Context: an optimization exercise on an open-source flow, tuned for small area, a short achievable clock period and few clock cycles per item. The choices shown serve that exercise and are no tape-out recipe.
In this exercise RTL edits were held to simulation tests only and were not proved equivalent to the original.
Some runs may be left out. An edit can pass the tests and still lose a function that they never use.

==> flow/design.v <==
`timescale 1ns / 1ps
module serial_multiplier (
    input  logic        clk,
    input  logic        rst,
    input  logic        start,
    input  logic [2:0]  funct3,         
    input  logic [31:0] A,
    input  logic [31:0] B,
    output logic [63:0] result_64,      
    output logic [31:0] result,         
    output logic        ready,
    output logic        stall
);
    localparam logic [31:0] KUP = 32'haaa9aaac;
    logic        busy;
    logic [32:0] a;                     
    logic [7:0]  one, two, neg;         
    logic        d16;                   
    logic        hi_sel;                
    logic [33:0] hs, hc;                
    logic [15:0] lo_s, lo_c;            
    logic [2:0]  cnt;
    logic        first;                 
    logic        xg;                    
    logic        cin;                   
    logic [31:0] l;                     
    wire a_sgn = (funct3 != 3'b011);
    wire b_sgn = funct3[2] | ~funct3[1];
    function automatic logic [23:0] booth(input logic [16:0] t);
        logic [7:0] o, w, n;
        for (int i = 0; i < 8; i++) begin
            o[i] = t[2*i+1] ^ t[2*i];
            w[i] = (t[2*i+2] & ~t[2*i+1] & ~t[2*i]) | (~t[2*i+2] & t[2*i+1] & t[2*i]);
            n[i] = t[2*i+2] & ~(t[2*i+1] & t[2*i]);
        end
        booth = {n, w, o};
    endfunction
    function automatic logic [34:0] pprow(input logic o, input logic w, input logic n,
                                          input logic [32:0] m);
        logic [34:0] p;
        p = (({35{o}} & {{2{m[32]}}, m}) | ({35{w}} & {m[32], m, 1'b0})) ^ {35{n}};
        pprow = {~p[34], p[33:0]};
    endfunction
    wire [34:0] u0 = pprow(one[0], two[0], neg[0], a);
    wire [34:0] u1 = pprow(one[1], two[1], neg[1], a);
    wire [34:0] u2 = pprow(one[2], two[2], neg[2], a);
    wire [34:0] u3 = pprow(one[3], two[3], neg[3], a);
    wire [34:0] u4 = pprow(one[4], two[4], neg[4], a);
    wire [34:0] u5 = pprow(one[5], two[5], neg[5], a);
    wire [34:0] u6 = pprow(one[6], two[6], neg[6], a);
    wire [34:0] u7 = pprow(one[7], two[7], neg[7], a);
    wire [32:0] xr = a & {33{xg}};
    wire [32:0] ux = {~xr[32], xr[31:0]};
    wire [33:0] hs_in = hs & {34{~first}};
    wire [33:0] hc_in = hc & {34{~first}};
    logic [49:0] cs_s, cs_c;
    wire fs0, fc0, fs1, fc1, fs2, fc2, fs3, fc3, fs4, fc4, fs5, fc5, fs6, fc6, fs7, fc7, fs8, fc8, fs9, fc9, fs10, fc10, fs11, fc11, fs12, fc12, fs13, fc13, fs14, fc14, fs15, fc15, fs16, fc16, fs17, fc17, fs18, fc18, fs19, fc19, fs20, fc20, fs21, fc21, fs22, fc22, fs23, fc23, fs24, fc24, fs25, fc25, fs26, fc26, fs27, fc27, fs28, fc28, fs29, fc29, fs30, fc30, fs31, fc31, fs32, fc32, fs33, fc33, fs34, fc34, fs35, fc35, fs36, fc36, fs37, fc37, fs38, fc38, fs39, fc39, fs40, fc40, fs41, fc41, fs42, fc42, fs43, fc43, fs44, fc44, fs45, fc45, fs46, fc46, fs47, fc47, fs48, fc48, fs49, fc49, fs50, fc50, fs51, fc51, fs52, fc52, fs53, fc53, fs54, fc54, fs55, fc55, fs56, fc56, fs57, fc57, fs58, fc58, fs59, fc59, fs60, fc60, fs61, fc61, fs62, fc62, fs63, fc63, fs64, fc64, fs65, fc65, fs66, fc66, fs67, fc67, fs68, fc68, fs69, fc69, fs70, fc70, fs71, fc71, fs72, fc72, fs73, fc73, fs74, fc74, fs75, fc75, fs76, fc76, fs77, fc77, fs78, fc78, fs79, fc79, fs80, fc80, fs81, fc81, fs82, fc82, fs83, fc83, fs84, fc84, fs85, fc85, fs86, fc86, fs87, fc87, fs88, fc88, fs89, fc89, fs90, fc90, fs91, fc91, fs92, fc92, fs93, fc93, fs94, fc94, fs95, fc95, fs96, fc96, fs97, fc97, fs98, fc98, fs99, fc99, fs100, fc100, fs101, fc101, fs102, fc102, fs103, fc103, fs104, fc104, fs105, fc105, fs106, fc106, fs107, fc107, fs108, fc108, fs109, fc109, fs110, fc110, fs111, fc111, fs112, fc112, fs113, fc113, fs114, fc114, fs115, fc115, fs116, fc116, fs117, fc117, fs118, fc118, fs119, fc119, fs120, fc120, fs121, fc121, fs122, fc122, fs123, fc123, fs124, fc124, fs125, fc125, fs126, fc126, fs127, fc127, fs128, fc128, fs129, fc129, fs130, fc130, fs131, fc131, fs132, fc132, fs133, fc133, fs134, fc134, fs135, fc135, fs136, fc136, fs137, fc137, fs138, fc138, fs139, fc139, fs140, fc140, fs141, fc141, fs142, fc142, fs143, fc143, fs144, fc144, fs145, fc145, fs146, fc146, fs147, fc147, fs148, fc148, fs149, fc149, fs150, fc150, fs151, fc151, fs152, fc152, fs153, fc153, fs154, fc154, fs155, fc155, fs156, fc156, fs157, fc157, fs158, fc158, fs159, fc159, fs160, fc160, fs161, fc161, fs162, fc162, fs163, fc163, fs164, fc164, fs165, fc165, fs166, fc166, fs167, fc167, fs168, fc168, fs169, fc169, fs170, fc170, fs171, fc171, fs172, fc172, fs173, fc173, fs174, fc174, fs175, fc175, fs176, fc176, fs177, fc177, fs178, fc178, fs179, fc179, fs180, fc180, fs181, fc181, fs182, fc182, fs183, fc183, fs184, fc184, fs185, fc185, fs186, fc186, fs187, fc187, fs188, fc188, fs189, fc189, fs190, fc190, fs191, fc191, fs192, fc192, fs193, fc193, fs194, fc194, fs195, fc195, fs196, fc196, fs197, fc197, fs198, fc198, fs199, fc199, fs200, fc200, fs201, fc201, fs202, fc202, fs203, fc203, fs204, fc204, fs205, fc205, fs206, fc206, fs207, fc207, fs208, fc208, fs209, fc209, fs210, fc210, fs211, fc211, fs212, fc212, fs213, fc213, fs214, fc214, fs215, fc215, fs216, fc216, fs217, fc217, fs218, fc218, fs219, fc219, fs220, fc220, fs221, fc221, fs222, fc222, fs223, fc223, fs224, fc224, fs225, fc225, fs226, fc226, fs227, fc227, fs228, fc228, fs229, fc229, fs230, fc230, fs231, fc231, fs232, fc232, fs233, fc233, fs234, fc234, fs235, fc235, fs236, fc236, fs237, fc237, fs238, fc238, fs239, fc239, fs240, fc240, fs241, fc241, fs242, fc242, fs243, fc243, fs244, fc244, fs245, fc245, fs246, fc246, fs247, fc247, fs248, fc248, fs249, fc249, fs250, fc250, fs251, fc251, fs252, fc252, fs253, fc253, fs254, fc254, fs255, fc255, fs256, fc256, fs257, fc257, fs258, fc258, fs259, fc259, fs260, fc260, fs261, fc261, fs262, fc262, fs263, fc263, fs264, fc264, fs265, fc265, fs266, fc266, fs267, fc267, fs268, fc268, fs269, fc269, fs270, fc270, fs271, fc271, fs272, fc272, fs273, fc273, fs274, fc274, fs275, fc275, fs276, fc276, fs277, fc277, fs278, fc278, fs279, fc279, fs280, fc280, fs281, fc281, fs282, fc282, fs283, fc283, fs284, fc284, fs285, fc285, fs286, fc286, fs287, fc287, fs288, fc288, fs289, fc289, fs290, fc290;
    wire has0, hac0, has1, hac1, has2, hac2, has3, hac3, has4, hac4, has5, hac5, has6, hac6;
    assign fs0 = hs_in[0] ^ hc_in[0] ^ neg[0];
    assign fc0 = (hs_in[0] & hc_in[0]) | (hs_in[0] & neg[0]) | (hc_in[0] & neg[0]);
    assign fs1 = hs_in[1] ^ hc_in[1] ^ u0[1];
    assign fc1 = (hs_in[1] & hc_in[1]) | (hs_in[1] & u0[1]) | (hc_in[1] & u0[1]);
    assign fs2 = hs_in[2] ^ hc_in[2] ^ neg[1];
    assign fc2 = (hs_in[2] & hc_in[2]) | (hs_in[2] & neg[1]) | (hc_in[2] & neg[1]);
    assign fs3 = u0[2] ^ u1[0] ^ fs2;
    assign fc3 = (u0[2] & u1[0]) | (u0[2] & fs2) | (u1[0] & fs2);
    assign fs4 = hs_in[3] ^ hc_in[3] ^ u0[3];
    assign fc4 = (hs_in[3] & hc_in[3]) | (hs_in[3] & u0[3]) | (hc_in[3] & u0[3]);
    assign fs5 = u1[1] ^ fc2 ^ fs4;
    assign fc5 = (u1[1] & fc2) | (u1[1] & fs4) | (fc2 & fs4);
    assign fs6 = hs_in[4] ^ hc_in[4] ^ neg[2];
    assign fc6 = (hs_in[4] & hc_in[4]) | (hs_in[4] & neg[2]) | (hc_in[4] & neg[2]);
    assign fs7 = u0[4] ^ u1[2] ^ u2[0];
    assign fc7 = (u0[4] & u1[2]) | (u0[4] & u2[0]) | (u1[2] & u2[0]);
    assign fs8 = fs6 ^ fc4 ^ fs7;
    assign fc8 = (fs6 & fc4) | (fs6 & fs7) | (fc4 & fs7);
    assign fs9 = hs_in[5] ^ hc_in[5] ^ u0[5];
    assign fc9 = (hs_in[5] & hc_in[5]) | (hs_in[5] & u0[5]) | (hc_in[5] & u0[5]);
    assign fs10 = u1[3] ^ u2[1] ^ fc6;
    assign fc10 = (u1[3] & u2[1]) | (u1[3] & fc6) | (u2[1] & fc6);
    assign fs11 = fc7 ^ fs9 ^ fs10;
    assign fc11 = (fc7 & fs9) | (fc7 & fs10) | (fs9 & fs10);
    assign fs12 = hs_in[6] ^ hc_in[6] ^ neg[3];
    assign fc12 = (hs_in[6] & hc_in[6]) | (hs_in[6] & neg[3]) | (hc_in[6] & neg[3]);
    assign fs13 = u0[6] ^ u1[4] ^ u2[2];
    assign fc13 = (u0[6] & u1[4]) | (u0[6] & u2[2]) | (u1[4] & u2[2]);
    assign fs14 = u3[0] ^ fs12 ^ fc9;
    assign fc14 = (u3[0] & fs12) | (u3[0] & fc9) | (fs12 & fc9);
    assign fs15 = fc10 ^ fs13 ^ fs14;
    assign fc15 = (fc10 & fs13) | (fc10 & fs14) | (fs13 & fs14);
    assign fs16 = hs_in[7] ^ hc_in[7] ^ u0[7];
    assign fc16 = (hs_in[7] & hc_in[7]) | (hs_in[7] & u0[7]) | (hc_in[7] & u0[7]);
    assign fs17 = u1[5] ^ u2[3] ^ u3[1];
    assign fc17 = (u1[5] & u2[3]) | (u1[5] & u3[1]) | (u2[3] & u3[1]);
    assign fs18 = fc12 ^ fc13 ^ fs16;
    assign fc18 = (fc12 & fc13) | (fc12 & fs16) | (fc13 & fs16);
    assign fs19 = fs17 ^ fc14 ^ fs18;
    assign fc19 = (fs17 & fc14) | (fs17 & fs18) | (fc14 & fs18);
    assign fs20 = hs_in[8] ^ hc_in[8] ^ neg[4];
    assign fc20 = (hs_in[8] & hc_in[8]) | (hs_in[8] & neg[4]) | (hc_in[8] & neg[4]);
    assign fs21 = u0[8] ^ u1[6] ^ u2[4];
    assign fc21 = (u0[8] & u1[6]) | (u0[8] & u2[4]) | (u1[6] & u2[4]);
    assign fs22 = u3[2] ^ u4[0] ^ fs20;
    assign fc22 = (u3[2] & u4[0]) | (u3[2] & fs20) | (u4[0] & fs20);
    assign fs23 = fc16 ^ fc17 ^ fs21;
    assign fc23 = (fc16 & fc17) | (fc16 & fs21) | (fc17 & fs21);
    assign fs24 = fs22 ^ fc18 ^ fs23;
    assign fc24 = (fs22 & fc18) | (fs22 & fs23) | (fc18 & fs23);
    assign fs25 = hs_in[9] ^ hc_in[9] ^ u0[9];
    assign fc25 = (hs_in[9] & hc_in[9]) | (hs_in[9] & u0[9]) | (hc_in[9] & u0[9]);
    assign fs26 = u1[7] ^ u2[5] ^ u3[3];
    assign fc26 = (u1[7] & u2[5]) | (u1[7] & u3[3]) | (u2[5] & u3[3]);
    assign fs27 = u4[1] ^ fc20 ^ fc21;
    assign fc27 = (u4[1] & fc20) | (u4[1] & fc21) | (fc20 & fc21);
    assign fs28 = fs25 ^ fs26 ^ fc22;
    assign fc28 = (fs25 & fs26) | (fs25 & fc22) | (fs26 & fc22);
    assign fs29 = fs27 ^ fc23 ^ fs28;
    assign fc29 = (fs27 & fc23) | (fs27 & fs28) | (fc23 & fs28);
    assign fs30 = hs_in[10] ^ hc_in[10] ^ neg[5];
    assign fc30 = (hs_in[10] & hc_in[10]) | (hs_in[10] & neg[5]) | (hc_in[10] & neg[5]);
    assign fs31 = u0[10] ^ u1[8] ^ u2[6];
    assign fc31 = (u0[10] & u1[8]) | (u0[10] & u2[6]) | (u1[8] & u2[6]);
    assign fs32 = u3[4] ^ u4[2] ^ u5[0];
    assign fc32 = (u3[4] & u4[2]) | (u3[4] & u5[0]) | (u4[2] & u5[0]);
    assign fs33 = fs30 ^ fc25 ^ fc26;
    assign fc33 = (fs30 & fc25) | (fs30 & fc26) | (fc25 & fc26);
    assign fs34 = fs31 ^ fs32 ^ fc27;
    assign fc34 = (fs31 & fs32) | (fs31 & fc27) | (fs32 & fc27);
    assign fs35 = fs33 ^ fc28 ^ fs34;
    assign fc35 = (fs33 & fc28) | (fs33 & fs34) | (fc28 & fs34);
    assign fs36 = hs_in[11] ^ hc_in[11] ^ u0[11];
    assign fc36 = (hs_in[11] & hc_in[11]) | (hs_in[11] & u0[11]) | (hc_in[11] & u0[11]);
    assign fs37 = u1[9] ^ u2[7] ^ u3[5];
    assign fc37 = (u1[9] & u2[7]) | (u1[9] & u3[5]) | (u2[7] & u3[5]);
    assign fs38 = u4[3] ^ u5[1] ^ fc30;
    assign fc38 = (u4[3] & u5[1]) | (u4[3] & fc30) | (u5[1] & fc30);
    assign fs39 = fc31 ^ fc32 ^ fs36;
    assign fc39 = (fc31 & fc32) | (fc31 & fs36) | (fc32 & fs36);
    assign fs40 = fs37 ^ fs38 ^ fc33;
    assign fc40 = (fs37 & fs38) | (fs37 & fc33) | (fs38 & fc33);
    assign fs41 = fs39 ^ fc34 ^ fs40;
    assign fc41 = (fs39 & fc34) | (fs39 & fs40) | (fc34 & fs40);
    assign fs42 = hs_in[12] ^ hc_in[12] ^ neg[6];
    assign fc42 = (hs_in[12] & hc_in[12]) | (hs_in[12] & neg[6]) | (hc_in[12] & neg[6]);
    assign fs43 = u0[12] ^ u1[10] ^ u2[8];
    assign fc43 = (u0[12] & u1[10]) | (u0[12] & u2[8]) | (u1[10] & u2[8]);
    assign fs44 = u3[6] ^ u4[4] ^ u5[2];
    assign fc44 = (u3[6] & u4[4]) | (u3[6] & u5[2]) | (u4[4] & u5[2]);
    assign fs45 = u6[0] ^ fs42 ^ fc36;
    assign fc45 = (u6[0] & fs42) | (u6[0] & fc36) | (fs42 & fc36);
    assign fs46 = fc37 ^ fc38 ^ fs43;
    assign fc46 = (fc37 & fc38) | (fc37 & fs43) | (fc38 & fs43);
    assign fs47 = fs44 ^ fs45 ^ fc39;
    assign fc47 = (fs44 & fs45) | (fs44 & fc39) | (fs45 & fc39);
    assign fs48 = fs46 ^ fc40 ^ fs47;
    assign fc48 = (fs46 & fc40) | (fs46 & fs47) | (fc40 & fs47);
    assign fs49 = hs_in[13] ^ hc_in[13] ^ u0[13];
    assign fc49 = (hs_in[13] & hc_in[13]) | (hs_in[13] & u0[13]) | (hc_in[13] & u0[13]);
    assign fs50 = u1[11] ^ u2[9] ^ u3[7];
    assign fc50 = (u1[11] & u2[9]) | (u1[11] & u3[7]) | (u2[9] & u3[7]);
    assign fs51 = u4[5] ^ u5[3] ^ u6[1];
    assign fc51 = (u4[5] & u5[3]) | (u4[5] & u6[1]) | (u5[3] & u6[1]);
    assign fs52 = fc42 ^ fc43 ^ fc44;
    assign fc52 = (fc42 & fc43) | (fc42 & fc44) | (fc43 & fc44);
    assign fs53 = fs49 ^ fs50 ^ fs51;
    assign fc53 = (fs49 & fs50) | (fs49 & fs51) | (fs50 & fs51);
    assign fs54 = fc45 ^ fs52 ^ fc46;
    assign fc54 = (fc45 & fs52) | (fc45 & fc46) | (fs52 & fc46);
    assign fs55 = fs53 ^ fc47 ^ fs54;
    assign fc55 = (fs53 & fc47) | (fs53 & fs54) | (fc47 & fs54);
    assign fs56 = hs_in[14] ^ hc_in[14] ^ neg[7];
    assign fc56 = (hs_in[14] & hc_in[14]) | (hs_in[14] & neg[7]) | (hc_in[14] & neg[7]);
    assign fs57 = u0[14] ^ u1[12] ^ u2[10];
    assign fc57 = (u0[14] & u1[12]) | (u0[14] & u2[10]) | (u1[12] & u2[10]);
    assign fs58 = u3[8] ^ u4[6] ^ u5[4];
    assign fc58 = (u3[8] & u4[6]) | (u3[8] & u5[4]) | (u4[6] & u5[4]);
    assign fs59 = u6[2] ^ u7[0] ^ fs56;
    assign fc59 = (u6[2] & u7[0]) | (u6[2] & fs56) | (u7[0] & fs56);
    assign fs60 = fc49 ^ fc50 ^ fc51;
    assign fc60 = (fc49 & fc50) | (fc49 & fc51) | (fc50 & fc51);
    assign fs61 = fs57 ^ fs58 ^ fs59;
    assign fc61 = (fs57 & fs58) | (fs57 & fs59) | (fs58 & fs59);
    assign fs62 = fc52 ^ fs60 ^ fc53;
    assign fc62 = (fc52 & fs60) | (fc52 & fc53) | (fs60 & fc53);
    assign fs63 = fs61 ^ fc54 ^ fs62;
    assign fc63 = (fs61 & fc54) | (fs61 & fs62) | (fc54 & fs62);
    assign fs64 = hs_in[15] ^ hc_in[15] ^ u0[15];
    assign fc64 = (hs_in[15] & hc_in[15]) | (hs_in[15] & u0[15]) | (hc_in[15] & u0[15]);
    assign fs65 = u1[13] ^ u2[11] ^ u3[9];
    assign fc65 = (u1[13] & u2[11]) | (u1[13] & u3[9]) | (u2[11] & u3[9]);
    assign fs66 = u4[7] ^ u5[5] ^ u6[3];
    assign fc66 = (u4[7] & u5[5]) | (u4[7] & u6[3]) | (u5[5] & u6[3]);
    assign fs67 = u7[1] ^ fc56 ^ fc57;
    assign fc67 = (u7[1] & fc56) | (u7[1] & fc57) | (fc56 & fc57);
    assign fs68 = fc58 ^ fs64 ^ fs65;
    assign fc68 = (fc58 & fs64) | (fc58 & fs65) | (fs64 & fs65);
    assign fs69 = fs66 ^ fc59 ^ fc60;
    assign fc69 = (fs66 & fc59) | (fs66 & fc60) | (fc59 & fc60);
    assign fs70 = fs67 ^ fc61 ^ fs68;
    assign fc70 = (fs67 & fc61) | (fs67 & fs68) | (fc61 & fs68);
    assign fs71 = fc62 ^ fs69 ^ fs70;
    assign fc71 = (fc62 & fs69) | (fc62 & fs70) | (fs69 & fs70);
    assign fs72 = hs_in[16] ^ hc_in[16] ^ ux[0];
    assign fc72 = (hs_in[16] & hc_in[16]) | (hs_in[16] & ux[0]) | (hc_in[16] & ux[0]);
    assign fs73 = u0[16] ^ u1[14] ^ u2[12];
    assign fc73 = (u0[16] & u1[14]) | (u0[16] & u2[12]) | (u1[14] & u2[12]);
    assign fs74 = u3[10] ^ u4[8] ^ u5[6];
    assign fc74 = (u3[10] & u4[8]) | (u3[10] & u5[6]) | (u4[8] & u5[6]);
    assign fs75 = u6[4] ^ u7[2] ^ fs72;
    assign fc75 = (u6[4] & u7[2]) | (u6[4] & fs72) | (u7[2] & fs72);
    assign fs76 = fc64 ^ fc65 ^ fc66;
    assign fc76 = (fc64 & fc65) | (fc64 & fc66) | (fc65 & fc66);
    assign fs77 = fs73 ^ fs74 ^ fs75;
    assign fc77 = (fs73 & fs74) | (fs73 & fs75) | (fs74 & fs75);
    assign fs78 = fc67 ^ fs76 ^ fc68;
    assign fc78 = (fc67 & fs76) | (fc67 & fc68) | (fs76 & fc68);
    assign fs79 = fs77 ^ fc69 ^ fc70;
    assign fc79 = (fs77 & fc69) | (fs77 & fc70) | (fc69 & fc70);
    assign fs80 = fs78 ^ fc71 ^ fs79;
    assign fc80 = (fs78 & fc71) | (fs78 & fs79) | (fc71 & fs79);
    assign fs81 = hs_in[17] ^ hc_in[17] ^ ux[1];
    assign fc81 = (hs_in[17] & hc_in[17]) | (hs_in[17] & ux[1]) | (hc_in[17] & ux[1]);
    assign fs82 = u0[17] ^ u1[15] ^ u2[13];
    assign fc82 = (u0[17] & u1[15]) | (u0[17] & u2[13]) | (u1[15] & u2[13]);
    assign fs83 = u3[11] ^ u4[9] ^ u5[7];
    assign fc83 = (u3[11] & u4[9]) | (u3[11] & u5[7]) | (u4[9] & u5[7]);
    assign fs84 = u6[5] ^ u7[3] ^ fc72;
    assign fc84 = (u6[5] & u7[3]) | (u6[5] & fc72) | (u7[3] & fc72);
    assign fs85 = fs81 ^ fc73 ^ fc74;
    assign fc85 = (fs81 & fc73) | (fs81 & fc74) | (fc73 & fc74);
    assign fs86 = fs82 ^ fs83 ^ fs84;
    assign fc86 = (fs82 & fs83) | (fs82 & fs84) | (fs83 & fs84);
    assign fs87 = fc75 ^ fc76 ^ fs85;
    assign fc87 = (fc75 & fc76) | (fc75 & fs85) | (fc76 & fs85);
    assign fs88 = fc77 ^ fs86 ^ fc78;
    assign fc88 = (fc77 & fs86) | (fc77 & fc78) | (fs86 & fc78);
    assign fs89 = fs87 ^ fc79 ^ fs88;
    assign fc89 = (fs87 & fc79) | (fs87 & fs88) | (fc79 & fs88);
    assign fs90 = hs_in[18] ^ hc_in[18] ^ ux[2];
    assign fc90 = (hs_in[18] & hc_in[18]) | (hs_in[18] & ux[2]) | (hc_in[18] & ux[2]);
    assign fs91 = u0[18] ^ u1[16] ^ u2[14];
    assign fc91 = (u0[18] & u1[16]) | (u0[18] & u2[14]) | (u1[16] & u2[14]);
    assign fs92 = u3[12] ^ u4[10] ^ u5[8];
    assign fc92 = (u3[12] & u4[10]) | (u3[12] & u5[8]) | (u4[10] & u5[8]);
    assign fs93 = u6[6] ^ u7[4] ^ fc81;
    assign fc93 = (u6[6] & u7[4]) | (u6[6] & fc81) | (u7[4] & fc81);
    assign fs94 = fs90 ^ fc82 ^ fc83;
    assign fc94 = (fs90 & fc82) | (fs90 & fc83) | (fc82 & fc83);
    assign fs95 = fc84 ^ fs91 ^ fs92;
    assign fc95 = (fc84 & fs91) | (fc84 & fs92) | (fs91 & fs92);
    assign fs96 = fs93 ^ fc85 ^ fs94;
    assign fc96 = (fs93 & fc85) | (fs93 & fs94) | (fc85 & fs94);
    assign fs97 = fc86 ^ fs95 ^ fc87;
    assign fc97 = (fc86 & fs95) | (fc86 & fc87) | (fs95 & fc87);
    assign fs98 = fs96 ^ fc88 ^ fs97;
    assign fc98 = (fs96 & fc88) | (fs96 & fs97) | (fc88 & fs97);
    assign fs99 = hs_in[19] ^ hc_in[19] ^ ux[3];
    assign fc99 = (hs_in[19] & hc_in[19]) | (hs_in[19] & ux[3]) | (hc_in[19] & ux[3]);
    assign fs100 = u0[19] ^ u1[17] ^ u2[15];
    assign fc100 = (u0[19] & u1[17]) | (u0[19] & u2[15]) | (u1[17] & u2[15]);
    assign fs101 = u3[13] ^ u4[11] ^ u5[9];
    assign fc101 = (u3[13] & u4[11]) | (u3[13] & u5[9]) | (u4[11] & u5[9]);
    assign fs102 = u6[7] ^ u7[5] ^ fc90;
    assign fc102 = (u6[7] & u7[5]) | (u6[7] & fc90) | (u7[5] & fc90);
    assign fs103 = fs99 ^ fc91 ^ fc92;
    assign fc103 = (fs99 & fc91) | (fs99 & fc92) | (fc91 & fc92);
    assign fs104 = fc93 ^ fs100 ^ fs101;
    assign fc104 = (fc93 & fs100) | (fc93 & fs101) | (fs100 & fs101);
    assign fs105 = fs102 ^ fc94 ^ fs103;
    assign fc105 = (fs102 & fc94) | (fs102 & fs103) | (fc94 & fs103);
    assign fs106 = fc95 ^ fs104 ^ fc96;
    assign fc106 = (fc95 & fs104) | (fc95 & fc96) | (fs104 & fc96);
    assign fs107 = fs105 ^ fc97 ^ fs106;
    assign fc107 = (fs105 & fc97) | (fs105 & fs106) | (fc97 & fs106);
    assign fs108 = hs_in[20] ^ hc_in[20] ^ ux[4];
    assign fc108 = (hs_in[20] & hc_in[20]) | (hs_in[20] & ux[4]) | (hc_in[20] & ux[4]);
    assign fs109 = u0[20] ^ u1[18] ^ u2[16];
    assign fc109 = (u0[20] & u1[18]) | (u0[20] & u2[16]) | (u1[18] & u2[16]);
    assign fs110 = u3[14] ^ u4[12] ^ u5[10];
    assign fc110 = (u3[14] & u4[12]) | (u3[14] & u5[10]) | (u4[12] & u5[10]);
    assign fs111 = u6[8] ^ u7[6] ^ fc99;
    assign fc111 = (u6[8] & u7[6]) | (u6[8] & fc99) | (u7[6] & fc99);
    assign fs112 = fs108 ^ fc100 ^ fc101;
    assign fc112 = (fs108 & fc100) | (fs108 & fc101) | (fc100 & fc101);
    assign fs113 = fc102 ^ fs109 ^ fs110;
    assign fc113 = (fc102 & fs109) | (fc102 & fs110) | (fs109 & fs110);
    assign fs114 = fs111 ^ fc103 ^ fs112;
    assign fc114 = (fs111 & fc103) | (fs111 & fs112) | (fc103 & fs112);
    assign fs115 = fc104 ^ fs113 ^ fc105;
    assign fc115 = (fc104 & fs113) | (fc104 & fc105) | (fs113 & fc105);
    assign fs116 = fs114 ^ fc106 ^ fs115;
    assign fc116 = (fs114 & fc106) | (fs114 & fs115) | (fc106 & fs115);
    assign fs117 = hs_in[21] ^ hc_in[21] ^ ux[5];
    assign fc117 = (hs_in[21] & hc_in[21]) | (hs_in[21] & ux[5]) | (hc_in[21] & ux[5]);
    assign fs118 = u0[21] ^ u1[19] ^ u2[17];
    assign fc118 = (u0[21] & u1[19]) | (u0[21] & u2[17]) | (u1[19] & u2[17]);
    assign fs119 = u3[15] ^ u4[13] ^ u5[11];
    assign fc119 = (u3[15] & u4[13]) | (u3[15] & u5[11]) | (u4[13] & u5[11]);
    assign fs120 = u6[9] ^ u7[7] ^ fc108;
    assign fc120 = (u6[9] & u7[7]) | (u6[9] & fc108) | (u7[7] & fc108);
    assign fs121 = fs117 ^ fc109 ^ fc110;
    assign fc121 = (fs117 & fc109) | (fs117 & fc110) | (fc109 & fc110);
    assign fs122 = fc111 ^ fs118 ^ fs119;
    assign fc122 = (fc111 & fs118) | (fc111 & fs119) | (fs118 & fs119);
    assign fs123 = fs120 ^ fc112 ^ fs121;
    assign fc123 = (fs120 & fc112) | (fs120 & fs121) | (fc112 & fs121);
    assign fs124 = fc113 ^ fs122 ^ fc114;
    assign fc124 = (fc113 & fs122) | (fc113 & fc114) | (fs122 & fc114);
    assign fs125 = fs123 ^ fc115 ^ fs124;
    assign fc125 = (fs123 & fc115) | (fs123 & fs124) | (fc115 & fs124);
    assign fs126 = hs_in[22] ^ hc_in[22] ^ ux[6];
    assign fc126 = (hs_in[22] & hc_in[22]) | (hs_in[22] & ux[6]) | (hc_in[22] & ux[6]);
    assign fs127 = u0[22] ^ u1[20] ^ u2[18];
    assign fc127 = (u0[22] & u1[20]) | (u0[22] & u2[18]) | (u1[20] & u2[18]);
    assign fs128 = u3[16] ^ u4[14] ^ u5[12];
    assign fc128 = (u3[16] & u4[14]) | (u3[16] & u5[12]) | (u4[14] & u5[12]);
    assign fs129 = u6[10] ^ u7[8] ^ fc117;
    assign fc129 = (u6[10] & u7[8]) | (u6[10] & fc117) | (u7[8] & fc117);
    assign fs130 = fs126 ^ fc118 ^ fc119;
    assign fc130 = (fs126 & fc118) | (fs126 & fc119) | (fc118 & fc119);
    assign fs131 = fc120 ^ fs127 ^ fs128;
    assign fc131 = (fc120 & fs127) | (fc120 & fs128) | (fs127 & fs128);
    assign fs132 = fs129 ^ fc121 ^ fs130;
    assign fc132 = (fs129 & fc121) | (fs129 & fs130) | (fc121 & fs130);
    assign fs133 = fc122 ^ fs131 ^ fc123;
    assign fc133 = (fc122 & fs131) | (fc122 & fc123) | (fs131 & fc123);
    assign fs134 = fs132 ^ fc124 ^ fs133;
    assign fc134 = (fs132 & fc124) | (fs132 & fs133) | (fc124 & fs133);
    assign fs135 = hs_in[23] ^ hc_in[23] ^ ux[7];
    assign fc135 = (hs_in[23] & hc_in[23]) | (hs_in[23] & ux[7]) | (hc_in[23] & ux[7]);
    assign fs136 = u0[23] ^ u1[21] ^ u2[19];
    assign fc136 = (u0[23] & u1[21]) | (u0[23] & u2[19]) | (u1[21] & u2[19]);
    assign fs137 = u3[17] ^ u4[15] ^ u5[13];
    assign fc137 = (u3[17] & u4[15]) | (u3[17] & u5[13]) | (u4[15] & u5[13]);
    assign fs138 = u6[11] ^ u7[9] ^ fc126;
    assign fc138 = (u6[11] & u7[9]) | (u6[11] & fc126) | (u7[9] & fc126);
    assign fs139 = fs135 ^ fc127 ^ fc128;
    assign fc139 = (fs135 & fc127) | (fs135 & fc128) | (fc127 & fc128);
    assign fs140 = fc129 ^ fs136 ^ fs137;
    assign fc140 = (fc129 & fs136) | (fc129 & fs137) | (fs136 & fs137);
    assign fs141 = fs138 ^ fc130 ^ fs139;
    assign fc141 = (fs138 & fc130) | (fs138 & fs139) | (fc130 & fs139);
    assign fs142 = fc131 ^ fs140 ^ fc132;
    assign fc142 = (fc131 & fs140) | (fc131 & fc132) | (fs140 & fc132);
    assign fs143 = fs141 ^ fc133 ^ fs142;
    assign fc143 = (fs141 & fc133) | (fs141 & fs142) | (fc133 & fs142);
    assign fs144 = hs_in[24] ^ hc_in[24] ^ ux[8];
    assign fc144 = (hs_in[24] & hc_in[24]) | (hs_in[24] & ux[8]) | (hc_in[24] & ux[8]);
    assign fs145 = u0[24] ^ u1[22] ^ u2[20];
    assign fc145 = (u0[24] & u1[22]) | (u0[24] & u2[20]) | (u1[22] & u2[20]);
    assign fs146 = u3[18] ^ u4[16] ^ u5[14];
    assign fc146 = (u3[18] & u4[16]) | (u3[18] & u5[14]) | (u4[16] & u5[14]);
    assign fs147 = u6[12] ^ u7[10] ^ fc135;
    assign fc147 = (u6[12] & u7[10]) | (u6[12] & fc135) | (u7[10] & fc135);
    assign fs148 = fs144 ^ fc136 ^ fc137;
    assign fc148 = (fs144 & fc136) | (fs144 & fc137) | (fc136 & fc137);
    assign fs149 = fc138 ^ fs145 ^ fs146;
    assign fc149 = (fc138 & fs145) | (fc138 & fs146) | (fs145 & fs146);
    assign fs150 = fs147 ^ fc139 ^ fs148;
    assign fc150 = (fs147 & fc139) | (fs147 & fs148) | (fc139 & fs148);
    assign fs151 = fc140 ^ fs149 ^ fc141;
    assign fc151 = (fc140 & fs149) | (fc140 & fc141) | (fs149 & fc141);
    assign fs152 = fs150 ^ fc142 ^ fs151;
    assign fc152 = (fs150 & fc142) | (fs150 & fs151) | (fc142 & fs151);
    assign fs153 = hs_in[25] ^ hc_in[25] ^ ux[9];
    assign fc153 = (hs_in[25] & hc_in[25]) | (hs_in[25] & ux[9]) | (hc_in[25] & ux[9]);
    assign fs154 = u0[25] ^ u1[23] ^ u2[21];
    assign fc154 = (u0[25] & u1[23]) | (u0[25] & u2[21]) | (u1[23] & u2[21]);
    assign fs155 = u3[19] ^ u4[17] ^ u5[15];
    assign fc155 = (u3[19] & u4[17]) | (u3[19] & u5[15]) | (u4[17] & u5[15]);
    assign fs156 = u6[13] ^ u7[11] ^ fc144;
    assign fc156 = (u6[13] & u7[11]) | (u6[13] & fc144) | (u7[11] & fc144);
    assign fs157 = fs153 ^ fc145 ^ fc146;
    assign fc157 = (fs153 & fc145) | (fs153 & fc146) | (fc145 & fc146);
    assign fs158 = fc147 ^ fs154 ^ fs155;
    assign fc158 = (fc147 & fs154) | (fc147 & fs155) | (fs154 & fs155);
    assign fs159 = fs156 ^ fc148 ^ fs157;
    assign fc159 = (fs156 & fc148) | (fs156 & fs157) | (fc148 & fs157);
    assign fs160 = fc149 ^ fs158 ^ fc150;
    assign fc160 = (fc149 & fs158) | (fc149 & fc150) | (fs158 & fc150);
    assign fs161 = fs159 ^ fc151 ^ fs160;
    assign fc161 = (fs159 & fc151) | (fs159 & fs160) | (fc151 & fs160);
    assign fs162 = hs_in[26] ^ hc_in[26] ^ ux[10];
    assign fc162 = (hs_in[26] & hc_in[26]) | (hs_in[26] & ux[10]) | (hc_in[26] & ux[10]);
    assign fs163 = u0[26] ^ u1[24] ^ u2[22];
    assign fc163 = (u0[26] & u1[24]) | (u0[26] & u2[22]) | (u1[24] & u2[22]);
    assign fs164 = u3[20] ^ u4[18] ^ u5[16];
    assign fc164 = (u3[20] & u4[18]) | (u3[20] & u5[16]) | (u4[18] & u5[16]);
    assign fs165 = u6[14] ^ u7[12] ^ fc153;
    assign fc165 = (u6[14] & u7[12]) | (u6[14] & fc153) | (u7[12] & fc153);
    assign fs166 = fs162 ^ fc154 ^ fc155;
    assign fc166 = (fs162 & fc154) | (fs162 & fc155) | (fc154 & fc155);
    assign fs167 = fc156 ^ fs163 ^ fs164;
    assign fc167 = (fc156 & fs163) | (fc156 & fs164) | (fs163 & fs164);
    assign fs168 = fs165 ^ fc157 ^ fs166;
    assign fc168 = (fs165 & fc157) | (fs165 & fs166) | (fc157 & fs166);
    assign fs169 = fc158 ^ fs167 ^ fc159;
    assign fc169 = (fc158 & fs167) | (fc158 & fc159) | (fs167 & fc159);
    assign fs170 = fs168 ^ fc160 ^ fs169;
    assign fc170 = (fs168 & fc160) | (fs168 & fs169) | (fc160 & fs169);
    assign fs171 = hs_in[27] ^ hc_in[27] ^ ux[11];
    assign fc171 = (hs_in[27] & hc_in[27]) | (hs_in[27] & ux[11]) | (hc_in[27] & ux[11]);
    assign fs172 = u0[27] ^ u1[25] ^ u2[23];
    assign fc172 = (u0[27] & u1[25]) | (u0[27] & u2[23]) | (u1[25] & u2[23]);
    assign fs173 = u3[21] ^ u4[19] ^ u5[17];
    assign fc173 = (u3[21] & u4[19]) | (u3[21] & u5[17]) | (u4[19] & u5[17]);
    assign fs174 = u6[15] ^ u7[13] ^ fc162;
    assign fc174 = (u6[15] & u7[13]) | (u6[15] & fc162) | (u7[13] & fc162);
    assign fs175 = fs171 ^ fc163 ^ fc164;
    assign fc175 = (fs171 & fc163) | (fs171 & fc164) | (fc163 & fc164);
    assign fs176 = fc165 ^ fs172 ^ fs173;
    assign fc176 = (fc165 & fs172) | (fc165 & fs173) | (fs172 & fs173);
    assign fs177 = fs174 ^ fc166 ^ fs175;
    assign fc177 = (fs174 & fc166) | (fs174 & fs175) | (fc166 & fs175);
    assign fs178 = fc167 ^ fs176 ^ fc168;
    assign fc178 = (fc167 & fs176) | (fc167 & fc168) | (fs176 & fc168);
    assign fs179 = fs177 ^ fc169 ^ fs178;
    assign fc179 = (fs177 & fc169) | (fs177 & fs178) | (fc169 & fs178);
    assign fs180 = hs_in[28] ^ hc_in[28] ^ ux[12];
    assign fc180 = (hs_in[28] & hc_in[28]) | (hs_in[28] & ux[12]) | (hc_in[28] & ux[12]);
    assign fs181 = u0[28] ^ u1[26] ^ u2[24];
    assign fc181 = (u0[28] & u1[26]) | (u0[28] & u2[24]) | (u1[26] & u2[24]);
    assign fs182 = u3[22] ^ u4[20] ^ u5[18];
    assign fc182 = (u3[22] & u4[20]) | (u3[22] & u5[18]) | (u4[20] & u5[18]);
    assign fs183 = u6[16] ^ u7[14] ^ fc171;
    assign fc183 = (u6[16] & u7[14]) | (u6[16] & fc171) | (u7[14] & fc171);
    assign fs184 = fs180 ^ fc172 ^ fc173;
    assign fc184 = (fs180 & fc172) | (fs180 & fc173) | (fc172 & fc173);
    assign fs185 = fc174 ^ fs181 ^ fs182;
    assign fc185 = (fc174 & fs181) | (fc174 & fs182) | (fs181 & fs182);
    assign fs186 = fs183 ^ fc175 ^ fs184;
    assign fc186 = (fs183 & fc175) | (fs183 & fs184) | (fc175 & fs184);
    assign fs187 = fc176 ^ fs185 ^ fc177;
    assign fc187 = (fc176 & fs185) | (fc176 & fc177) | (fs185 & fc177);
    assign fs188 = fs186 ^ fc178 ^ fs187;
    assign fc188 = (fs186 & fc178) | (fs186 & fs187) | (fc178 & fs187);
    assign fs189 = hs_in[29] ^ hc_in[29] ^ ux[13];
    assign fc189 = (hs_in[29] & hc_in[29]) | (hs_in[29] & ux[13]) | (hc_in[29] & ux[13]);
    assign fs190 = u0[29] ^ u1[27] ^ u2[25];
    assign fc190 = (u0[29] & u1[27]) | (u0[29] & u2[25]) | (u1[27] & u2[25]);
    assign fs191 = u3[23] ^ u4[21] ^ u5[19];
    assign fc191 = (u3[23] & u4[21]) | (u3[23] & u5[19]) | (u4[21] & u5[19]);
    assign fs192 = u6[17] ^ u7[15] ^ fc180;
    assign fc192 = (u6[17] & u7[15]) | (u6[17] & fc180) | (u7[15] & fc180);
    assign fs193 = fs189 ^ fc181 ^ fc182;
    assign fc193 = (fs189 & fc181) | (fs189 & fc182) | (fc181 & fc182);
    assign fs194 = fc183 ^ fs190 ^ fs191;
    assign fc194 = (fc183 & fs190) | (fc183 & fs191) | (fs190 & fs191);
    assign fs195 = fs192 ^ fc184 ^ fs193;
    assign fc195 = (fs192 & fc184) | (fs192 & fs193) | (fc184 & fs193);
    assign fs196 = fc185 ^ fs194 ^ fc186;
    assign fc196 = (fc185 & fs194) | (fc185 & fc186) | (fs194 & fc186);
    assign fs197 = fs195 ^ fc187 ^ fs196;
    assign fc197 = (fs195 & fc187) | (fs195 & fs196) | (fc187 & fs196);
    assign fs198 = hs_in[30] ^ hc_in[30] ^ ux[14];
    assign fc198 = (hs_in[30] & hc_in[30]) | (hs_in[30] & ux[14]) | (hc_in[30] & ux[14]);
    assign fs199 = u0[30] ^ u1[28] ^ u2[26];
    assign fc199 = (u0[30] & u1[28]) | (u0[30] & u2[26]) | (u1[28] & u2[26]);
    assign fs200 = u3[24] ^ u4[22] ^ u5[20];
    assign fc200 = (u3[24] & u4[22]) | (u3[24] & u5[20]) | (u4[22] & u5[20]);
    assign fs201 = u6[18] ^ u7[16] ^ fc189;
    assign fc201 = (u6[18] & u7[16]) | (u6[18] & fc189) | (u7[16] & fc189);
    assign fs202 = fs198 ^ fc190 ^ fc191;
    assign fc202 = (fs198 & fc190) | (fs198 & fc191) | (fc190 & fc191);
    assign fs203 = fc192 ^ fs199 ^ fs200;
    assign fc203 = (fc192 & fs199) | (fc192 & fs200) | (fs199 & fs200);
    assign fs204 = fs201 ^ fc193 ^ fs202;
    assign fc204 = (fs201 & fc193) | (fs201 & fs202) | (fc193 & fs202);
    assign fs205 = fc194 ^ fs203 ^ fc195;
    assign fc205 = (fc194 & fs203) | (fc194 & fc195) | (fs203 & fc195);
    assign fs206 = fs204 ^ fc196 ^ fs205;
    assign fc206 = (fs204 & fc196) | (fs204 & fs205) | (fc196 & fs205);
    assign fs207 = hs_in[31] ^ hc_in[31] ^ ux[15];
    assign fc207 = (hs_in[31] & hc_in[31]) | (hs_in[31] & ux[15]) | (hc_in[31] & ux[15]);
    assign fs208 = u0[31] ^ u1[29] ^ u2[27];
    assign fc208 = (u0[31] & u1[29]) | (u0[31] & u2[27]) | (u1[29] & u2[27]);
    assign fs209 = u3[25] ^ u4[23] ^ u5[21];
    assign fc209 = (u3[25] & u4[23]) | (u3[25] & u5[21]) | (u4[23] & u5[21]);
    assign fs210 = u6[19] ^ u7[17] ^ fc198;
    assign fc210 = (u6[19] & u7[17]) | (u6[19] & fc198) | (u7[17] & fc198);
    assign fs211 = fs207 ^ fc199 ^ fc200;
    assign fc211 = (fs207 & fc199) | (fs207 & fc200) | (fc199 & fc200);
    assign fs212 = fc201 ^ fs208 ^ fs209;
    assign fc212 = (fc201 & fs208) | (fc201 & fs209) | (fs208 & fs209);
    assign fs213 = fs210 ^ fc202 ^ fs211;
    assign fc213 = (fs210 & fc202) | (fs210 & fs211) | (fc202 & fs211);
    assign fs214 = fc203 ^ fs212 ^ fc204;
    assign fc214 = (fc203 & fs212) | (fc203 & fc204) | (fs212 & fc204);
    assign fs215 = fs213 ^ fc205 ^ fs214;
    assign fc215 = (fs213 & fc205) | (fs213 & fs214) | (fc205 & fs214);
    assign fs216 = hs_in[32] ^ hc_in[32] ^ ux[16];
    assign fc216 = (hs_in[32] & hc_in[32]) | (hs_in[32] & ux[16]) | (hc_in[32] & ux[16]);
    assign fs217 = u0[32] ^ u1[30] ^ u2[28];
    assign fc217 = (u0[32] & u1[30]) | (u0[32] & u2[28]) | (u1[30] & u2[28]);
    assign fs218 = u3[26] ^ u4[24] ^ u5[22];
    assign fc218 = (u3[26] & u4[24]) | (u3[26] & u5[22]) | (u4[24] & u5[22]);
    assign fs219 = u6[20] ^ u7[18] ^ fc207;
    assign fc219 = (u6[20] & u7[18]) | (u6[20] & fc207) | (u7[18] & fc207);
    assign fs220 = fs216 ^ fc208 ^ fc209;
    assign fc220 = (fs216 & fc208) | (fs216 & fc209) | (fc208 & fc209);
    assign fs221 = fc210 ^ fs217 ^ fs218;
    assign fc221 = (fc210 & fs217) | (fc210 & fs218) | (fs217 & fs218);
    assign fs222 = fs219 ^ fc211 ^ fs220;
    assign fc222 = (fs219 & fc211) | (fs219 & fs220) | (fc211 & fs220);
    assign fs223 = fc212 ^ fs221 ^ fc213;
    assign fc223 = (fc212 & fs221) | (fc212 & fc213) | (fs221 & fc213);
    assign fs224 = fs222 ^ fc214 ^ fs223;
    assign fc224 = (fs222 & fc214) | (fs222 & fs223) | (fc214 & fs223);
    assign fs225 = hs_in[33] ^ hc_in[33] ^ ux[17];
    assign fc225 = (hs_in[33] & hc_in[33]) | (hs_in[33] & ux[17]) | (hc_in[33] & ux[17]);
    assign fs226 = u0[33] ^ u1[31] ^ u2[29];
    assign fc226 = (u0[33] & u1[31]) | (u0[33] & u2[29]) | (u1[31] & u2[29]);
    assign fs227 = u3[27] ^ u4[25] ^ u5[23];
    assign fc227 = (u3[27] & u4[25]) | (u3[27] & u5[23]) | (u4[25] & u5[23]);
    assign fs228 = u6[21] ^ u7[19] ^ fc216;
    assign fc228 = (u6[21] & u7[19]) | (u6[21] & fc216) | (u7[19] & fc216);
    assign fs229 = fs225 ^ fc217 ^ fc218;
    assign fc229 = (fs225 & fc217) | (fs225 & fc218) | (fc217 & fc218);
    assign fs230 = fc219 ^ fs226 ^ fs227;
    assign fc230 = (fc219 & fs226) | (fc219 & fs227) | (fs226 & fs227);
    assign fs231 = fs228 ^ fc220 ^ fs229;
    assign fc231 = (fs228 & fc220) | (fs228 & fs229) | (fc220 & fs229);
    assign fs232 = fc221 ^ fs230 ^ fc222;
    assign fc232 = (fc221 & fs230) | (fc221 & fc222) | (fs230 & fc222);
    assign fs233 = fs231 ^ fc223 ^ fs232;
    assign fc233 = (fs231 & fc223) | (fs231 & fs232) | (fc223 & fs232);
    assign fs234 = ux[18] ^ u0[34] ^ u1[32];
    assign fc234 = (ux[18] & u0[34]) | (ux[18] & u1[32]) | (u0[34] & u1[32]);
    assign fs235 = u2[30] ^ u3[28] ^ u4[26];
    assign fc235 = (u2[30] & u3[28]) | (u2[30] & u4[26]) | (u3[28] & u4[26]);
    assign fs236 = u5[24] ^ u6[22] ^ u7[20];
    assign fc236 = (u5[24] & u6[22]) | (u5[24] & u7[20]) | (u6[22] & u7[20]);
    assign fs237 = fc225 ^ fc226 ^ fc227;
    assign fc237 = (fc225 & fc226) | (fc225 & fc227) | (fc226 & fc227);
    assign fs238 = fc228 ^ fs234 ^ fs235;
    assign fc238 = (fc228 & fs234) | (fc228 & fs235) | (fs234 & fs235);
    assign fs239 = fs236 ^ fc229 ^ fs237;
    assign fc239 = (fs236 & fc229) | (fs236 & fs237) | (fc229 & fs237);
    assign fs240 = fc230 ^ fs238 ^ fc231;
    assign fc240 = (fc230 & fs238) | (fc230 & fc231) | (fs238 & fc231);
    assign fs241 = fs239 ^ fc232 ^ fs240;
    assign fc241 = (fs239 & fc232) | (fs239 & fs240) | (fc232 & fs240);
    assign fs242 = ux[19] ^ u1[33] ^ u2[31];
    assign fc242 = (ux[19] & u1[33]) | (ux[19] & u2[31]) | (u1[33] & u2[31]);
    assign fs243 = u3[29] ^ u4[27] ^ u5[25];
    assign fc243 = (u3[29] & u4[27]) | (u3[29] & u5[25]) | (u4[27] & u5[25]);
    assign fs244 = u6[23] ^ u7[21] ^ fc234;
    assign fc244 = (u6[23] & u7[21]) | (u6[23] & fc234) | (u7[21] & fc234);
    assign fs245 = fc235 ^ fc236 ^ fs242;
    assign fc245 = (fc235 & fc236) | (fc235 & fs242) | (fc236 & fs242);
    assign fs246 = fs243 ^ fc237 ^ fs244;
    assign fc246 = (fs243 & fc237) | (fs243 & fs244) | (fc237 & fs244);
    assign fs247 = fc238 ^ fs245 ^ fc239;
    assign fc247 = (fc238 & fs245) | (fc238 & fc239) | (fs245 & fc239);
    assign fs248 = fs246 ^ fc240 ^ fs247;
    assign fc248 = (fs246 & fc240) | (fs246 & fs247) | (fc240 & fs247);
    assign fs249 = ux[20] ^ u1[34] ^ u2[32];
    assign fc249 = (ux[20] & u1[34]) | (ux[20] & u2[32]) | (u1[34] & u2[32]);
    assign fs250 = u3[30] ^ u4[28] ^ u5[26];
    assign fc250 = (u3[30] & u4[28]) | (u3[30] & u5[26]) | (u4[28] & u5[26]);
    assign fs251 = u6[24] ^ u7[22] ^ fc242;
    assign fc251 = (u6[24] & u7[22]) | (u6[24] & fc242) | (u7[22] & fc242);
    assign fs252 = fc243 ^ fs249 ^ fs250;
    assign fc252 = (fc243 & fs249) | (fc243 & fs250) | (fs249 & fs250);
    assign fs253 = fc244 ^ fs251 ^ fc245;
    assign fc253 = (fc244 & fs251) | (fc244 & fc245) | (fs251 & fc245);
    assign fs254 = fs252 ^ fc246 ^ fs253;
    assign fc254 = (fs252 & fc246) | (fs252 & fs253) | (fc246 & fs253);
    assign has0 = fc247 ^ fs254;
    assign hac0 = fc247 & fs254;
    assign fs255 = ux[21] ^ u2[33] ^ u3[31];
    assign fc255 = (ux[21] & u2[33]) | (ux[21] & u3[31]) | (u2[33] & u3[31]);
    assign fs256 = u4[29] ^ u5[27] ^ u6[25];
    assign fc256 = (u4[29] & u5[27]) | (u4[29] & u6[25]) | (u5[27] & u6[25]);
    assign fs257 = u7[23] ^ fc249 ^ fc250;
    assign fc257 = (u7[23] & fc249) | (u7[23] & fc250) | (fc249 & fc250);
    assign fs258 = fs255 ^ fs256 ^ fc251;
    assign fc258 = (fs255 & fs256) | (fs255 & fc251) | (fs256 & fc251);
    assign fs259 = fs257 ^ fc252 ^ fc253;
    assign fc259 = (fs257 & fc252) | (fs257 & fc253) | (fc252 & fc253);
    assign fs260 = fs258 ^ fc254 ^ fs259;
    assign fc260 = (fs258 & fc254) | (fs258 & fs259) | (fc254 & fs259);
    assign fs261 = ux[22] ^ u2[34] ^ u3[32];
    assign fc261 = (ux[22] & u2[34]) | (ux[22] & u3[32]) | (u2[34] & u3[32]);
    assign fs262 = u4[30] ^ u5[28] ^ u6[26];
    assign fc262 = (u4[30] & u5[28]) | (u4[30] & u6[26]) | (u5[28] & u6[26]);
    assign fs263 = u7[24] ^ fc255 ^ fc256;
    assign fc263 = (u7[24] & fc255) | (u7[24] & fc256) | (fc255 & fc256);
    assign fs264 = fs261 ^ fs262 ^ fc257;
    assign fc264 = (fs261 & fs262) | (fs261 & fc257) | (fs262 & fc257);
    assign fs265 = fs263 ^ fc258 ^ fs264;
    assign fc265 = (fs263 & fc258) | (fs263 & fs264) | (fc258 & fs264);
    assign has1 = fc259 ^ fs265;
    assign hac1 = fc259 & fs265;
    assign fs266 = ux[23] ^ u3[33] ^ u4[31];
    assign fc266 = (ux[23] & u3[33]) | (ux[23] & u4[31]) | (u3[33] & u4[31]);
    assign fs267 = u5[29] ^ u6[27] ^ u7[25];
    assign fc267 = (u5[29] & u6[27]) | (u5[29] & u7[25]) | (u6[27] & u7[25]);
    assign fs268 = fc261 ^ fc262 ^ fs266;
    assign fc268 = (fc261 & fc262) | (fc261 & fs266) | (fc262 & fs266);
    assign fs269 = fs267 ^ fc263 ^ fs268;
    assign fc269 = (fs267 & fc263) | (fs267 & fs268) | (fc263 & fs268);
    assign fs270 = fc264 ^ fs269 ^ fc265;
    assign fc270 = (fc264 & fs269) | (fc264 & fc265) | (fs269 & fc265);
    assign fs271 = ux[24] ^ u3[34] ^ u4[32];
    assign fc271 = (ux[24] & u3[34]) | (ux[24] & u4[32]) | (u3[34] & u4[32]);
    assign fs272 = u5[30] ^ u6[28] ^ u7[26];
    assign fc272 = (u5[30] & u6[28]) | (u5[30] & u7[26]) | (u6[28] & u7[26]);
    assign fs273 = fc266 ^ fc267 ^ fs271;
    assign fc273 = (fc266 & fc267) | (fc266 & fs271) | (fc267 & fs271);
    assign fs274 = fs272 ^ fc268 ^ fs273;
    assign fc274 = (fs272 & fc268) | (fs272 & fs273) | (fc268 & fs273);
    assign has2 = fc269 ^ fs274;
    assign hac2 = fc269 & fs274;
    assign fs275 = ux[25] ^ u4[33] ^ u5[31];
    assign fc275 = (ux[25] & u4[33]) | (ux[25] & u5[31]) | (u4[33] & u5[31]);
    assign fs276 = u6[29] ^ u7[27] ^ fc271;
    assign fc276 = (u6[29] & u7[27]) | (u6[29] & fc271) | (u7[27] & fc271);
    assign fs277 = fc272 ^ fs275 ^ fs276;
    assign fc277 = (fc272 & fs275) | (fc272 & fs276) | (fs275 & fs276);
    assign fs278 = fc273 ^ fc274 ^ fs277;
    assign fc278 = (fc273 & fc274) | (fc273 & fs277) | (fc274 & fs277);
    assign fs279 = ux[26] ^ u4[34] ^ u5[32];
    assign fc279 = (ux[26] & u4[34]) | (ux[26] & u5[32]) | (u4[34] & u5[32]);
    assign fs280 = u6[30] ^ u7[28] ^ fc275;
    assign fc280 = (u6[30] & u7[28]) | (u6[30] & fc275) | (u7[28] & fc275);
    assign fs281 = fs279 ^ fc276 ^ fs280;
    assign fc281 = (fs279 & fc276) | (fs279 & fs280) | (fc276 & fs280);
    assign has3 = fc277 ^ fs281;
    assign hac3 = fc277 & fs281;
    assign fs282 = ux[27] ^ u5[33] ^ u6[31];
    assign fc282 = (ux[27] & u5[33]) | (ux[27] & u6[31]) | (u5[33] & u6[31]);
    assign fs283 = u7[29] ^ fc279 ^ fs282;
    assign fc283 = (u7[29] & fc279) | (u7[29] & fs282) | (fc279 & fs282);
    assign fs284 = fc280 ^ fs283 ^ fc281;
    assign fc284 = (fc280 & fs283) | (fc280 & fc281) | (fs283 & fc281);
    assign fs285 = ux[28] ^ u5[34] ^ u6[32];
    assign fc285 = (ux[28] & u5[34]) | (ux[28] & u6[32]) | (u5[34] & u6[32]);
    assign fs286 = u7[30] ^ fc282 ^ fs285;
    assign fc286 = (u7[30] & fc282) | (u7[30] & fs285) | (fc282 & fs285);
    assign has4 = fc283 ^ fs286;
    assign hac4 = fc283 & fs286;
    assign fs287 = ux[29] ^ u6[33] ^ u7[31];
    assign fc287 = (ux[29] & u6[33]) | (ux[29] & u7[31]) | (u6[33] & u7[31]);
    assign fs288 = fc285 ^ fs287 ^ fc286;
    assign fc288 = (fc285 & fs287) | (fc285 & fc286) | (fs287 & fc286);
    assign fs289 = ux[30] ^ u6[34] ^ u7[32];
    assign fc289 = (ux[30] & u6[34]) | (ux[30] & u7[32]) | (u6[34] & u7[32]);
    assign has5 = fc287 ^ fs289;
    assign hac5 = fc287 & fs289;
    assign fs290 = ux[31] ^ u7[33] ^ fc289;
    assign fc290 = (ux[31] & u7[33]) | (ux[31] & fc289) | (u7[33] & fc289);
    assign has6 = ux[32] ^ u7[34];
    assign hac6 = ux[32] & u7[34];
    assign cs_s[0] = u0[0];
    assign cs_c[0] = fs0;
    assign cs_s[1] = fc0;
    assign cs_c[1] = fs1;
    assign cs_s[2] = fc1;
    assign cs_c[2] = fs3;
    assign cs_s[3] = fc3;
    assign cs_c[3] = fs5;
    assign cs_s[4] = fc5;
    assign cs_c[4] = fs8;
    assign cs_s[5] = fc8;
    assign cs_c[5] = fs11;
    assign cs_s[6] = fc11;
    assign cs_c[6] = fs15;
    assign cs_s[7] = fc15;
    assign cs_c[7] = fs19;
    assign cs_s[8] = fc19;
    assign cs_c[8] = fs24;
    assign cs_s[9] = fc24;
    assign cs_c[9] = fs29;
    assign cs_s[10] = fc29;
    assign cs_c[10] = fs35;
    assign cs_s[11] = fc35;
    assign cs_c[11] = fs41;
    assign cs_s[12] = fc41;
    assign cs_c[12] = fs48;
    assign cs_s[13] = fc48;
    assign cs_c[13] = fs55;
    assign cs_s[14] = fc55;
    assign cs_c[14] = fs63;
    assign cs_s[15] = fc63;
    assign cs_c[15] = fs71;
    assign cs_s[16] = fs80;
    assign cs_c[16] = 1'b0;
    assign cs_s[17] = fc80;
    assign cs_c[17] = fs89;
    assign cs_s[18] = fc89;
    assign cs_c[18] = fs98;
    assign cs_s[19] = fc98;
    assign cs_c[19] = fs107;
    assign cs_s[20] = fc107;
    assign cs_c[20] = fs116;
    assign cs_s[21] = fc116;
    assign cs_c[21] = fs125;
    assign cs_s[22] = fc125;
    assign cs_c[22] = fs134;
    assign cs_s[23] = fc134;
    assign cs_c[23] = fs143;
    assign cs_s[24] = fc143;
    assign cs_c[24] = fs152;
    assign cs_s[25] = fc152;
    assign cs_c[25] = fs161;
    assign cs_s[26] = fc161;
    assign cs_c[26] = fs170;
    assign cs_s[27] = fc170;
    assign cs_c[27] = fs179;
    assign cs_s[28] = fc179;
    assign cs_c[28] = fs188;
    assign cs_s[29] = fc188;
    assign cs_c[29] = fs197;
    assign cs_s[30] = fc197;
    assign cs_c[30] = fs206;
    assign cs_s[31] = fc206;
    assign cs_c[31] = fs215;
    assign cs_s[32] = fc215;
    assign cs_c[32] = fs224;
    assign cs_s[33] = fc224;
    assign cs_c[33] = fs233;
    assign cs_s[34] = fc233;
    assign cs_c[34] = fs241;
    assign cs_s[35] = fc241;
    assign cs_c[35] = fs248;
    assign cs_s[36] = fc248;
    assign cs_c[36] = has0;
    assign cs_s[37] = hac0;
    assign cs_c[37] = fs260;
    assign cs_s[38] = fc260;
    assign cs_c[38] = has1;
    assign cs_s[39] = hac1;
    assign cs_c[39] = fs270;
    assign cs_s[40] = fc270;
    assign cs_c[40] = has2;
    assign cs_s[41] = hac2;
    assign cs_c[41] = fs278;
    assign cs_s[42] = fc278;
    assign cs_c[42] = has3;
    assign cs_s[43] = hac3;
    assign cs_c[43] = fs284;
    assign cs_s[44] = fc284;
    assign cs_c[44] = has4;
    assign cs_s[45] = hac4;
    assign cs_c[45] = fs288;
    assign cs_s[46] = fc288;
    assign cs_c[46] = has5;
    assign cs_s[47] = hac5;
    assign cs_c[47] = fs290;
    assign cs_s[48] = fc290;
    assign cs_c[48] = has6;
    assign cs_s[49] = hac6;
    assign cs_c[49] = 1'b0;
    wire [17:0] lo_w = {1'b0, lo_s, 1'b1} + {1'b0, lo_c, cin};
    wire [16:0] lo_sum = lo_w[17:1];
    wire [31:0] fs = hs[31:0] ^ hc[31:0] ^ KUP;
    wire [31:0] fc = (hs[31:0] & hc[31:0]) | (hs[31:0] & KUP) | (hc[31:0] & KUP);
    wire [48:0] pw = {fs, lo_s, 1'b1} + {fc[30:0], 1'b0, lo_c, cin};
    assign result_64 = {pw[48:1], l[31:16]};
    assign result    = hi_sel ? result_64[63:32] : result_64[31:0];
    assign stall     = busy;
    always_ff @(posedge clk or posedge rst) begin
        if (rst) begin
            busy  <= 1'b0;
            ready <= 1'b0;
        end else begin
            busy  <= busy ? (cnt != 3'd1) : start;
            ready <= busy & (cnt == 3'd1);
        end
    end
    always_ff @(posedge clk) begin
        first <= ~busy;
        xg    <= busy & (cnt == 3'd0) & d16;
        cnt   <= busy ? cnt + 3'd1 : 3'd0;
        hs    <= cs_s[49:16];
        hc    <= cs_c[49:16];
        lo_s  <= cs_s[15:0];
        lo_c  <= cs_c[15:0];
        cin   <= ~first & lo_sum[16];
        if (busy) begin
            l <= {lo_sum[15:0], l[31:16]};
            {neg, two, one} <= booth(l[31:15]);
        end else begin
            l <= B;
            {neg, two, one} <= booth({B[15:0], 1'b0});
            a      <= {a_sgn & A[31], A};
            d16    <= ~b_sgn & B[31];
            hi_sel <= ~funct3[2] & (funct3[1] | funct3[0]);
        end
    end
endmodule
==> flow/run.sh <==
#!/bin/bash
# synth_recipe.tcl (not shown) runs the flow's synth.tcl, then flattens the netlist and writes it again
# the make line also repeats each setting of config.mk as NAME=value (left out here)
make -C /OpenROAD-flow-scripts/flow DESIGN_CONFIG=/design/flow/config.mk WORK_HOME=/design/flow/orfs CLKGATE_MAP_FILE= SYNTH_SCRIPT=/design/flow/synth_recipe.tcl finish
==> flow/config.mk <==
export PLATFORM = sky130hd
export DESIGN_NAME = serial_multiplier
export DESIGN_NICKNAME = serial_multiplier
export VERILOG_FILES = /design/flow/design.v
export SDC_FILE = /design/flow/constraint.sdc
export NUM_CORES = 4
export LEC_CHECK = 0
export CAP_MARGIN = 20
export CORE_MARGIN = 2
export CORE_UTILIZATION = 40
export SETUP_SLACK_MARGIN = 1.6
export SLEW_MARGIN = 20
==> flow/constraint.sdc <==
create_clock -name core_clock -period 5.5 [get_ports {clk}]
set_input_delay 1.1000 -clock core_clock [delete_from_list [all_inputs] [get_ports {clk}]]
set_output_delay 1.1000 -clock core_clock [all_outputs]
set_load 0.01 [all_outputs]
==> run_1/pins.png <==
Scale bar: 50 um. Pins as bars across the die edge, other pins in grey.
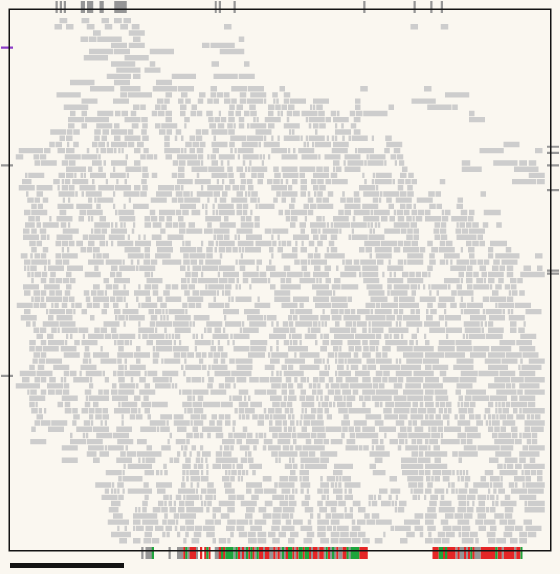
`clk` -> purple  # pins 1, direction input, edge left
`result_64` -> red  # pins 64, direction output, edge bottom
`B` -> green  # pins 32, direction input, edge bottom
all pins by edge = 136 bottom, 23 top, 6 right, 3 left

==> run_1/metal_stack.png <==
Scale bar: 50 um.
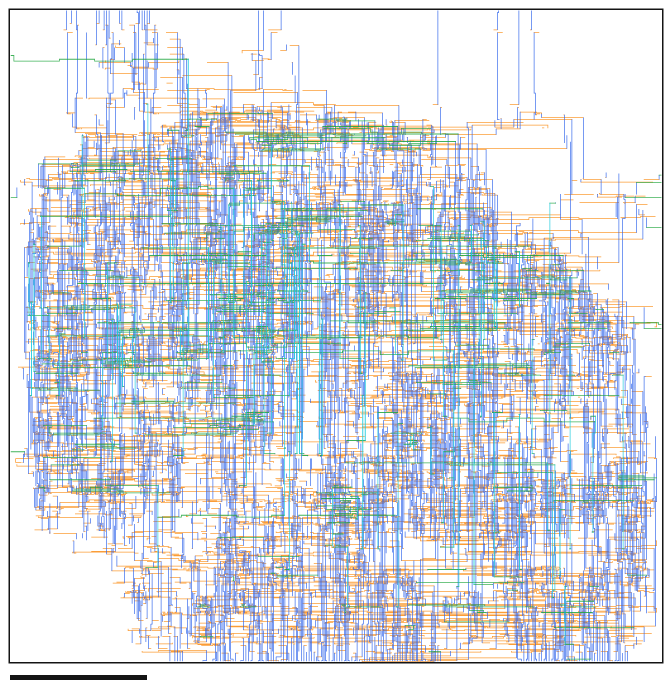
met2 -> blue  # wire length 39.2 mm
met4 -> cyan  # wire length 4,040 um
met3 -> green  # wire length 5,780 um
met1 -> orange  # wire length 31.0 mm

==> run_1/final_congestion.png <==
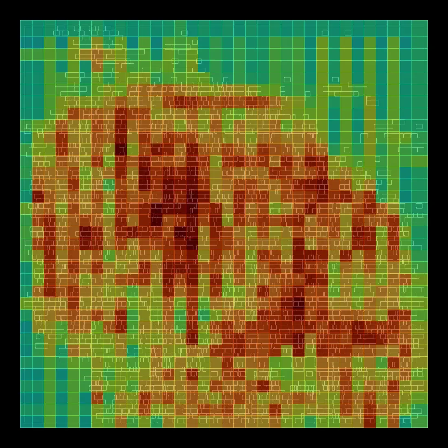
gr usage total: 27.97%
GRT met3 Usage: 4.576%

==> metrics.md, run 1 <==
| Metric | Value |
|---|---|
| Req. time, crit path | 4400 ps |
| DIE WIDTH | 237.2 um |
| DIE AREA | 0.05627 sq mm |
| Multi-input gate share of total cell area | 60.35% |
| Status | complete, no violations |
| Non-Filler Instances | 3,287 |
| Post-synth cell types | 77 |
| Crit start category | flop |
| XOR/XNOR Fraction of Synth Area | 13.12% |
| GRT busiest layer | met2 |
| Vias | 18,472 |
| NonClk Buf Share | 14.49% |
| CP Buf/Inv Count | 3 |
| Number of synthesized flops with an enable pin | 35 |
| Final period utilization | 84.75% |
| YS warnings | 1 |
| Synth cell count leaders | inv_1 (395), fa_1 (286), a22oi_1 (257) |
| Metal2 WL | 39.19 mm |
| GPL Wtd Cong | 0.9240 |
| Synthesized area | 0.02176 sq mm |
| Post-Route Skew | 15.94 ps |
| Final Util | 51.93% |
| Asr flop ratio synth | 1.099% |
| Die height | 237.2 um |
| Post-CTS setup buffers | 121 |
| Largest net degree at the start of global routing | 56 |
| Initial antenna violation count | 2 |
| Largest family of logic cells by synthesized area | adder cells |
| Seq cells | 182 |
| # clk buffers | 18 |
| Initial core utilization | 40.43% |
| H-tree levels | 4 |
| Synth-to-Final Area Change | 28.43% |
| Row count | 85 |
| Fmax | 0.2145 GHz |
| #FFs+latches synth | 182 |
| Metal-1 WL | 30.99 mm |
| Met3 WL | 5.775 mm |
| Max incr delay on CP | 350 ps |
| Number of nets with antenna violations after routing | 0 |
| CTS Sinks | 182 |
| First-pass GRT wire length | 117.4 mm |
| FF-to-FF path depth | 9 |
| Hold Vio Cnt, Final | 0 |
| CTS buffer count | 17 |
| Final Max Tran Viols | 0 |
| Mux contribution to synthesized area | 2.628% |
| Dpl ws | 869.5 ps |
| Top FF cell, synth | dfxtp_1 |
Testbench counts for the RTL of run 1, summed over its fixed seeds: cycles 9,608, items 3,200.
## Run 2: files that changed since run 1, shown whole
==> flow/design.v <==
`timescale 1ns / 1ps
module serial_multiplier (
    input  logic        clk,
    input  logic        rst,
    input  logic        start,
    input  logic [2:0]  funct3,         
    input  logic [31:0] A,
    input  logic [31:0] B,
    output logic [63:0] result_64,      
    output logic [31:0] result,         
    output logic        ready,
    output logic        stall
);
    logic        busy;
    logic [32:0] a;                     
    logic [7:0]  one, two, neg;         
    logic        d16;                   
    logic        hi_sel;                
    logic [33:0] hs, hc;                
    logic [15:0] lo_s, lo_c;            
    logic [2:0]  cnt;
    logic        first;                 
    logic        xg;                    
    logic        kg;                    
    logic        cin;                   
    logic [31:0] l;                     
    wire a_sgn = (funct3 != 3'b011);
    wire b_sgn = funct3[2] | ~funct3[1];
    function automatic logic [23:0] booth(input logic [16:0] t);
        logic [7:0] o, w, n;
        for (int i = 0; i < 8; i++) begin
            o[i] = t[2*i+1] ^ t[2*i];
            w[i] = (t[2*i+2] & ~t[2*i+1] & ~t[2*i]) | (~t[2*i+2] & t[2*i+1] & t[2*i]);
            n[i] = t[2*i+2] & ~(t[2*i+1] & t[2*i]);
        end
        booth = {n, w, o};
    endfunction
    function automatic logic [34:0] pprow(input logic o, input logic w, input logic n,
                                          input logic [32:0] m);
        logic [34:0] p;
        p = (({35{o}} & {{2{m[32]}}, m}) | ({35{w}} & {m[32], m, 1'b0})) ^ {35{n}};
        pprow = {~p[34], p[33:0]};
    endfunction
    wire [34:0] u0 = pprow(one[0], two[0], neg[0], a);
    wire [34:0] u1 = pprow(one[1], two[1], neg[1], a);
    wire [34:0] u2 = pprow(one[2], two[2], neg[2], a);
    wire [34:0] u3 = pprow(one[3], two[3], neg[3], a);
    wire [34:0] u4 = pprow(one[4], two[4], neg[4], a);
    wire [34:0] u5 = pprow(one[5], two[5], neg[5], a);
    wire [34:0] u6 = pprow(one[6], two[6], neg[6], a);
    wire [34:0] u7 = pprow(one[7], two[7], neg[7], a);
    wire [32:0] xr = a & {33{xg}};
    wire [32:0] ux = {~xr[32], xr[31:0]};
    wire [33:0] hs_in = hs & {34{~first}};
    wire [33:0] hc_in = hc & {34{~first}};
    logic [49:0] cs_s, cs_c;
    wire fs0, fc0, fs1, fc1, fs2, fc2, fs3, fc3, fs4, fc4, fs5, fc5, fs6, fc6, fs7, fc7, fs8, fc8, fs9, fc9, fs10, fc10, fs11, fc11, fs12, fc12, fs13, fc13, fs14, fc14, fs15, fc15, fs16, fc16, fs17, fc17, fs18, fc18, fs19, fc19, fs20, fc20, fs21, fc21, fs22, fc22, fs23, fc23, fs24, fc24, fs25, fc25, fs26, fc26, fs27, fc27, fs28, fc28, fs29, fc29, fs30, fc30, fs31, fc31, fs32, fc32, fs33, fc33, fs34, fc34, fs35, fc35, fs36, fc36, fs37, fc37, fs38, fc38, fs39, fc39, fs40, fc40, fs41, fc41, fs42, fc42, fs43, fc43, fs44, fc44, fs45, fc45, fs46, fc46, fs47, fc47, fs48, fc48, fs49, fc49, fs50, fc50, fs51, fc51, fs52, fc52, fs53, fc53, fs54, fc54, fs55, fc55, fs56, fc56, fs57, fc57, fs58, fc58, fs59, fc59, fs60, fc60, fs61, fc61, fs62, fc62, fs63, fc63, fs64, fc64, fs65, fc65, fs66, fc66, fs67, fc67, fs68, fc68, fs69, fc69, fs70, fc70, fs71, fc71, fs72, fc72, fs73, fc73, fs74, fc74, fs75, fc75, fs76, fc76, fs77, fc77, fs78, fc78, fs79, fc79, fs80, fc80, fs81, fc81, fs82, fc82, fs83, fc83, fs84, fc84, fs85, fc85, fs86, fc86, fs87, fc87, fs88, fc88, fs89, fc89, fs90, fc90, fs91, fc91, fs92, fc92, fs93, fc93, fs94, fc94, fs95, fc95, fs96, fc96, fs97, fc97, fs98, fc98, fs99, fc99, fs100, fc100, fs101, fc101, fs102, fc102, fs103, fc103, fs104, fc104, fs105, fc105, fs106, fc106, fs107, fc107, fs108, fc108, fs109, fc109, fs110, fc110, fs111, fc111, fs112, fc112, fs113, fc113, fs114, fc114, fs115, fc115, fs116, fc116, fs117, fc117, fs118, fc118, fs119, fc119, fs120, fc120, fs121, fc121, fs122, fc122, fs123, fc123, fs124, fc124, fs125, fc125, fs126, fc126, fs127, fc127, fs128, fc128, fs129, fc129, fs130, fc130, fs131, fc131, fs132, fc132, fs133, fc133, fs134, fc134, fs135, fc135, fs136, fc136, fs137, fc137, fs138, fc138, fs139, fc139, fs140, fc140, fs141, fc141, fs142, fc142, fs143, fc143, fs144, fc144, fs145, fc145, fs146, fc146, fs147, fc147, fs148, fc148, fs149, fc149, fs150, fc150, fs151, fc151, fs152, fc152, fs153, fc153, fs154, fc154, fs155, fc155, fs156, fc156, fs157, fc157, fs158, fc158, fs159, fc159, fs160, fc160, fs161, fc161, fs162, fc162, fs163, fc163, fs164, fc164, fs165, fc165, fs166, fc166, fs167, fc167, fs168, fc168, fs169, fc169, fs170, fc170, fs171, fc171, fs172, fc172, fs173, fc173, fs174, fc174, fs175, fc175, fs176, fc176, fs177, fc177, fs178, fc178, fs179, fc179, fs180, fc180, fs181, fc181, fs182, fc182, fs183, fc183, fs184, fc184, fs185, fc185, fs186, fc186, fs187, fc187, fs188, fc188, fs189, fc189, fs190, fc190, fs191, fc191, fs192, fc192, fs193, fc193, fs194, fc194, fs195, fc195, fs196, fc196, fs197, fc197, fs198, fc198, fs199, fc199, fs200, fc200, fs201, fc201, fs202, fc202, fs203, fc203, fs204, fc204, fs205, fc205, fs206, fc206, fs207, fc207, fs208, fc208, fs209, fc209, fs210, fc210, fs211, fc211, fs212, fc212, fs213, fc213, fs214, fc214, fs215, fc215, fs216, fc216, fs217, fc217, fs218, fc218, fs219, fc219, fs220, fc220, fs221, fc221, fs222, fc222, fs223, fc223, fs224, fc224, fs225, fc225, fs226, fc226, fs227, fc227, fs228, fc228, fs229, fc229, fs230, fc230, fs231, fc231, fs232, fc232, fs233, fc233, fs234, fc234, fs235, fc235, fs236, fc236, fs237, fc237, fs238, fc238, fs239, fc239, fs240, fc240, fs241, fc241, fs242, fc242, fs243, fc243, fs244, fc244, fs245, fc245, fs246, fc246, fs247, fc247, fs248, fc248, fs249, fc249, fs250, fc250, fs251, fc251, fs252, fc252, fs253, fc253, fs254, fc254, fs255, fc255, fs256, fc256, fs257, fc257, fs258, fc258, fs259, fc259, fs260, fc260, fs261, fc261, fs262, fc262, fs263, fc263, fs264, fc264, fs265, fc265, fs266, fc266, fs267, fc267, fs268, fc268, fs269, fc269, fs270, fc270, fs271, fc271, fs272, fc272, fs273, fc273, fs274, fc274, fs275, fc275, fs276, fc276, fs277, fc277, fs278, fc278, fs279, fc279, fs280, fc280, fs281, fc281, fs282, fc282, fs283, fc283, fs284, fc284, fs285, fc285, fs286, fc286, fs287, fc287, fs288, fc288, fs289, fc289, fs290, fc290, fs291, fc291, fs292, fc292, fs293, fc293, fs294, fc294, fs295, fc295, fs296, fc296, fs297, fc297, fs298, fc298, fs299, fc299, fs300, fc300, fs301, fc301, fs302, fc302, fs303, fc303, fs304, fc304, fs305, fc305, fs306, fc306, fs307, fc307, fs308, fc308;
    wire has0, hac0, has1, hac1, has2, hac2, has3, hac3, has4, hac4, has5, hac5, has6, hac6, has7, hac7, has8, hac8, has9, hac9, has10, hac10, has11, hac11, has12, hac12;
    serial_multiplier_fa fa0 (.a(hs_in[0]), .b(hc_in[0]), .c(neg[0]), .s(fs0), .co(fc0));
    serial_multiplier_fa fa1 (.a(hs_in[1]), .b(hc_in[1]), .c(u0[1]), .s(fs1), .co(fc1));
    serial_multiplier_fa fa2 (.a(hs_in[2]), .b(hc_in[2]), .c(neg[1]), .s(fs2), .co(fc2));
    serial_multiplier_fa fa3 (.a(u0[2]), .b(u1[0]), .c(fs2), .s(fs3), .co(fc3));
    serial_multiplier_fa fa4 (.a(hs_in[3]), .b(hc_in[3]), .c(u0[3]), .s(fs4), .co(fc4));
    serial_multiplier_fa fa5 (.a(u1[1]), .b(fc2), .c(fs4), .s(fs5), .co(fc5));
    serial_multiplier_fa fa6 (.a(hs_in[4]), .b(hc_in[4]), .c(neg[2]), .s(fs6), .co(fc6));
    serial_multiplier_fa fa7 (.a(u0[4]), .b(u1[2]), .c(u2[0]), .s(fs7), .co(fc7));
    serial_multiplier_fa fa8 (.a(fs6), .b(fc4), .c(fs7), .s(fs8), .co(fc8));
    serial_multiplier_fa fa9 (.a(hs_in[5]), .b(hc_in[5]), .c(u0[5]), .s(fs9), .co(fc9));
    serial_multiplier_fa fa10 (.a(u1[3]), .b(u2[1]), .c(fc6), .s(fs10), .co(fc10));
    serial_multiplier_fa fa11 (.a(fc7), .b(fs9), .c(fs10), .s(fs11), .co(fc11));
    serial_multiplier_fa fa12 (.a(hs_in[6]), .b(hc_in[6]), .c(neg[3]), .s(fs12), .co(fc12));
    serial_multiplier_fa fa13 (.a(u0[6]), .b(u1[4]), .c(u2[2]), .s(fs13), .co(fc13));
    serial_multiplier_fa fa14 (.a(u3[0]), .b(fs12), .c(fc9), .s(fs14), .co(fc14));
    serial_multiplier_fa fa15 (.a(fc10), .b(fs13), .c(fs14), .s(fs15), .co(fc15));
    serial_multiplier_fa fa16 (.a(hs_in[7]), .b(hc_in[7]), .c(u0[7]), .s(fs16), .co(fc16));
    serial_multiplier_fa fa17 (.a(u1[5]), .b(u2[3]), .c(u3[1]), .s(fs17), .co(fc17));
    serial_multiplier_fa fa18 (.a(fc12), .b(fc13), .c(fs16), .s(fs18), .co(fc18));
    serial_multiplier_fa fa19 (.a(fs17), .b(fc14), .c(fs18), .s(fs19), .co(fc19));
    serial_multiplier_fa fa20 (.a(hs_in[8]), .b(hc_in[8]), .c(neg[4]), .s(fs20), .co(fc20));
    serial_multiplier_fa fa21 (.a(u0[8]), .b(u1[6]), .c(u2[4]), .s(fs21), .co(fc21));
    serial_multiplier_fa fa22 (.a(u3[2]), .b(u4[0]), .c(fs20), .s(fs22), .co(fc22));
    serial_multiplier_fa fa23 (.a(fc16), .b(fc17), .c(fs21), .s(fs23), .co(fc23));
    serial_multiplier_fa fa24 (.a(fs22), .b(fc18), .c(fs23), .s(fs24), .co(fc24));
    serial_multiplier_fa fa25 (.a(hs_in[9]), .b(hc_in[9]), .c(u0[9]), .s(fs25), .co(fc25));
    serial_multiplier_fa fa26 (.a(u1[7]), .b(u2[5]), .c(u3[3]), .s(fs26), .co(fc26));
    serial_multiplier_fa fa27 (.a(u4[1]), .b(fc20), .c(fc21), .s(fs27), .co(fc27));
    serial_multiplier_fa fa28 (.a(fs25), .b(fs26), .c(fc22), .s(fs28), .co(fc28));
    serial_multiplier_fa fa29 (.a(fs27), .b(fc23), .c(fs28), .s(fs29), .co(fc29));
    serial_multiplier_fa fa30 (.a(hs_in[10]), .b(hc_in[10]), .c(neg[5]), .s(fs30), .co(fc30));
    serial_multiplier_fa fa31 (.a(u0[10]), .b(u1[8]), .c(u2[6]), .s(fs31), .co(fc31));
    serial_multiplier_fa fa32 (.a(u3[4]), .b(u4[2]), .c(u5[0]), .s(fs32), .co(fc32));
    serial_multiplier_fa fa33 (.a(fs30), .b(fc25), .c(fc26), .s(fs33), .co(fc33));
    serial_multiplier_fa fa34 (.a(fs31), .b(fs32), .c(fc27), .s(fs34), .co(fc34));
    serial_multiplier_fa fa35 (.a(fs33), .b(fc28), .c(fs34), .s(fs35), .co(fc35));
    serial_multiplier_fa fa36 (.a(hs_in[11]), .b(hc_in[11]), .c(u0[11]), .s(fs36), .co(fc36));
    serial_multiplier_fa fa37 (.a(u1[9]), .b(u2[7]), .c(u3[5]), .s(fs37), .co(fc37));
    serial_multiplier_fa fa38 (.a(u4[3]), .b(u5[1]), .c(fc30), .s(fs38), .co(fc38));
    serial_multiplier_fa fa39 (.a(fc31), .b(fc32), .c(fs36), .s(fs39), .co(fc39));
    serial_multiplier_fa fa40 (.a(fs37), .b(fs38), .c(fc33), .s(fs40), .co(fc40));
    serial_multiplier_fa fa41 (.a(fs39), .b(fc34), .c(fs40), .s(fs41), .co(fc41));
    serial_multiplier_fa fa42 (.a(hs_in[12]), .b(hc_in[12]), .c(neg[6]), .s(fs42), .co(fc42));
    serial_multiplier_fa fa43 (.a(u0[12]), .b(u1[10]), .c(u2[8]), .s(fs43), .co(fc43));
    serial_multiplier_fa fa44 (.a(u3[6]), .b(u4[4]), .c(u5[2]), .s(fs44), .co(fc44));
    serial_multiplier_fa fa45 (.a(u6[0]), .b(fs42), .c(fc36), .s(fs45), .co(fc45));
    serial_multiplier_fa fa46 (.a(fc37), .b(fc38), .c(fs43), .s(fs46), .co(fc46));
    serial_multiplier_fa fa47 (.a(fs44), .b(fs45), .c(fc39), .s(fs47), .co(fc47));
    serial_multiplier_fa fa48 (.a(fs46), .b(fc40), .c(fs47), .s(fs48), .co(fc48));
    serial_multiplier_fa fa49 (.a(hs_in[13]), .b(hc_in[13]), .c(u0[13]), .s(fs49), .co(fc49));
    serial_multiplier_fa fa50 (.a(u1[11]), .b(u2[9]), .c(u3[7]), .s(fs50), .co(fc50));
    serial_multiplier_fa fa51 (.a(u4[5]), .b(u5[3]), .c(u6[1]), .s(fs51), .co(fc51));
    serial_multiplier_fa fa52 (.a(fc42), .b(fc43), .c(fc44), .s(fs52), .co(fc52));
    serial_multiplier_fa fa53 (.a(fs49), .b(fs50), .c(fs51), .s(fs53), .co(fc53));
    serial_multiplier_fa fa54 (.a(fc45), .b(fs52), .c(fc46), .s(fs54), .co(fc54));
    serial_multiplier_fa fa55 (.a(fs53), .b(fc47), .c(fs54), .s(fs55), .co(fc55));
    serial_multiplier_fa fa56 (.a(hs_in[14]), .b(hc_in[14]), .c(neg[7]), .s(fs56), .co(fc56));
    serial_multiplier_fa fa57 (.a(u0[14]), .b(u1[12]), .c(u2[10]), .s(fs57), .co(fc57));
    serial_multiplier_fa fa58 (.a(u3[8]), .b(u4[6]), .c(u5[4]), .s(fs58), .co(fc58));
    serial_multiplier_fa fa59 (.a(u6[2]), .b(u7[0]), .c(fs56), .s(fs59), .co(fc59));
    serial_multiplier_fa fa60 (.a(fc49), .b(fc50), .c(fc51), .s(fs60), .co(fc60));
    serial_multiplier_fa fa61 (.a(fs57), .b(fs58), .c(fs59), .s(fs61), .co(fc61));
    serial_multiplier_fa fa62 (.a(fc52), .b(fs60), .c(fc53), .s(fs62), .co(fc62));
    serial_multiplier_fa fa63 (.a(fs61), .b(fc54), .c(fs62), .s(fs63), .co(fc63));
    serial_multiplier_fa fa64 (.a(hs_in[15]), .b(hc_in[15]), .c(u0[15]), .s(fs64), .co(fc64));
    serial_multiplier_fa fa65 (.a(u1[13]), .b(u2[11]), .c(u3[9]), .s(fs65), .co(fc65));
    serial_multiplier_fa fa66 (.a(u4[7]), .b(u5[5]), .c(u6[3]), .s(fs66), .co(fc66));
    serial_multiplier_fa fa67 (.a(u7[1]), .b(fc56), .c(fc57), .s(fs67), .co(fc67));
    serial_multiplier_fa fa68 (.a(fc58), .b(fs64), .c(fs65), .s(fs68), .co(fc68));
    serial_multiplier_fa fa69 (.a(fs66), .b(fc59), .c(fc60), .s(fs69), .co(fc69));
    serial_multiplier_fa fa70 (.a(fs67), .b(fc61), .c(fs68), .s(fs70), .co(fc70));
    serial_multiplier_fa fa71 (.a(fc62), .b(fs69), .c(fs70), .s(fs71), .co(fc71));
    serial_multiplier_fa fa72 (.a(hs_in[16]), .b(hc_in[16]), .c(ux[0]), .s(fs72), .co(fc72));
    serial_multiplier_fa fa73 (.a(u0[16]), .b(u1[14]), .c(u2[12]), .s(fs73), .co(fc73));
    serial_multiplier_fa fa74 (.a(u3[10]), .b(u4[8]), .c(u5[6]), .s(fs74), .co(fc74));
    serial_multiplier_fa fa75 (.a(u6[4]), .b(u7[2]), .c(fs72), .s(fs75), .co(fc75));
    serial_multiplier_fa fa76 (.a(fc64), .b(fc65), .c(fc66), .s(fs76), .co(fc76));
    serial_multiplier_fa fa77 (.a(fs73), .b(fs74), .c(fs75), .s(fs77), .co(fc77));
    serial_multiplier_fa fa78 (.a(fc67), .b(fs76), .c(fc68), .s(fs78), .co(fc78));
    serial_multiplier_fa fa79 (.a(fs77), .b(fc69), .c(fc70), .s(fs79), .co(fc79));
    serial_multiplier_fa fa80 (.a(fs78), .b(fc71), .c(fs79), .s(fs80), .co(fc80));
    serial_multiplier_fa fa81 (.a(hs_in[17]), .b(hc_in[17]), .c(ux[1]), .s(fs81), .co(fc81));
    serial_multiplier_fa fa82 (.a(u0[17]), .b(u1[15]), .c(u2[13]), .s(fs82), .co(fc82));
    serial_multiplier_fa fa83 (.a(u3[11]), .b(u4[9]), .c(u5[7]), .s(fs83), .co(fc83));
    serial_multiplier_fa fa84 (.a(u6[5]), .b(u7[3]), .c(fc72), .s(fs84), .co(fc84));
    serial_multiplier_fa fa85 (.a(fs81), .b(fc73), .c(fc74), .s(fs85), .co(fc85));
    serial_multiplier_fa fa86 (.a(fs82), .b(fs83), .c(fs84), .s(fs86), .co(fc86));
    serial_multiplier_fa fa87 (.a(fc75), .b(fc76), .c(fs85), .s(fs87), .co(fc87));
    serial_multiplier_fa fa88 (.a(fc77), .b(fs86), .c(fc78), .s(fs88), .co(fc88));
    serial_multiplier_fa fa89 (.a(fs87), .b(fc79), .c(fs88), .s(fs89), .co(fc89));
    serial_multiplier_fa fa90 (.a(hs_in[18]), .b(hc_in[18]), .c(ux[2]), .s(fs90), .co(fc90));
    serial_multiplier_fa fa91 (.a(kg), .b(u0[18]), .c(u1[16]), .s(fs91), .co(fc91));
    serial_multiplier_fa fa92 (.a(u2[14]), .b(u3[12]), .c(u4[10]), .s(fs92), .co(fc92));
    serial_multiplier_fa fa93 (.a(u5[8]), .b(u6[6]), .c(u7[4]), .s(fs93), .co(fc93));
    serial_multiplier_fa fa94 (.a(fc81), .b(fs90), .c(fc82), .s(fs94), .co(fc94));
    serial_multiplier_fa fa95 (.a(fc83), .b(fc84), .c(fs91), .s(fs95), .co(fc95));
    serial_multiplier_fa fa96 (.a(fs92), .b(fs93), .c(fc85), .s(fs96), .co(fc96));
    serial_multiplier_fa fa97 (.a(fs94), .b(fc86), .c(fs95), .s(fs97), .co(fc97));
    serial_multiplier_fa fa98 (.a(fc87), .b(fs96), .c(fs97), .s(fs98), .co(fc98));
    assign has0 = fc88 ^ fs98;
    assign hac0 = fc88 & fs98;
    serial_multiplier_fa fa99 (.a(hs_in[19]), .b(hc_in[19]), .c(ux[3]), .s(fs99), .co(fc99));
    serial_multiplier_fa fa100 (.a(kg), .b(u0[19]), .c(u1[17]), .s(fs100), .co(fc100));
    serial_multiplier_fa fa101 (.a(u2[15]), .b(u3[13]), .c(u4[11]), .s(fs101), .co(fc101));
    serial_multiplier_fa fa102 (.a(u5[9]), .b(u6[7]), .c(u7[5]), .s(fs102), .co(fc102));
    serial_multiplier_fa fa103 (.a(fc90), .b(fs99), .c(fc91), .s(fs103), .co(fc103));
    serial_multiplier_fa fa104 (.a(fc92), .b(fc93), .c(fs100), .s(fs104), .co(fc104));
    serial_multiplier_fa fa105 (.a(fs101), .b(fs102), .c(fc94), .s(fs105), .co(fc105));
    serial_multiplier_fa fa106 (.a(fs103), .b(fc95), .c(fs104), .s(fs106), .co(fc106));
    serial_multiplier_fa fa107 (.a(fc96), .b(fs105), .c(fc97), .s(fs107), .co(fc107));
    serial_multiplier_fa fa108 (.a(fs106), .b(fc98), .c(fs107), .s(fs108), .co(fc108));
    serial_multiplier_fa fa109 (.a(hs_in[20]), .b(hc_in[20]), .c(ux[4]), .s(fs109), .co(fc109));
    serial_multiplier_fa fa110 (.a(u0[20]), .b(u1[18]), .c(u2[16]), .s(fs110), .co(fc110));
    serial_multiplier_fa fa111 (.a(u3[14]), .b(u4[12]), .c(u5[10]), .s(fs111), .co(fc111));
    serial_multiplier_fa fa112 (.a(u6[8]), .b(u7[6]), .c(fc99), .s(fs112), .co(fc112));
    serial_multiplier_fa fa113 (.a(fs109), .b(fc100), .c(fc101), .s(fs113), .co(fc113));
    serial_multiplier_fa fa114 (.a(fc102), .b(fs110), .c(fs111), .s(fs114), .co(fc114));
    serial_multiplier_fa fa115 (.a(fs112), .b(fc103), .c(fs113), .s(fs115), .co(fc115));
    serial_multiplier_fa fa116 (.a(fc104), .b(fs114), .c(fc105), .s(fs116), .co(fc116));
    serial_multiplier_fa fa117 (.a(fc106), .b(fs115), .c(fs116), .s(fs117), .co(fc117));
    serial_multiplier_fa fa118 (.a(fc107), .b(fs117), .c(fc108), .s(fs118), .co(fc118));
    serial_multiplier_fa fa119 (.a(hs_in[21]), .b(hc_in[21]), .c(ux[5]), .s(fs119), .co(fc119));
    serial_multiplier_fa fa120 (.a(kg), .b(u0[21]), .c(u1[19]), .s(fs120), .co(fc120));
    serial_multiplier_fa fa121 (.a(u2[17]), .b(u3[15]), .c(u4[13]), .s(fs121), .co(fc121));
    serial_multiplier_fa fa122 (.a(u5[11]), .b(u6[9]), .c(u7[7]), .s(fs122), .co(fc122));
    serial_multiplier_fa fa123 (.a(fc109), .b(fs119), .c(fc110), .s(fs123), .co(fc123));
    serial_multiplier_fa fa124 (.a(fc111), .b(fc112), .c(fs120), .s(fs124), .co(fc124));
    serial_multiplier_fa fa125 (.a(fs121), .b(fs122), .c(fc113), .s(fs125), .co(fc125));
    serial_multiplier_fa fa126 (.a(fs123), .b(fc114), .c(fs124), .s(fs126), .co(fc126));
    serial_multiplier_fa fa127 (.a(fc115), .b(fs125), .c(fs126), .s(fs127), .co(fc127));
    serial_multiplier_fa fa128 (.a(fc116), .b(fs127), .c(fc117), .s(fs128), .co(fc128));
    serial_multiplier_fa fa129 (.a(hs_in[22]), .b(hc_in[22]), .c(ux[6]), .s(fs129), .co(fc129));
    serial_multiplier_fa fa130 (.a(u0[22]), .b(u1[20]), .c(u2[18]), .s(fs130), .co(fc130));
    serial_multiplier_fa fa131 (.a(u3[16]), .b(u4[14]), .c(u5[12]), .s(fs131), .co(fc131));
    serial_multiplier_fa fa132 (.a(u6[10]), .b(u7[8]), .c(fc119), .s(fs132), .co(fc132));
    serial_multiplier_fa fa133 (.a(fs129), .b(fc120), .c(fc121), .s(fs133), .co(fc133));
    serial_multiplier_fa fa134 (.a(fc122), .b(fs130), .c(fs131), .s(fs134), .co(fc134));
    serial_multiplier_fa fa135 (.a(fs132), .b(fc123), .c(fs133), .s(fs135), .co(fc135));
    serial_multiplier_fa fa136 (.a(fc124), .b(fs134), .c(fc125), .s(fs136), .co(fc136));
    serial_multiplier_fa fa137 (.a(fc126), .b(fs135), .c(fs136), .s(fs137), .co(fc137));
    assign has1 = fc127 ^ fs137;
    assign hac1 = fc127 & fs137;
    serial_multiplier_fa fa138 (.a(hs_in[23]), .b(hc_in[23]), .c(ux[7]), .s(fs138), .co(fc138));
    serial_multiplier_fa fa139 (.a(kg), .b(u0[23]), .c(u1[21]), .s(fs139), .co(fc139));
    serial_multiplier_fa fa140 (.a(u2[19]), .b(u3[17]), .c(u4[15]), .s(fs140), .co(fc140));
    serial_multiplier_fa fa141 (.a(u5[13]), .b(u6[11]), .c(u7[9]), .s(fs141), .co(fc141));
    serial_multiplier_fa fa142 (.a(fc129), .b(fs138), .c(fc130), .s(fs142), .co(fc142));
    serial_multiplier_fa fa143 (.a(fc131), .b(fc132), .c(fs139), .s(fs143), .co(fc143));
    serial_multiplier_fa fa144 (.a(fs140), .b(fs141), .c(fc133), .s(fs144), .co(fc144));
    serial_multiplier_fa fa145 (.a(fs142), .b(fc134), .c(fs143), .s(fs145), .co(fc145));
    serial_multiplier_fa fa146 (.a(fc135), .b(fs144), .c(fs145), .s(fs146), .co(fc146));
    serial_multiplier_fa fa147 (.a(fc136), .b(fs146), .c(fc137), .s(fs147), .co(fc147));
    serial_multiplier_fa fa148 (.a(hs_in[24]), .b(hc_in[24]), .c(ux[8]), .s(fs148), .co(fc148));
    serial_multiplier_fa fa149 (.a(u0[24]), .b(u1[22]), .c(u2[20]), .s(fs149), .co(fc149));
    serial_multiplier_fa fa150 (.a(u3[18]), .b(u4[16]), .c(u5[14]), .s(fs150), .co(fc150));
    serial_multiplier_fa fa151 (.a(u6[12]), .b(u7[10]), .c(fc138), .s(fs151), .co(fc151));
    serial_multiplier_fa fa152 (.a(fs148), .b(fc139), .c(fc140), .s(fs152), .co(fc152));
    serial_multiplier_fa fa153 (.a(fc141), .b(fs149), .c(fs150), .s(fs153), .co(fc153));
    serial_multiplier_fa fa154 (.a(fs151), .b(fc142), .c(fs152), .s(fs154), .co(fc154));
    serial_multiplier_fa fa155 (.a(fc143), .b(fs153), .c(fc144), .s(fs155), .co(fc155));
    serial_multiplier_fa fa156 (.a(fc145), .b(fs154), .c(fs155), .s(fs156), .co(fc156));
    assign has2 = fc146 ^ fs156;
    assign hac2 = fc146 & fs156;
    serial_multiplier_fa fa157 (.a(hs_in[25]), .b(hc_in[25]), .c(ux[9]), .s(fs157), .co(fc157));
    serial_multiplier_fa fa158 (.a(kg), .b(u0[25]), .c(u1[23]), .s(fs158), .co(fc158));
    serial_multiplier_fa fa159 (.a(u2[21]), .b(u3[19]), .c(u4[17]), .s(fs159), .co(fc159));
    serial_multiplier_fa fa160 (.a(u5[15]), .b(u6[13]), .c(u7[11]), .s(fs160), .co(fc160));
    serial_multiplier_fa fa161 (.a(fc148), .b(fs157), .c(fc149), .s(fs161), .co(fc161));
    serial_multiplier_fa fa162 (.a(fc150), .b(fc151), .c(fs158), .s(fs162), .co(fc162));
    serial_multiplier_fa fa163 (.a(fs159), .b(fs160), .c(fc152), .s(fs163), .co(fc163));
    serial_multiplier_fa fa164 (.a(fs161), .b(fc153), .c(fs162), .s(fs164), .co(fc164));
    serial_multiplier_fa fa165 (.a(fc154), .b(fs163), .c(fs164), .s(fs165), .co(fc165));
    serial_multiplier_fa fa166 (.a(fc155), .b(fs165), .c(fc156), .s(fs166), .co(fc166));
    serial_multiplier_fa fa167 (.a(hs_in[26]), .b(hc_in[26]), .c(ux[10]), .s(fs167), .co(fc167));
    serial_multiplier_fa fa168 (.a(u0[26]), .b(u1[24]), .c(u2[22]), .s(fs168), .co(fc168));
    serial_multiplier_fa fa169 (.a(u3[20]), .b(u4[18]), .c(u5[16]), .s(fs169), .co(fc169));
    serial_multiplier_fa fa170 (.a(u6[14]), .b(u7[12]), .c(fc157), .s(fs170), .co(fc170));
    serial_multiplier_fa fa171 (.a(fs167), .b(fc158), .c(fc159), .s(fs171), .co(fc171));
    serial_multiplier_fa fa172 (.a(fc160), .b(fs168), .c(fs169), .s(fs172), .co(fc172));
    serial_multiplier_fa fa173 (.a(fs170), .b(fc161), .c(fs171), .s(fs173), .co(fc173));
    serial_multiplier_fa fa174 (.a(fc162), .b(fs172), .c(fc163), .s(fs174), .co(fc174));
    serial_multiplier_fa fa175 (.a(fc164), .b(fs173), .c(fs174), .s(fs175), .co(fc175));
    assign has3 = fc165 ^ fs175;
    assign hac3 = fc165 & fs175;
    serial_multiplier_fa fa176 (.a(hs_in[27]), .b(hc_in[27]), .c(ux[11]), .s(fs176), .co(fc176));
    serial_multiplier_fa fa177 (.a(kg), .b(u0[27]), .c(u1[25]), .s(fs177), .co(fc177));
    serial_multiplier_fa fa178 (.a(u2[23]), .b(u3[21]), .c(u4[19]), .s(fs178), .co(fc178));
    serial_multiplier_fa fa179 (.a(u5[17]), .b(u6[15]), .c(u7[13]), .s(fs179), .co(fc179));
    serial_multiplier_fa fa180 (.a(fc167), .b(fs176), .c(fc168), .s(fs180), .co(fc180));
    serial_multiplier_fa fa181 (.a(fc169), .b(fc170), .c(fs177), .s(fs181), .co(fc181));
    serial_multiplier_fa fa182 (.a(fs178), .b(fs179), .c(fc171), .s(fs182), .co(fc182));
    serial_multiplier_fa fa183 (.a(fs180), .b(fc172), .c(fs181), .s(fs183), .co(fc183));
    serial_multiplier_fa fa184 (.a(fc173), .b(fs182), .c(fs183), .s(fs184), .co(fc184));
    serial_multiplier_fa fa185 (.a(fc174), .b(fs184), .c(fc175), .s(fs185), .co(fc185));
    serial_multiplier_fa fa186 (.a(hs_in[28]), .b(hc_in[28]), .c(ux[12]), .s(fs186), .co(fc186));
    serial_multiplier_fa fa187 (.a(u0[28]), .b(u1[26]), .c(u2[24]), .s(fs187), .co(fc187));
    serial_multiplier_fa fa188 (.a(u3[22]), .b(u4[20]), .c(u5[18]), .s(fs188), .co(fc188));
    serial_multiplier_fa fa189 (.a(u6[16]), .b(u7[14]), .c(fc176), .s(fs189), .co(fc189));
    serial_multiplier_fa fa190 (.a(fs186), .b(fc177), .c(fc178), .s(fs190), .co(fc190));
    serial_multiplier_fa fa191 (.a(fc179), .b(fs187), .c(fs188), .s(fs191), .co(fc191));
    serial_multiplier_fa fa192 (.a(fs189), .b(fc180), .c(fs190), .s(fs192), .co(fc192));
    serial_multiplier_fa fa193 (.a(fc181), .b(fs191), .c(fc182), .s(fs193), .co(fc193));
    serial_multiplier_fa fa194 (.a(fc183), .b(fs192), .c(fs193), .s(fs194), .co(fc194));
    assign has4 = fc184 ^ fs194;
    assign hac4 = fc184 & fs194;
    serial_multiplier_fa fa195 (.a(hs_in[29]), .b(hc_in[29]), .c(ux[13]), .s(fs195), .co(fc195));
    serial_multiplier_fa fa196 (.a(kg), .b(u0[29]), .c(u1[27]), .s(fs196), .co(fc196));
    serial_multiplier_fa fa197 (.a(u2[25]), .b(u3[23]), .c(u4[21]), .s(fs197), .co(fc197));
    serial_multiplier_fa fa198 (.a(u5[19]), .b(u6[17]), .c(u7[15]), .s(fs198), .co(fc198));
    serial_multiplier_fa fa199 (.a(fc186), .b(fs195), .c(fc187), .s(fs199), .co(fc199));
    serial_multiplier_fa fa200 (.a(fc188), .b(fc189), .c(fs196), .s(fs200), .co(fc200));
    serial_multiplier_fa fa201 (.a(fs197), .b(fs198), .c(fc190), .s(fs201), .co(fc201));
    serial_multiplier_fa fa202 (.a(fs199), .b(fc191), .c(fs200), .s(fs202), .co(fc202));
    serial_multiplier_fa fa203 (.a(fc192), .b(fs201), .c(fs202), .s(fs203), .co(fc203));
    serial_multiplier_fa fa204 (.a(fc193), .b(fs203), .c(fc194), .s(fs204), .co(fc204));
    serial_multiplier_fa fa205 (.a(hs_in[30]), .b(hc_in[30]), .c(ux[14]), .s(fs205), .co(fc205));
    serial_multiplier_fa fa206 (.a(u0[30]), .b(u1[28]), .c(u2[26]), .s(fs206), .co(fc206));
    serial_multiplier_fa fa207 (.a(u3[24]), .b(u4[22]), .c(u5[20]), .s(fs207), .co(fc207));
    serial_multiplier_fa fa208 (.a(u6[18]), .b(u7[16]), .c(fc195), .s(fs208), .co(fc208));
    serial_multiplier_fa fa209 (.a(fs205), .b(fc196), .c(fc197), .s(fs209), .co(fc209));
    serial_multiplier_fa fa210 (.a(fc198), .b(fs206), .c(fs207), .s(fs210), .co(fc210));
    serial_multiplier_fa fa211 (.a(fs208), .b(fc199), .c(fs209), .s(fs211), .co(fc211));
    serial_multiplier_fa fa212 (.a(fc200), .b(fs210), .c(fc201), .s(fs212), .co(fc212));
    serial_multiplier_fa fa213 (.a(fc202), .b(fs211), .c(fs212), .s(fs213), .co(fc213));
    assign has5 = fc203 ^ fs213;
    assign hac5 = fc203 & fs213;
    serial_multiplier_fa fa214 (.a(hs_in[31]), .b(hc_in[31]), .c(ux[15]), .s(fs214), .co(fc214));
    serial_multiplier_fa fa215 (.a(kg), .b(u0[31]), .c(u1[29]), .s(fs215), .co(fc215));
    serial_multiplier_fa fa216 (.a(u2[27]), .b(u3[25]), .c(u4[23]), .s(fs216), .co(fc216));
    serial_multiplier_fa fa217 (.a(u5[21]), .b(u6[19]), .c(u7[17]), .s(fs217), .co(fc217));
    serial_multiplier_fa fa218 (.a(fc205), .b(fs214), .c(fc206), .s(fs218), .co(fc218));
    serial_multiplier_fa fa219 (.a(fc207), .b(fc208), .c(fs215), .s(fs219), .co(fc219));
    serial_multiplier_fa fa220 (.a(fs216), .b(fs217), .c(fc209), .s(fs220), .co(fc220));
    serial_multiplier_fa fa221 (.a(fs218), .b(fc210), .c(fs219), .s(fs221), .co(fc221));
    serial_multiplier_fa fa222 (.a(fc211), .b(fs220), .c(fs221), .s(fs222), .co(fc222));
    serial_multiplier_fa fa223 (.a(fc212), .b(fs222), .c(fc213), .s(fs223), .co(fc223));
    serial_multiplier_fa fa224 (.a(hs_in[32]), .b(hc_in[32]), .c(ux[16]), .s(fs224), .co(fc224));
    serial_multiplier_fa fa225 (.a(kg), .b(u0[32]), .c(u1[30]), .s(fs225), .co(fc225));
    serial_multiplier_fa fa226 (.a(u2[28]), .b(u3[26]), .c(u4[24]), .s(fs226), .co(fc226));
    serial_multiplier_fa fa227 (.a(u5[22]), .b(u6[20]), .c(u7[18]), .s(fs227), .co(fc227));
    serial_multiplier_fa fa228 (.a(fc214), .b(fs224), .c(fc215), .s(fs228), .co(fc228));
    serial_multiplier_fa fa229 (.a(fc216), .b(fc217), .c(fs225), .s(fs229), .co(fc229));
    serial_multiplier_fa fa230 (.a(fs226), .b(fs227), .c(fc218), .s(fs230), .co(fc230));
    serial_multiplier_fa fa231 (.a(fs228), .b(fc219), .c(fs229), .s(fs231), .co(fc231));
    serial_multiplier_fa fa232 (.a(fc220), .b(fs230), .c(fc221), .s(fs232), .co(fc232));
    serial_multiplier_fa fa233 (.a(fs231), .b(fc222), .c(fs232), .s(fs233), .co(fc233));
    serial_multiplier_fa fa234 (.a(hs_in[33]), .b(hc_in[33]), .c(ux[17]), .s(fs234), .co(fc234));
    serial_multiplier_fa fa235 (.a(u0[33]), .b(u1[31]), .c(u2[29]), .s(fs235), .co(fc235));
    serial_multiplier_fa fa236 (.a(u3[27]), .b(u4[25]), .c(u5[23]), .s(fs236), .co(fc236));
    serial_multiplier_fa fa237 (.a(u6[21]), .b(u7[19]), .c(fc224), .s(fs237), .co(fc237));
    serial_multiplier_fa fa238 (.a(fs234), .b(fc225), .c(fc226), .s(fs238), .co(fc238));
    serial_multiplier_fa fa239 (.a(fc227), .b(fs235), .c(fs236), .s(fs239), .co(fc239));
    serial_multiplier_fa fa240 (.a(fs237), .b(fc228), .c(fs238), .s(fs240), .co(fc240));
    serial_multiplier_fa fa241 (.a(fc229), .b(fs239), .c(fc230), .s(fs241), .co(fc241));
    serial_multiplier_fa fa242 (.a(fc231), .b(fs240), .c(fs241), .s(fs242), .co(fc242));
    serial_multiplier_fa fa243 (.a(fc232), .b(fs242), .c(fc233), .s(fs243), .co(fc243));
    serial_multiplier_fa fa244 (.a(ux[18]), .b(u0[34]), .c(u1[32]), .s(fs244), .co(fc244));
    serial_multiplier_fa fa245 (.a(u2[30]), .b(u3[28]), .c(u4[26]), .s(fs245), .co(fc245));
    serial_multiplier_fa fa246 (.a(u5[24]), .b(u6[22]), .c(u7[20]), .s(fs246), .co(fc246));
    serial_multiplier_fa fa247 (.a(fc234), .b(fc235), .c(fc236), .s(fs247), .co(fc247));
    serial_multiplier_fa fa248 (.a(fc237), .b(fs244), .c(fs245), .s(fs248), .co(fc248));
    serial_multiplier_fa fa249 (.a(fs246), .b(fc238), .c(fs247), .s(fs249), .co(fc249));
    serial_multiplier_fa fa250 (.a(fc239), .b(fs248), .c(fc240), .s(fs250), .co(fc250));
    serial_multiplier_fa fa251 (.a(fs249), .b(fc241), .c(fs250), .s(fs251), .co(fc251));
    assign has6 = fc242 ^ fs251;
    assign hac6 = fc242 & fs251;
    serial_multiplier_fa fa252 (.a(ux[19]), .b(kg), .c(u1[33]), .s(fs252), .co(fc252));
    serial_multiplier_fa fa253 (.a(u2[31]), .b(u3[29]), .c(u4[27]), .s(fs253), .co(fc253));
    serial_multiplier_fa fa254 (.a(u5[25]), .b(u6[23]), .c(u7[21]), .s(fs254), .co(fc254));
    serial_multiplier_fa fa255 (.a(fc244), .b(fc245), .c(fc246), .s(fs255), .co(fc255));
    serial_multiplier_fa fa256 (.a(fs252), .b(fs253), .c(fs254), .s(fs256), .co(fc256));
    serial_multiplier_fa fa257 (.a(fc247), .b(fs255), .c(fc248), .s(fs257), .co(fc257));
    serial_multiplier_fa fa258 (.a(fs256), .b(fc249), .c(fs257), .s(fs258), .co(fc258));
    serial_multiplier_fa fa259 (.a(fc250), .b(fs258), .c(fc251), .s(fs259), .co(fc259));
    serial_multiplier_fa fa260 (.a(ux[20]), .b(u1[34]), .c(u2[32]), .s(fs260), .co(fc260));
    serial_multiplier_fa fa261 (.a(u3[30]), .b(u4[28]), .c(u5[26]), .s(fs261), .co(fc261));
    serial_multiplier_fa fa262 (.a(u6[24]), .b(u7[22]), .c(fc252), .s(fs262), .co(fc262));
    serial_multiplier_fa fa263 (.a(fc253), .b(fc254), .c(fs260), .s(fs263), .co(fc263));
    serial_multiplier_fa fa264 (.a(fs261), .b(fc255), .c(fs262), .s(fs264), .co(fc264));
    serial_multiplier_fa fa265 (.a(fc256), .b(fs263), .c(fc257), .s(fs265), .co(fc265));
    serial_multiplier_fa fa266 (.a(fs264), .b(fc258), .c(fs265), .s(fs266), .co(fc266));
    serial_multiplier_fa fa267 (.a(ux[21]), .b(kg), .c(u2[33]), .s(fs267), .co(fc267));
    serial_multiplier_fa fa268 (.a(u3[31]), .b(u4[29]), .c(u5[27]), .s(fs268), .co(fc268));
    serial_multiplier_fa fa269 (.a(u6[25]), .b(u7[23]), .c(fc260), .s(fs269), .co(fc269));
    serial_multiplier_fa fa270 (.a(fc261), .b(fs267), .c(fs268), .s(fs270), .co(fc270));
    serial_multiplier_fa fa271 (.a(fc262), .b(fs269), .c(fc263), .s(fs271), .co(fc271));
    serial_multiplier_fa fa272 (.a(fs270), .b(fc264), .c(fs271), .s(fs272), .co(fc272));
    assign has7 = fc265 ^ fs272;
    assign hac7 = fc265 & fs272;
    serial_multiplier_fa fa273 (.a(ux[22]), .b(u2[34]), .c(u3[32]), .s(fs273), .co(fc273));
    serial_multiplier_fa fa274 (.a(u4[30]), .b(u5[28]), .c(u6[26]), .s(fs274), .co(fc274));
    serial_multiplier_fa fa275 (.a(u7[24]), .b(fc267), .c(fc268), .s(fs275), .co(fc275));
    serial_multiplier_fa fa276 (.a(fs273), .b(fs274), .c(fc269), .s(fs276), .co(fc276));
    serial_multiplier_fa fa277 (.a(fs275), .b(fc270), .c(fc271), .s(fs277), .co(fc277));
    serial_multiplier_fa fa278 (.a(fs276), .b(fc272), .c(fs277), .s(fs278), .co(fc278));
    serial_multiplier_fa fa279 (.a(ux[23]), .b(kg), .c(u3[33]), .s(fs279), .co(fc279));
    serial_multiplier_fa fa280 (.a(u4[31]), .b(u5[29]), .c(u6[27]), .s(fs280), .co(fc280));
    serial_multiplier_fa fa281 (.a(u7[25]), .b(fc273), .c(fc274), .s(fs281), .co(fc281));
    serial_multiplier_fa fa282 (.a(fs279), .b(fs280), .c(fc275), .s(fs282), .co(fc282));
    serial_multiplier_fa fa283 (.a(fs281), .b(fc276), .c(fs282), .s(fs283), .co(fc283));
    assign has8 = fc277 ^ fs283;
    assign hac8 = fc277 & fs283;
    serial_multiplier_fa fa284 (.a(ux[24]), .b(u3[34]), .c(u4[32]), .s(fs284), .co(fc284));
    serial_multiplier_fa fa285 (.a(u5[30]), .b(u6[28]), .c(u7[26]), .s(fs285), .co(fc285));
    serial_multiplier_fa fa286 (.a(fc279), .b(fc280), .c(fs284), .s(fs286), .co(fc286));
    serial_multiplier_fa fa287 (.a(fs285), .b(fc281), .c(fs286), .s(fs287), .co(fc287));
    serial_multiplier_fa fa288 (.a(fc282), .b(fs287), .c(fc283), .s(fs288), .co(fc288));
    serial_multiplier_fa fa289 (.a(ux[25]), .b(kg), .c(u4[33]), .s(fs289), .co(fc289));
    serial_multiplier_fa fa290 (.a(u5[31]), .b(u6[29]), .c(u7[27]), .s(fs290), .co(fc290));
    serial_multiplier_fa fa291 (.a(fc284), .b(fc285), .c(fs289), .s(fs291), .co(fc291));
    serial_multiplier_fa fa292 (.a(fs290), .b(fc286), .c(fs291), .s(fs292), .co(fc292));
    assign has9 = fc287 ^ fs292;
    assign hac9 = fc287 & fs292;
    serial_multiplier_fa fa293 (.a(ux[26]), .b(u4[34]), .c(u5[32]), .s(fs293), .co(fc293));
    serial_multiplier_fa fa294 (.a(u6[30]), .b(u7[28]), .c(fc289), .s(fs294), .co(fc294));
    serial_multiplier_fa fa295 (.a(fc290), .b(fs293), .c(fs294), .s(fs295), .co(fc295));
    serial_multiplier_fa fa296 (.a(fc291), .b(fc292), .c(fs295), .s(fs296), .co(fc296));
    serial_multiplier_fa fa297 (.a(ux[27]), .b(kg), .c(u5[33]), .s(fs297), .co(fc297));
    serial_multiplier_fa fa298 (.a(u6[31]), .b(u7[29]), .c(fc293), .s(fs298), .co(fc298));
    serial_multiplier_fa fa299 (.a(fs297), .b(fc294), .c(fs298), .s(fs299), .co(fc299));
    assign has10 = fc295 ^ fs299;
    assign hac10 = fc295 & fs299;
    serial_multiplier_fa fa300 (.a(ux[28]), .b(u5[34]), .c(u6[32]), .s(fs300), .co(fc300));
    serial_multiplier_fa fa301 (.a(u7[30]), .b(fc297), .c(fs300), .s(fs301), .co(fc301));
    serial_multiplier_fa fa302 (.a(fc298), .b(fs301), .c(fc299), .s(fs302), .co(fc302));
    serial_multiplier_fa fa303 (.a(ux[29]), .b(kg), .c(u6[33]), .s(fs303), .co(fc303));
    serial_multiplier_fa fa304 (.a(u7[31]), .b(fc300), .c(fs303), .s(fs304), .co(fc304));
    assign has11 = fc301 ^ fs304;
    assign hac11 = fc301 & fs304;
    serial_multiplier_fa fa305 (.a(ux[30]), .b(u6[34]), .c(u7[32]), .s(fs305), .co(fc305));
    serial_multiplier_fa fa306 (.a(fc303), .b(fs305), .c(fc304), .s(fs306), .co(fc306));
    serial_multiplier_fa fa307 (.a(ux[31]), .b(kg), .c(u7[33]), .s(fs307), .co(fc307));
    assign has12 = fc305 ^ fs307;
    assign hac12 = fc305 & fs307;
    serial_multiplier_fa fa308 (.a(ux[32]), .b(u7[34]), .c(fc307), .s(fs308), .co(fc308));
    assign cs_s[0] = u0[0];
    assign cs_c[0] = fs0;
    assign cs_s[1] = fc0;
    assign cs_c[1] = fs1;
    assign cs_s[2] = fc1;
    assign cs_c[2] = fs3;
    assign cs_s[3] = fc3;
    assign cs_c[3] = fs5;
    assign cs_s[4] = fc5;
    assign cs_c[4] = fs8;
    assign cs_s[5] = fc8;
    assign cs_c[5] = fs11;
    assign cs_s[6] = fc11;
    assign cs_c[6] = fs15;
    assign cs_s[7] = fc15;
    assign cs_c[7] = fs19;
    assign cs_s[8] = fc19;
    assign cs_c[8] = fs24;
    assign cs_s[9] = fc24;
    assign cs_c[9] = fs29;
    assign cs_s[10] = fc29;
    assign cs_c[10] = fs35;
    assign cs_s[11] = fc35;
    assign cs_c[11] = fs41;
    assign cs_s[12] = fc41;
    assign cs_c[12] = fs48;
    assign cs_s[13] = fc48;
    assign cs_c[13] = fs55;
    assign cs_s[14] = fc55;
    assign cs_c[14] = fs63;
    assign cs_s[15] = fc63;
    assign cs_c[15] = fs71;
    assign cs_s[16] = fs80;
    assign cs_c[16] = 1'b0;
    assign cs_s[17] = fc80;
    assign cs_c[17] = fs89;
    assign cs_s[18] = fc89;
    assign cs_c[18] = has0;
    assign cs_s[19] = hac0;
    assign cs_c[19] = fs108;
    assign cs_s[20] = fs118;
    assign cs_c[20] = 1'b0;
    assign cs_s[21] = fc118;
    assign cs_c[21] = fs128;
    assign cs_s[22] = fc128;
    assign cs_c[22] = has1;
    assign cs_s[23] = hac1;
    assign cs_c[23] = fs147;
    assign cs_s[24] = fc147;
    assign cs_c[24] = has2;
    assign cs_s[25] = hac2;
    assign cs_c[25] = fs166;
    assign cs_s[26] = fc166;
    assign cs_c[26] = has3;
    assign cs_s[27] = hac3;
    assign cs_c[27] = fs185;
    assign cs_s[28] = fc185;
    assign cs_c[28] = has4;
    assign cs_s[29] = hac4;
    assign cs_c[29] = fs204;
    assign cs_s[30] = fc204;
    assign cs_c[30] = has5;
    assign cs_s[31] = hac5;
    assign cs_c[31] = fs223;
    assign cs_s[32] = fc223;
    assign cs_c[32] = fs233;
    assign cs_s[33] = fs243;
    assign cs_c[33] = 1'b0;
    assign cs_s[34] = fc243;
    assign cs_c[34] = has6;
    assign cs_s[35] = hac6;
    assign cs_c[35] = fs259;
    assign cs_s[36] = fc259;
    assign cs_c[36] = fs266;
    assign cs_s[37] = fc266;
    assign cs_c[37] = has7;
    assign cs_s[38] = hac7;
    assign cs_c[38] = fs278;
    assign cs_s[39] = fc278;
    assign cs_c[39] = has8;
    assign cs_s[40] = hac8;
    assign cs_c[40] = fs288;
    assign cs_s[41] = fc288;
    assign cs_c[41] = has9;
    assign cs_s[42] = hac9;
    assign cs_c[42] = fs296;
    assign cs_s[43] = fc296;
    assign cs_c[43] = has10;
    assign cs_s[44] = hac10;
    assign cs_c[44] = fs302;
    assign cs_s[45] = fc302;
    assign cs_c[45] = has11;
    assign cs_s[46] = hac11;
    assign cs_c[46] = fs306;
    assign cs_s[47] = fc306;
    assign cs_c[47] = has12;
    assign cs_s[48] = hac12;
    assign cs_c[48] = fs308;
    assign cs_s[49] = fc308;
    assign cs_c[49] = 1'b0;
    wire [17:0] lo_w = {1'b0, lo_s, 1'b1} + {1'b0, lo_c, cin};
    wire [16:0] lo_sum = lo_w[17:1];
    wire [48:0] pw = {hs[31:0], lo_s, 1'b1} + {hc[31:0], lo_c, cin};
    assign result_64 = {pw[48:1], l[31:16]};
    assign result    = hi_sel ? result_64[63:32] : result_64[31:0];
    assign stall     = busy;
    always_ff @(posedge clk or posedge rst) begin
        if (rst) begin
            busy  <= 1'b0;
            ready <= 1'b0;
        end else begin
            busy  <= busy ? (cnt != 3'd1) : start;
            ready <= busy & (cnt == 3'd1);
        end
    end
    always_ff @(posedge clk) begin
        first <= ~busy;
        xg    <= busy & (cnt == 3'd0) & d16;
        kg    <= busy & (cnt == 3'd0);
        cnt   <= busy ? cnt + 3'd1 : 3'd0;
        hs    <= cs_s[49:16];
        hc    <= cs_c[49:16];
        lo_s  <= cs_s[15:0];
        lo_c  <= cs_c[15:0];
        cin   <= ~first & lo_sum[16];
        if (busy) begin
            l <= {lo_sum[15:0], l[31:16]};
            {neg, two, one} <= booth(l[31:15]);
        end else begin
            l <= B;
            {neg, two, one} <= booth({B[15:0], 1'b0});
            a      <= {a_sgn & A[31], A};
            d16    <= ~b_sgn & B[31];
            hi_sel <= ~funct3[2] & (funct3[1] | funct3[0]);
        end
    end
endmodule
module serial_multiplier_fa (
    input  logic a,
    input  logic b,
    input  logic c,
    output logic s,
    output logic co
);
    assign s  = a ^ b ^ c;
    assign co = (a & b) | (a & c) | (b & c);
endmodule
==> flow/config.mk <==
export PLATFORM = sky130hd
export DESIGN_NAME = serial_multiplier
export DESIGN_NICKNAME = serial_multiplier
export VERILOG_FILES = /design/flow/design.v
export SDC_FILE = /design/flow/constraint.sdc
export NUM_CORES = 4
export LEC_CHECK = 0
export CAP_MARGIN = 20
export CORE_MARGIN = 2
export CORE_UTILIZATION = 65
export SETUP_SLACK_MARGIN = 1.2
export SLEW_MARGIN = 20
export SYNTH_HIERARCHICAL = 1
export SYNTH_MINIMUM_KEEP_SIZE = 0
==> run_2/pins.png <==
Scale bar: 50 um. Pins as bars across the die edge, other pins in grey.
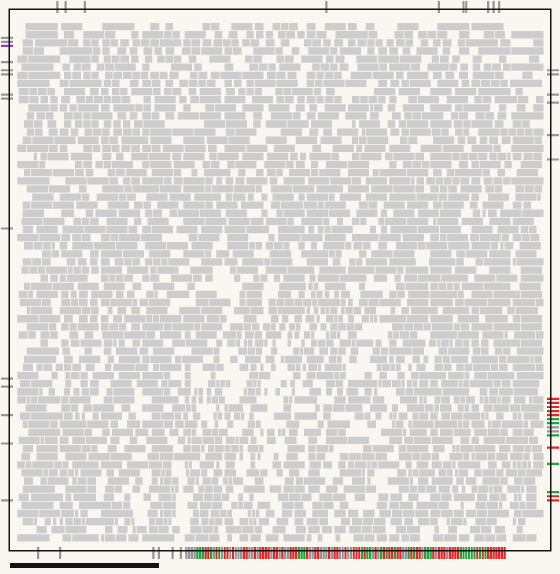
`result_64` -> red  # pins 64, direction output, edge 56 bottom, 8 right
`clk` -> purple  # pins 1, direction input, edge left
`B` -> green  # pins 32, direction input, edge 27 bottom, 5 right
all pins by edge = 123 bottom, 21 right, 14 left, 10 top
DIE WIDTH: 181.0 um
die height: 181.0 um
I/O Buffers: 167

==> metrics.md, run 2 <==
| Metric | Value |
|---|---|
| Status | complete, no violations |
| Hold Vio Cnt, Final | 0 (unchanged) |
| Routed vias/inst | 6.927 |
| NonClk Buf Share | 11.43% (-3.1 points) |
| First-pass GRT wire length | 105.0 mm (-11%) |
| Fill cells | 2,004 |
| Final Util | 78.75% (+27 points) |
| RSZ-0062 raised after global routing | yes |
| Post-Route Skew | 17.94 ps (+2.005 ps) |
| Max-capacitance violation count | 0 |
| Seq/Total Area, Yosys | 19.56% |
| Crit path DAT | 3340 ps |
| Top reg by flops | hs |
| Largest net degree at the start of global routing | 55 (-1.8%) |
| DP Cell Count | 2,345 |
| Metal2 WL | 34.16 mm (-13%) |
| Vias | 17,062 (-7.6%) |
| Number of synthesized flops with an enable pin | 35 (unchanged) |
| Synthesized area | 0.02037 sq mm (-6.4%) |
| Commonest non-fill, non-tap cell in the layout | fa_1 |
| IO Pins | 168 |
| Plain + repair buffers | 312 |
| Metal-1 WL | 24.35 mm (-21%) |
| GRT met3 Usage | 9.111% (+4.5 points) |
| Max layer used | met4 |
| XOR/XNOR Fraction of Synth Area | 13.67% (+0.55 points) |
| YS warnings | 7 (+6) |
| Reg area | 0.004023 sq mm |
| Row count | 64 (-25%) |
| Slew HR | 27.27% |
| DIE AREA | 0.03277 sq mm (-42%) |
| Hpwl dp | 50.82 mm |
| Worst path cell trace | inv_2 > fa_2 > nor2b_4 > o2111ai_2 > a211oi_2 > buf_4 > o311ai_4 > and4bb_4 > o21ai_4 > mux2i_2 > buf_4 > a31o_2 > buf_6 |
| Req. time, crit path | 4400 ps (about the same) |
| Flop2flop setup slack | 1220 ps |
| FF-to-FF path depth | 9 (unchanged) |
| Final Max Tran Viols | 0 (unchanged) |
| Compound-gate portion of the synthesized area | 15.64% |
| Clk tree area frac | 2.258% |
| # clk buffers | 18 (unchanged) |
| GPL Wtd Cong | 1.009 (+9.2%) |
| Worst R2R Start | two[4]$_DFF_P_ |
| CP Buf/Inv Count | 4 (+1) |
| Synth area leaders | fa_1 (30%), dfxtp_1 (14%), xnor2_1 (13%), a22oi_1 (9.5%), edfxtp_1 (5.2%) |
| Synth Area in Simple Gates | 8.422% |
| Synth cell count leaders | fa_1 (310), xnor2_1 (298), a22oi_1 (257) |
| Max incr delay on CP | 410 ps (+60 ps) |
| Setup crit start | cin$_DFF_P_ |
| Asr flop ratio synth | 1.105% (+0.0061 points) |
| Multi-input logic area | 0.01628 sq mm |
| Post-synth cell types | 67 (-13%) |
| Worst hold path class | flop to flop |
| Worst hold slack | 442.7 ps |
| Final count of negative-setup-slack endpoints | 0 |
| Dpl ws | 923.7 ps (+54.19 ps) |
| Number of nets with antenna violations after routing | 0 (unchanged) |
| Commonest non-fill, non-tap cells in the layout | fa_1 (309), xnor2_1 (290), a22oi_1 (257), buf_4 (137), dfxtp_1 (114) |
| Initial core utilization | 66.24% (+26 points) |
| Gr usage total | 42.97% (+15 points) |
| Crit path depth | 13 |
| CTS Sinks | 181 (-0.55%) |
| Crit start category | flop |
| H-tree levels | 4 (unchanged) |
| Iter 0 DRT Violations | 1,923 |
| Max FFs per register | 34 |
| DRC | 0 |
| GRT busiest layer | met2 |
| Mux contribution to synthesized area | 2.844% (+0.22 points) |
| N_taps | 396 |
| Top FF cell, synth | dfxtp_1 |
| Multi-input gate share of total cell area | 67.21% (+6.9 points) |
| Met3 WL | 7.536 mm (+30%) |
| Post-CTS setup buffers | 47 (-61%) |
| Comb_multi_in | 1,514 |
| CTS buffer count | 17 (unchanged) |
| GRT overflow | 0 |
| Seq cells | 181 (-0.55%) |
| Fraction of area in registers | 16.61% |
| CTS Root Buffer Type | clkbuf_16 |
| Worst-path clk slew | 80 ps |
| Synth-to-Final Area Change | 18.88% |
| Worst Hold Launch | d16$_DFFE_PN_ |
| Clock network latency to the later pin of the worst-skew pair | 470 ps |
| Fmax | 0.2251 GHz (+4.9%) |
| Top-count cell post-synth | fa_1 |
| #FFs+latches synth | 181 (-0.55%) |
| Largest family of logic cells by synthesized area | adder cells |
| Final period utilization | 80.78% (-4.0 points) |
| Non-Filler Instances | 2,463 (-25%) |
| Layout cells sized above 1 | 19.50% |
| Initial antenna violation count | 1 (-1) |
Testbench counts for the RTL of run 2, summed over its fixed seeds: cycles 9,608, items 3,200.
==> run_2/met2.png <==
Scale bar: 50 um.
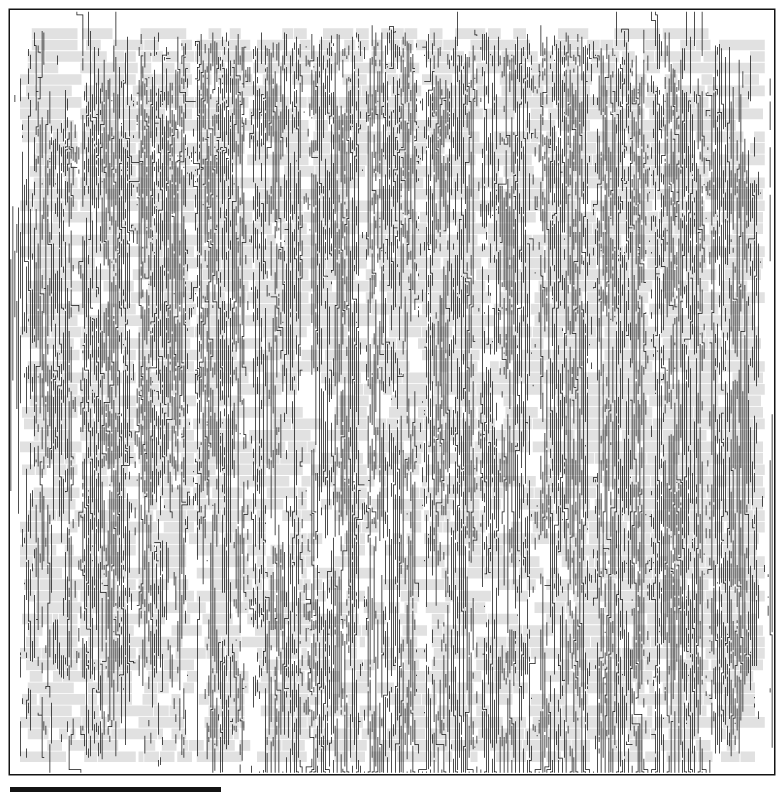
wire length on this layer = 34.2 mm
share of all routed wire = 48%
main direction = vertical
longest straight run = 72.4 um
Total Wirelength: 70.90 mm
met2 Track Usage GR: 71.74%

==> inputs of run 3 (changes only) <==
--- a/flow/config.mk
+++ b/flow/config.mk
@@ -9,3 +9,3 @@
 export CORE_MARGIN = 2
-export CORE_UTILIZATION = 65
+export CORE_UTILIZATION = 40
 export SETUP_SLACK_MARGIN = 1.2
==> run_3/metal_stack.png <==
Scale bar: 50 um.
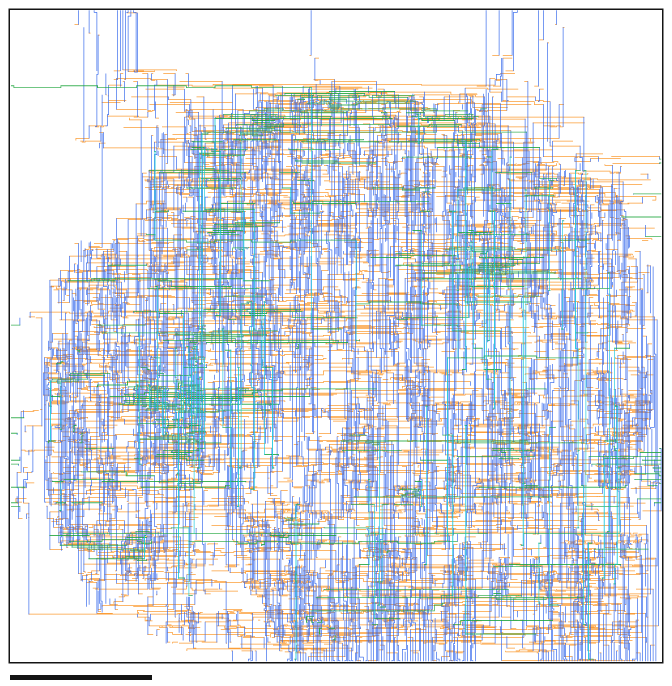
met2 -> blue  # wire length 37.5 mm
met3 -> green  # wire length 5,430 um
met4 -> cyan  # wire length 3,450 um
met1 -> orange  # wire length 28.2 mm

==> metrics.md, run 3 <==
| Metric | Value |
|---|---|
| Commonest non-fill, non-tap cells in the layout | fa_1 (309), xnor2_1 (285), a22oi_1 (257), buf_4 (138), dfxtp_1 (115) |
| Max layer used | met4 |
| Post-CTS setup buffers | 53 (+13%) |
| Comb_multi_in | 1,514 (unchanged) |
| #FFs+latches synth | 181 (unchanged) |
| Seq cells | 181 (unchanged) |
| XOR/XNOR Fraction of Synth Area | 13.67% (unchanged) |
| Asr flop ratio synth | 1.105% (unchanged) |
| Crit start category | flop |
| Largest net degree at the start of global routing | 55 (unchanged) |
| Top reg by flops | hs |
| Max-capacitance violation count | 0 (unchanged) |
| Status | complete, no violations |
| Hpwl dp | 53.76 mm (+5.8%) |
| Flop2flop setup slack | 1240 ps (+20 ps) |
| Dpl ws | 646.0 ps (-277.7 ps) |
| Final period utilization | 81.23% (+0.46 points) |
| Crit path depth | 14 (+1) |
| Metal2 WL | 37.54 mm (+9.9%) |
| Plain + repair buffers | 313 (+0.32%) |
| FF-to-FF path depth | 8 (-1) |
| Worst-path clk slew | 80 ps (about the same) |
| CTS Sinks | 181 (unchanged) |
| CTS Root Buffer Type | clkbuf_16 |
| Setup crit start | lo_s[0]$_DFF_P_ |
| DP Cell Count | 2,617 (+12%) |
| GRT met3 Usage | 6.126% (-3.0 points) |
| Layout cells sized above 1 | 20.45% (+0.96 points) |
| Final Util | 49.15% (-30 points) |
| Fraction of area in registers | 16.34% (-0.27 points) |
| YS warnings | 7 (unchanged) |
| Slew HR | 27.08% (-0.19 points) |
| First-pass GRT wire length | 110.4 mm (+5.2%) |
| Initial core utilization | 40.60% (-26 points) |
| Worst Hold Launch | cnt[0]$_SDFF_PN0_ |
| Reg area | 0.004029 sq mm (+0.16%) |
| Clock network latency to the later pin of the worst-skew pair | 500 ps (+30 ps) |
| Mux contribution to synthesized area | 2.844% (unchanged) |
| Seq/Total Area, Yosys | 19.56% (unchanged) |
| DIE AREA | 0.05274 sq mm (+61%) |
| Worst hold path class | flop to flop |
| CTS buffer count | 17 (unchanged) |
| N_taps | 672 (+70%) |
| Gr usage total | 28.17% (-15 points) |
| GRT overflow | 0 (unchanged) |
| Synth-to-Final Area Change | 21.06% |
| RSZ-0062 raised after global routing | yes |
| Routed vias/inst | 5.912 (-15%) |
| Final Max Tran Viols | 0 (unchanged) |
| Largest family of logic cells by synthesized area | adder cells |
| Synth Area in Simple Gates | 8.422% (unchanged) |
| GPL Wtd Cong | 0.8932 (-11%) |
| Worst hold slack | 454.0 ps (+11.33 ps) |
| Number of nets with antenna violations after routing | 0 (unchanged) |
| Vias | 16,205 (-5.0%) |
==> run_3/pins.png <==
Scale bar: 50 um. Pins as bars across the die edge, other pins in grey.
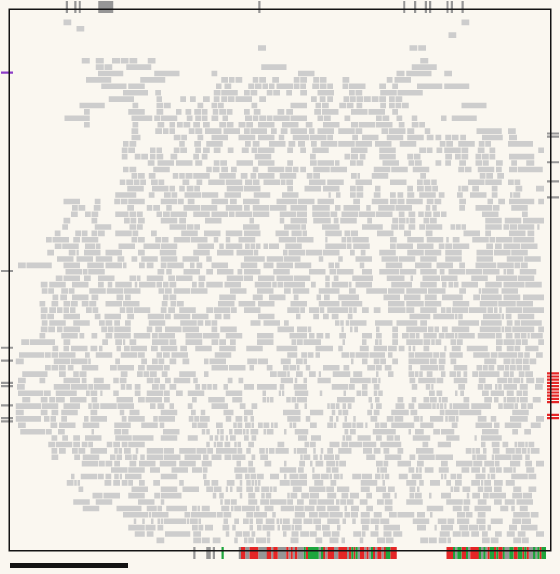
`clk` -> purple  # pins 1, direction input, edge left
`result_64` -> red  # pins 64, direction output, edge 52 bottom, 12 right
`B` -> green  # pins 32, direction input, edge bottom
die height: 229.7 um
DIE WIDTH: 229.7 um

==> inputs of run 4 (changes only) <==
--- a/flow/design.v
+++ b/flow/design.v
@@ -25,3 +25,3 @@
     logic        cin;                   
-    logic [31:0] l;                     
+    logic [16:0] l;                     
     wire a_sgn = (funct3 != 3'b011);
@@ -496,3 +496,3 @@
     wire [48:0] pw = {hs[31:0], lo_s, 1'b1} + {hc[31:0], lo_c, cin};
-    assign result_64 = {pw[48:1], l[31:16]};
+    assign result_64 = {pw[48:1], l[16:1]};
     assign result    = hi_sel ? result_64[63:32] : result_64[31:0];
@@ -519,6 +519,6 @@
         if (busy) begin
-            l <= {lo_sum[15:0], l[31:16]};
-            {neg, two, one} <= booth(l[31:15]);
+            l <= {lo_sum[15:0], l[16:16]};
+            {neg, two, one} <= booth(l[16:0]);
         end else begin
-            l <= B;
+            l <= B[31:15];
             {neg, two, one} <= booth({B[15:0], 1'b0});
--- a/flow/config.mk
+++ b/flow/config.mk
@@ -9,3 +9,3 @@
 export CORE_MARGIN = 2
-export CORE_UTILIZATION = 40
+export CORE_UTILIZATION = 50
 export SETUP_SLACK_MARGIN = 1.2
==> run_4/met2.png <==
Scale bar: 50 um.
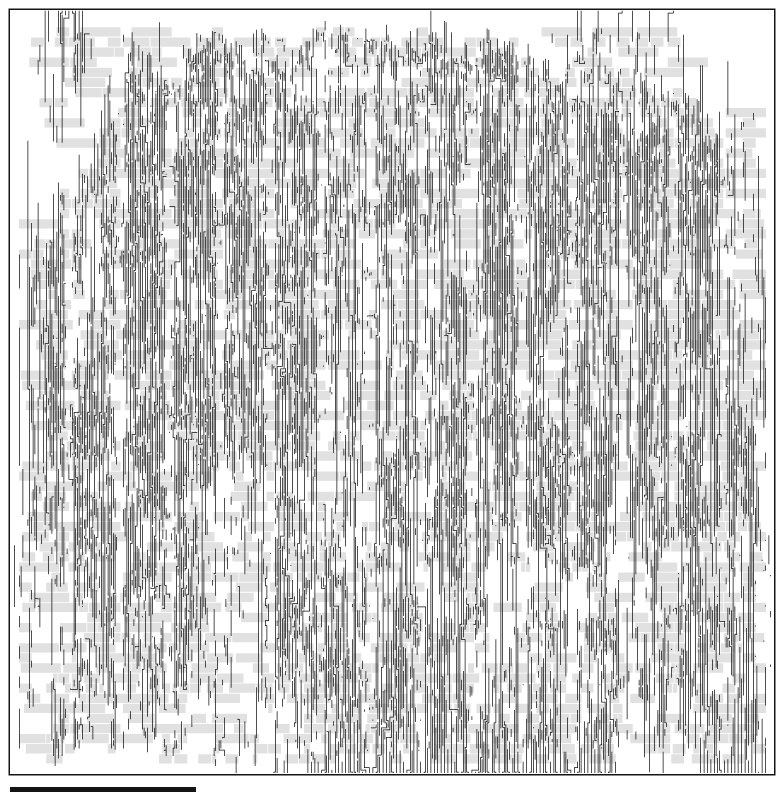
nets with wire on the layer = 2,197
wire length on this layer = 35.6 mm
longest straight run = 78.4 um
main direction = vertical
share of all routed wire = 49%

==> metrics.md, run 4 <==
| Metric | Value |
|---|---|
| CTS Root Buffer Type | clkbuf_16 |
| Metal2 WL | 35.63 mm (-5.1%) |
| Reg area | 0.004031 sq mm (about the same) |
| Flop2flop setup slack | 1240 ps (about the same) |
| Initial antenna violation count | 4 |
| Commonest non-fill, non-tap cells in the layout | fa_1 (309), xnor2_1 (288), a22oi_1 (257), buf_4 (133), dfxtp_1 (113) |
| Final Util | 61.17% (+12 points) |
| Met1 GRT Util | 44.89% |
| GRT busiest layer | met2 |
| Initial core utilization | 50.91% (+10 points) |
| Final period utilization | 80.00% (-1.2 points) |
| Largest net degree at the start of global routing | 55 (unchanged) |
| GRT overflow | 0 (unchanged) |
| Req. time, crit path | 4400 ps |
| GPL Wtd Cong | 0.9481 (+6.1%) |
| Top reg by flops | hs |
| Multi-input logic area | 0.01629 sq mm |
| Comb_multi_in | 1,514 (unchanged) |
| N_taps | 525 (-22%) |
| Inverters | 28 |
| Hold Vio Cnt, Final | 0 |
| Measured slew at the worst slew-check pin | 1057 ps |
| DP Cell Count | 2,468 (-5.7%) |
| Max-capacitance violation count | 0 (unchanged) |
| H-tree levels | 4 |
| Synth Area in Simple Gates | 8.422% (unchanged) |
| Mux contribution to synthesized area | 2.844% (unchanged) |
| Non-Filler Instances | 2,593 |
| Total Wirelength | 73.33 mm |
| GRT met3 Usage | 5.512% (-0.61 points) |
| Met3 WL | 5.447 mm |
| Synth cell count leaders | fa_1 (310), xnor2_1 (298), a22oi_1 (257) |
| Hold buffer count at cts | 0 |
| Number of nets with antenna violations after routing | 0 (unchanged) |
| Dpl ws | 729.1 ps (+83.19 ps) |
| Row count | 73 |
| FF-to-FF path depth | 8 (unchanged) |
| Post-Synth Adder-Cell Area | 35.08% |
| Seq cells | 181 (unchanged) |
| Status | complete, no violations |
| Final Max Tran Viols | 0 (unchanged) |
| #FFs+latches synth | 181 (unchanged) |
| Synth-to-Final Area Change | 20.15% |
| Max incr delay on CP | 340 ps |
| Layout cells sized above 1 | 19.54% (-0.92 points) |
| Final count of negative-setup-slack endpoints | 0 |
| Compound-gate portion of the synthesized area | 15.64% |
| Post-synth cell types | 67 |
| Antenna cells | 0 |
| CTS buffer count | 17 (unchanged) |
| First-pass GRT wire length | 108.2 mm (-2.0%) |
| Worst-path clk slew | 80 ps (about the same) |
| Worst hold path class | flop to flop |
| Post-CTS setup buffers | 47 (-11%) |
| Commonest non-fill, non-tap cell in the layout | fa_1 |
| Setup crit start | lo_s[0]$_DFF_P_ |
| Largest family of logic cells by synthesized area | adder cells |
| Number of synthesized flops with an enable pin | 35 |
| Synth area leaders | fa_1 (30%), dfxtp_1 (14%), xnor2_1 (13%), a22oi_1 (9.5%), edfxtp_1 (5.2%) |
| Worst Setup End Kind | primary output |
| Asr flop ratio synth | 1.105% (unchanged) |
| Plain + repair buffers | 313 (unchanged) |
| TritonCTS clock tree | built |
| Slew HR | 29.50% (+2.4 points) |
| Yosys top cell area share | 30.47% |
| Synth area leader | fa_1 |
| XOR/XNOR Fraction of Synth Area | 13.67% (unchanged) |
| DIE AREA | 0.04237 sq mm (-20%) |
| Mapped Avg Cell Area | 10.53 sq um |
| Crit path DAT | 3300 ps |
| NonClk Buf Share | 11.43% |
| Top cell category | multi-input combinational cells |
| Fraction of area in registers | 16.47% (+0.13 points) |
| Routed vias/inst | 6.251 (+5.7%) |
| Finished Cell Area | 0.02447 sq mm |
| Hpwl dp | 52.71 mm (-1.9%) |
| Vias in the first global route | 17,036 |
| Vias | 16,210 (+0.031%) |
| Gr usage total | 35.27% (+7.1 points) |
| CTS Sinks | 181 (unchanged) |
| RSZ-0062 raised after global routing | yes |
| Worst R2R Start | neg[1]$_DFF_P_ |
| CP max-delay cell | dfxtp_2 |
| DRC | 0 |
| Worst Hold Launch | cnt[0]$_SDFF_PN0_ |
| Max layer used | met4 |
| Iter 0 DRT Violations | 1,456 |
| Hold Path End | cnt[0]$_SDFF_PN0_ |
| Crit path depth | 11 (-3) |
| Clock network latency to the later pin of the worst-skew pair | 480 ps (-20 ps) |
| Seq/Total Area, Yosys | 19.56% (unchanged) |
| Crit start category | flop |
| Worst hold slack | 464.4 ps (+10.42 ps) |
| YS warnings | 7 (unchanged) |
Testbench counts for the RTL of run 4, summed over its fixed seeds: cycles 9,608, items 3,200.
==> run_4/pins.png <==
Scale bar: 50 um. Pins as bars across the die edge, other pins in grey.
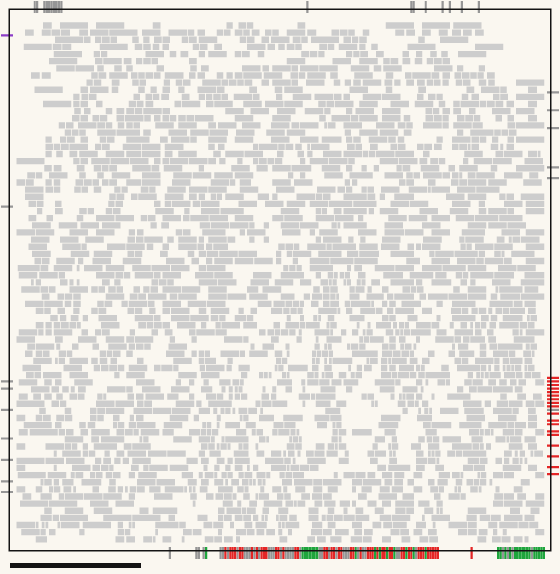
`B` -> green  # pins 32, direction input, edge bottom
`result_64` -> red  # pins 64, direction output, edge 46 bottom, 18 right
`clk` -> purple  # pins 1, direction input, edge left
all pins by edge = 117 bottom, 24 right, 18 top, 9 left
DIE WIDTH: 205.8 um
die height: 205.8 um

==> inputs of run 5 (changes only) <==
--- a/flow/design.v
+++ b/flow/design.v
@@ -495,3 +495,458 @@
     wire [16:0] lo_sum = lo_w[17:1];
-    wire [48:0] pw = {hs[31:0], lo_s, 1'b1} + {hc[31:0], lo_c, cin};
+    wire [47:0] ax = {hs[31:0], lo_s};
+    wire [47:0] ay = {hc[31:0], lo_c};
+    wire [47:0] pp0 = ax ^ ay;
+    wire [47:0] gg0 = ax & ay;
+    wire g1_1 = gg0[1] | (pp0[1] & (gg0[0] | (pp0[0] & cin)));
+    wire p1_1 = pp0[1] & pp0[0];
+    wire g1_2 = gg0[2] | (pp0[2] & gg0[1]);
+    wire p1_2 = pp0[2] & pp0[1];
+    wire g1_3 = gg0[3] | (pp0[3] & gg0[2]);
+    wire p1_3 = pp0[3] & pp0[2];
+    wire g1_4 = gg0[4] | (pp0[4] & gg0[3]);
+    wire p1_4 = pp0[4] & pp0[3];
+    wire g1_5 = gg0[5] | (pp0[5] & gg0[4]);
+    wire p1_5 = pp0[5] & pp0[4];
+    wire g1_6 = gg0[6] | (pp0[6] & gg0[5]);
+    wire p1_6 = pp0[6] & pp0[5];
+    wire g1_7 = gg0[7] | (pp0[7] & gg0[6]);
+    wire p1_7 = pp0[7] & pp0[6];
+    wire g1_8 = gg0[8] | (pp0[8] & gg0[7]);
+    wire p1_8 = pp0[8] & pp0[7];
+    wire g1_9 = gg0[9] | (pp0[9] & gg0[8]);
+    wire p1_9 = pp0[9] & pp0[8];
+    wire g1_10 = gg0[10] | (pp0[10] & gg0[9]);
+    wire p1_10 = pp0[10] & pp0[9];
+    wire g1_11 = gg0[11] | (pp0[11] & gg0[10]);
+    wire p1_11 = pp0[11] & pp0[10];
+    wire g1_12 = gg0[12] | (pp0[12] & gg0[11]);
+    wire p1_12 = pp0[12] & pp0[11];
+    wire g1_13 = gg0[13] | (pp0[13] & gg0[12]);
+    wire p1_13 = pp0[13] & pp0[12];
+    wire g1_14 = gg0[14] | (pp0[14] & gg0[13]);
+    wire p1_14 = pp0[14] & pp0[13];
+    wire g1_15 = gg0[15] | (pp0[15] & gg0[14]);
+    wire p1_15 = pp0[15] & pp0[14];
+    wire g1_16 = gg0[16] | (pp0[16] & gg0[15]);
+    wire p1_16 = pp0[16] & pp0[15];
+    wire g1_17 = gg0[17] | (pp0[17] & gg0[16]);
+    wire p1_17 = pp0[17] & pp0[16];
+    wire g1_18 = gg0[18] | (pp0[18] & gg0[17]);
+    wire p1_18 = pp0[18] & pp0[17];
+    wire g1_19 = gg0[19] | (pp0[19] & gg0[18]);
+    wire p1_19 = pp0[19] & pp0[18];
+    wire g1_20 = gg0[20] | (pp0[20] & gg0[19]);
+    wire p1_20 = pp0[20] & pp0[19];
+    wire g1_21 = gg0[21] | (pp0[21] & gg0[20]);
+    wire p1_21 = pp0[21] & pp0[20];
+    wire g1_22 = gg0[22] | (pp0[22] & gg0[21]);
+    wire p1_22 = pp0[22] & pp0[21];
+    wire g1_23 = gg0[23] | (pp0[23] & gg0[22]);
+    wire p1_23 = pp0[23] & pp0[22];
+    wire g1_24 = gg0[24] | (pp0[24] & gg0[23]);
+    wire p1_24 = pp0[24] & pp0[23];
+    wire g1_25 = gg0[25] | (pp0[25] & gg0[24]);
+    wire p1_25 = pp0[25] & pp0[24];
+    wire g1_26 = gg0[26] | (pp0[26] & gg0[25]);
+    wire p1_26 = pp0[26] & pp0[25];
+    wire g1_27 = gg0[27] | (pp0[27] & gg0[26]);
+    wire p1_27 = pp0[27] & pp0[26];
+    wire g1_28 = gg0[28] | (pp0[28] & gg0[27]);
+    wire p1_28 = pp0[28] & pp0[27];
+    wire g1_29 = gg0[29] | (pp0[29] & gg0[28]);
+    wire p1_29 = pp0[29] & pp0[28];
+    wire g1_30 = gg0[30] | (pp0[30] & gg0[29]);
+    wire p1_30 = pp0[30] & pp0[29];
+    wire g1_31 = gg0[31] | (pp0[31] & gg0[30]);
+    wire p1_31 = pp0[31] & pp0[30];
+    wire g1_32 = gg0[32] | (pp0[32] & gg0[31]);
+    wire p1_32 = pp0[32] & pp0[31];
+    wire g1_33 = gg0[33] | (pp0[33] & gg0[32]);
+    wire p1_33 = pp0[33] & pp0[32];
+    wire g1_34 = gg0[34] | (pp0[34] & gg0[33]);
+    wire p1_34 = pp0[34] & pp0[33];
+    wire g1_35 = gg0[35] | (pp0[35] & gg0[34]);
+    wire p1_35 = pp0[35] & pp0[34];
+    wire g1_36 = gg0[36] | (pp0[36] & gg0[35]);
+    wire p1_36 = pp0[36] & pp0[35];
+    wire g1_37 = gg0[37] | (pp0[37] & gg0[36]);
+    wire p1_37 = pp0[37] & pp0[36];
+    wire g1_38 = gg0[38] | (pp0[38] & gg0[37]);
+    wire p1_38 = pp0[38] & pp0[37];
+    wire g1_39 = gg0[39] | (pp0[39] & gg0[38]);
+    wire p1_39 = pp0[39] & pp0[38];
+    wire g1_40 = gg0[40] | (pp0[40] & gg0[39]);
+    wire p1_40 = pp0[40] & pp0[39];
+    wire g1_41 = gg0[41] | (pp0[41] & gg0[40]);
+    wire p1_41 = pp0[41] & pp0[40];
+    wire g1_42 = gg0[42] | (pp0[42] & gg0[41]);
+    wire p1_42 = pp0[42] & pp0[41];
+    wire g1_43 = gg0[43] | (pp0[43] & gg0[42]);
+    wire p1_43 = pp0[43] & pp0[42];
+    wire g1_44 = gg0[44] | (pp0[44] & gg0[43]);
+    wire p1_44 = pp0[44] & pp0[43];
+    wire g1_45 = gg0[45] | (pp0[45] & gg0[44]);
+    wire p1_45 = pp0[45] & pp0[44];
+    wire g1_46 = gg0[46] | (pp0[46] & gg0[45]);
+    wire p1_46 = pp0[46] & pp0[45];
+    wire g1_47 = gg0[47] | (pp0[47] & gg0[46]);
+    wire p1_47 = pp0[47] & pp0[46];
+    wire g2_2 = g1_2 | (p1_2 & (gg0[0] | (pp0[0] & cin)));
+    wire p2_2 = p1_2 & pp0[0];
+    wire g2_3 = g1_3 | (p1_3 & g1_1);
+    wire p2_3 = p1_3 & p1_1;
+    wire g2_4 = g1_4 | (p1_4 & g1_2);
+    wire p2_4 = p1_4 & p1_2;
+    wire g2_5 = g1_5 | (p1_5 & g1_3);
+    wire p2_5 = p1_5 & p1_3;
+    wire g2_6 = g1_6 | (p1_6 & g1_4);
+    wire p2_6 = p1_6 & p1_4;
+    wire g2_7 = g1_7 | (p1_7 & g1_5);
+    wire p2_7 = p1_7 & p1_5;
+    wire g2_8 = g1_8 | (p1_8 & g1_6);
+    wire p2_8 = p1_8 & p1_6;
+    wire g2_9 = g1_9 | (p1_9 & g1_7);
+    wire p2_9 = p1_9 & p1_7;
+    wire g2_10 = g1_10 | (p1_10 & g1_8);
+    wire p2_10 = p1_10 & p1_8;
+    wire g2_11 = g1_11 | (p1_11 & g1_9);
+    wire p2_11 = p1_11 & p1_9;
+    wire g2_12 = g1_12 | (p1_12 & g1_10);
+    wire p2_12 = p1_12 & p1_10;
+    wire g2_13 = g1_13 | (p1_13 & g1_11);
+    wire p2_13 = p1_13 & p1_11;
+    wire g2_14 = g1_14 | (p1_14 & g1_12);
+    wire p2_14 = p1_14 & p1_12;
+    wire g2_15 = g1_15 | (p1_15 & g1_13);
+    wire p2_15 = p1_15 & p1_13;
+    wire g2_16 = g1_16 | (p1_16 & g1_14);
+    wire p2_16 = p1_16 & p1_14;
+    wire g2_17 = g1_17 | (p1_17 & g1_15);
+    wire p2_17 = p1_17 & p1_15;
+    wire g2_18 = g1_18 | (p1_18 & g1_16);
+    wire p2_18 = p1_18 & p1_16;
+    wire g2_19 = g1_19 | (p1_19 & g1_17);
+    wire p2_19 = p1_19 & p1_17;
+    wire g2_20 = g1_20 | (p1_20 & g1_18);
+    wire p2_20 = p1_20 & p1_18;
+    wire g2_21 = g1_21 | (p1_21 & g1_19);
+    wire p2_21 = p1_21 & p1_19;
+    wire g2_22 = g1_22 | (p1_22 & g1_20);
+    wire p2_22 = p1_22 & p1_20;
+    wire g2_23 = g1_23 | (p1_23 & g1_21);
+    wire p2_23 = p1_23 & p1_21;
+    wire g2_24 = g1_24 | (p1_24 & g1_22);
+    wire p2_24 = p1_24 & p1_22;
+    wire g2_25 = g1_25 | (p1_25 & g1_23);
+    wire p2_25 = p1_25 & p1_23;
+    wire g2_26 = g1_26 | (p1_26 & g1_24);
+    wire p2_26 = p1_26 & p1_24;
+    wire g2_27 = g1_27 | (p1_27 & g1_25);
+    wire p2_27 = p1_27 & p1_25;
+    wire g2_28 = g1_28 | (p1_28 & g1_26);
+    wire p2_28 = p1_28 & p1_26;
+    wire g2_29 = g1_29 | (p1_29 & g1_27);
+    wire p2_29 = p1_29 & p1_27;
+    wire g2_30 = g1_30 | (p1_30 & g1_28);
+    wire p2_30 = p1_30 & p1_28;
+    wire g2_31 = g1_31 | (p1_31 & g1_29);
+    wire p2_31 = p1_31 & p1_29;
+    wire g2_32 = g1_32 | (p1_32 & g1_30);
+    wire p2_32 = p1_32 & p1_30;
+    wire g2_33 = g1_33 | (p1_33 & g1_31);
+    wire p2_33 = p1_33 & p1_31;
+    wire g2_34 = g1_34 | (p1_34 & g1_32);
+    wire p2_34 = p1_34 & p1_32;
+    wire g2_35 = g1_35 | (p1_35 & g1_33);
+    wire p2_35 = p1_35 & p1_33;
+    wire g2_36 = g1_36 | (p1_36 & g1_34);
+    wire p2_36 = p1_36 & p1_34;
+    wire g2_37 = g1_37 | (p1_37 & g1_35);
+    wire p2_37 = p1_37 & p1_35;
+    wire g2_38 = g1_38 | (p1_38 & g1_36);
+    wire p2_38 = p1_38 & p1_36;
+    wire g2_39 = g1_39 | (p1_39 & g1_37);
+    wire p2_39 = p1_39 & p1_37;
+    wire g2_40 = g1_40 | (p1_40 & g1_38);
+    wire p2_40 = p1_40 & p1_38;
+    wire g2_41 = g1_41 | (p1_41 & g1_39);
+    wire p2_41 = p1_41 & p1_39;
+    wire g2_42 = g1_42 | (p1_42 & g1_40);
+    wire p2_42 = p1_42 & p1_40;
+    wire g2_43 = g1_43 | (p1_43 & g1_41);
+    wire p2_43 = p1_43 & p1_41;
+    wire g2_44 = g1_44 | (p1_44 & g1_42);
+    wire p2_44 = p1_44 & p1_42;
+    wire g2_45 = g1_45 | (p1_45 & g1_43);
+    wire p2_45 = p1_45 & p1_43;
+    wire g2_46 = g1_46 | (p1_46 & g1_44);
+    wire p2_46 = p1_46 & p1_44;
+    wire g2_47 = g1_47 | (p1_47 & g1_45);
+    wire p2_47 = p1_47 & p1_45;
+    wire g3_4 = g2_4 | (p2_4 & (gg0[0] | (pp0[0] & cin)));
+    wire p3_4 = p2_4 & pp0[0];
+    wire g3_5 = g2_5 | (p2_5 & g1_1);
+    wire p3_5 = p2_5 & p1_1;
+    wire g3_6 = g2_6 | (p2_6 & g2_2);
+    wire p3_6 = p2_6 & p2_2;
+    wire g3_7 = g2_7 | (p2_7 & g2_3);
+    wire p3_7 = p2_7 & p2_3;
+    wire g3_8 = g2_8 | (p2_8 & g2_4);
+    wire p3_8 = p2_8 & p2_4;
+    wire g3_9 = g2_9 | (p2_9 & g2_5);
+    wire p3_9 = p2_9 & p2_5;
+    wire g3_10 = g2_10 | (p2_10 & g2_6);
+    wire p3_10 = p2_10 & p2_6;
+    wire g3_11 = g2_11 | (p2_11 & g2_7);
+    wire p3_11 = p2_11 & p2_7;
+    wire g3_12 = g2_12 | (p2_12 & g2_8);
+    wire p3_12 = p2_12 & p2_8;
+    wire g3_13 = g2_13 | (p2_13 & g2_9);
+    wire p3_13 = p2_13 & p2_9;
+    wire g3_14 = g2_14 | (p2_14 & g2_10);
+    wire p3_14 = p2_14 & p2_10;
+    wire g3_15 = g2_15 | (p2_15 & g2_11);
+    wire p3_15 = p2_15 & p2_11;
+    wire g3_16 = g2_16 | (p2_16 & g2_12);
+    wire p3_16 = p2_16 & p2_12;
+    wire g3_17 = g2_17 | (p2_17 & g2_13);
+    wire p3_17 = p2_17 & p2_13;
+    wire g3_18 = g2_18 | (p2_18 & g2_14);
+    wire p3_18 = p2_18 & p2_14;
+    wire g3_19 = g2_19 | (p2_19 & g2_15);
+    wire p3_19 = p2_19 & p2_15;
+    wire g3_20 = g2_20 | (p2_20 & g2_16);
+    wire p3_20 = p2_20 & p2_16;
+    wire g3_21 = g2_21 | (p2_21 & g2_17);
+    wire p3_21 = p2_21 & p2_17;
+    wire g3_22 = g2_22 | (p2_22 & g2_18);
+    wire p3_22 = p2_22 & p2_18;
+    wire g3_23 = g2_23 | (p2_23 & g2_19);
+    wire p3_23 = p2_23 & p2_19;
+    wire g3_24 = g2_24 | (p2_24 & g2_20);
+    wire p3_24 = p2_24 & p2_20;
+    wire g3_25 = g2_25 | (p2_25 & g2_21);
+    wire p3_25 = p2_25 & p2_21;
+    wire g3_26 = g2_26 | (p2_26 & g2_22);
+    wire p3_26 = p2_26 & p2_22;
+    wire g3_27 = g2_27 | (p2_27 & g2_23);
+    wire p3_27 = p2_27 & p2_23;
+    wire g3_28 = g2_28 | (p2_28 & g2_24);
+    wire p3_28 = p2_28 & p2_24;
+    wire g3_29 = g2_29 | (p2_29 & g2_25);
+    wire p3_29 = p2_29 & p2_25;
+    wire g3_30 = g2_30 | (p2_30 & g2_26);
+    wire p3_30 = p2_30 & p2_26;
+    wire g3_31 = g2_31 | (p2_31 & g2_27);
+    wire p3_31 = p2_31 & p2_27;
+    wire g3_32 = g2_32 | (p2_32 & g2_28);
+    wire p3_32 = p2_32 & p2_28;
+    wire g3_33 = g2_33 | (p2_33 & g2_29);
+    wire p3_33 = p2_33 & p2_29;
+    wire g3_34 = g2_34 | (p2_34 & g2_30);
+    wire p3_34 = p2_34 & p2_30;
+    wire g3_35 = g2_35 | (p2_35 & g2_31);
+    wire p3_35 = p2_35 & p2_31;
+    wire g3_36 = g2_36 | (p2_36 & g2_32);
+    wire p3_36 = p2_36 & p2_32;
+    wire g3_37 = g2_37 | (p2_37 & g2_33);
+    wire p3_37 = p2_37 & p2_33;
+    wire g3_38 = g2_38 | (p2_38 & g2_34);
+    wire p3_38 = p2_38 & p2_34;
+    wire g3_39 = g2_39 | (p2_39 & g2_35);
+    wire p3_39 = p2_39 & p2_35;
+    wire g3_40 = g2_40 | (p2_40 & g2_36);
+    wire p3_40 = p2_40 & p2_36;
+    wire g3_41 = g2_41 | (p2_41 & g2_37);
+    wire p3_41 = p2_41 & p2_37;
+    wire g3_42 = g2_42 | (p2_42 & g2_38);
+    wire p3_42 = p2_42 & p2_38;
+    wire g3_43 = g2_43 | (p2_43 & g2_39);
+    wire p3_43 = p2_43 & p2_39;
+    wire g3_44 = g2_44 | (p2_44 & g2_40);
+    wire p3_44 = p2_44 & p2_40;
+    wire g3_45 = g2_45 | (p2_45 & g2_41);
+    wire p3_45 = p2_45 & p2_41;
+    wire g3_46 = g2_46 | (p2_46 & g2_42);
+    wire p3_46 = p2_46 & p2_42;
+    wire g3_47 = g2_47 | (p2_47 & g2_43);
+    wire p3_47 = p2_47 & p2_43;
+    wire g4_8 = g3_8 | (p3_8 & (gg0[0] | (pp0[0] & cin)));
+    wire p4_8 = p3_8 & pp0[0];
+    wire g4_9 = g3_9 | (p3_9 & g1_1);
+    wire p4_9 = p3_9 & p1_1;
+    wire g4_10 = g3_10 | (p3_10 & g2_2);
+    wire p4_10 = p3_10 & p2_2;
+    wire g4_11 = g3_11 | (p3_11 & g2_3);
+    wire p4_11 = p3_11 & p2_3;
+    wire g4_12 = g3_12 | (p3_12 & g3_4);
+    wire p4_12 = p3_12 & p3_4;
+    wire g4_13 = g3_13 | (p3_13 & g3_5);
+    wire p4_13 = p3_13 & p3_5;
+    wire g4_14 = g3_14 | (p3_14 & g3_6);
+    wire p4_14 = p3_14 & p3_6;
+    wire g4_15 = g3_15 | (p3_15 & g3_7);
+    wire p4_15 = p3_15 & p3_7;
+    wire g4_16 = g3_16 | (p3_16 & g3_8);
+    wire p4_16 = p3_16 & p3_8;
+    wire g4_17 = g3_17 | (p3_17 & g3_9);
+    wire p4_17 = p3_17 & p3_9;
+    wire g4_18 = g3_18 | (p3_18 & g3_10);
+    wire p4_18 = p3_18 & p3_10;
+    wire g4_19 = g3_19 | (p3_19 & g3_11);
+    wire p4_19 = p3_19 & p3_11;
+    wire g4_20 = g3_20 | (p3_20 & g3_12);
+    wire p4_20 = p3_20 & p3_12;
+    wire g4_21 = g3_21 | (p3_21 & g3_13);
+    wire p4_21 = p3_21 & p3_13;
+    wire g4_22 = g3_22 | (p3_22 & g3_14);
+    wire p4_22 = p3_22 & p3_14;
+    wire g4_23 = g3_23 | (p3_23 & g3_15);
+    wire p4_23 = p3_23 & p3_15;
+    wire g4_24 = g3_24 | (p3_24 & g3_16);
+    wire p4_24 = p3_24 & p3_16;
+    wire g4_25 = g3_25 | (p3_25 & g3_17);
+    wire p4_25 = p3_25 & p3_17;
+    wire g4_26 = g3_26 | (p3_26 & g3_18);
+    wire p4_26 = p3_26 & p3_18;
+    wire g4_27 = g3_27 | (p3_27 & g3_19);
+    wire p4_27 = p3_27 & p3_19;
+    wire g4_28 = g3_28 | (p3_28 & g3_20);
+    wire p4_28 = p3_28 & p3_20;
+    wire g4_29 = g3_29 | (p3_29 & g3_21);
+    wire p4_29 = p3_29 & p3_21;
+    wire g4_30 = g3_30 | (p3_30 & g3_22);
+    wire p4_30 = p3_30 & p3_22;
+    wire g4_31 = g3_31 | (p3_31 & g3_23);
+    wire p4_31 = p3_31 & p3_23;
+    wire g4_32 = g3_32 | (p3_32 & g3_24);
+    wire p4_32 = p3_32 & p3_24;
+    wire g4_33 = g3_33 | (p3_33 & g3_25);
+    wire p4_33 = p3_33 & p3_25;
+    wire g4_34 = g3_34 | (p3_34 & g3_26);
+    wire p4_34 = p3_34 & p3_26;
+    wire g4_35 = g3_35 | (p3_35 & g3_27);
+    wire p4_35 = p3_35 & p3_27;
+    wire g4_36 = g3_36 | (p3_36 & g3_28);
+    wire p4_36 = p3_36 & p3_28;
+    wire g4_37 = g3_37 | (p3_37 & g3_29);
+    wire p4_37 = p3_37 & p3_29;
+    wire g4_38 = g3_38 | (p3_38 & g3_30);
+    wire p4_38 = p3_38 & p3_30;
+    wire g4_39 = g3_39 | (p3_39 & g3_31);
+    wire p4_39 = p3_39 & p3_31;
+    wire g4_40 = g3_40 | (p3_40 & g3_32);
+    wire p4_40 = p3_40 & p3_32;
+    wire g4_41 = g3_41 | (p3_41 & g3_33);
+    wire p4_41 = p3_41 & p3_33;
+    wire g4_42 = g3_42 | (p3_42 & g3_34);
+    wire p4_42 = p3_42 & p3_34;
+    wire g4_43 = g3_43 | (p3_43 & g3_35);
+    wire p4_43 = p3_43 & p3_35;
+    wire g4_44 = g3_44 | (p3_44 & g3_36);
+    wire p4_44 = p3_44 & p3_36;
+    wire g4_45 = g3_45 | (p3_45 & g3_37);
+    wire p4_45 = p3_45 & p3_37;
+    wire g4_46 = g3_46 | (p3_46 & g3_38);
+    wire p4_46 = p3_46 & p3_38;
+    wire g4_47 = g3_47 | (p3_47 & g3_39);
+    wire p4_47 = p3_47 & p3_39;
+    wire g5_16 = g4_16 | (p4_16 & (gg0[0] | (pp0[0] & cin)));
+    wire p5_16 = p4_16 & pp0[0];
+    wire g5_17 = g4_17 | (p4_17 & g1_1);
+    wire p5_17 = p4_17 & p1_1;
+    wire g5_18 = g4_18 | (p4_18 & g2_2);
+    wire p5_18 = p4_18 & p2_2;
+    wire g5_19 = g4_19 | (p4_19 & g2_3);
+    wire p5_19 = p4_19 & p2_3;
+    wire g5_20 = g4_20 | (p4_20 & g3_4);
+    wire p5_20 = p4_20 & p3_4;
+    wire g5_21 = g4_21 | (p4_21 & g3_5);
+    wire p5_21 = p4_21 & p3_5;
+    wire g5_22 = g4_22 | (p4_22 & g3_6);
+    wire p5_22 = p4_22 & p3_6;
+    wire g5_23 = g4_23 | (p4_23 & g3_7);
+    wire p5_23 = p4_23 & p3_7;
+    wire g5_24 = g4_24 | (p4_24 & g4_8);
+    wire p5_24 = p4_24 & p4_8;
+    wire g5_25 = g4_25 | (p4_25 & g4_9);
+    wire p5_25 = p4_25 & p4_9;
+    wire g5_26 = g4_26 | (p4_26 & g4_10);
+    wire p5_26 = p4_26 & p4_10;
+    wire g5_27 = g4_27 | (p4_27 & g4_11);
+    wire p5_27 = p4_27 & p4_11;
+    wire g5_28 = g4_28 | (p4_28 & g4_12);
+    wire p5_28 = p4_28 & p4_12;
+    wire g5_29 = g4_29 | (p4_29 & g4_13);
+    wire p5_29 = p4_29 & p4_13;
+    wire g5_30 = g4_30 | (p4_30 & g4_14);
+    wire p5_30 = p4_30 & p4_14;
+    wire g5_31 = g4_31 | (p4_31 & g4_15);
+    wire p5_31 = p4_31 & p4_15;
+    wire g5_32 = g4_32 | (p4_32 & g4_16);
+    wire p5_32 = p4_32 & p4_16;
+    wire g5_33 = g4_33 | (p4_33 & g4_17);
+    wire p5_33 = p4_33 & p4_17;
+    wire g5_34 = g4_34 | (p4_34 & g4_18);
+    wire p5_34 = p4_34 & p4_18;
+    wire g5_35 = g4_35 | (p4_35 & g4_19);
+    wire p5_35 = p4_35 & p4_19;
+    wire g5_36 = g4_36 | (p4_36 & g4_20);
+    wire p5_36 = p4_36 & p4_20;
+    wire g5_37 = g4_37 | (p4_37 & g4_21);
+    wire p5_37 = p4_37 & p4_21;
+    wire g5_38 = g4_38 | (p4_38 & g4_22);
+    wire p5_38 = p4_38 & p4_22;
+    wire g5_39 = g4_39 | (p4_39 & g4_23);
+    wire p5_39 = p4_39 & p4_23;
+    wire g5_40 = g4_40 | (p4_40 & g4_24);
+    wire p5_40 = p4_40 & p4_24;
+    wire g5_41 = g4_41 | (p4_41 & g4_25);
+    wire p5_41 = p4_41 & p4_25;
+    wire g5_42 = g4_42 | (p4_42 & g4_26);
+    wire p5_42 = p4_42 & p4_26;
+    wire g5_43 = g4_43 | (p4_43 & g4_27);
+    wire p5_43 = p4_43 & p4_27;
+    wire g5_44 = g4_44 | (p4_44 & g4_28);
+    wire p5_44 = p4_44 & p4_28;
+    wire g5_45 = g4_45 | (p4_45 & g4_29);
+    wire p5_45 = p4_45 & p4_29;
+    wire g5_46 = g4_46 | (p4_46 & g4_30);
+    wire p5_46 = p4_46 & p4_30;
+    wire g5_47 = g4_47 | (p4_47 & g4_31);
+    wire p5_47 = p4_47 & p4_31;
+    wire g6_32 = g5_32 | (p5_32 & (gg0[0] | (pp0[0] & cin)));
+    wire p6_32 = p5_32 & pp0[0];
+    wire g6_33 = g5_33 | (p5_33 & g1_1);
+    wire p6_33 = p5_33 & p1_1;
+    wire g6_34 = g5_34 | (p5_34 & g2_2);
+    wire p6_34 = p5_34 & p2_2;
+    wire g6_35 = g5_35 | (p5_35 & g2_3);
+    wire p6_35 = p5_35 & p2_3;
+    wire g6_36 = g5_36 | (p5_36 & g3_4);
+    wire p6_36 = p5_36 & p3_4;
+    wire g6_37 = g5_37 | (p5_37 & g3_5);
+    wire p6_37 = p5_37 & p3_5;
+    wire g6_38 = g5_38 | (p5_38 & g3_6);
+    wire p6_38 = p5_38 & p3_6;
+    wire g6_39 = g5_39 | (p5_39 & g3_7);
+    wire p6_39 = p5_39 & p3_7;
+    wire g6_40 = g5_40 | (p5_40 & g4_8);
+    wire p6_40 = p5_40 & p4_8;
+    wire g6_41 = g5_41 | (p5_41 & g4_9);
+    wire p6_41 = p5_41 & p4_9;
+    wire g6_42 = g5_42 | (p5_42 & g4_10);
+    wire p6_42 = p5_42 & p4_10;
+    wire g6_43 = g5_43 | (p5_43 & g4_11);
+    wire p6_43 = p5_43 & p4_11;
+    wire g6_44 = g5_44 | (p5_44 & g4_12);
+    wire p6_44 = p5_44 & p4_12;
+    wire g6_45 = g5_45 | (p5_45 & g4_13);
+    wire p6_45 = p5_45 & p4_13;
+    wire g6_46 = g5_46 | (p5_46 & g4_14);
+    wire p6_46 = p5_46 & p4_14;
+    wire g6_47 = g5_47 | (p5_47 & g4_15);
+    wire p6_47 = p5_47 & p4_15;
+    wire [47:0] cy = {g6_47, g6_46, g6_45, g6_44, g6_43, g6_42, g6_41, g6_40, g6_39, g6_38, g6_37, g6_36, g6_35, g6_34, g6_33, g6_32, g5_31, g5_30, g5_29, g5_28, g5_27, g5_26, g5_25, g5_24, g5_23, g5_22, g5_21, g5_20, g5_19, g5_18, g5_17, g5_16, g4_15, g4_14, g4_13, g4_12, g4_11, g4_10, g4_9, g4_8, g3_7, g3_6, g3_5, g3_4, g2_3, g2_2, g1_1, (gg0[0] | (pp0[0] & cin))};
+    wire [48:0] pw = {pp0 ^ {cy[46:0], cin}, 1'b0};
     assign result_64 = {pw[48:1], l[16:1]};
==> run_5/metal_stack.png <==
Scale bar: 50 um.
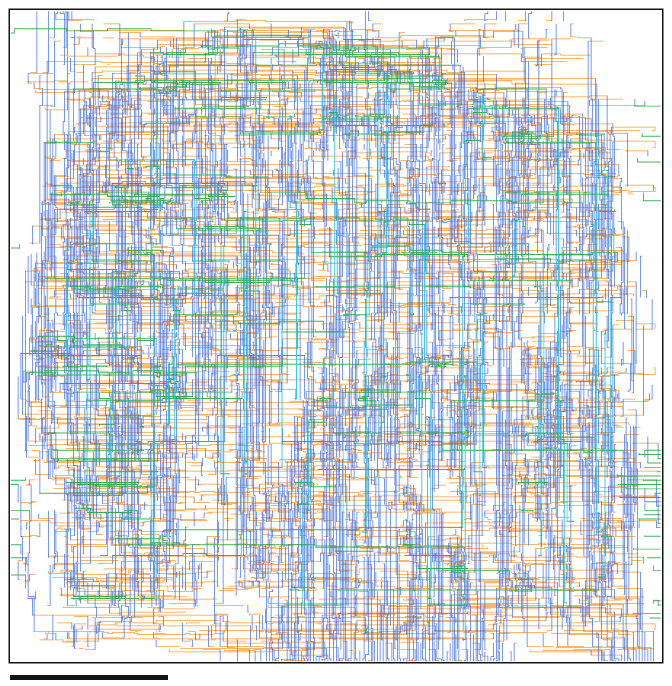
met4 -> cyan  # wire length 3,630 um
met3 -> green  # wire length 5,650 um
met2 -> blue  # wire length 34.9 mm
met1 -> orange  # wire length 27.6 mm

==> metrics.md, run 5 <==
| Metric | Value |
|---|---|
| Post-Synth Adder-Cell Area | 35.05% (about the same) |
| Routed vias/inst | 6.214 (-0.60%) |
| Hold Vio Cnt, Final | 0 (unchanged) |
| CP max-delay cell | fa_2 |
| Layout cells sized above 1 | 21.14% (+1.6 points) |
| Status | complete, no violations |
| Fraction of area in registers | 16.30% (-0.17 points) |
| Metal2 WL | 34.90 mm (-2.1%) |
| Post-synth cell types | 79 (+18%) |
| Clock network latency to the later pin of the worst-skew pair | 470 ps (about the same) |
| Crit path DAT | 3710 ps (+410 ps) |
| CTS Root Buffer Type | clkbuf_16 |
| Number of nets with antenna violations after routing | 0 (unchanged) |
| Gr usage total | 34.23% (-1.0 points) |
| Flop2flop setup slack | 1300 ps (+60 ps) |
| Crit start category | flop |
| Measured slew at the worst slew-check pin | 1062 ps (+4.413 ps) |
| Largest net degree at the start of global routing | 55 (unchanged) |
| Initial antenna violation count | 3 (-1) |
| Worst Hold Launch | cnt[0]$_SDFF_PN0_ |
| N_taps | 532 (+1.3%) |
| First-pass GRT wire length | 105.5 mm (-2.5%) |
| GPL Wtd Cong | 0.9233 (-2.6%) |
| Synth area leaders | fa_1 (30%), dfxtp_1 (14%), xnor2_1 (13%), a22oi_1 (9.4%), edfxtp_1 (5.1%) |
| Die height | 206.2 um (+0.17%) |
| Final Max Tran Viols | 0 (unchanged) |
| Setup crit start | cin$_DFF_P_ |
| Synth Area in Simple Gates | 7.640% (-0.78 points) |
| Total Wirelength | 71.80 mm (-2.1%) |
| Max-capacitance violation count | 0 (unchanged) |
| Commonest non-fill, non-tap cell in the layout | fa_1 |
| TritonCTS clock tree | built |
| Mux contribution to synthesized area | 2.994% (+0.15 points) |
| YS warnings | 7 (unchanged) |
| Final period utilization | 87.45% (+7.5 points) |
| Worst-path clk slew | 80 ps (about the same) |
| Synth-to-Final Area Change | 20.59% |
| Number of synthesized flops with an enable pin | 35 (unchanged) |
| Hpwl dp | 51.73 mm (-1.9%) |
| Vias | 16,188 (-0.14%) |
| Initial core utilization | 50.40% (-0.52 points) |
| Worst hold slack | 458.4 ps (-6.026 ps) |
| Dpl ws | 584.9 ps (-144.3 ps) |
| CTS Sinks | 181 (unchanged) |
| Post-CTS setup buffers | 36 (-23%) |
| Synth area leader | fa_1 |
| Max layer used | met4 |
| Slew HR | 29.21% (-0.29 points) |
| Top cell category | multi-input combinational cells |
| Plain + repair buffers | 320 (+2.2%) |
| GRT busiest layer | met2 |
| Comb_multi_in | 1,502 (-0.79%) |
| Inverters | 37 (+32%) |
| Largest family of logic cells by synthesized area | adder cells |
| NonClk Buf Share | 11.80% (+0.37 points) |
| Met3 WL | 5.646 mm (+3.7%) |
Testbench counts for the RTL of run 5, summed over its fixed seeds: cycles 9,608, items 3,200.
==> run_5/final_congestion.png <==
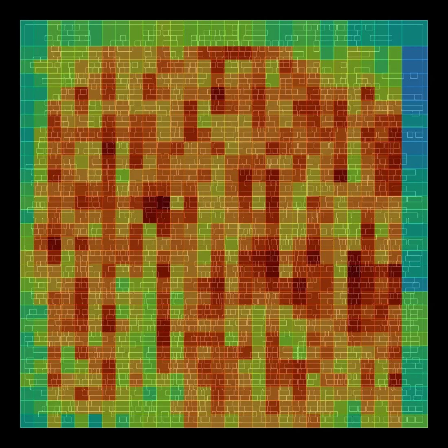
DR WL/cell: 27.56 um
Final Util: 60.77%
met2 Track Usage GR: 56.83%
met1 GRT Util: 44.07%

==> run 6: too many edits to list; what changed since run 5 <==
flow/design.v: 995 -> 536 lines; modules unchanged: 1
  serial_multiplier: edited, 984 -> 525 lines
==> run_6/pins.png <==
Scale bar: 50 um. Pins as bars across the die edge, other pins in grey.
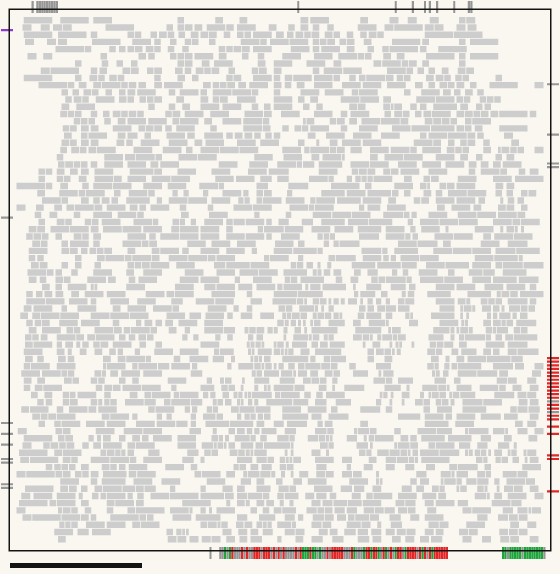
`result_64` -> red  # pins 64, direction output, edge 43 bottom, 21 right
`B` -> green  # pins 32, direction input, edge bottom
`clk` -> purple  # pins 1, direction input, edge left

==> metrics.md, run 6 <==
| Metric | Value |
|---|---|
| Setup crit start | lo_s[15]$_DFF_P_ |
| Final Util | 61.68% (+0.90 points) |
| Largest family of logic cells by synthesized area | adder cells |
| GRT busiest layer | met2 |
| CP max-delay cell | or3_1 |
| Measured slew at the worst slew-check pin | 881.5 ps (-180.4 ps) |
| Number of nets with antenna violations after routing | 0 (unchanged) |
| Fraction of area in registers | 16.26% (-0.041 points) |
| Met1 GRT Util | 43.07% (-0.99 points) |
| Synth-to-Final Area Change | 22.20% |
| NonClk Buf Share | 12.27% (+0.47 points) |
| Final Max Tran Viols | 0 (unchanged) |
| Clock network latency to the later pin of the worst-skew pair | 470 ps (about the same) |
| Met3 WL | 4.916 mm (-13%) |
| GPL Wtd Cong | 0.9196 (-0.40%) |
| Commonest non-fill, non-tap cell in the layout | fa_1 |
| Post-CTS setup buffers | 36 (unchanged) |
| Mux contribution to synthesized area | 3.040% (+0.047 points) |
| Hold Vio Cnt, Final | 0 (unchanged) |
| Crit start category | flop |
| Worst-path clk slew | 70 ps (about the same) |
| Layout cells sized above 1 | 21.99% (+0.85 points) |
| Inverters | 17 (-54%) |
| Status | complete, no violations |
| Worst hold slack | 435.6 ps (-22.80 ps) |
| Hpwl dp | 52.64 mm (+1.8%) |
| Initial core utilization | 50.47% (+0.072 points) |
| Dpl ws | 912.8 ps (+328.0 ps) |
| Routed vias/inst | 6.179 (-0.57%) |
| TritonCTS clock tree | built |
| Final period utilization | 81.20% (-6.2 points) |
| Comb_multi_in | 1,472 (-2.0%) |
| Max-capacitance violation count | 0 (unchanged) |
| Number of synthesized flops with an enable pin | 35 (unchanged) |
| Met2 Track Usage GR | 59.63% (+2.8 points) |
| Vias | 15,842 (-2.1%) |
| Largest net degree at the start of global routing | 64 (+16%) |
| Metal2 WL | 35.88 mm (+2.8%) |
| Total Wirelength | 71.20 mm (-0.83%) |
| Top cell category | multi-input combinational cells |
| Max layer used | met4 |
| N_taps | 525 (-1.3%) |
| YS warnings | 7 (unchanged) |
| Plain + repair buffers | 339 (+5.9%) |
| Synth area leader | fa_1 |
| Multi-input logic area | 0.01610 sq mm |
| Initial antenna violation count | 1 (-2) |
| First-pass GRT wire length | 104.7 mm (-0.74%) |
| Die height | 203.8 um (-1.2%) |
| Slew HR | 41.23% (+12 points) |
| Flop2flop setup slack | 1300 ps (about the same) |
| Synth Area in Simple Gates | 7.472% (-0.17 points) |
| DR WL/cell | 27.77 um (+0.76%) |
| CTS Root Buffer Type | clkbuf_16 |
| Post-Synth Adder-Cell Area | 34.93% (-0.13 points) |
Testbench counts for the RTL of run 6, summed over its fixed seeds: cycles 9,608, items 3,200.
==> run_6/registers.png <==
Scale bar: 50 um. Other sequential cells in the stronger grey, the rest of the logic in the fainter grey.
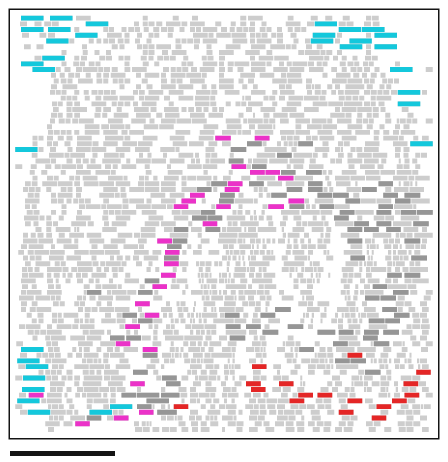
`l` -> red  # sequential cells 17, where bottom right
`a` -> cyan  # sequential cells 33, where spread over the die
`hc` -> magenta  # sequential cells 30
not coloured = 98

==> inputs of run 7 (changes only) <==
==> flow/flow/run.sh (new file) <==
#!/bin/bash
# Own layout flow: the standard flow, with two placement/sizing knobs changed.
# - the port buffers are buf_1 cells (the standard flow's buffer_ports picks a
#   delay buffer, clkdlybuf4s50_1, for every port);
# - the resizer may change a cell to one with another footprint (the platform
#   sets MATCH_CELL_FOOTPRINT=1), so a flip-flop can be upsized.
# Synthesis is the standard synthesis, unchanged.
set -euo pipefail
bash standard.sh synth > flow_synth.log 2>&1
sed -e 's|^make -C |make MATCH_CELL_FOOTPRINT=0 "BUFFER_PORTS_ARGS=-buffer_cell sky130_fd_sc_hd__buf_1" -C |' standard.sh > layout.sh
grep -q 'MATCH_CELL_FOOTPRINT=0' layout.sh
bash layout.sh finish > flow_layout.log 2>&1
==> flow/standard.sh (new file) <==
#!/bin/bash
# synth_recipe.tcl (not shown) runs the flow's synth.tcl, then flattens the netlist and writes it again
# the make line also repeats each setting of config.mk as NAME=value (left out here)
make -C /OpenROAD-flow-scripts/flow DESIGN_CONFIG=/design/flow/config.mk WORK_HOME=/design/flow/orfs CLKGATE_MAP_FILE= SYNTH_SCRIPT=/design/flow/synth_recipe.tcl "${@:-finish}"
removed: flow/run.sh
==> run_7/pins.png <==
Scale bar: 50 um. Pins as bars across the die edge, other pins in grey.
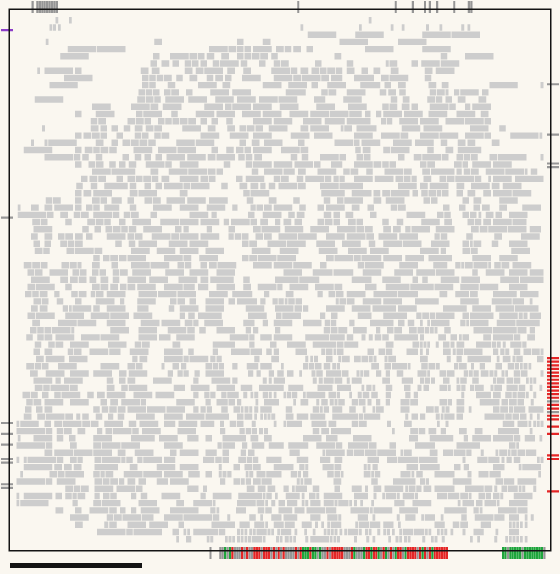
`B` -> green  # pins 32, direction input, edge bottom
`result_64` -> red  # pins 64, direction output, edge 43 bottom, 21 right
`clk` -> purple  # pins 1, direction input, edge left

==> metrics.md, run 7 <==
| Metric | Value |
|---|---|
| Worst-path clk slew | 80 ps (about the same) |
| Met1 GRT Util | 42.18% (-0.89 points) |
| Max layer used | met5 |
| Synth Area in Simple Gates | 7.472% (unchanged) |
| Plain + repair buffers | 292 (-14%) |
| Gr usage total | 33.43% |
| Comb_multi_in | 1,472 (unchanged) |
| Max-capacitance violation count | 0 (unchanged) |
| TritonCTS clock tree | built |
| Non-Filler Instances | 2,517 |
| Seq cells | 178 |
| Post-CTS setup buffers | 19 (-47%) |
| Final Max Tran Viols | 0 (unchanged) |
| Clk tree area frac | 2.523% |
| Iter 0 DRT Violations | 1,445 |
| Worst hold path class | flop to flop |
| Metal2 WL | 32.68 mm (-8.9%) |
| FF-to-FF path depth | 7 |
| Yosys top cell area share | 30.29% |
| Number of synthesized flops with an enable pin | 35 (unchanged) |
| Hpwl dp | 50.91 mm (-3.3%) |
| Top FF cell, synth | dfxtp_1 |
| Final WS setup | 1111 ps |
| Flop2flop setup slack | 1280 ps (-20 ps) |
| Largest net degree at the start of global routing | 54 (-16%) |
| Met3 WL | 5.277 mm (+7.3%) |
| Post-Synth Adder-Cell Area | 34.93% (unchanged) |
| Worst Hold Launch | cnt$_SDFF_PN0_ |
| Final Util | 56.92% (-4.8 points) |
| Top cell category | multi-input combinational cells |
| Crit path DAT | 3290 ps |
| Initial antenna violation count | 2 (+1) |
| Fraction of area in registers | 17.63% (+1.4 points) |
| R2r endpoint | hs[3]$_DFF_P_ |
| GRT busiest layer | met2 |
| Initial core utilization | 50.47% (unchanged) |
| Clock network latency to the later pin of the worst-skew pair | 480 ps (about the same) |
| GRT met3 Usage | 5.912% |
| Asr flop ratio synth | 1.124% |
| Final count of negative-setup-slack endpoints | 0 |
| Finished Cell Area | 0.02251 sq mm |
| GPL Wtd Cong | 0.9317 (+1.3%) |
| Status | complete, no violations |
| Fin Setup TNS | 0 ps |
| First-pass GRT wire length | 101.3 mm (-3.2%) |
| Largest family of logic cells by synthesized area | adder cells |
| Seq/Total Area, Yosys | 19.66% |
| Multi-input logic area | 0.01560 sq mm (-3.1%) |
| NumNets Final | 2,424 |
| Synth area leader | fa_1 |
| Post_cts resized | 63 |
| Synth area leaders | fa_1 (30%), dfxtp_1 (14%), xnor2_1 (13%), a22oi_1 (9.6%), edfxtp_1 (5.3%) |
| Measured slew at the worst slew-check pin | 1017 ps (+135.0 ps) |
| Commonest non-fill, non-tap cell in the layout | fa_1 |
| Synth-to-Final Area Change | 12.79% |
| IO Pins | 168 |
| CP max-delay cell | fa_2 |
| Layout cells sized above 1 | 17.13% (-4.9 points) |
| Mux contribution to synthesized area | 3.040% (unchanged) |
| Routed vias/inst | 6.155 (-0.38%) |
| DP Cell Count | 2,422 |
| Number of nets with antenna violations after routing | 0 (unchanged) |
| Die height | 203.8 um (unchanged) |
| Slew HR | 32.14% (-9.1 points) |
| #FFs+latches synth | 178 |
| Worst hold slack | 427.0 ps (-8.584 ps) |
| CTS Root Buffer Type | clkbuf_16 |
| Hold Vio Cnt, Final | 0 (unchanged) |
| Multi-input gate share of total cell area | 69.31% |
| Row count | 73 |
| Dpl ws | 918.0 ps (+5.191 ps) |
| Mapped Avg Cell Area | 10.61 sq um |
| I/O Buffers | 167 |
| YS warnings | 7 (unchanged) |
| Compound-gate portion of the synthesized area | 15.96% |
| Final period utilization | 79.81% (-1.4 points) |
| Inverters | 17 (unchanged) |
| Crit path depth | 12 |
| Synthesized area | 0.01996 sq mm |
| WS Path Type | flop to primary output |
| H-tree levels | 4 |
| Synth cell count leaders | fa_1 (302), xnor2_1 (296), a22oi_1 (256) |
| NonClk Buf Share | 7.320% (-5.0 points) |
| DR WL/cell | 27.29 um (-1.7%) |
| Req. time, crit path | 4400 ps |
| Setup crit start | lo_s[0]$_DFF_P_ |
| DIE AREA | 0.04153 sq mm |
| Setup crit end | result[25] |
| Crit start category | flop |
| Max incr delay on CP | 410 ps |
| N_taps | 525 (unchanged) |
| Post-synth cell types | 68 |
==> run_7/met2.png <==
Scale bar: 50 um.
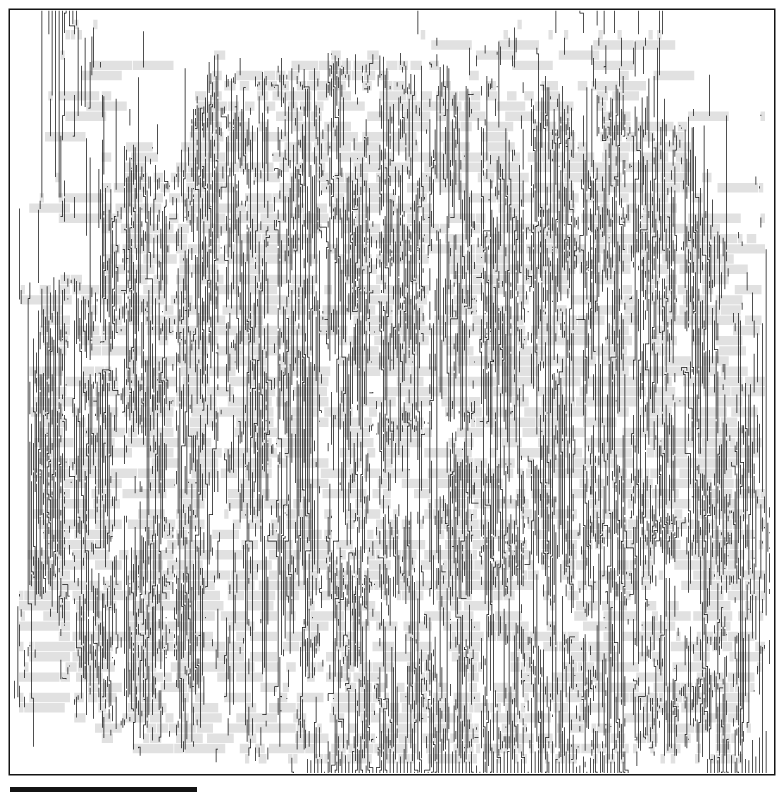
nets with wire on the layer = 2,112
longest straight run = 97.6 um
share of all routed wire = 48%
Total Wirelength: 68.68 mm
met2 Track Usage GR: 54.41%
Vias: 15,492

==> inputs of run 8 (changes only) <==
--- a/flow/config.mk
+++ b/flow/config.mk
@@ -10,2 +10,4 @@
 export CORE_UTILIZATION = 50
+export CTS_CLUSTER_DIAMETER = 150
+export CTS_CLUSTER_SIZE = 50
 export SETUP_SLACK_MARGIN = 1.2
==> run_8/metal_stack.png <==
Scale bar: 50 um.
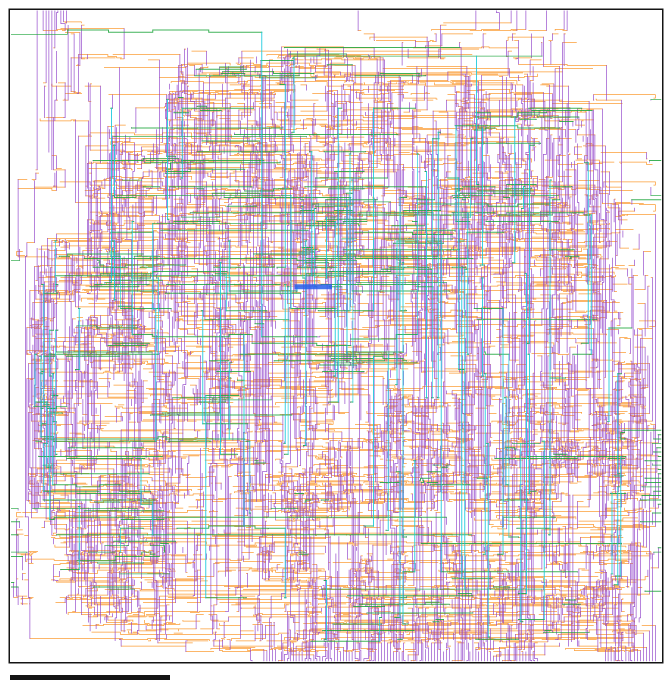
met4 -> cyan  # wire length 4,050 um
met2 -> purple  # wire length 32.7 mm
met5 -> blue  # wire length 10.1 um
met3 -> green  # wire length 5,280 um
met1 -> orange  # wire length 26.7 mm

==> metrics.md, run 8 <==
| Metric | Value |
|---|---|
| Dpl ws | 918.0 ps (unchanged) |
| GRT busiest layer | met2 |
| DIE AREA | 0.04153 sq mm (unchanged) |
| Synthesized area | 0.01996 sq mm (unchanged) |
| Seq/Total Area, Yosys | 19.66% (unchanged) |
| Finished Cell Area | 0.02251 sq mm (unchanged) |
| I/O Buffers | 167 (unchanged) |
| Total Wirelength | 68.68 mm (unchanged) |
| Compound-gate portion of the synthesized area | 15.96% (unchanged) |
| Max incr delay on CP | 410 ps (about the same) |
| Post_cts resized | 63 (unchanged) |
| Max layer used | met5 |
| Synth cell count leaders | fa_1 (302), xnor2_1 (296), a22oi_1 (256) |
| Gr usage total | 33.43% (unchanged) |
| NumNets Final | 2,424 (unchanged) |
| Crit path DAT | 3290 ps (about the same) |
| DP Cell Count | 2,422 (unchanged) |
| Met1 GRT Util | 42.18% (unchanged) |
| Final count of negative-setup-slack endpoints | 0 (unchanged) |
| Multi-input gate share of total cell area | 69.31% (unchanged) |
| Worst Hold Launch | cnt$_SDFF_PN0_ |
| Post-Synth Adder-Cell Area | 34.93% (unchanged) |
| Metal2 WL | 32.68 mm (unchanged) |
| Crit start category | flop |
| Asr flop ratio synth | 1.124% (unchanged) |
| Comb_multi_in | 1,472 (unchanged) |
| Met3 WL | 5.277 mm (unchanged) |
| Slew HR | 32.14% (unchanged) |
| Top cell category | multi-input combinational cells |
| Number of nets with antenna violations after routing | 0 (unchanged) |
| Flop2flop setup slack | 1280 ps (about the same) |
| Commonest non-fill, non-tap cell in the layout | fa_1 |
| Number of synthesized flops with an enable pin | 35 (unchanged) |
| Synth area leaders | fa_1 (30%), dfxtp_1 (14%), xnor2_1 (13%), a22oi_1 (9.6%), edfxtp_1 (5.3%) |
| Largest net degree at the start of global routing | 54 (unchanged) |
| Initial core utilization | 50.47% (unchanged) |
| Status | complete, no violations |
| Setup crit start | lo_s[0]$_DFF_P_ |
| CTS Root Buffer Type | clkbuf_16 |
| Setup crit end | result[25] |
| Final period utilization | 79.81% (unchanged) |
| Die height | 203.8 um (unchanged) |
| Req. time, crit path | 4400 ps (about the same) |
| Worst-path clk slew | 80 ps (about the same) |
| Worst hold slack | 427.0 ps (unchanged) |
==> run_8/final_congestion.png <==
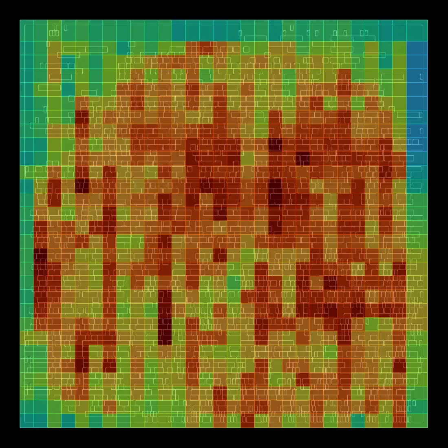
DR WL/cell: 27.29 um
Final Util: 56.92%

==> inputs of run 9 (changes only) <==
--- a/flow/config.mk
+++ b/flow/config.mk
@@ -10,4 +10,4 @@
 export CORE_UTILIZATION = 50
-export CTS_CLUSTER_DIAMETER = 150
-export CTS_CLUSTER_SIZE = 50
+export CTS_CLUSTER_DIAMETER = 100
+export CTS_CLUSTER_SIZE = 30
 export SETUP_SLACK_MARGIN = 1.2
==> run_9/registers.png <==
Scale bar: 50 um. Other sequential cells in the stronger grey, the rest of the logic in the fainter grey.
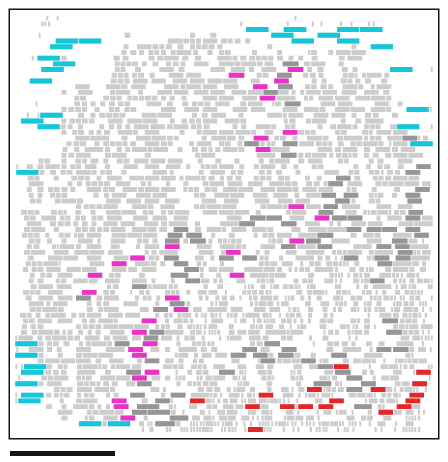
`a` -> cyan  # sequential cells 33, where spread over the die
`l` -> red  # sequential cells 17
`hc` -> magenta  # sequential cells 30

==> metrics.md, run 9 <==
| Metric | Value |
|---|---|
| Status | complete, no violations |
| Row count | 73 |
| Finished Cell Area | 0.02251 sq mm (unchanged) |
| GRT overflow | 0 |
| Final count of negative-setup-slack endpoints | 0 (unchanged) |
| Worst hold slack | 427.0 ps (unchanged) |
| Synth area leaders | fa_1 (30%), dfxtp_1 (14%), xnor2_1 (13%), a22oi_1 (9.6%), edfxtp_1 (5.3%) |
| Dpl ws | 918.0 ps (unchanged) |
| Seq/Total Area, Yosys | 19.66% (unchanged) |
| Hpwl dp | 50.91 mm |
| N_taps | 525 |
| Hold Path End | cnt$_SDFF_PN0_ |
| Setup crit start | lo_s[0]$_DFF_P_ |
| Met1 GRT Util | 42.18% (unchanged) |
| Commonest non-fill, non-tap cell in the layout | fa_1 |
| Post_cts resized | 63 (unchanged) |
| WS Path Type | flop to primary output |
| Slew HR | 32.14% (unchanged) |
| TritonCTS clock tree | built |
| Final Util | 56.92% (unchanged) |
| Total Wirelength | 68.68 mm (unchanged) |
| I/O Buffers | 167 (unchanged) |
| Post-synth cell types | 68 |
| Die height | 203.8 um (unchanged) |
| Mapped Avg Cell Area | 10.61 sq um |
| DRT Pass-1 Iters | 6 |
| Number of synthesized flops with an enable pin | 35 (unchanged) |
| Number of nets with antenna violations after routing | 0 (unchanged) |
| Asr flop ratio synth | 1.124% (unchanged) |
| Req. time, crit path | 4400 ps (about the same) |
| Multi-input gate share of total cell area | 69.31% (unchanged) |
| Hold Path Stages | 1 |
| Worst-path clk slew | 80 ps (about the same) |
| DP Cell Count | 2,422 (unchanged) |
| Synth cell count leaders | fa_1 (302), xnor2_1 (296), a22oi_1 (256) |
| Gr usage total | 33.43% (unchanged) |
| Max incr delay on CP | 410 ps (about the same) |
| Clock network latency to the later pin of the worst-skew pair | 480 ps |
| Max layer used | met5 |
| GRT busiest layer | met2 |
| Worst Hold Launch | cnt$_SDFF_PN0_ |
| Worst-path maximum fanout | 3 |
| Flop2flop setup slack | 1280 ps (about the same) |
| DIE WIDTH | 203.8 um |
| CP Buf/Inv Count | 2 |
| DR WL/cell | 27.29 um (unchanged) |
| Metal2 WL | 32.68 mm (unchanged) |
| Max-capacitance violation count | 0 |
| Initial core utilization | 50.47% (unchanged) |
| Final period utilization | 79.81% (unchanged) |
| CTS Root Buffer Type | clkbuf_16 |
| NonClk Buf Share | 7.320% |
| Top cell category | multi-input combinational cells |
| Synthesized area | 0.01996 sq mm (unchanged) |
| Setup crit end | result[25] |
| Comb_multi_in | 1,472 (unchanged) |
| NumNets Final | 2,424 (unchanged) |
| First-pass GRT wire length | 101.3 mm |
| DIE AREA | 0.04153 sq mm (unchanged) |
| Longest Clk Path Bufs | 2 |
| Crit start category | flop |
| Met2 Track Usage GR | 54.41% |
| Met3 WL | 5.277 mm (unchanged) |
| Largest net degree at the start of global routing | 54 (unchanged) |
| Period minus WS final | 4389 ps |
| Crit path DAT | 3290 ps (about the same) |
| Post-Synth Adder-Cell Area | 34.93% (unchanged) |
| Compound-gate portion of the synthesized area | 15.96% (unchanged) |
==> inputs of run 10 (changes only) <==
--- a/flow/design.v
+++ b/flow/design.v
@@ -489,5 +489,4 @@
     assign cs_c[49] = 1'b0;
-    wire [17:0] lo_w = {1'b0, lo_s, 1'b1} + {1'b0, lo_c, cin};
-    wire [16:0] lo_sum = lo_w[17:1];
     wire [48:0] pw = {hs[31:0], lo_s, 1'b1} + {hc[31:0], lo_c, cin};
+    wire [16:0] lo_sum = {pw[17] ^ hs[0] ^ hc[0], pw[16:1]};
     assign result_64 = {pw[48:1], l[16:1]};
--- a/flow/config.mk
+++ b/flow/config.mk
@@ -10,4 +10,2 @@
 export CORE_UTILIZATION = 50
-export CTS_CLUSTER_DIAMETER = 100
-export CTS_CLUSTER_SIZE = 30
 export SETUP_SLACK_MARGIN = 1.2
==> run_10/met2.png <==
Scale bar: 50 um.
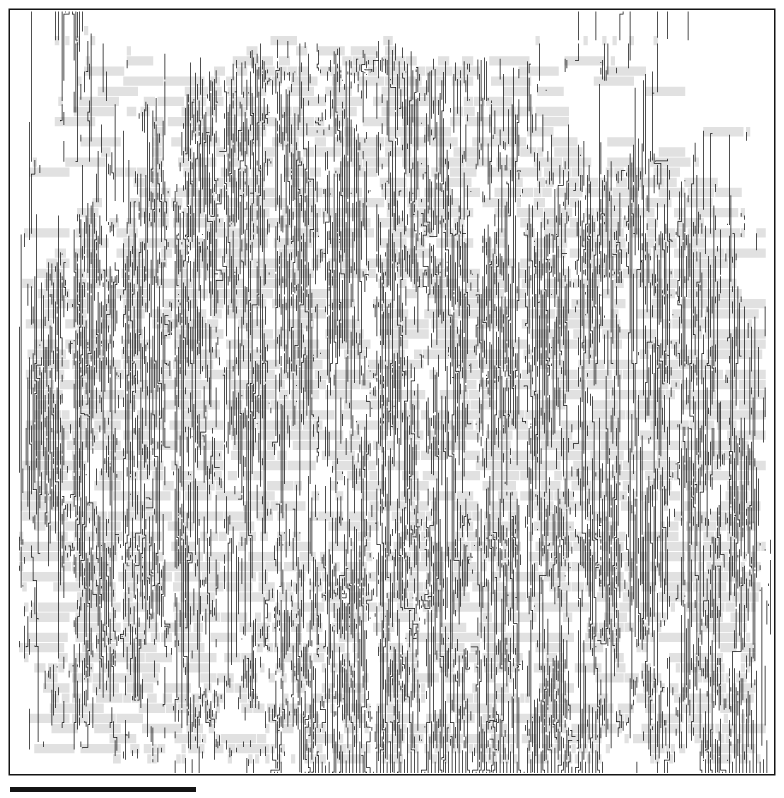
main direction = vertical
wire length on this layer = 33.0 mm
longest straight run = 86.4 um
share of all routed wire = 47%
nets with wire on the layer = 2,159
met2 Track Usage GR: 54.40%
Vias: 16,181
Total Wirelength: 69.75 mm

==> metrics.md, run 10 <==
| Metric | Value |
|---|---|
| Status | complete, no violations |
| Worst hold slack | 424.7 ps (-2.299 ps) |
| NonClk Buf Share | 7.322% (about the same) |
| DIE WIDTH | 205.5 um (+0.81%) |
| Slew HR | 36.82% (+4.7 points) |
| Post-synth cell types | 82 (+21%) |
| DP Cell Count | 2,489 (+2.8%) |
| Mux contribution to synthesized area | 2.386% |
| DIE AREA | 0.04221 sq mm (+1.6%) |
| Fin Setup TNS | 0 ps |
| Synthesized area | 0.02029 sq mm (+1.7%) |
| Hold Vio Cnt, Final | 0 |
| CTS Root Buffer Type | clkbuf_16 |
| CTS Sinks | 178 |
| Period minus WS final | 4276 ps (-113.1 ps) |
| FF-to-FF path depth | 9 |
| Metal2 WL | 33.05 mm (+1.1%) |
| Post-Synth Adder-Cell Area | 34.35% (-0.57 points) |
| Largest family of logic cells by synthesized area | adder cells |
| N_taps | 525 (unchanged) |
| Max layer used | met5 |
| Dpl ws | 1000 ps (+82.28 ps) |
| Post-CTS setup buffers | 13 |
| Commonest non-fill, non-tap cells in the layout | fa_1 (301), xnor2_1 (285), a22oi_1 (256), buf_1 (161), buf_4 (122) |
| WS Path Type | flop to primary output |
| Met1 GRT Util | 42.36% (+0.18 points) |
| Flop2flop setup slack | 1270 ps (about the same) |
| I/O Buffers | 167 (unchanged) |
| Largest net degree at the start of global routing | 56 (+3.7%) |
| Final period utilization | 77.75% (-2.1 points) |
| Crit start category | flop |
| Comb_multi_in | 1,529 (+3.9%) |
| Post-Route Skew | 16.84 ps |
| Gr usage total | 33.64% (+0.21 points) |
| Max-capacitance violation count | 0 (unchanged) |
| GRT overflow | 0 (unchanged) |
| Final Max Tran Viols | 0 |
| Non-Filler Instances | 2,581 |
| Die height | 205.5 um (+0.81%) |
| # clk buffers | 17 |
| Finished Cell Area | 0.02281 sq mm (+1.3%) |
| Setup crit start | lo_s[0]$_DFF_P_ |
| Synth area leaders | fa_1 (30%), dfxtp_1 (14%), xnor2_1 (12%), a22oi_1 (9.5%), edfxtp_1 (5.2%) |
| Final count of negative-setup-slack endpoints | 0 (unchanged) |
| Cell family with most CP delay | compound AO/OA/AOI/OAI gates |
| Max incr delay on CP | 390 ps (-20 ps) |
| Hpwl dp | 53.71 mm (+5.5%) |
| Longest Clk Path Bufs | 2 (unchanged) |
| Req. time, crit path | 4400 ps (about the same) |
| First-pass GRT wire length | 103.8 mm (+2.4%) |
| DR WL/cell | 27.03 um (-0.95%) |
| Post_cts resized | 47 (-25%) |
| Seq cells | 178 |
| Row count | 73 (unchanged) |
| Crit path DAT | 3180 ps (-110 ps) |
| DRC | 0 |
| Compound-gate portion of the synthesized area | 17.13% (+1.2 points) |
| Final Util | 57.15% (+0.23 points) |
| TritonCTS clock tree | built |
| CP Buf/Inv Count | 1 (-1) |
| Inverters | 21 |
| Top cell category | multi-input combinational cells |
| Commonest non-fill, non-tap cell in the layout | fa_1 |
| Asr flop ratio synth | 1.124% (unchanged) |
| Antenna cells | 1 |
| NumNets Final | 2,488 (+2.6%) |
| Mapped Avg Cell Area | 10.46 sq um (-1.4%) |
| Met3 WL | 5.090 mm (-3.5%) |
| Setup crit end | result[28] |
| Multi-input gate share of total cell area | 69.66% (+0.35 points) |
| IO Pins | 168 |
| Worst-path clk slew | 80 ps (about the same) |
| Synth area leader | fa_1 |
| Number of synthesized flops with an enable pin | 35 (unchanged) |
| Clock network latency to the later pin of the worst-skew pair | 480 ps (about the same) |
| Synth Area in Simple Gates | 8.361% |
| Worst-path maximum fanout | 6 (+3) |
| GRT busiest layer | met2 |
| Number of nets with antenna violations after routing | 0 (unchanged) |
| #FFs+latches synth | 178 |
| Initial core utilization | 50.84% (+0.37 points) |
| Seq/Total Area, Yosys | 19.34% (-0.32 points) |
| Synth cell count leaders | fa_1 (302), xnor2_1 (288), a22oi_1 (256) |
| DRT Pass-1 Iters | 6 (unchanged) |
| Top-count cell post-synth | fa_1 |
Testbench counts for the RTL of run 10, summed over its fixed seeds: cycles 9,608, items 3,200.
==> run_10/pins.png <==
Scale bar: 50 um. Pins as bars across the die edge, other pins in grey.
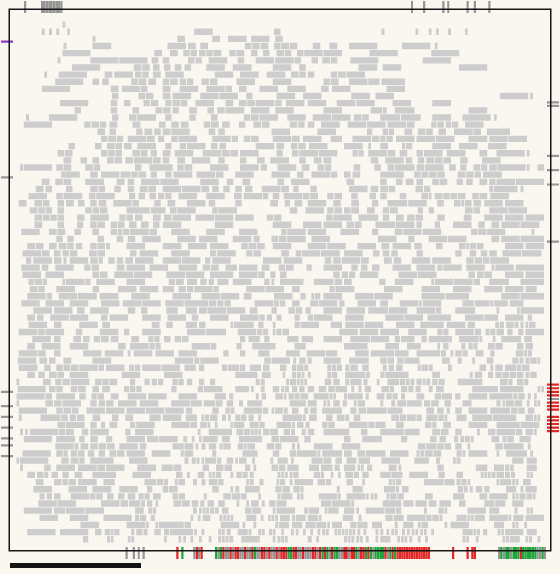
`B` -> green  # pins 32, direction input, edge bottom
`clk` -> purple  # pins 1, direction input, edge left
`result_64` -> red  # pins 64, direction output, edge 52 bottom, 12 right

==> inputs of run 11 (changes only) <==
--- a/flow/design.v
+++ b/flow/design.v
@@ -16,2 +16,3 @@
     logic [7:0]  one, two, neg;         
+    logic [7:0]  one_h, two_h, neg_h;   
     logic        d16;                   
@@ -43,10 +44,26 @@
     endfunction
-    wire [33:0] u0 = pprow(one[0], two[0], neg[0], a);
-    wire [33:0] u1 = pprow(one[1], two[1], neg[1], a);
-    wire [33:0] u2 = pprow(one[2], two[2], neg[2], a);
-    wire [33:0] u3 = pprow(one[3], two[3], neg[3], a);
-    wire [33:0] u4 = pprow(one[4], two[4], neg[4], a);
-    wire [33:0] u5 = pprow(one[5], two[5], neg[5], a);
-    wire [33:0] u6 = pprow(one[6], two[6], neg[6], a);
-    wire [33:0] u7 = pprow(one[7], two[7], neg[7], a);
+    wire [33:0] uh0 = pprow(one_h[0], two_h[0], neg_h[0], a);
+    wire [33:0] ul0 = pprow(one[0], two[0], neg[0], a);
+    wire [33:0] u0 = {uh0[33:17], ul0[16:0]};
+    wire [33:0] uh1 = pprow(one_h[1], two_h[1], neg_h[1], a);
+    wire [33:0] ul1 = pprow(one[1], two[1], neg[1], a);
+    wire [33:0] u1 = {uh1[33:17], ul1[16:0]};
+    wire [33:0] uh2 = pprow(one_h[2], two_h[2], neg_h[2], a);
+    wire [33:0] ul2 = pprow(one[2], two[2], neg[2], a);
+    wire [33:0] u2 = {uh2[33:17], ul2[16:0]};
+    wire [33:0] uh3 = pprow(one_h[3], two_h[3], neg_h[3], a);
+    wire [33:0] ul3 = pprow(one[3], two[3], neg[3], a);
+    wire [33:0] u3 = {uh3[33:17], ul3[16:0]};
+    wire [33:0] uh4 = pprow(one_h[4], two_h[4], neg_h[4], a);
+    wire [33:0] ul4 = pprow(one[4], two[4], neg[4], a);
+    wire [33:0] u4 = {uh4[33:17], ul4[16:0]};
+    wire [33:0] uh5 = pprow(one_h[5], two_h[5], neg_h[5], a);
+    wire [33:0] ul5 = pprow(one[5], two[5], neg[5], a);
+    wire [33:0] u5 = {uh5[33:17], ul5[16:0]};
+    wire [33:0] uh6 = pprow(one_h[6], two_h[6], neg_h[6], a);
+    wire [33:0] ul6 = pprow(one[6], two[6], neg[6], a);
+    wire [33:0] u6 = {uh6[33:17], ul6[16:0]};
+    wire [33:0] uh7 = pprow(one_h[7], two_h[7], neg_h[7], a);
+    wire [33:0] ul7 = pprow(one[7], two[7], neg[7], a);
+    wire [33:0] u7 = {uh7[33:17], ul7[16:0]};
     wire [32:0] xr = a & {33{xg}};
@@ -516,2 +533,3 @@
             {neg, two, one} <= booth(l[16:0]);
+            {neg_h, two_h, one_h} <= booth(l[16:0]);
         end else begin
@@ -519,2 +537,4 @@
             {neg, two, one} <= booth({B[15:0], 1'b0});
+            if (start)
+                {neg_h, two_h, one_h} <= booth({B[15:0], 1'b0});
             a      <= {a_sgn & A[31], A};
==> run_11/met2.png <==
Scale bar: 50 um.
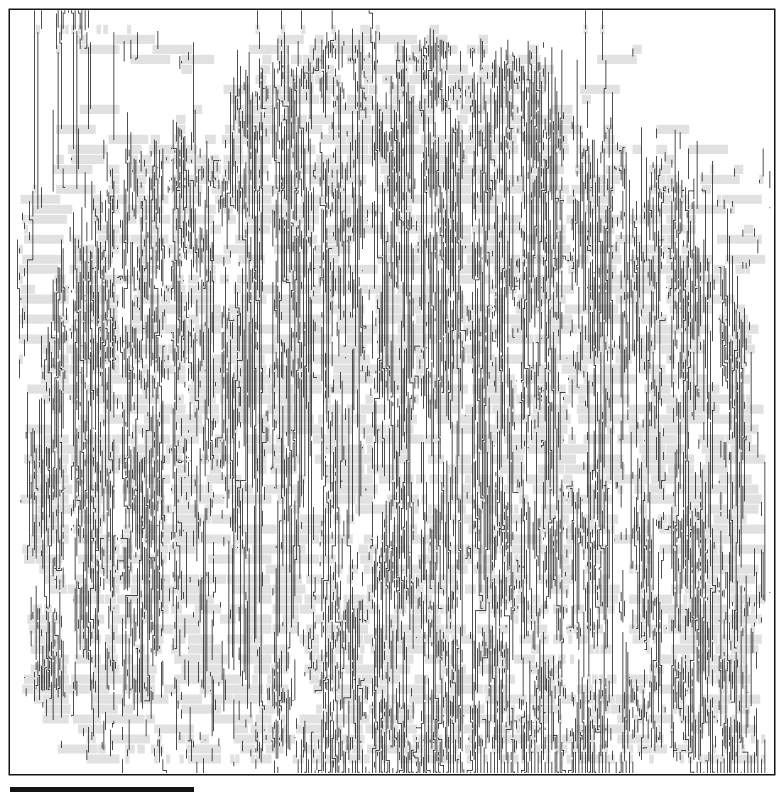
share of all routed wire = 48%
main direction = vertical
wire length on this layer = 34.1 mm
Total Wirelength: 70.31 mm
Vias: 16,015
met2 Track Usage GR: 52.26%

==> metrics.md, run 11 <==
| Metric | Value |
|---|---|
| Clock network latency to the later pin of the worst-skew pair | 580 ps (+100 ps) |
| Asr flop ratio synth | 0.9901% (-0.13 points) |
| Commonest non-fill, non-tap cells in the layout | fa_1 (301), xnor2_1 (282), a22oi_1 (256), buf_1 (144), buf_4 (131) |
| # clk buffers | 29 (+12) |
| Compound-gate portion of the synthesized area | 15.60% (-1.5 points) |
| Row count | 74 (+1.4%) |
| Worst-path clk slew | 60 ps (-20 ps) |
| First-pass GRT wire length | 104.0 mm (+0.22%) |
| Post-synth cell types | 70 (-15%) |
| Post-Route Skew | 24.71 ps (+7.869 ps) |
| Top-count cell post-synth | fa_1 |
| Synth Area in Simple Gates | 7.734% (-0.63 points) |
| Fin Setup TNS | 0 ps (unchanged) |
| Synth area leader | fa_1 |
| Flop2flop setup slack | 1300 ps (+30 ps) |
| DIE AREA | 0.04322 sq mm (+2.4%) |
| Post-Synth Adder-Cell Area | 33.54% (-0.82 points) |
| CTS Root Buffer Type | clkbuf_16 |
| Post-CTS setup buffers | 26 (+13) |
| N_taps | 532 (+1.3%) |
| GRT overflow | 0 (unchanged) |
| Inverters | 19 (-9.5%) |
| Finished Cell Area | 0.02396 sq mm (+5.0%) |
| DP Cell Count | 2,490 (+0.040%) |
| Period minus WS final | 4618 ps (+342.1 ps) |
| DR WL/cell | 26.87 um (-0.59%) |
| Multi-input gate share of total cell area | 66.08% (-3.6 points) |
| Status | complete, no violations |
| Seq/Total Area, Yosys | 22.34% (+3.0 points) |
| Met3 WL | 5.532 mm (+8.7%) |
| DIE WIDTH | 207.9 um (+1.2%) |
| Top cell category | multi-input combinational cells |
| Metal2 WL | 34.09 mm (+3.1%) |
| Final period utilization | 83.97% (+6.2 points) |
| TritonCTS clock tree | built |
| Die height | 207.9 um (+1.2%) |
| Number of nets with antenna violations after routing | 0 (unchanged) |
| FF-to-FF path depth | 8 (-1) |
| Initial core utilization | 50.80% (about the same) |
| IO Pins | 168 (unchanged) |
| WS Path Type | flop to primary output |
| Met1 GRT Util | 42.05% (-0.31 points) |
| DRC | 0 (unchanged) |
| Worst hold slack | 357.6 ps (-67.09 ps) |
| Final Util | 58.55% (+1.4 points) |
| Dpl ws | 1127 ps (+127.1 ps) |
| Setup crit start | cin$_DFF_P_ |
| CTS Sinks | 202 (+13%) |
| Crit path DAT | 3520 ps (+340 ps) |
| Non-Filler Instances | 2,617 (+1.4%) |
| Max layer used | met5 |
| NonClk Buf Share | 7.535% (+0.21 points) |
| Synth cell count leaders | fa_1 (302), xnor2_1 (290), a22oi_1 (256) |
| #FFs+latches synth | 202 (+13%) |
| Mux contribution to synthesized area | 2.654% (+0.27 points) |
| CP Buf/Inv Count | 5 (+4) |
| Max incr delay on CP | 380 ps (about the same) |
| Largest net degree at the start of global routing | 42 (-25%) |
| NumNets Final | 2,510 (+0.88%) |
| Gr usage total | 31.95% (-1.7 points) |
| Setup crit end | result[27] |
| Max-capacitance violation count | 0 (unchanged) |
| I/O Buffers | 167 (unchanged) |
| Worst-path maximum fanout | 4 (-2) |
| Number of synthesized flops with an enable pin | 59 (+69%) |
| Antenna cells | 1 (unchanged) |
Testbench counts for the RTL of run 11, summed over its fixed seeds: cycles 9,608, items 3,200.
==> run_11/metal_stack.png <==
Scale bar: 50 um.
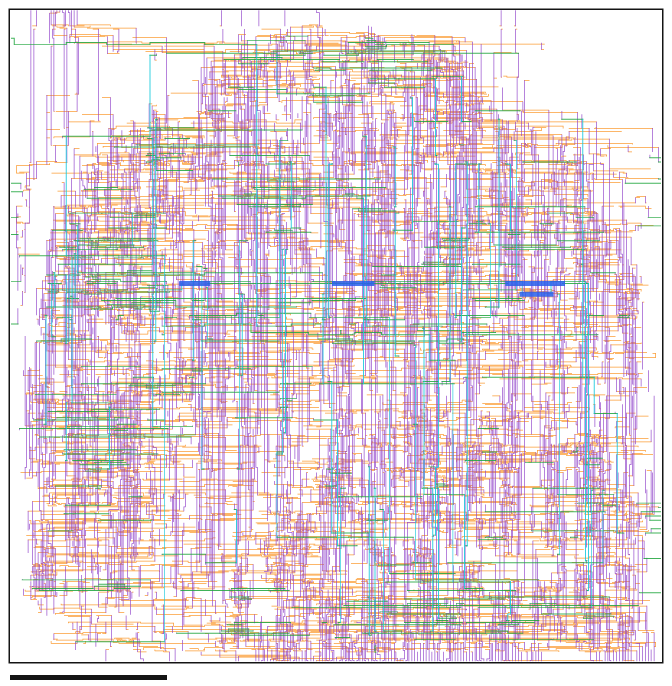
met4 -> cyan  # wire length 3,270 um
met2 -> purple  # wire length 34.1 mm
met1 -> orange  # wire length 27.4 mm
met5 -> blue  # wire length 46.9 um
met3 -> green  # wire length 5,530 um


==> screenshots <==
Metal layers overlaid.
Scale bar: 50 um.
picture 1
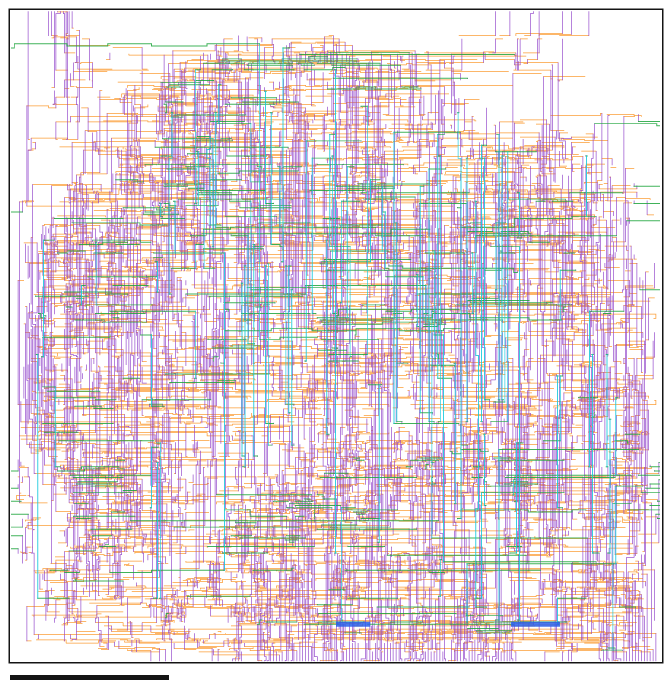
picture 2
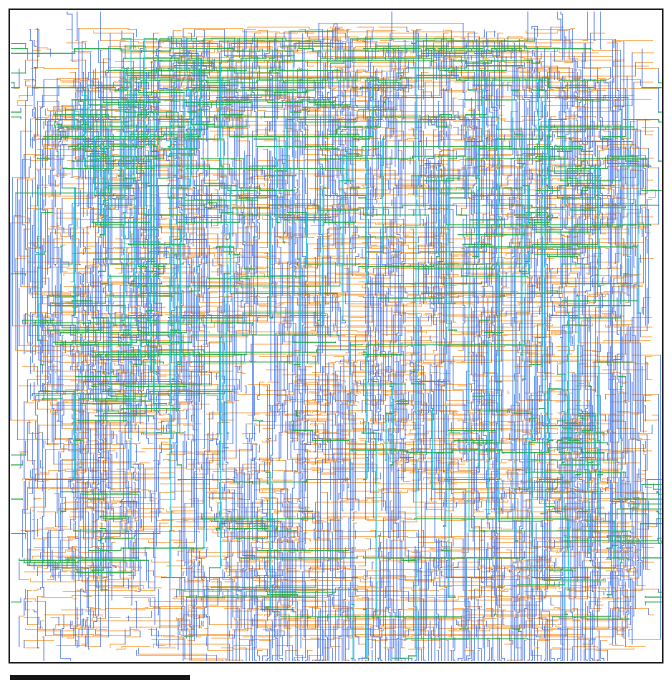
picture 3
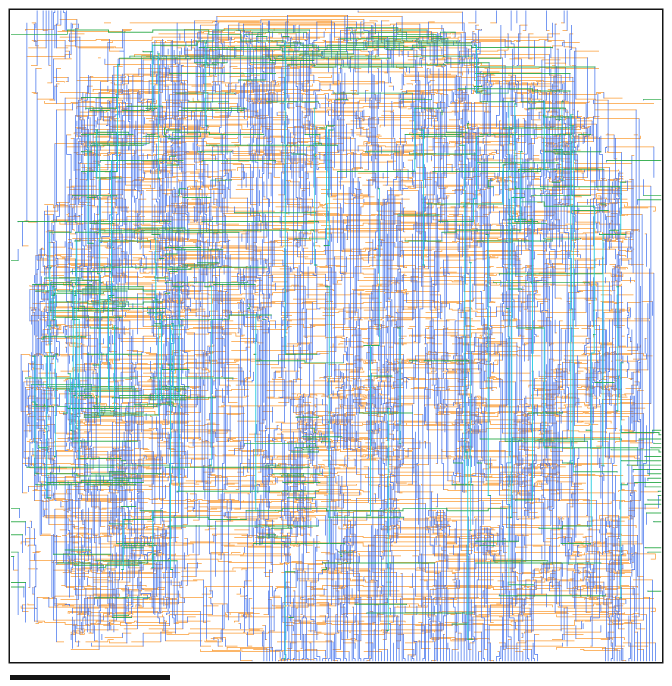
For run 10, see picture 1.
For run 2, see picture 2.
For run 6, see picture 3.
Of these, smallest die: picture 2


==> gallery <==
Sequential cells grouped by signal name.
Scale bar: 50 um. Other sequential cells in the stronger grey, the rest of the logic in the fainter grey.
shot_01.png
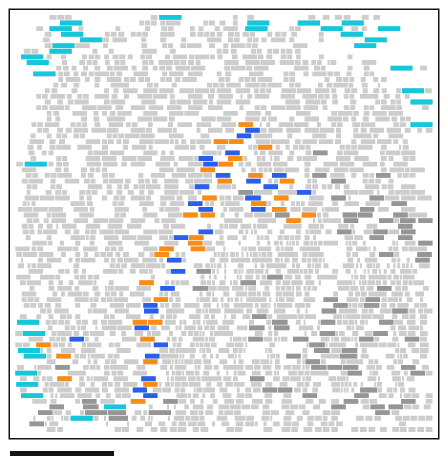
shot_02.png
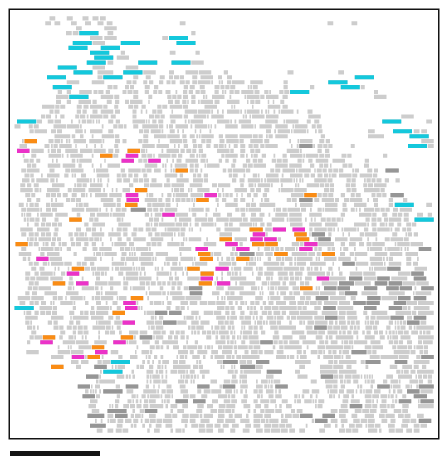
shot_03.png
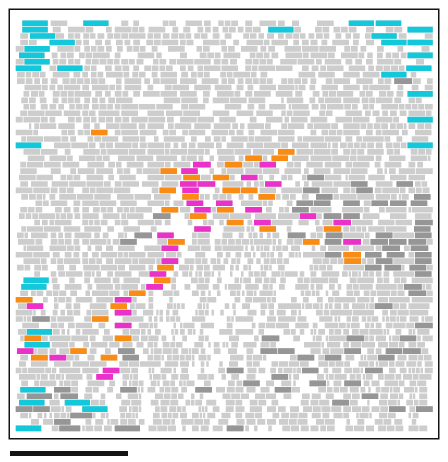
shot_04.png
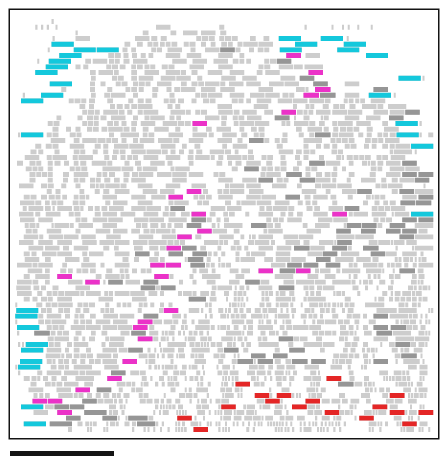
shot_05.png
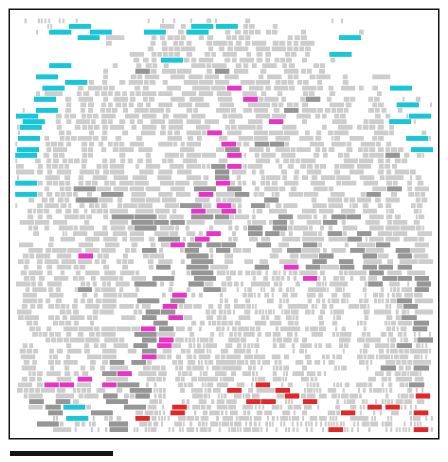
shot_06.png
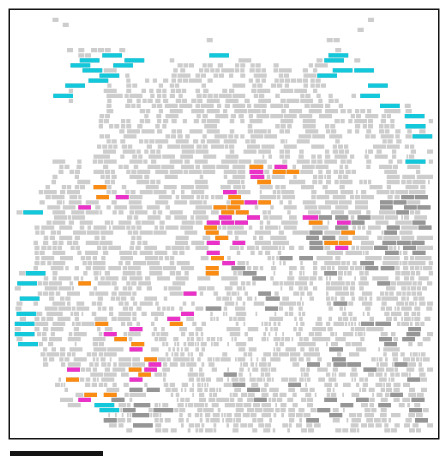
- smallest die: shot_03.png
- shot_06.png = run 3
- shot_04.png = run 10
- shot_03.png = run 2
- shot_05.png = run 11
- shot_02.png = run 1
- shot_01.png = run 5

==> afterwards: timing with drivers on the ports <==
The flow's constraints put no driver on any port. The routed layouts listed below were extracted and timed again, unchanged, in two steps. Step 1 sets driving cells, clkbuf_16 on the clock port and buf_2 on the other inputs (assumed; they add their load-dependent delay and slew). Step 2, shift: input delay + t, output delay - t, t = (earliest + latest rising clock arrival at the registers) / 2. This alone moves slack from input paths to output paths. Slacks: ideal ports / drivers / drivers and shift; pairs: ideal ports / drivers.
run | t (ns) | setup WS [ns] | worst slew at a driven data input, ns
run 1 | 0.564 | 0.839 / 0.775 / 1.338 | 0.07
run 2 | 0.517 | 1.057 / 1.002 / 1.222 | 0.05
run 3 | 0.545 | 1.032 / 0.975 / 1.243 | 0.06
run 4 | 0.524 | 1.100 / 1.044 / 1.241 | 0.06
run 5 | 0.523 | 0.690 / 0.632 / 1.155 | 0.07
run 6 | 0.524 | 1.034 / 0.972 / 1.301 | 0.05
run 7 | 0.526 | 1.111 / 1.055 / 1.277 | 0.05
run 8 | 0.526 | 1.111 / 1.055 / 1.277 | 0.05
run 9 | 0.526 | 1.111 / 1.055 / 1.277 | 0.05
run 10 | 0.530 | 1.224 / 1.168 / 1.265 | 0.05
run 11 | 0.621 | 0.882 / 0.823 / 1.301 | 0.06
After both steps setup and hold are still met in every run listed.
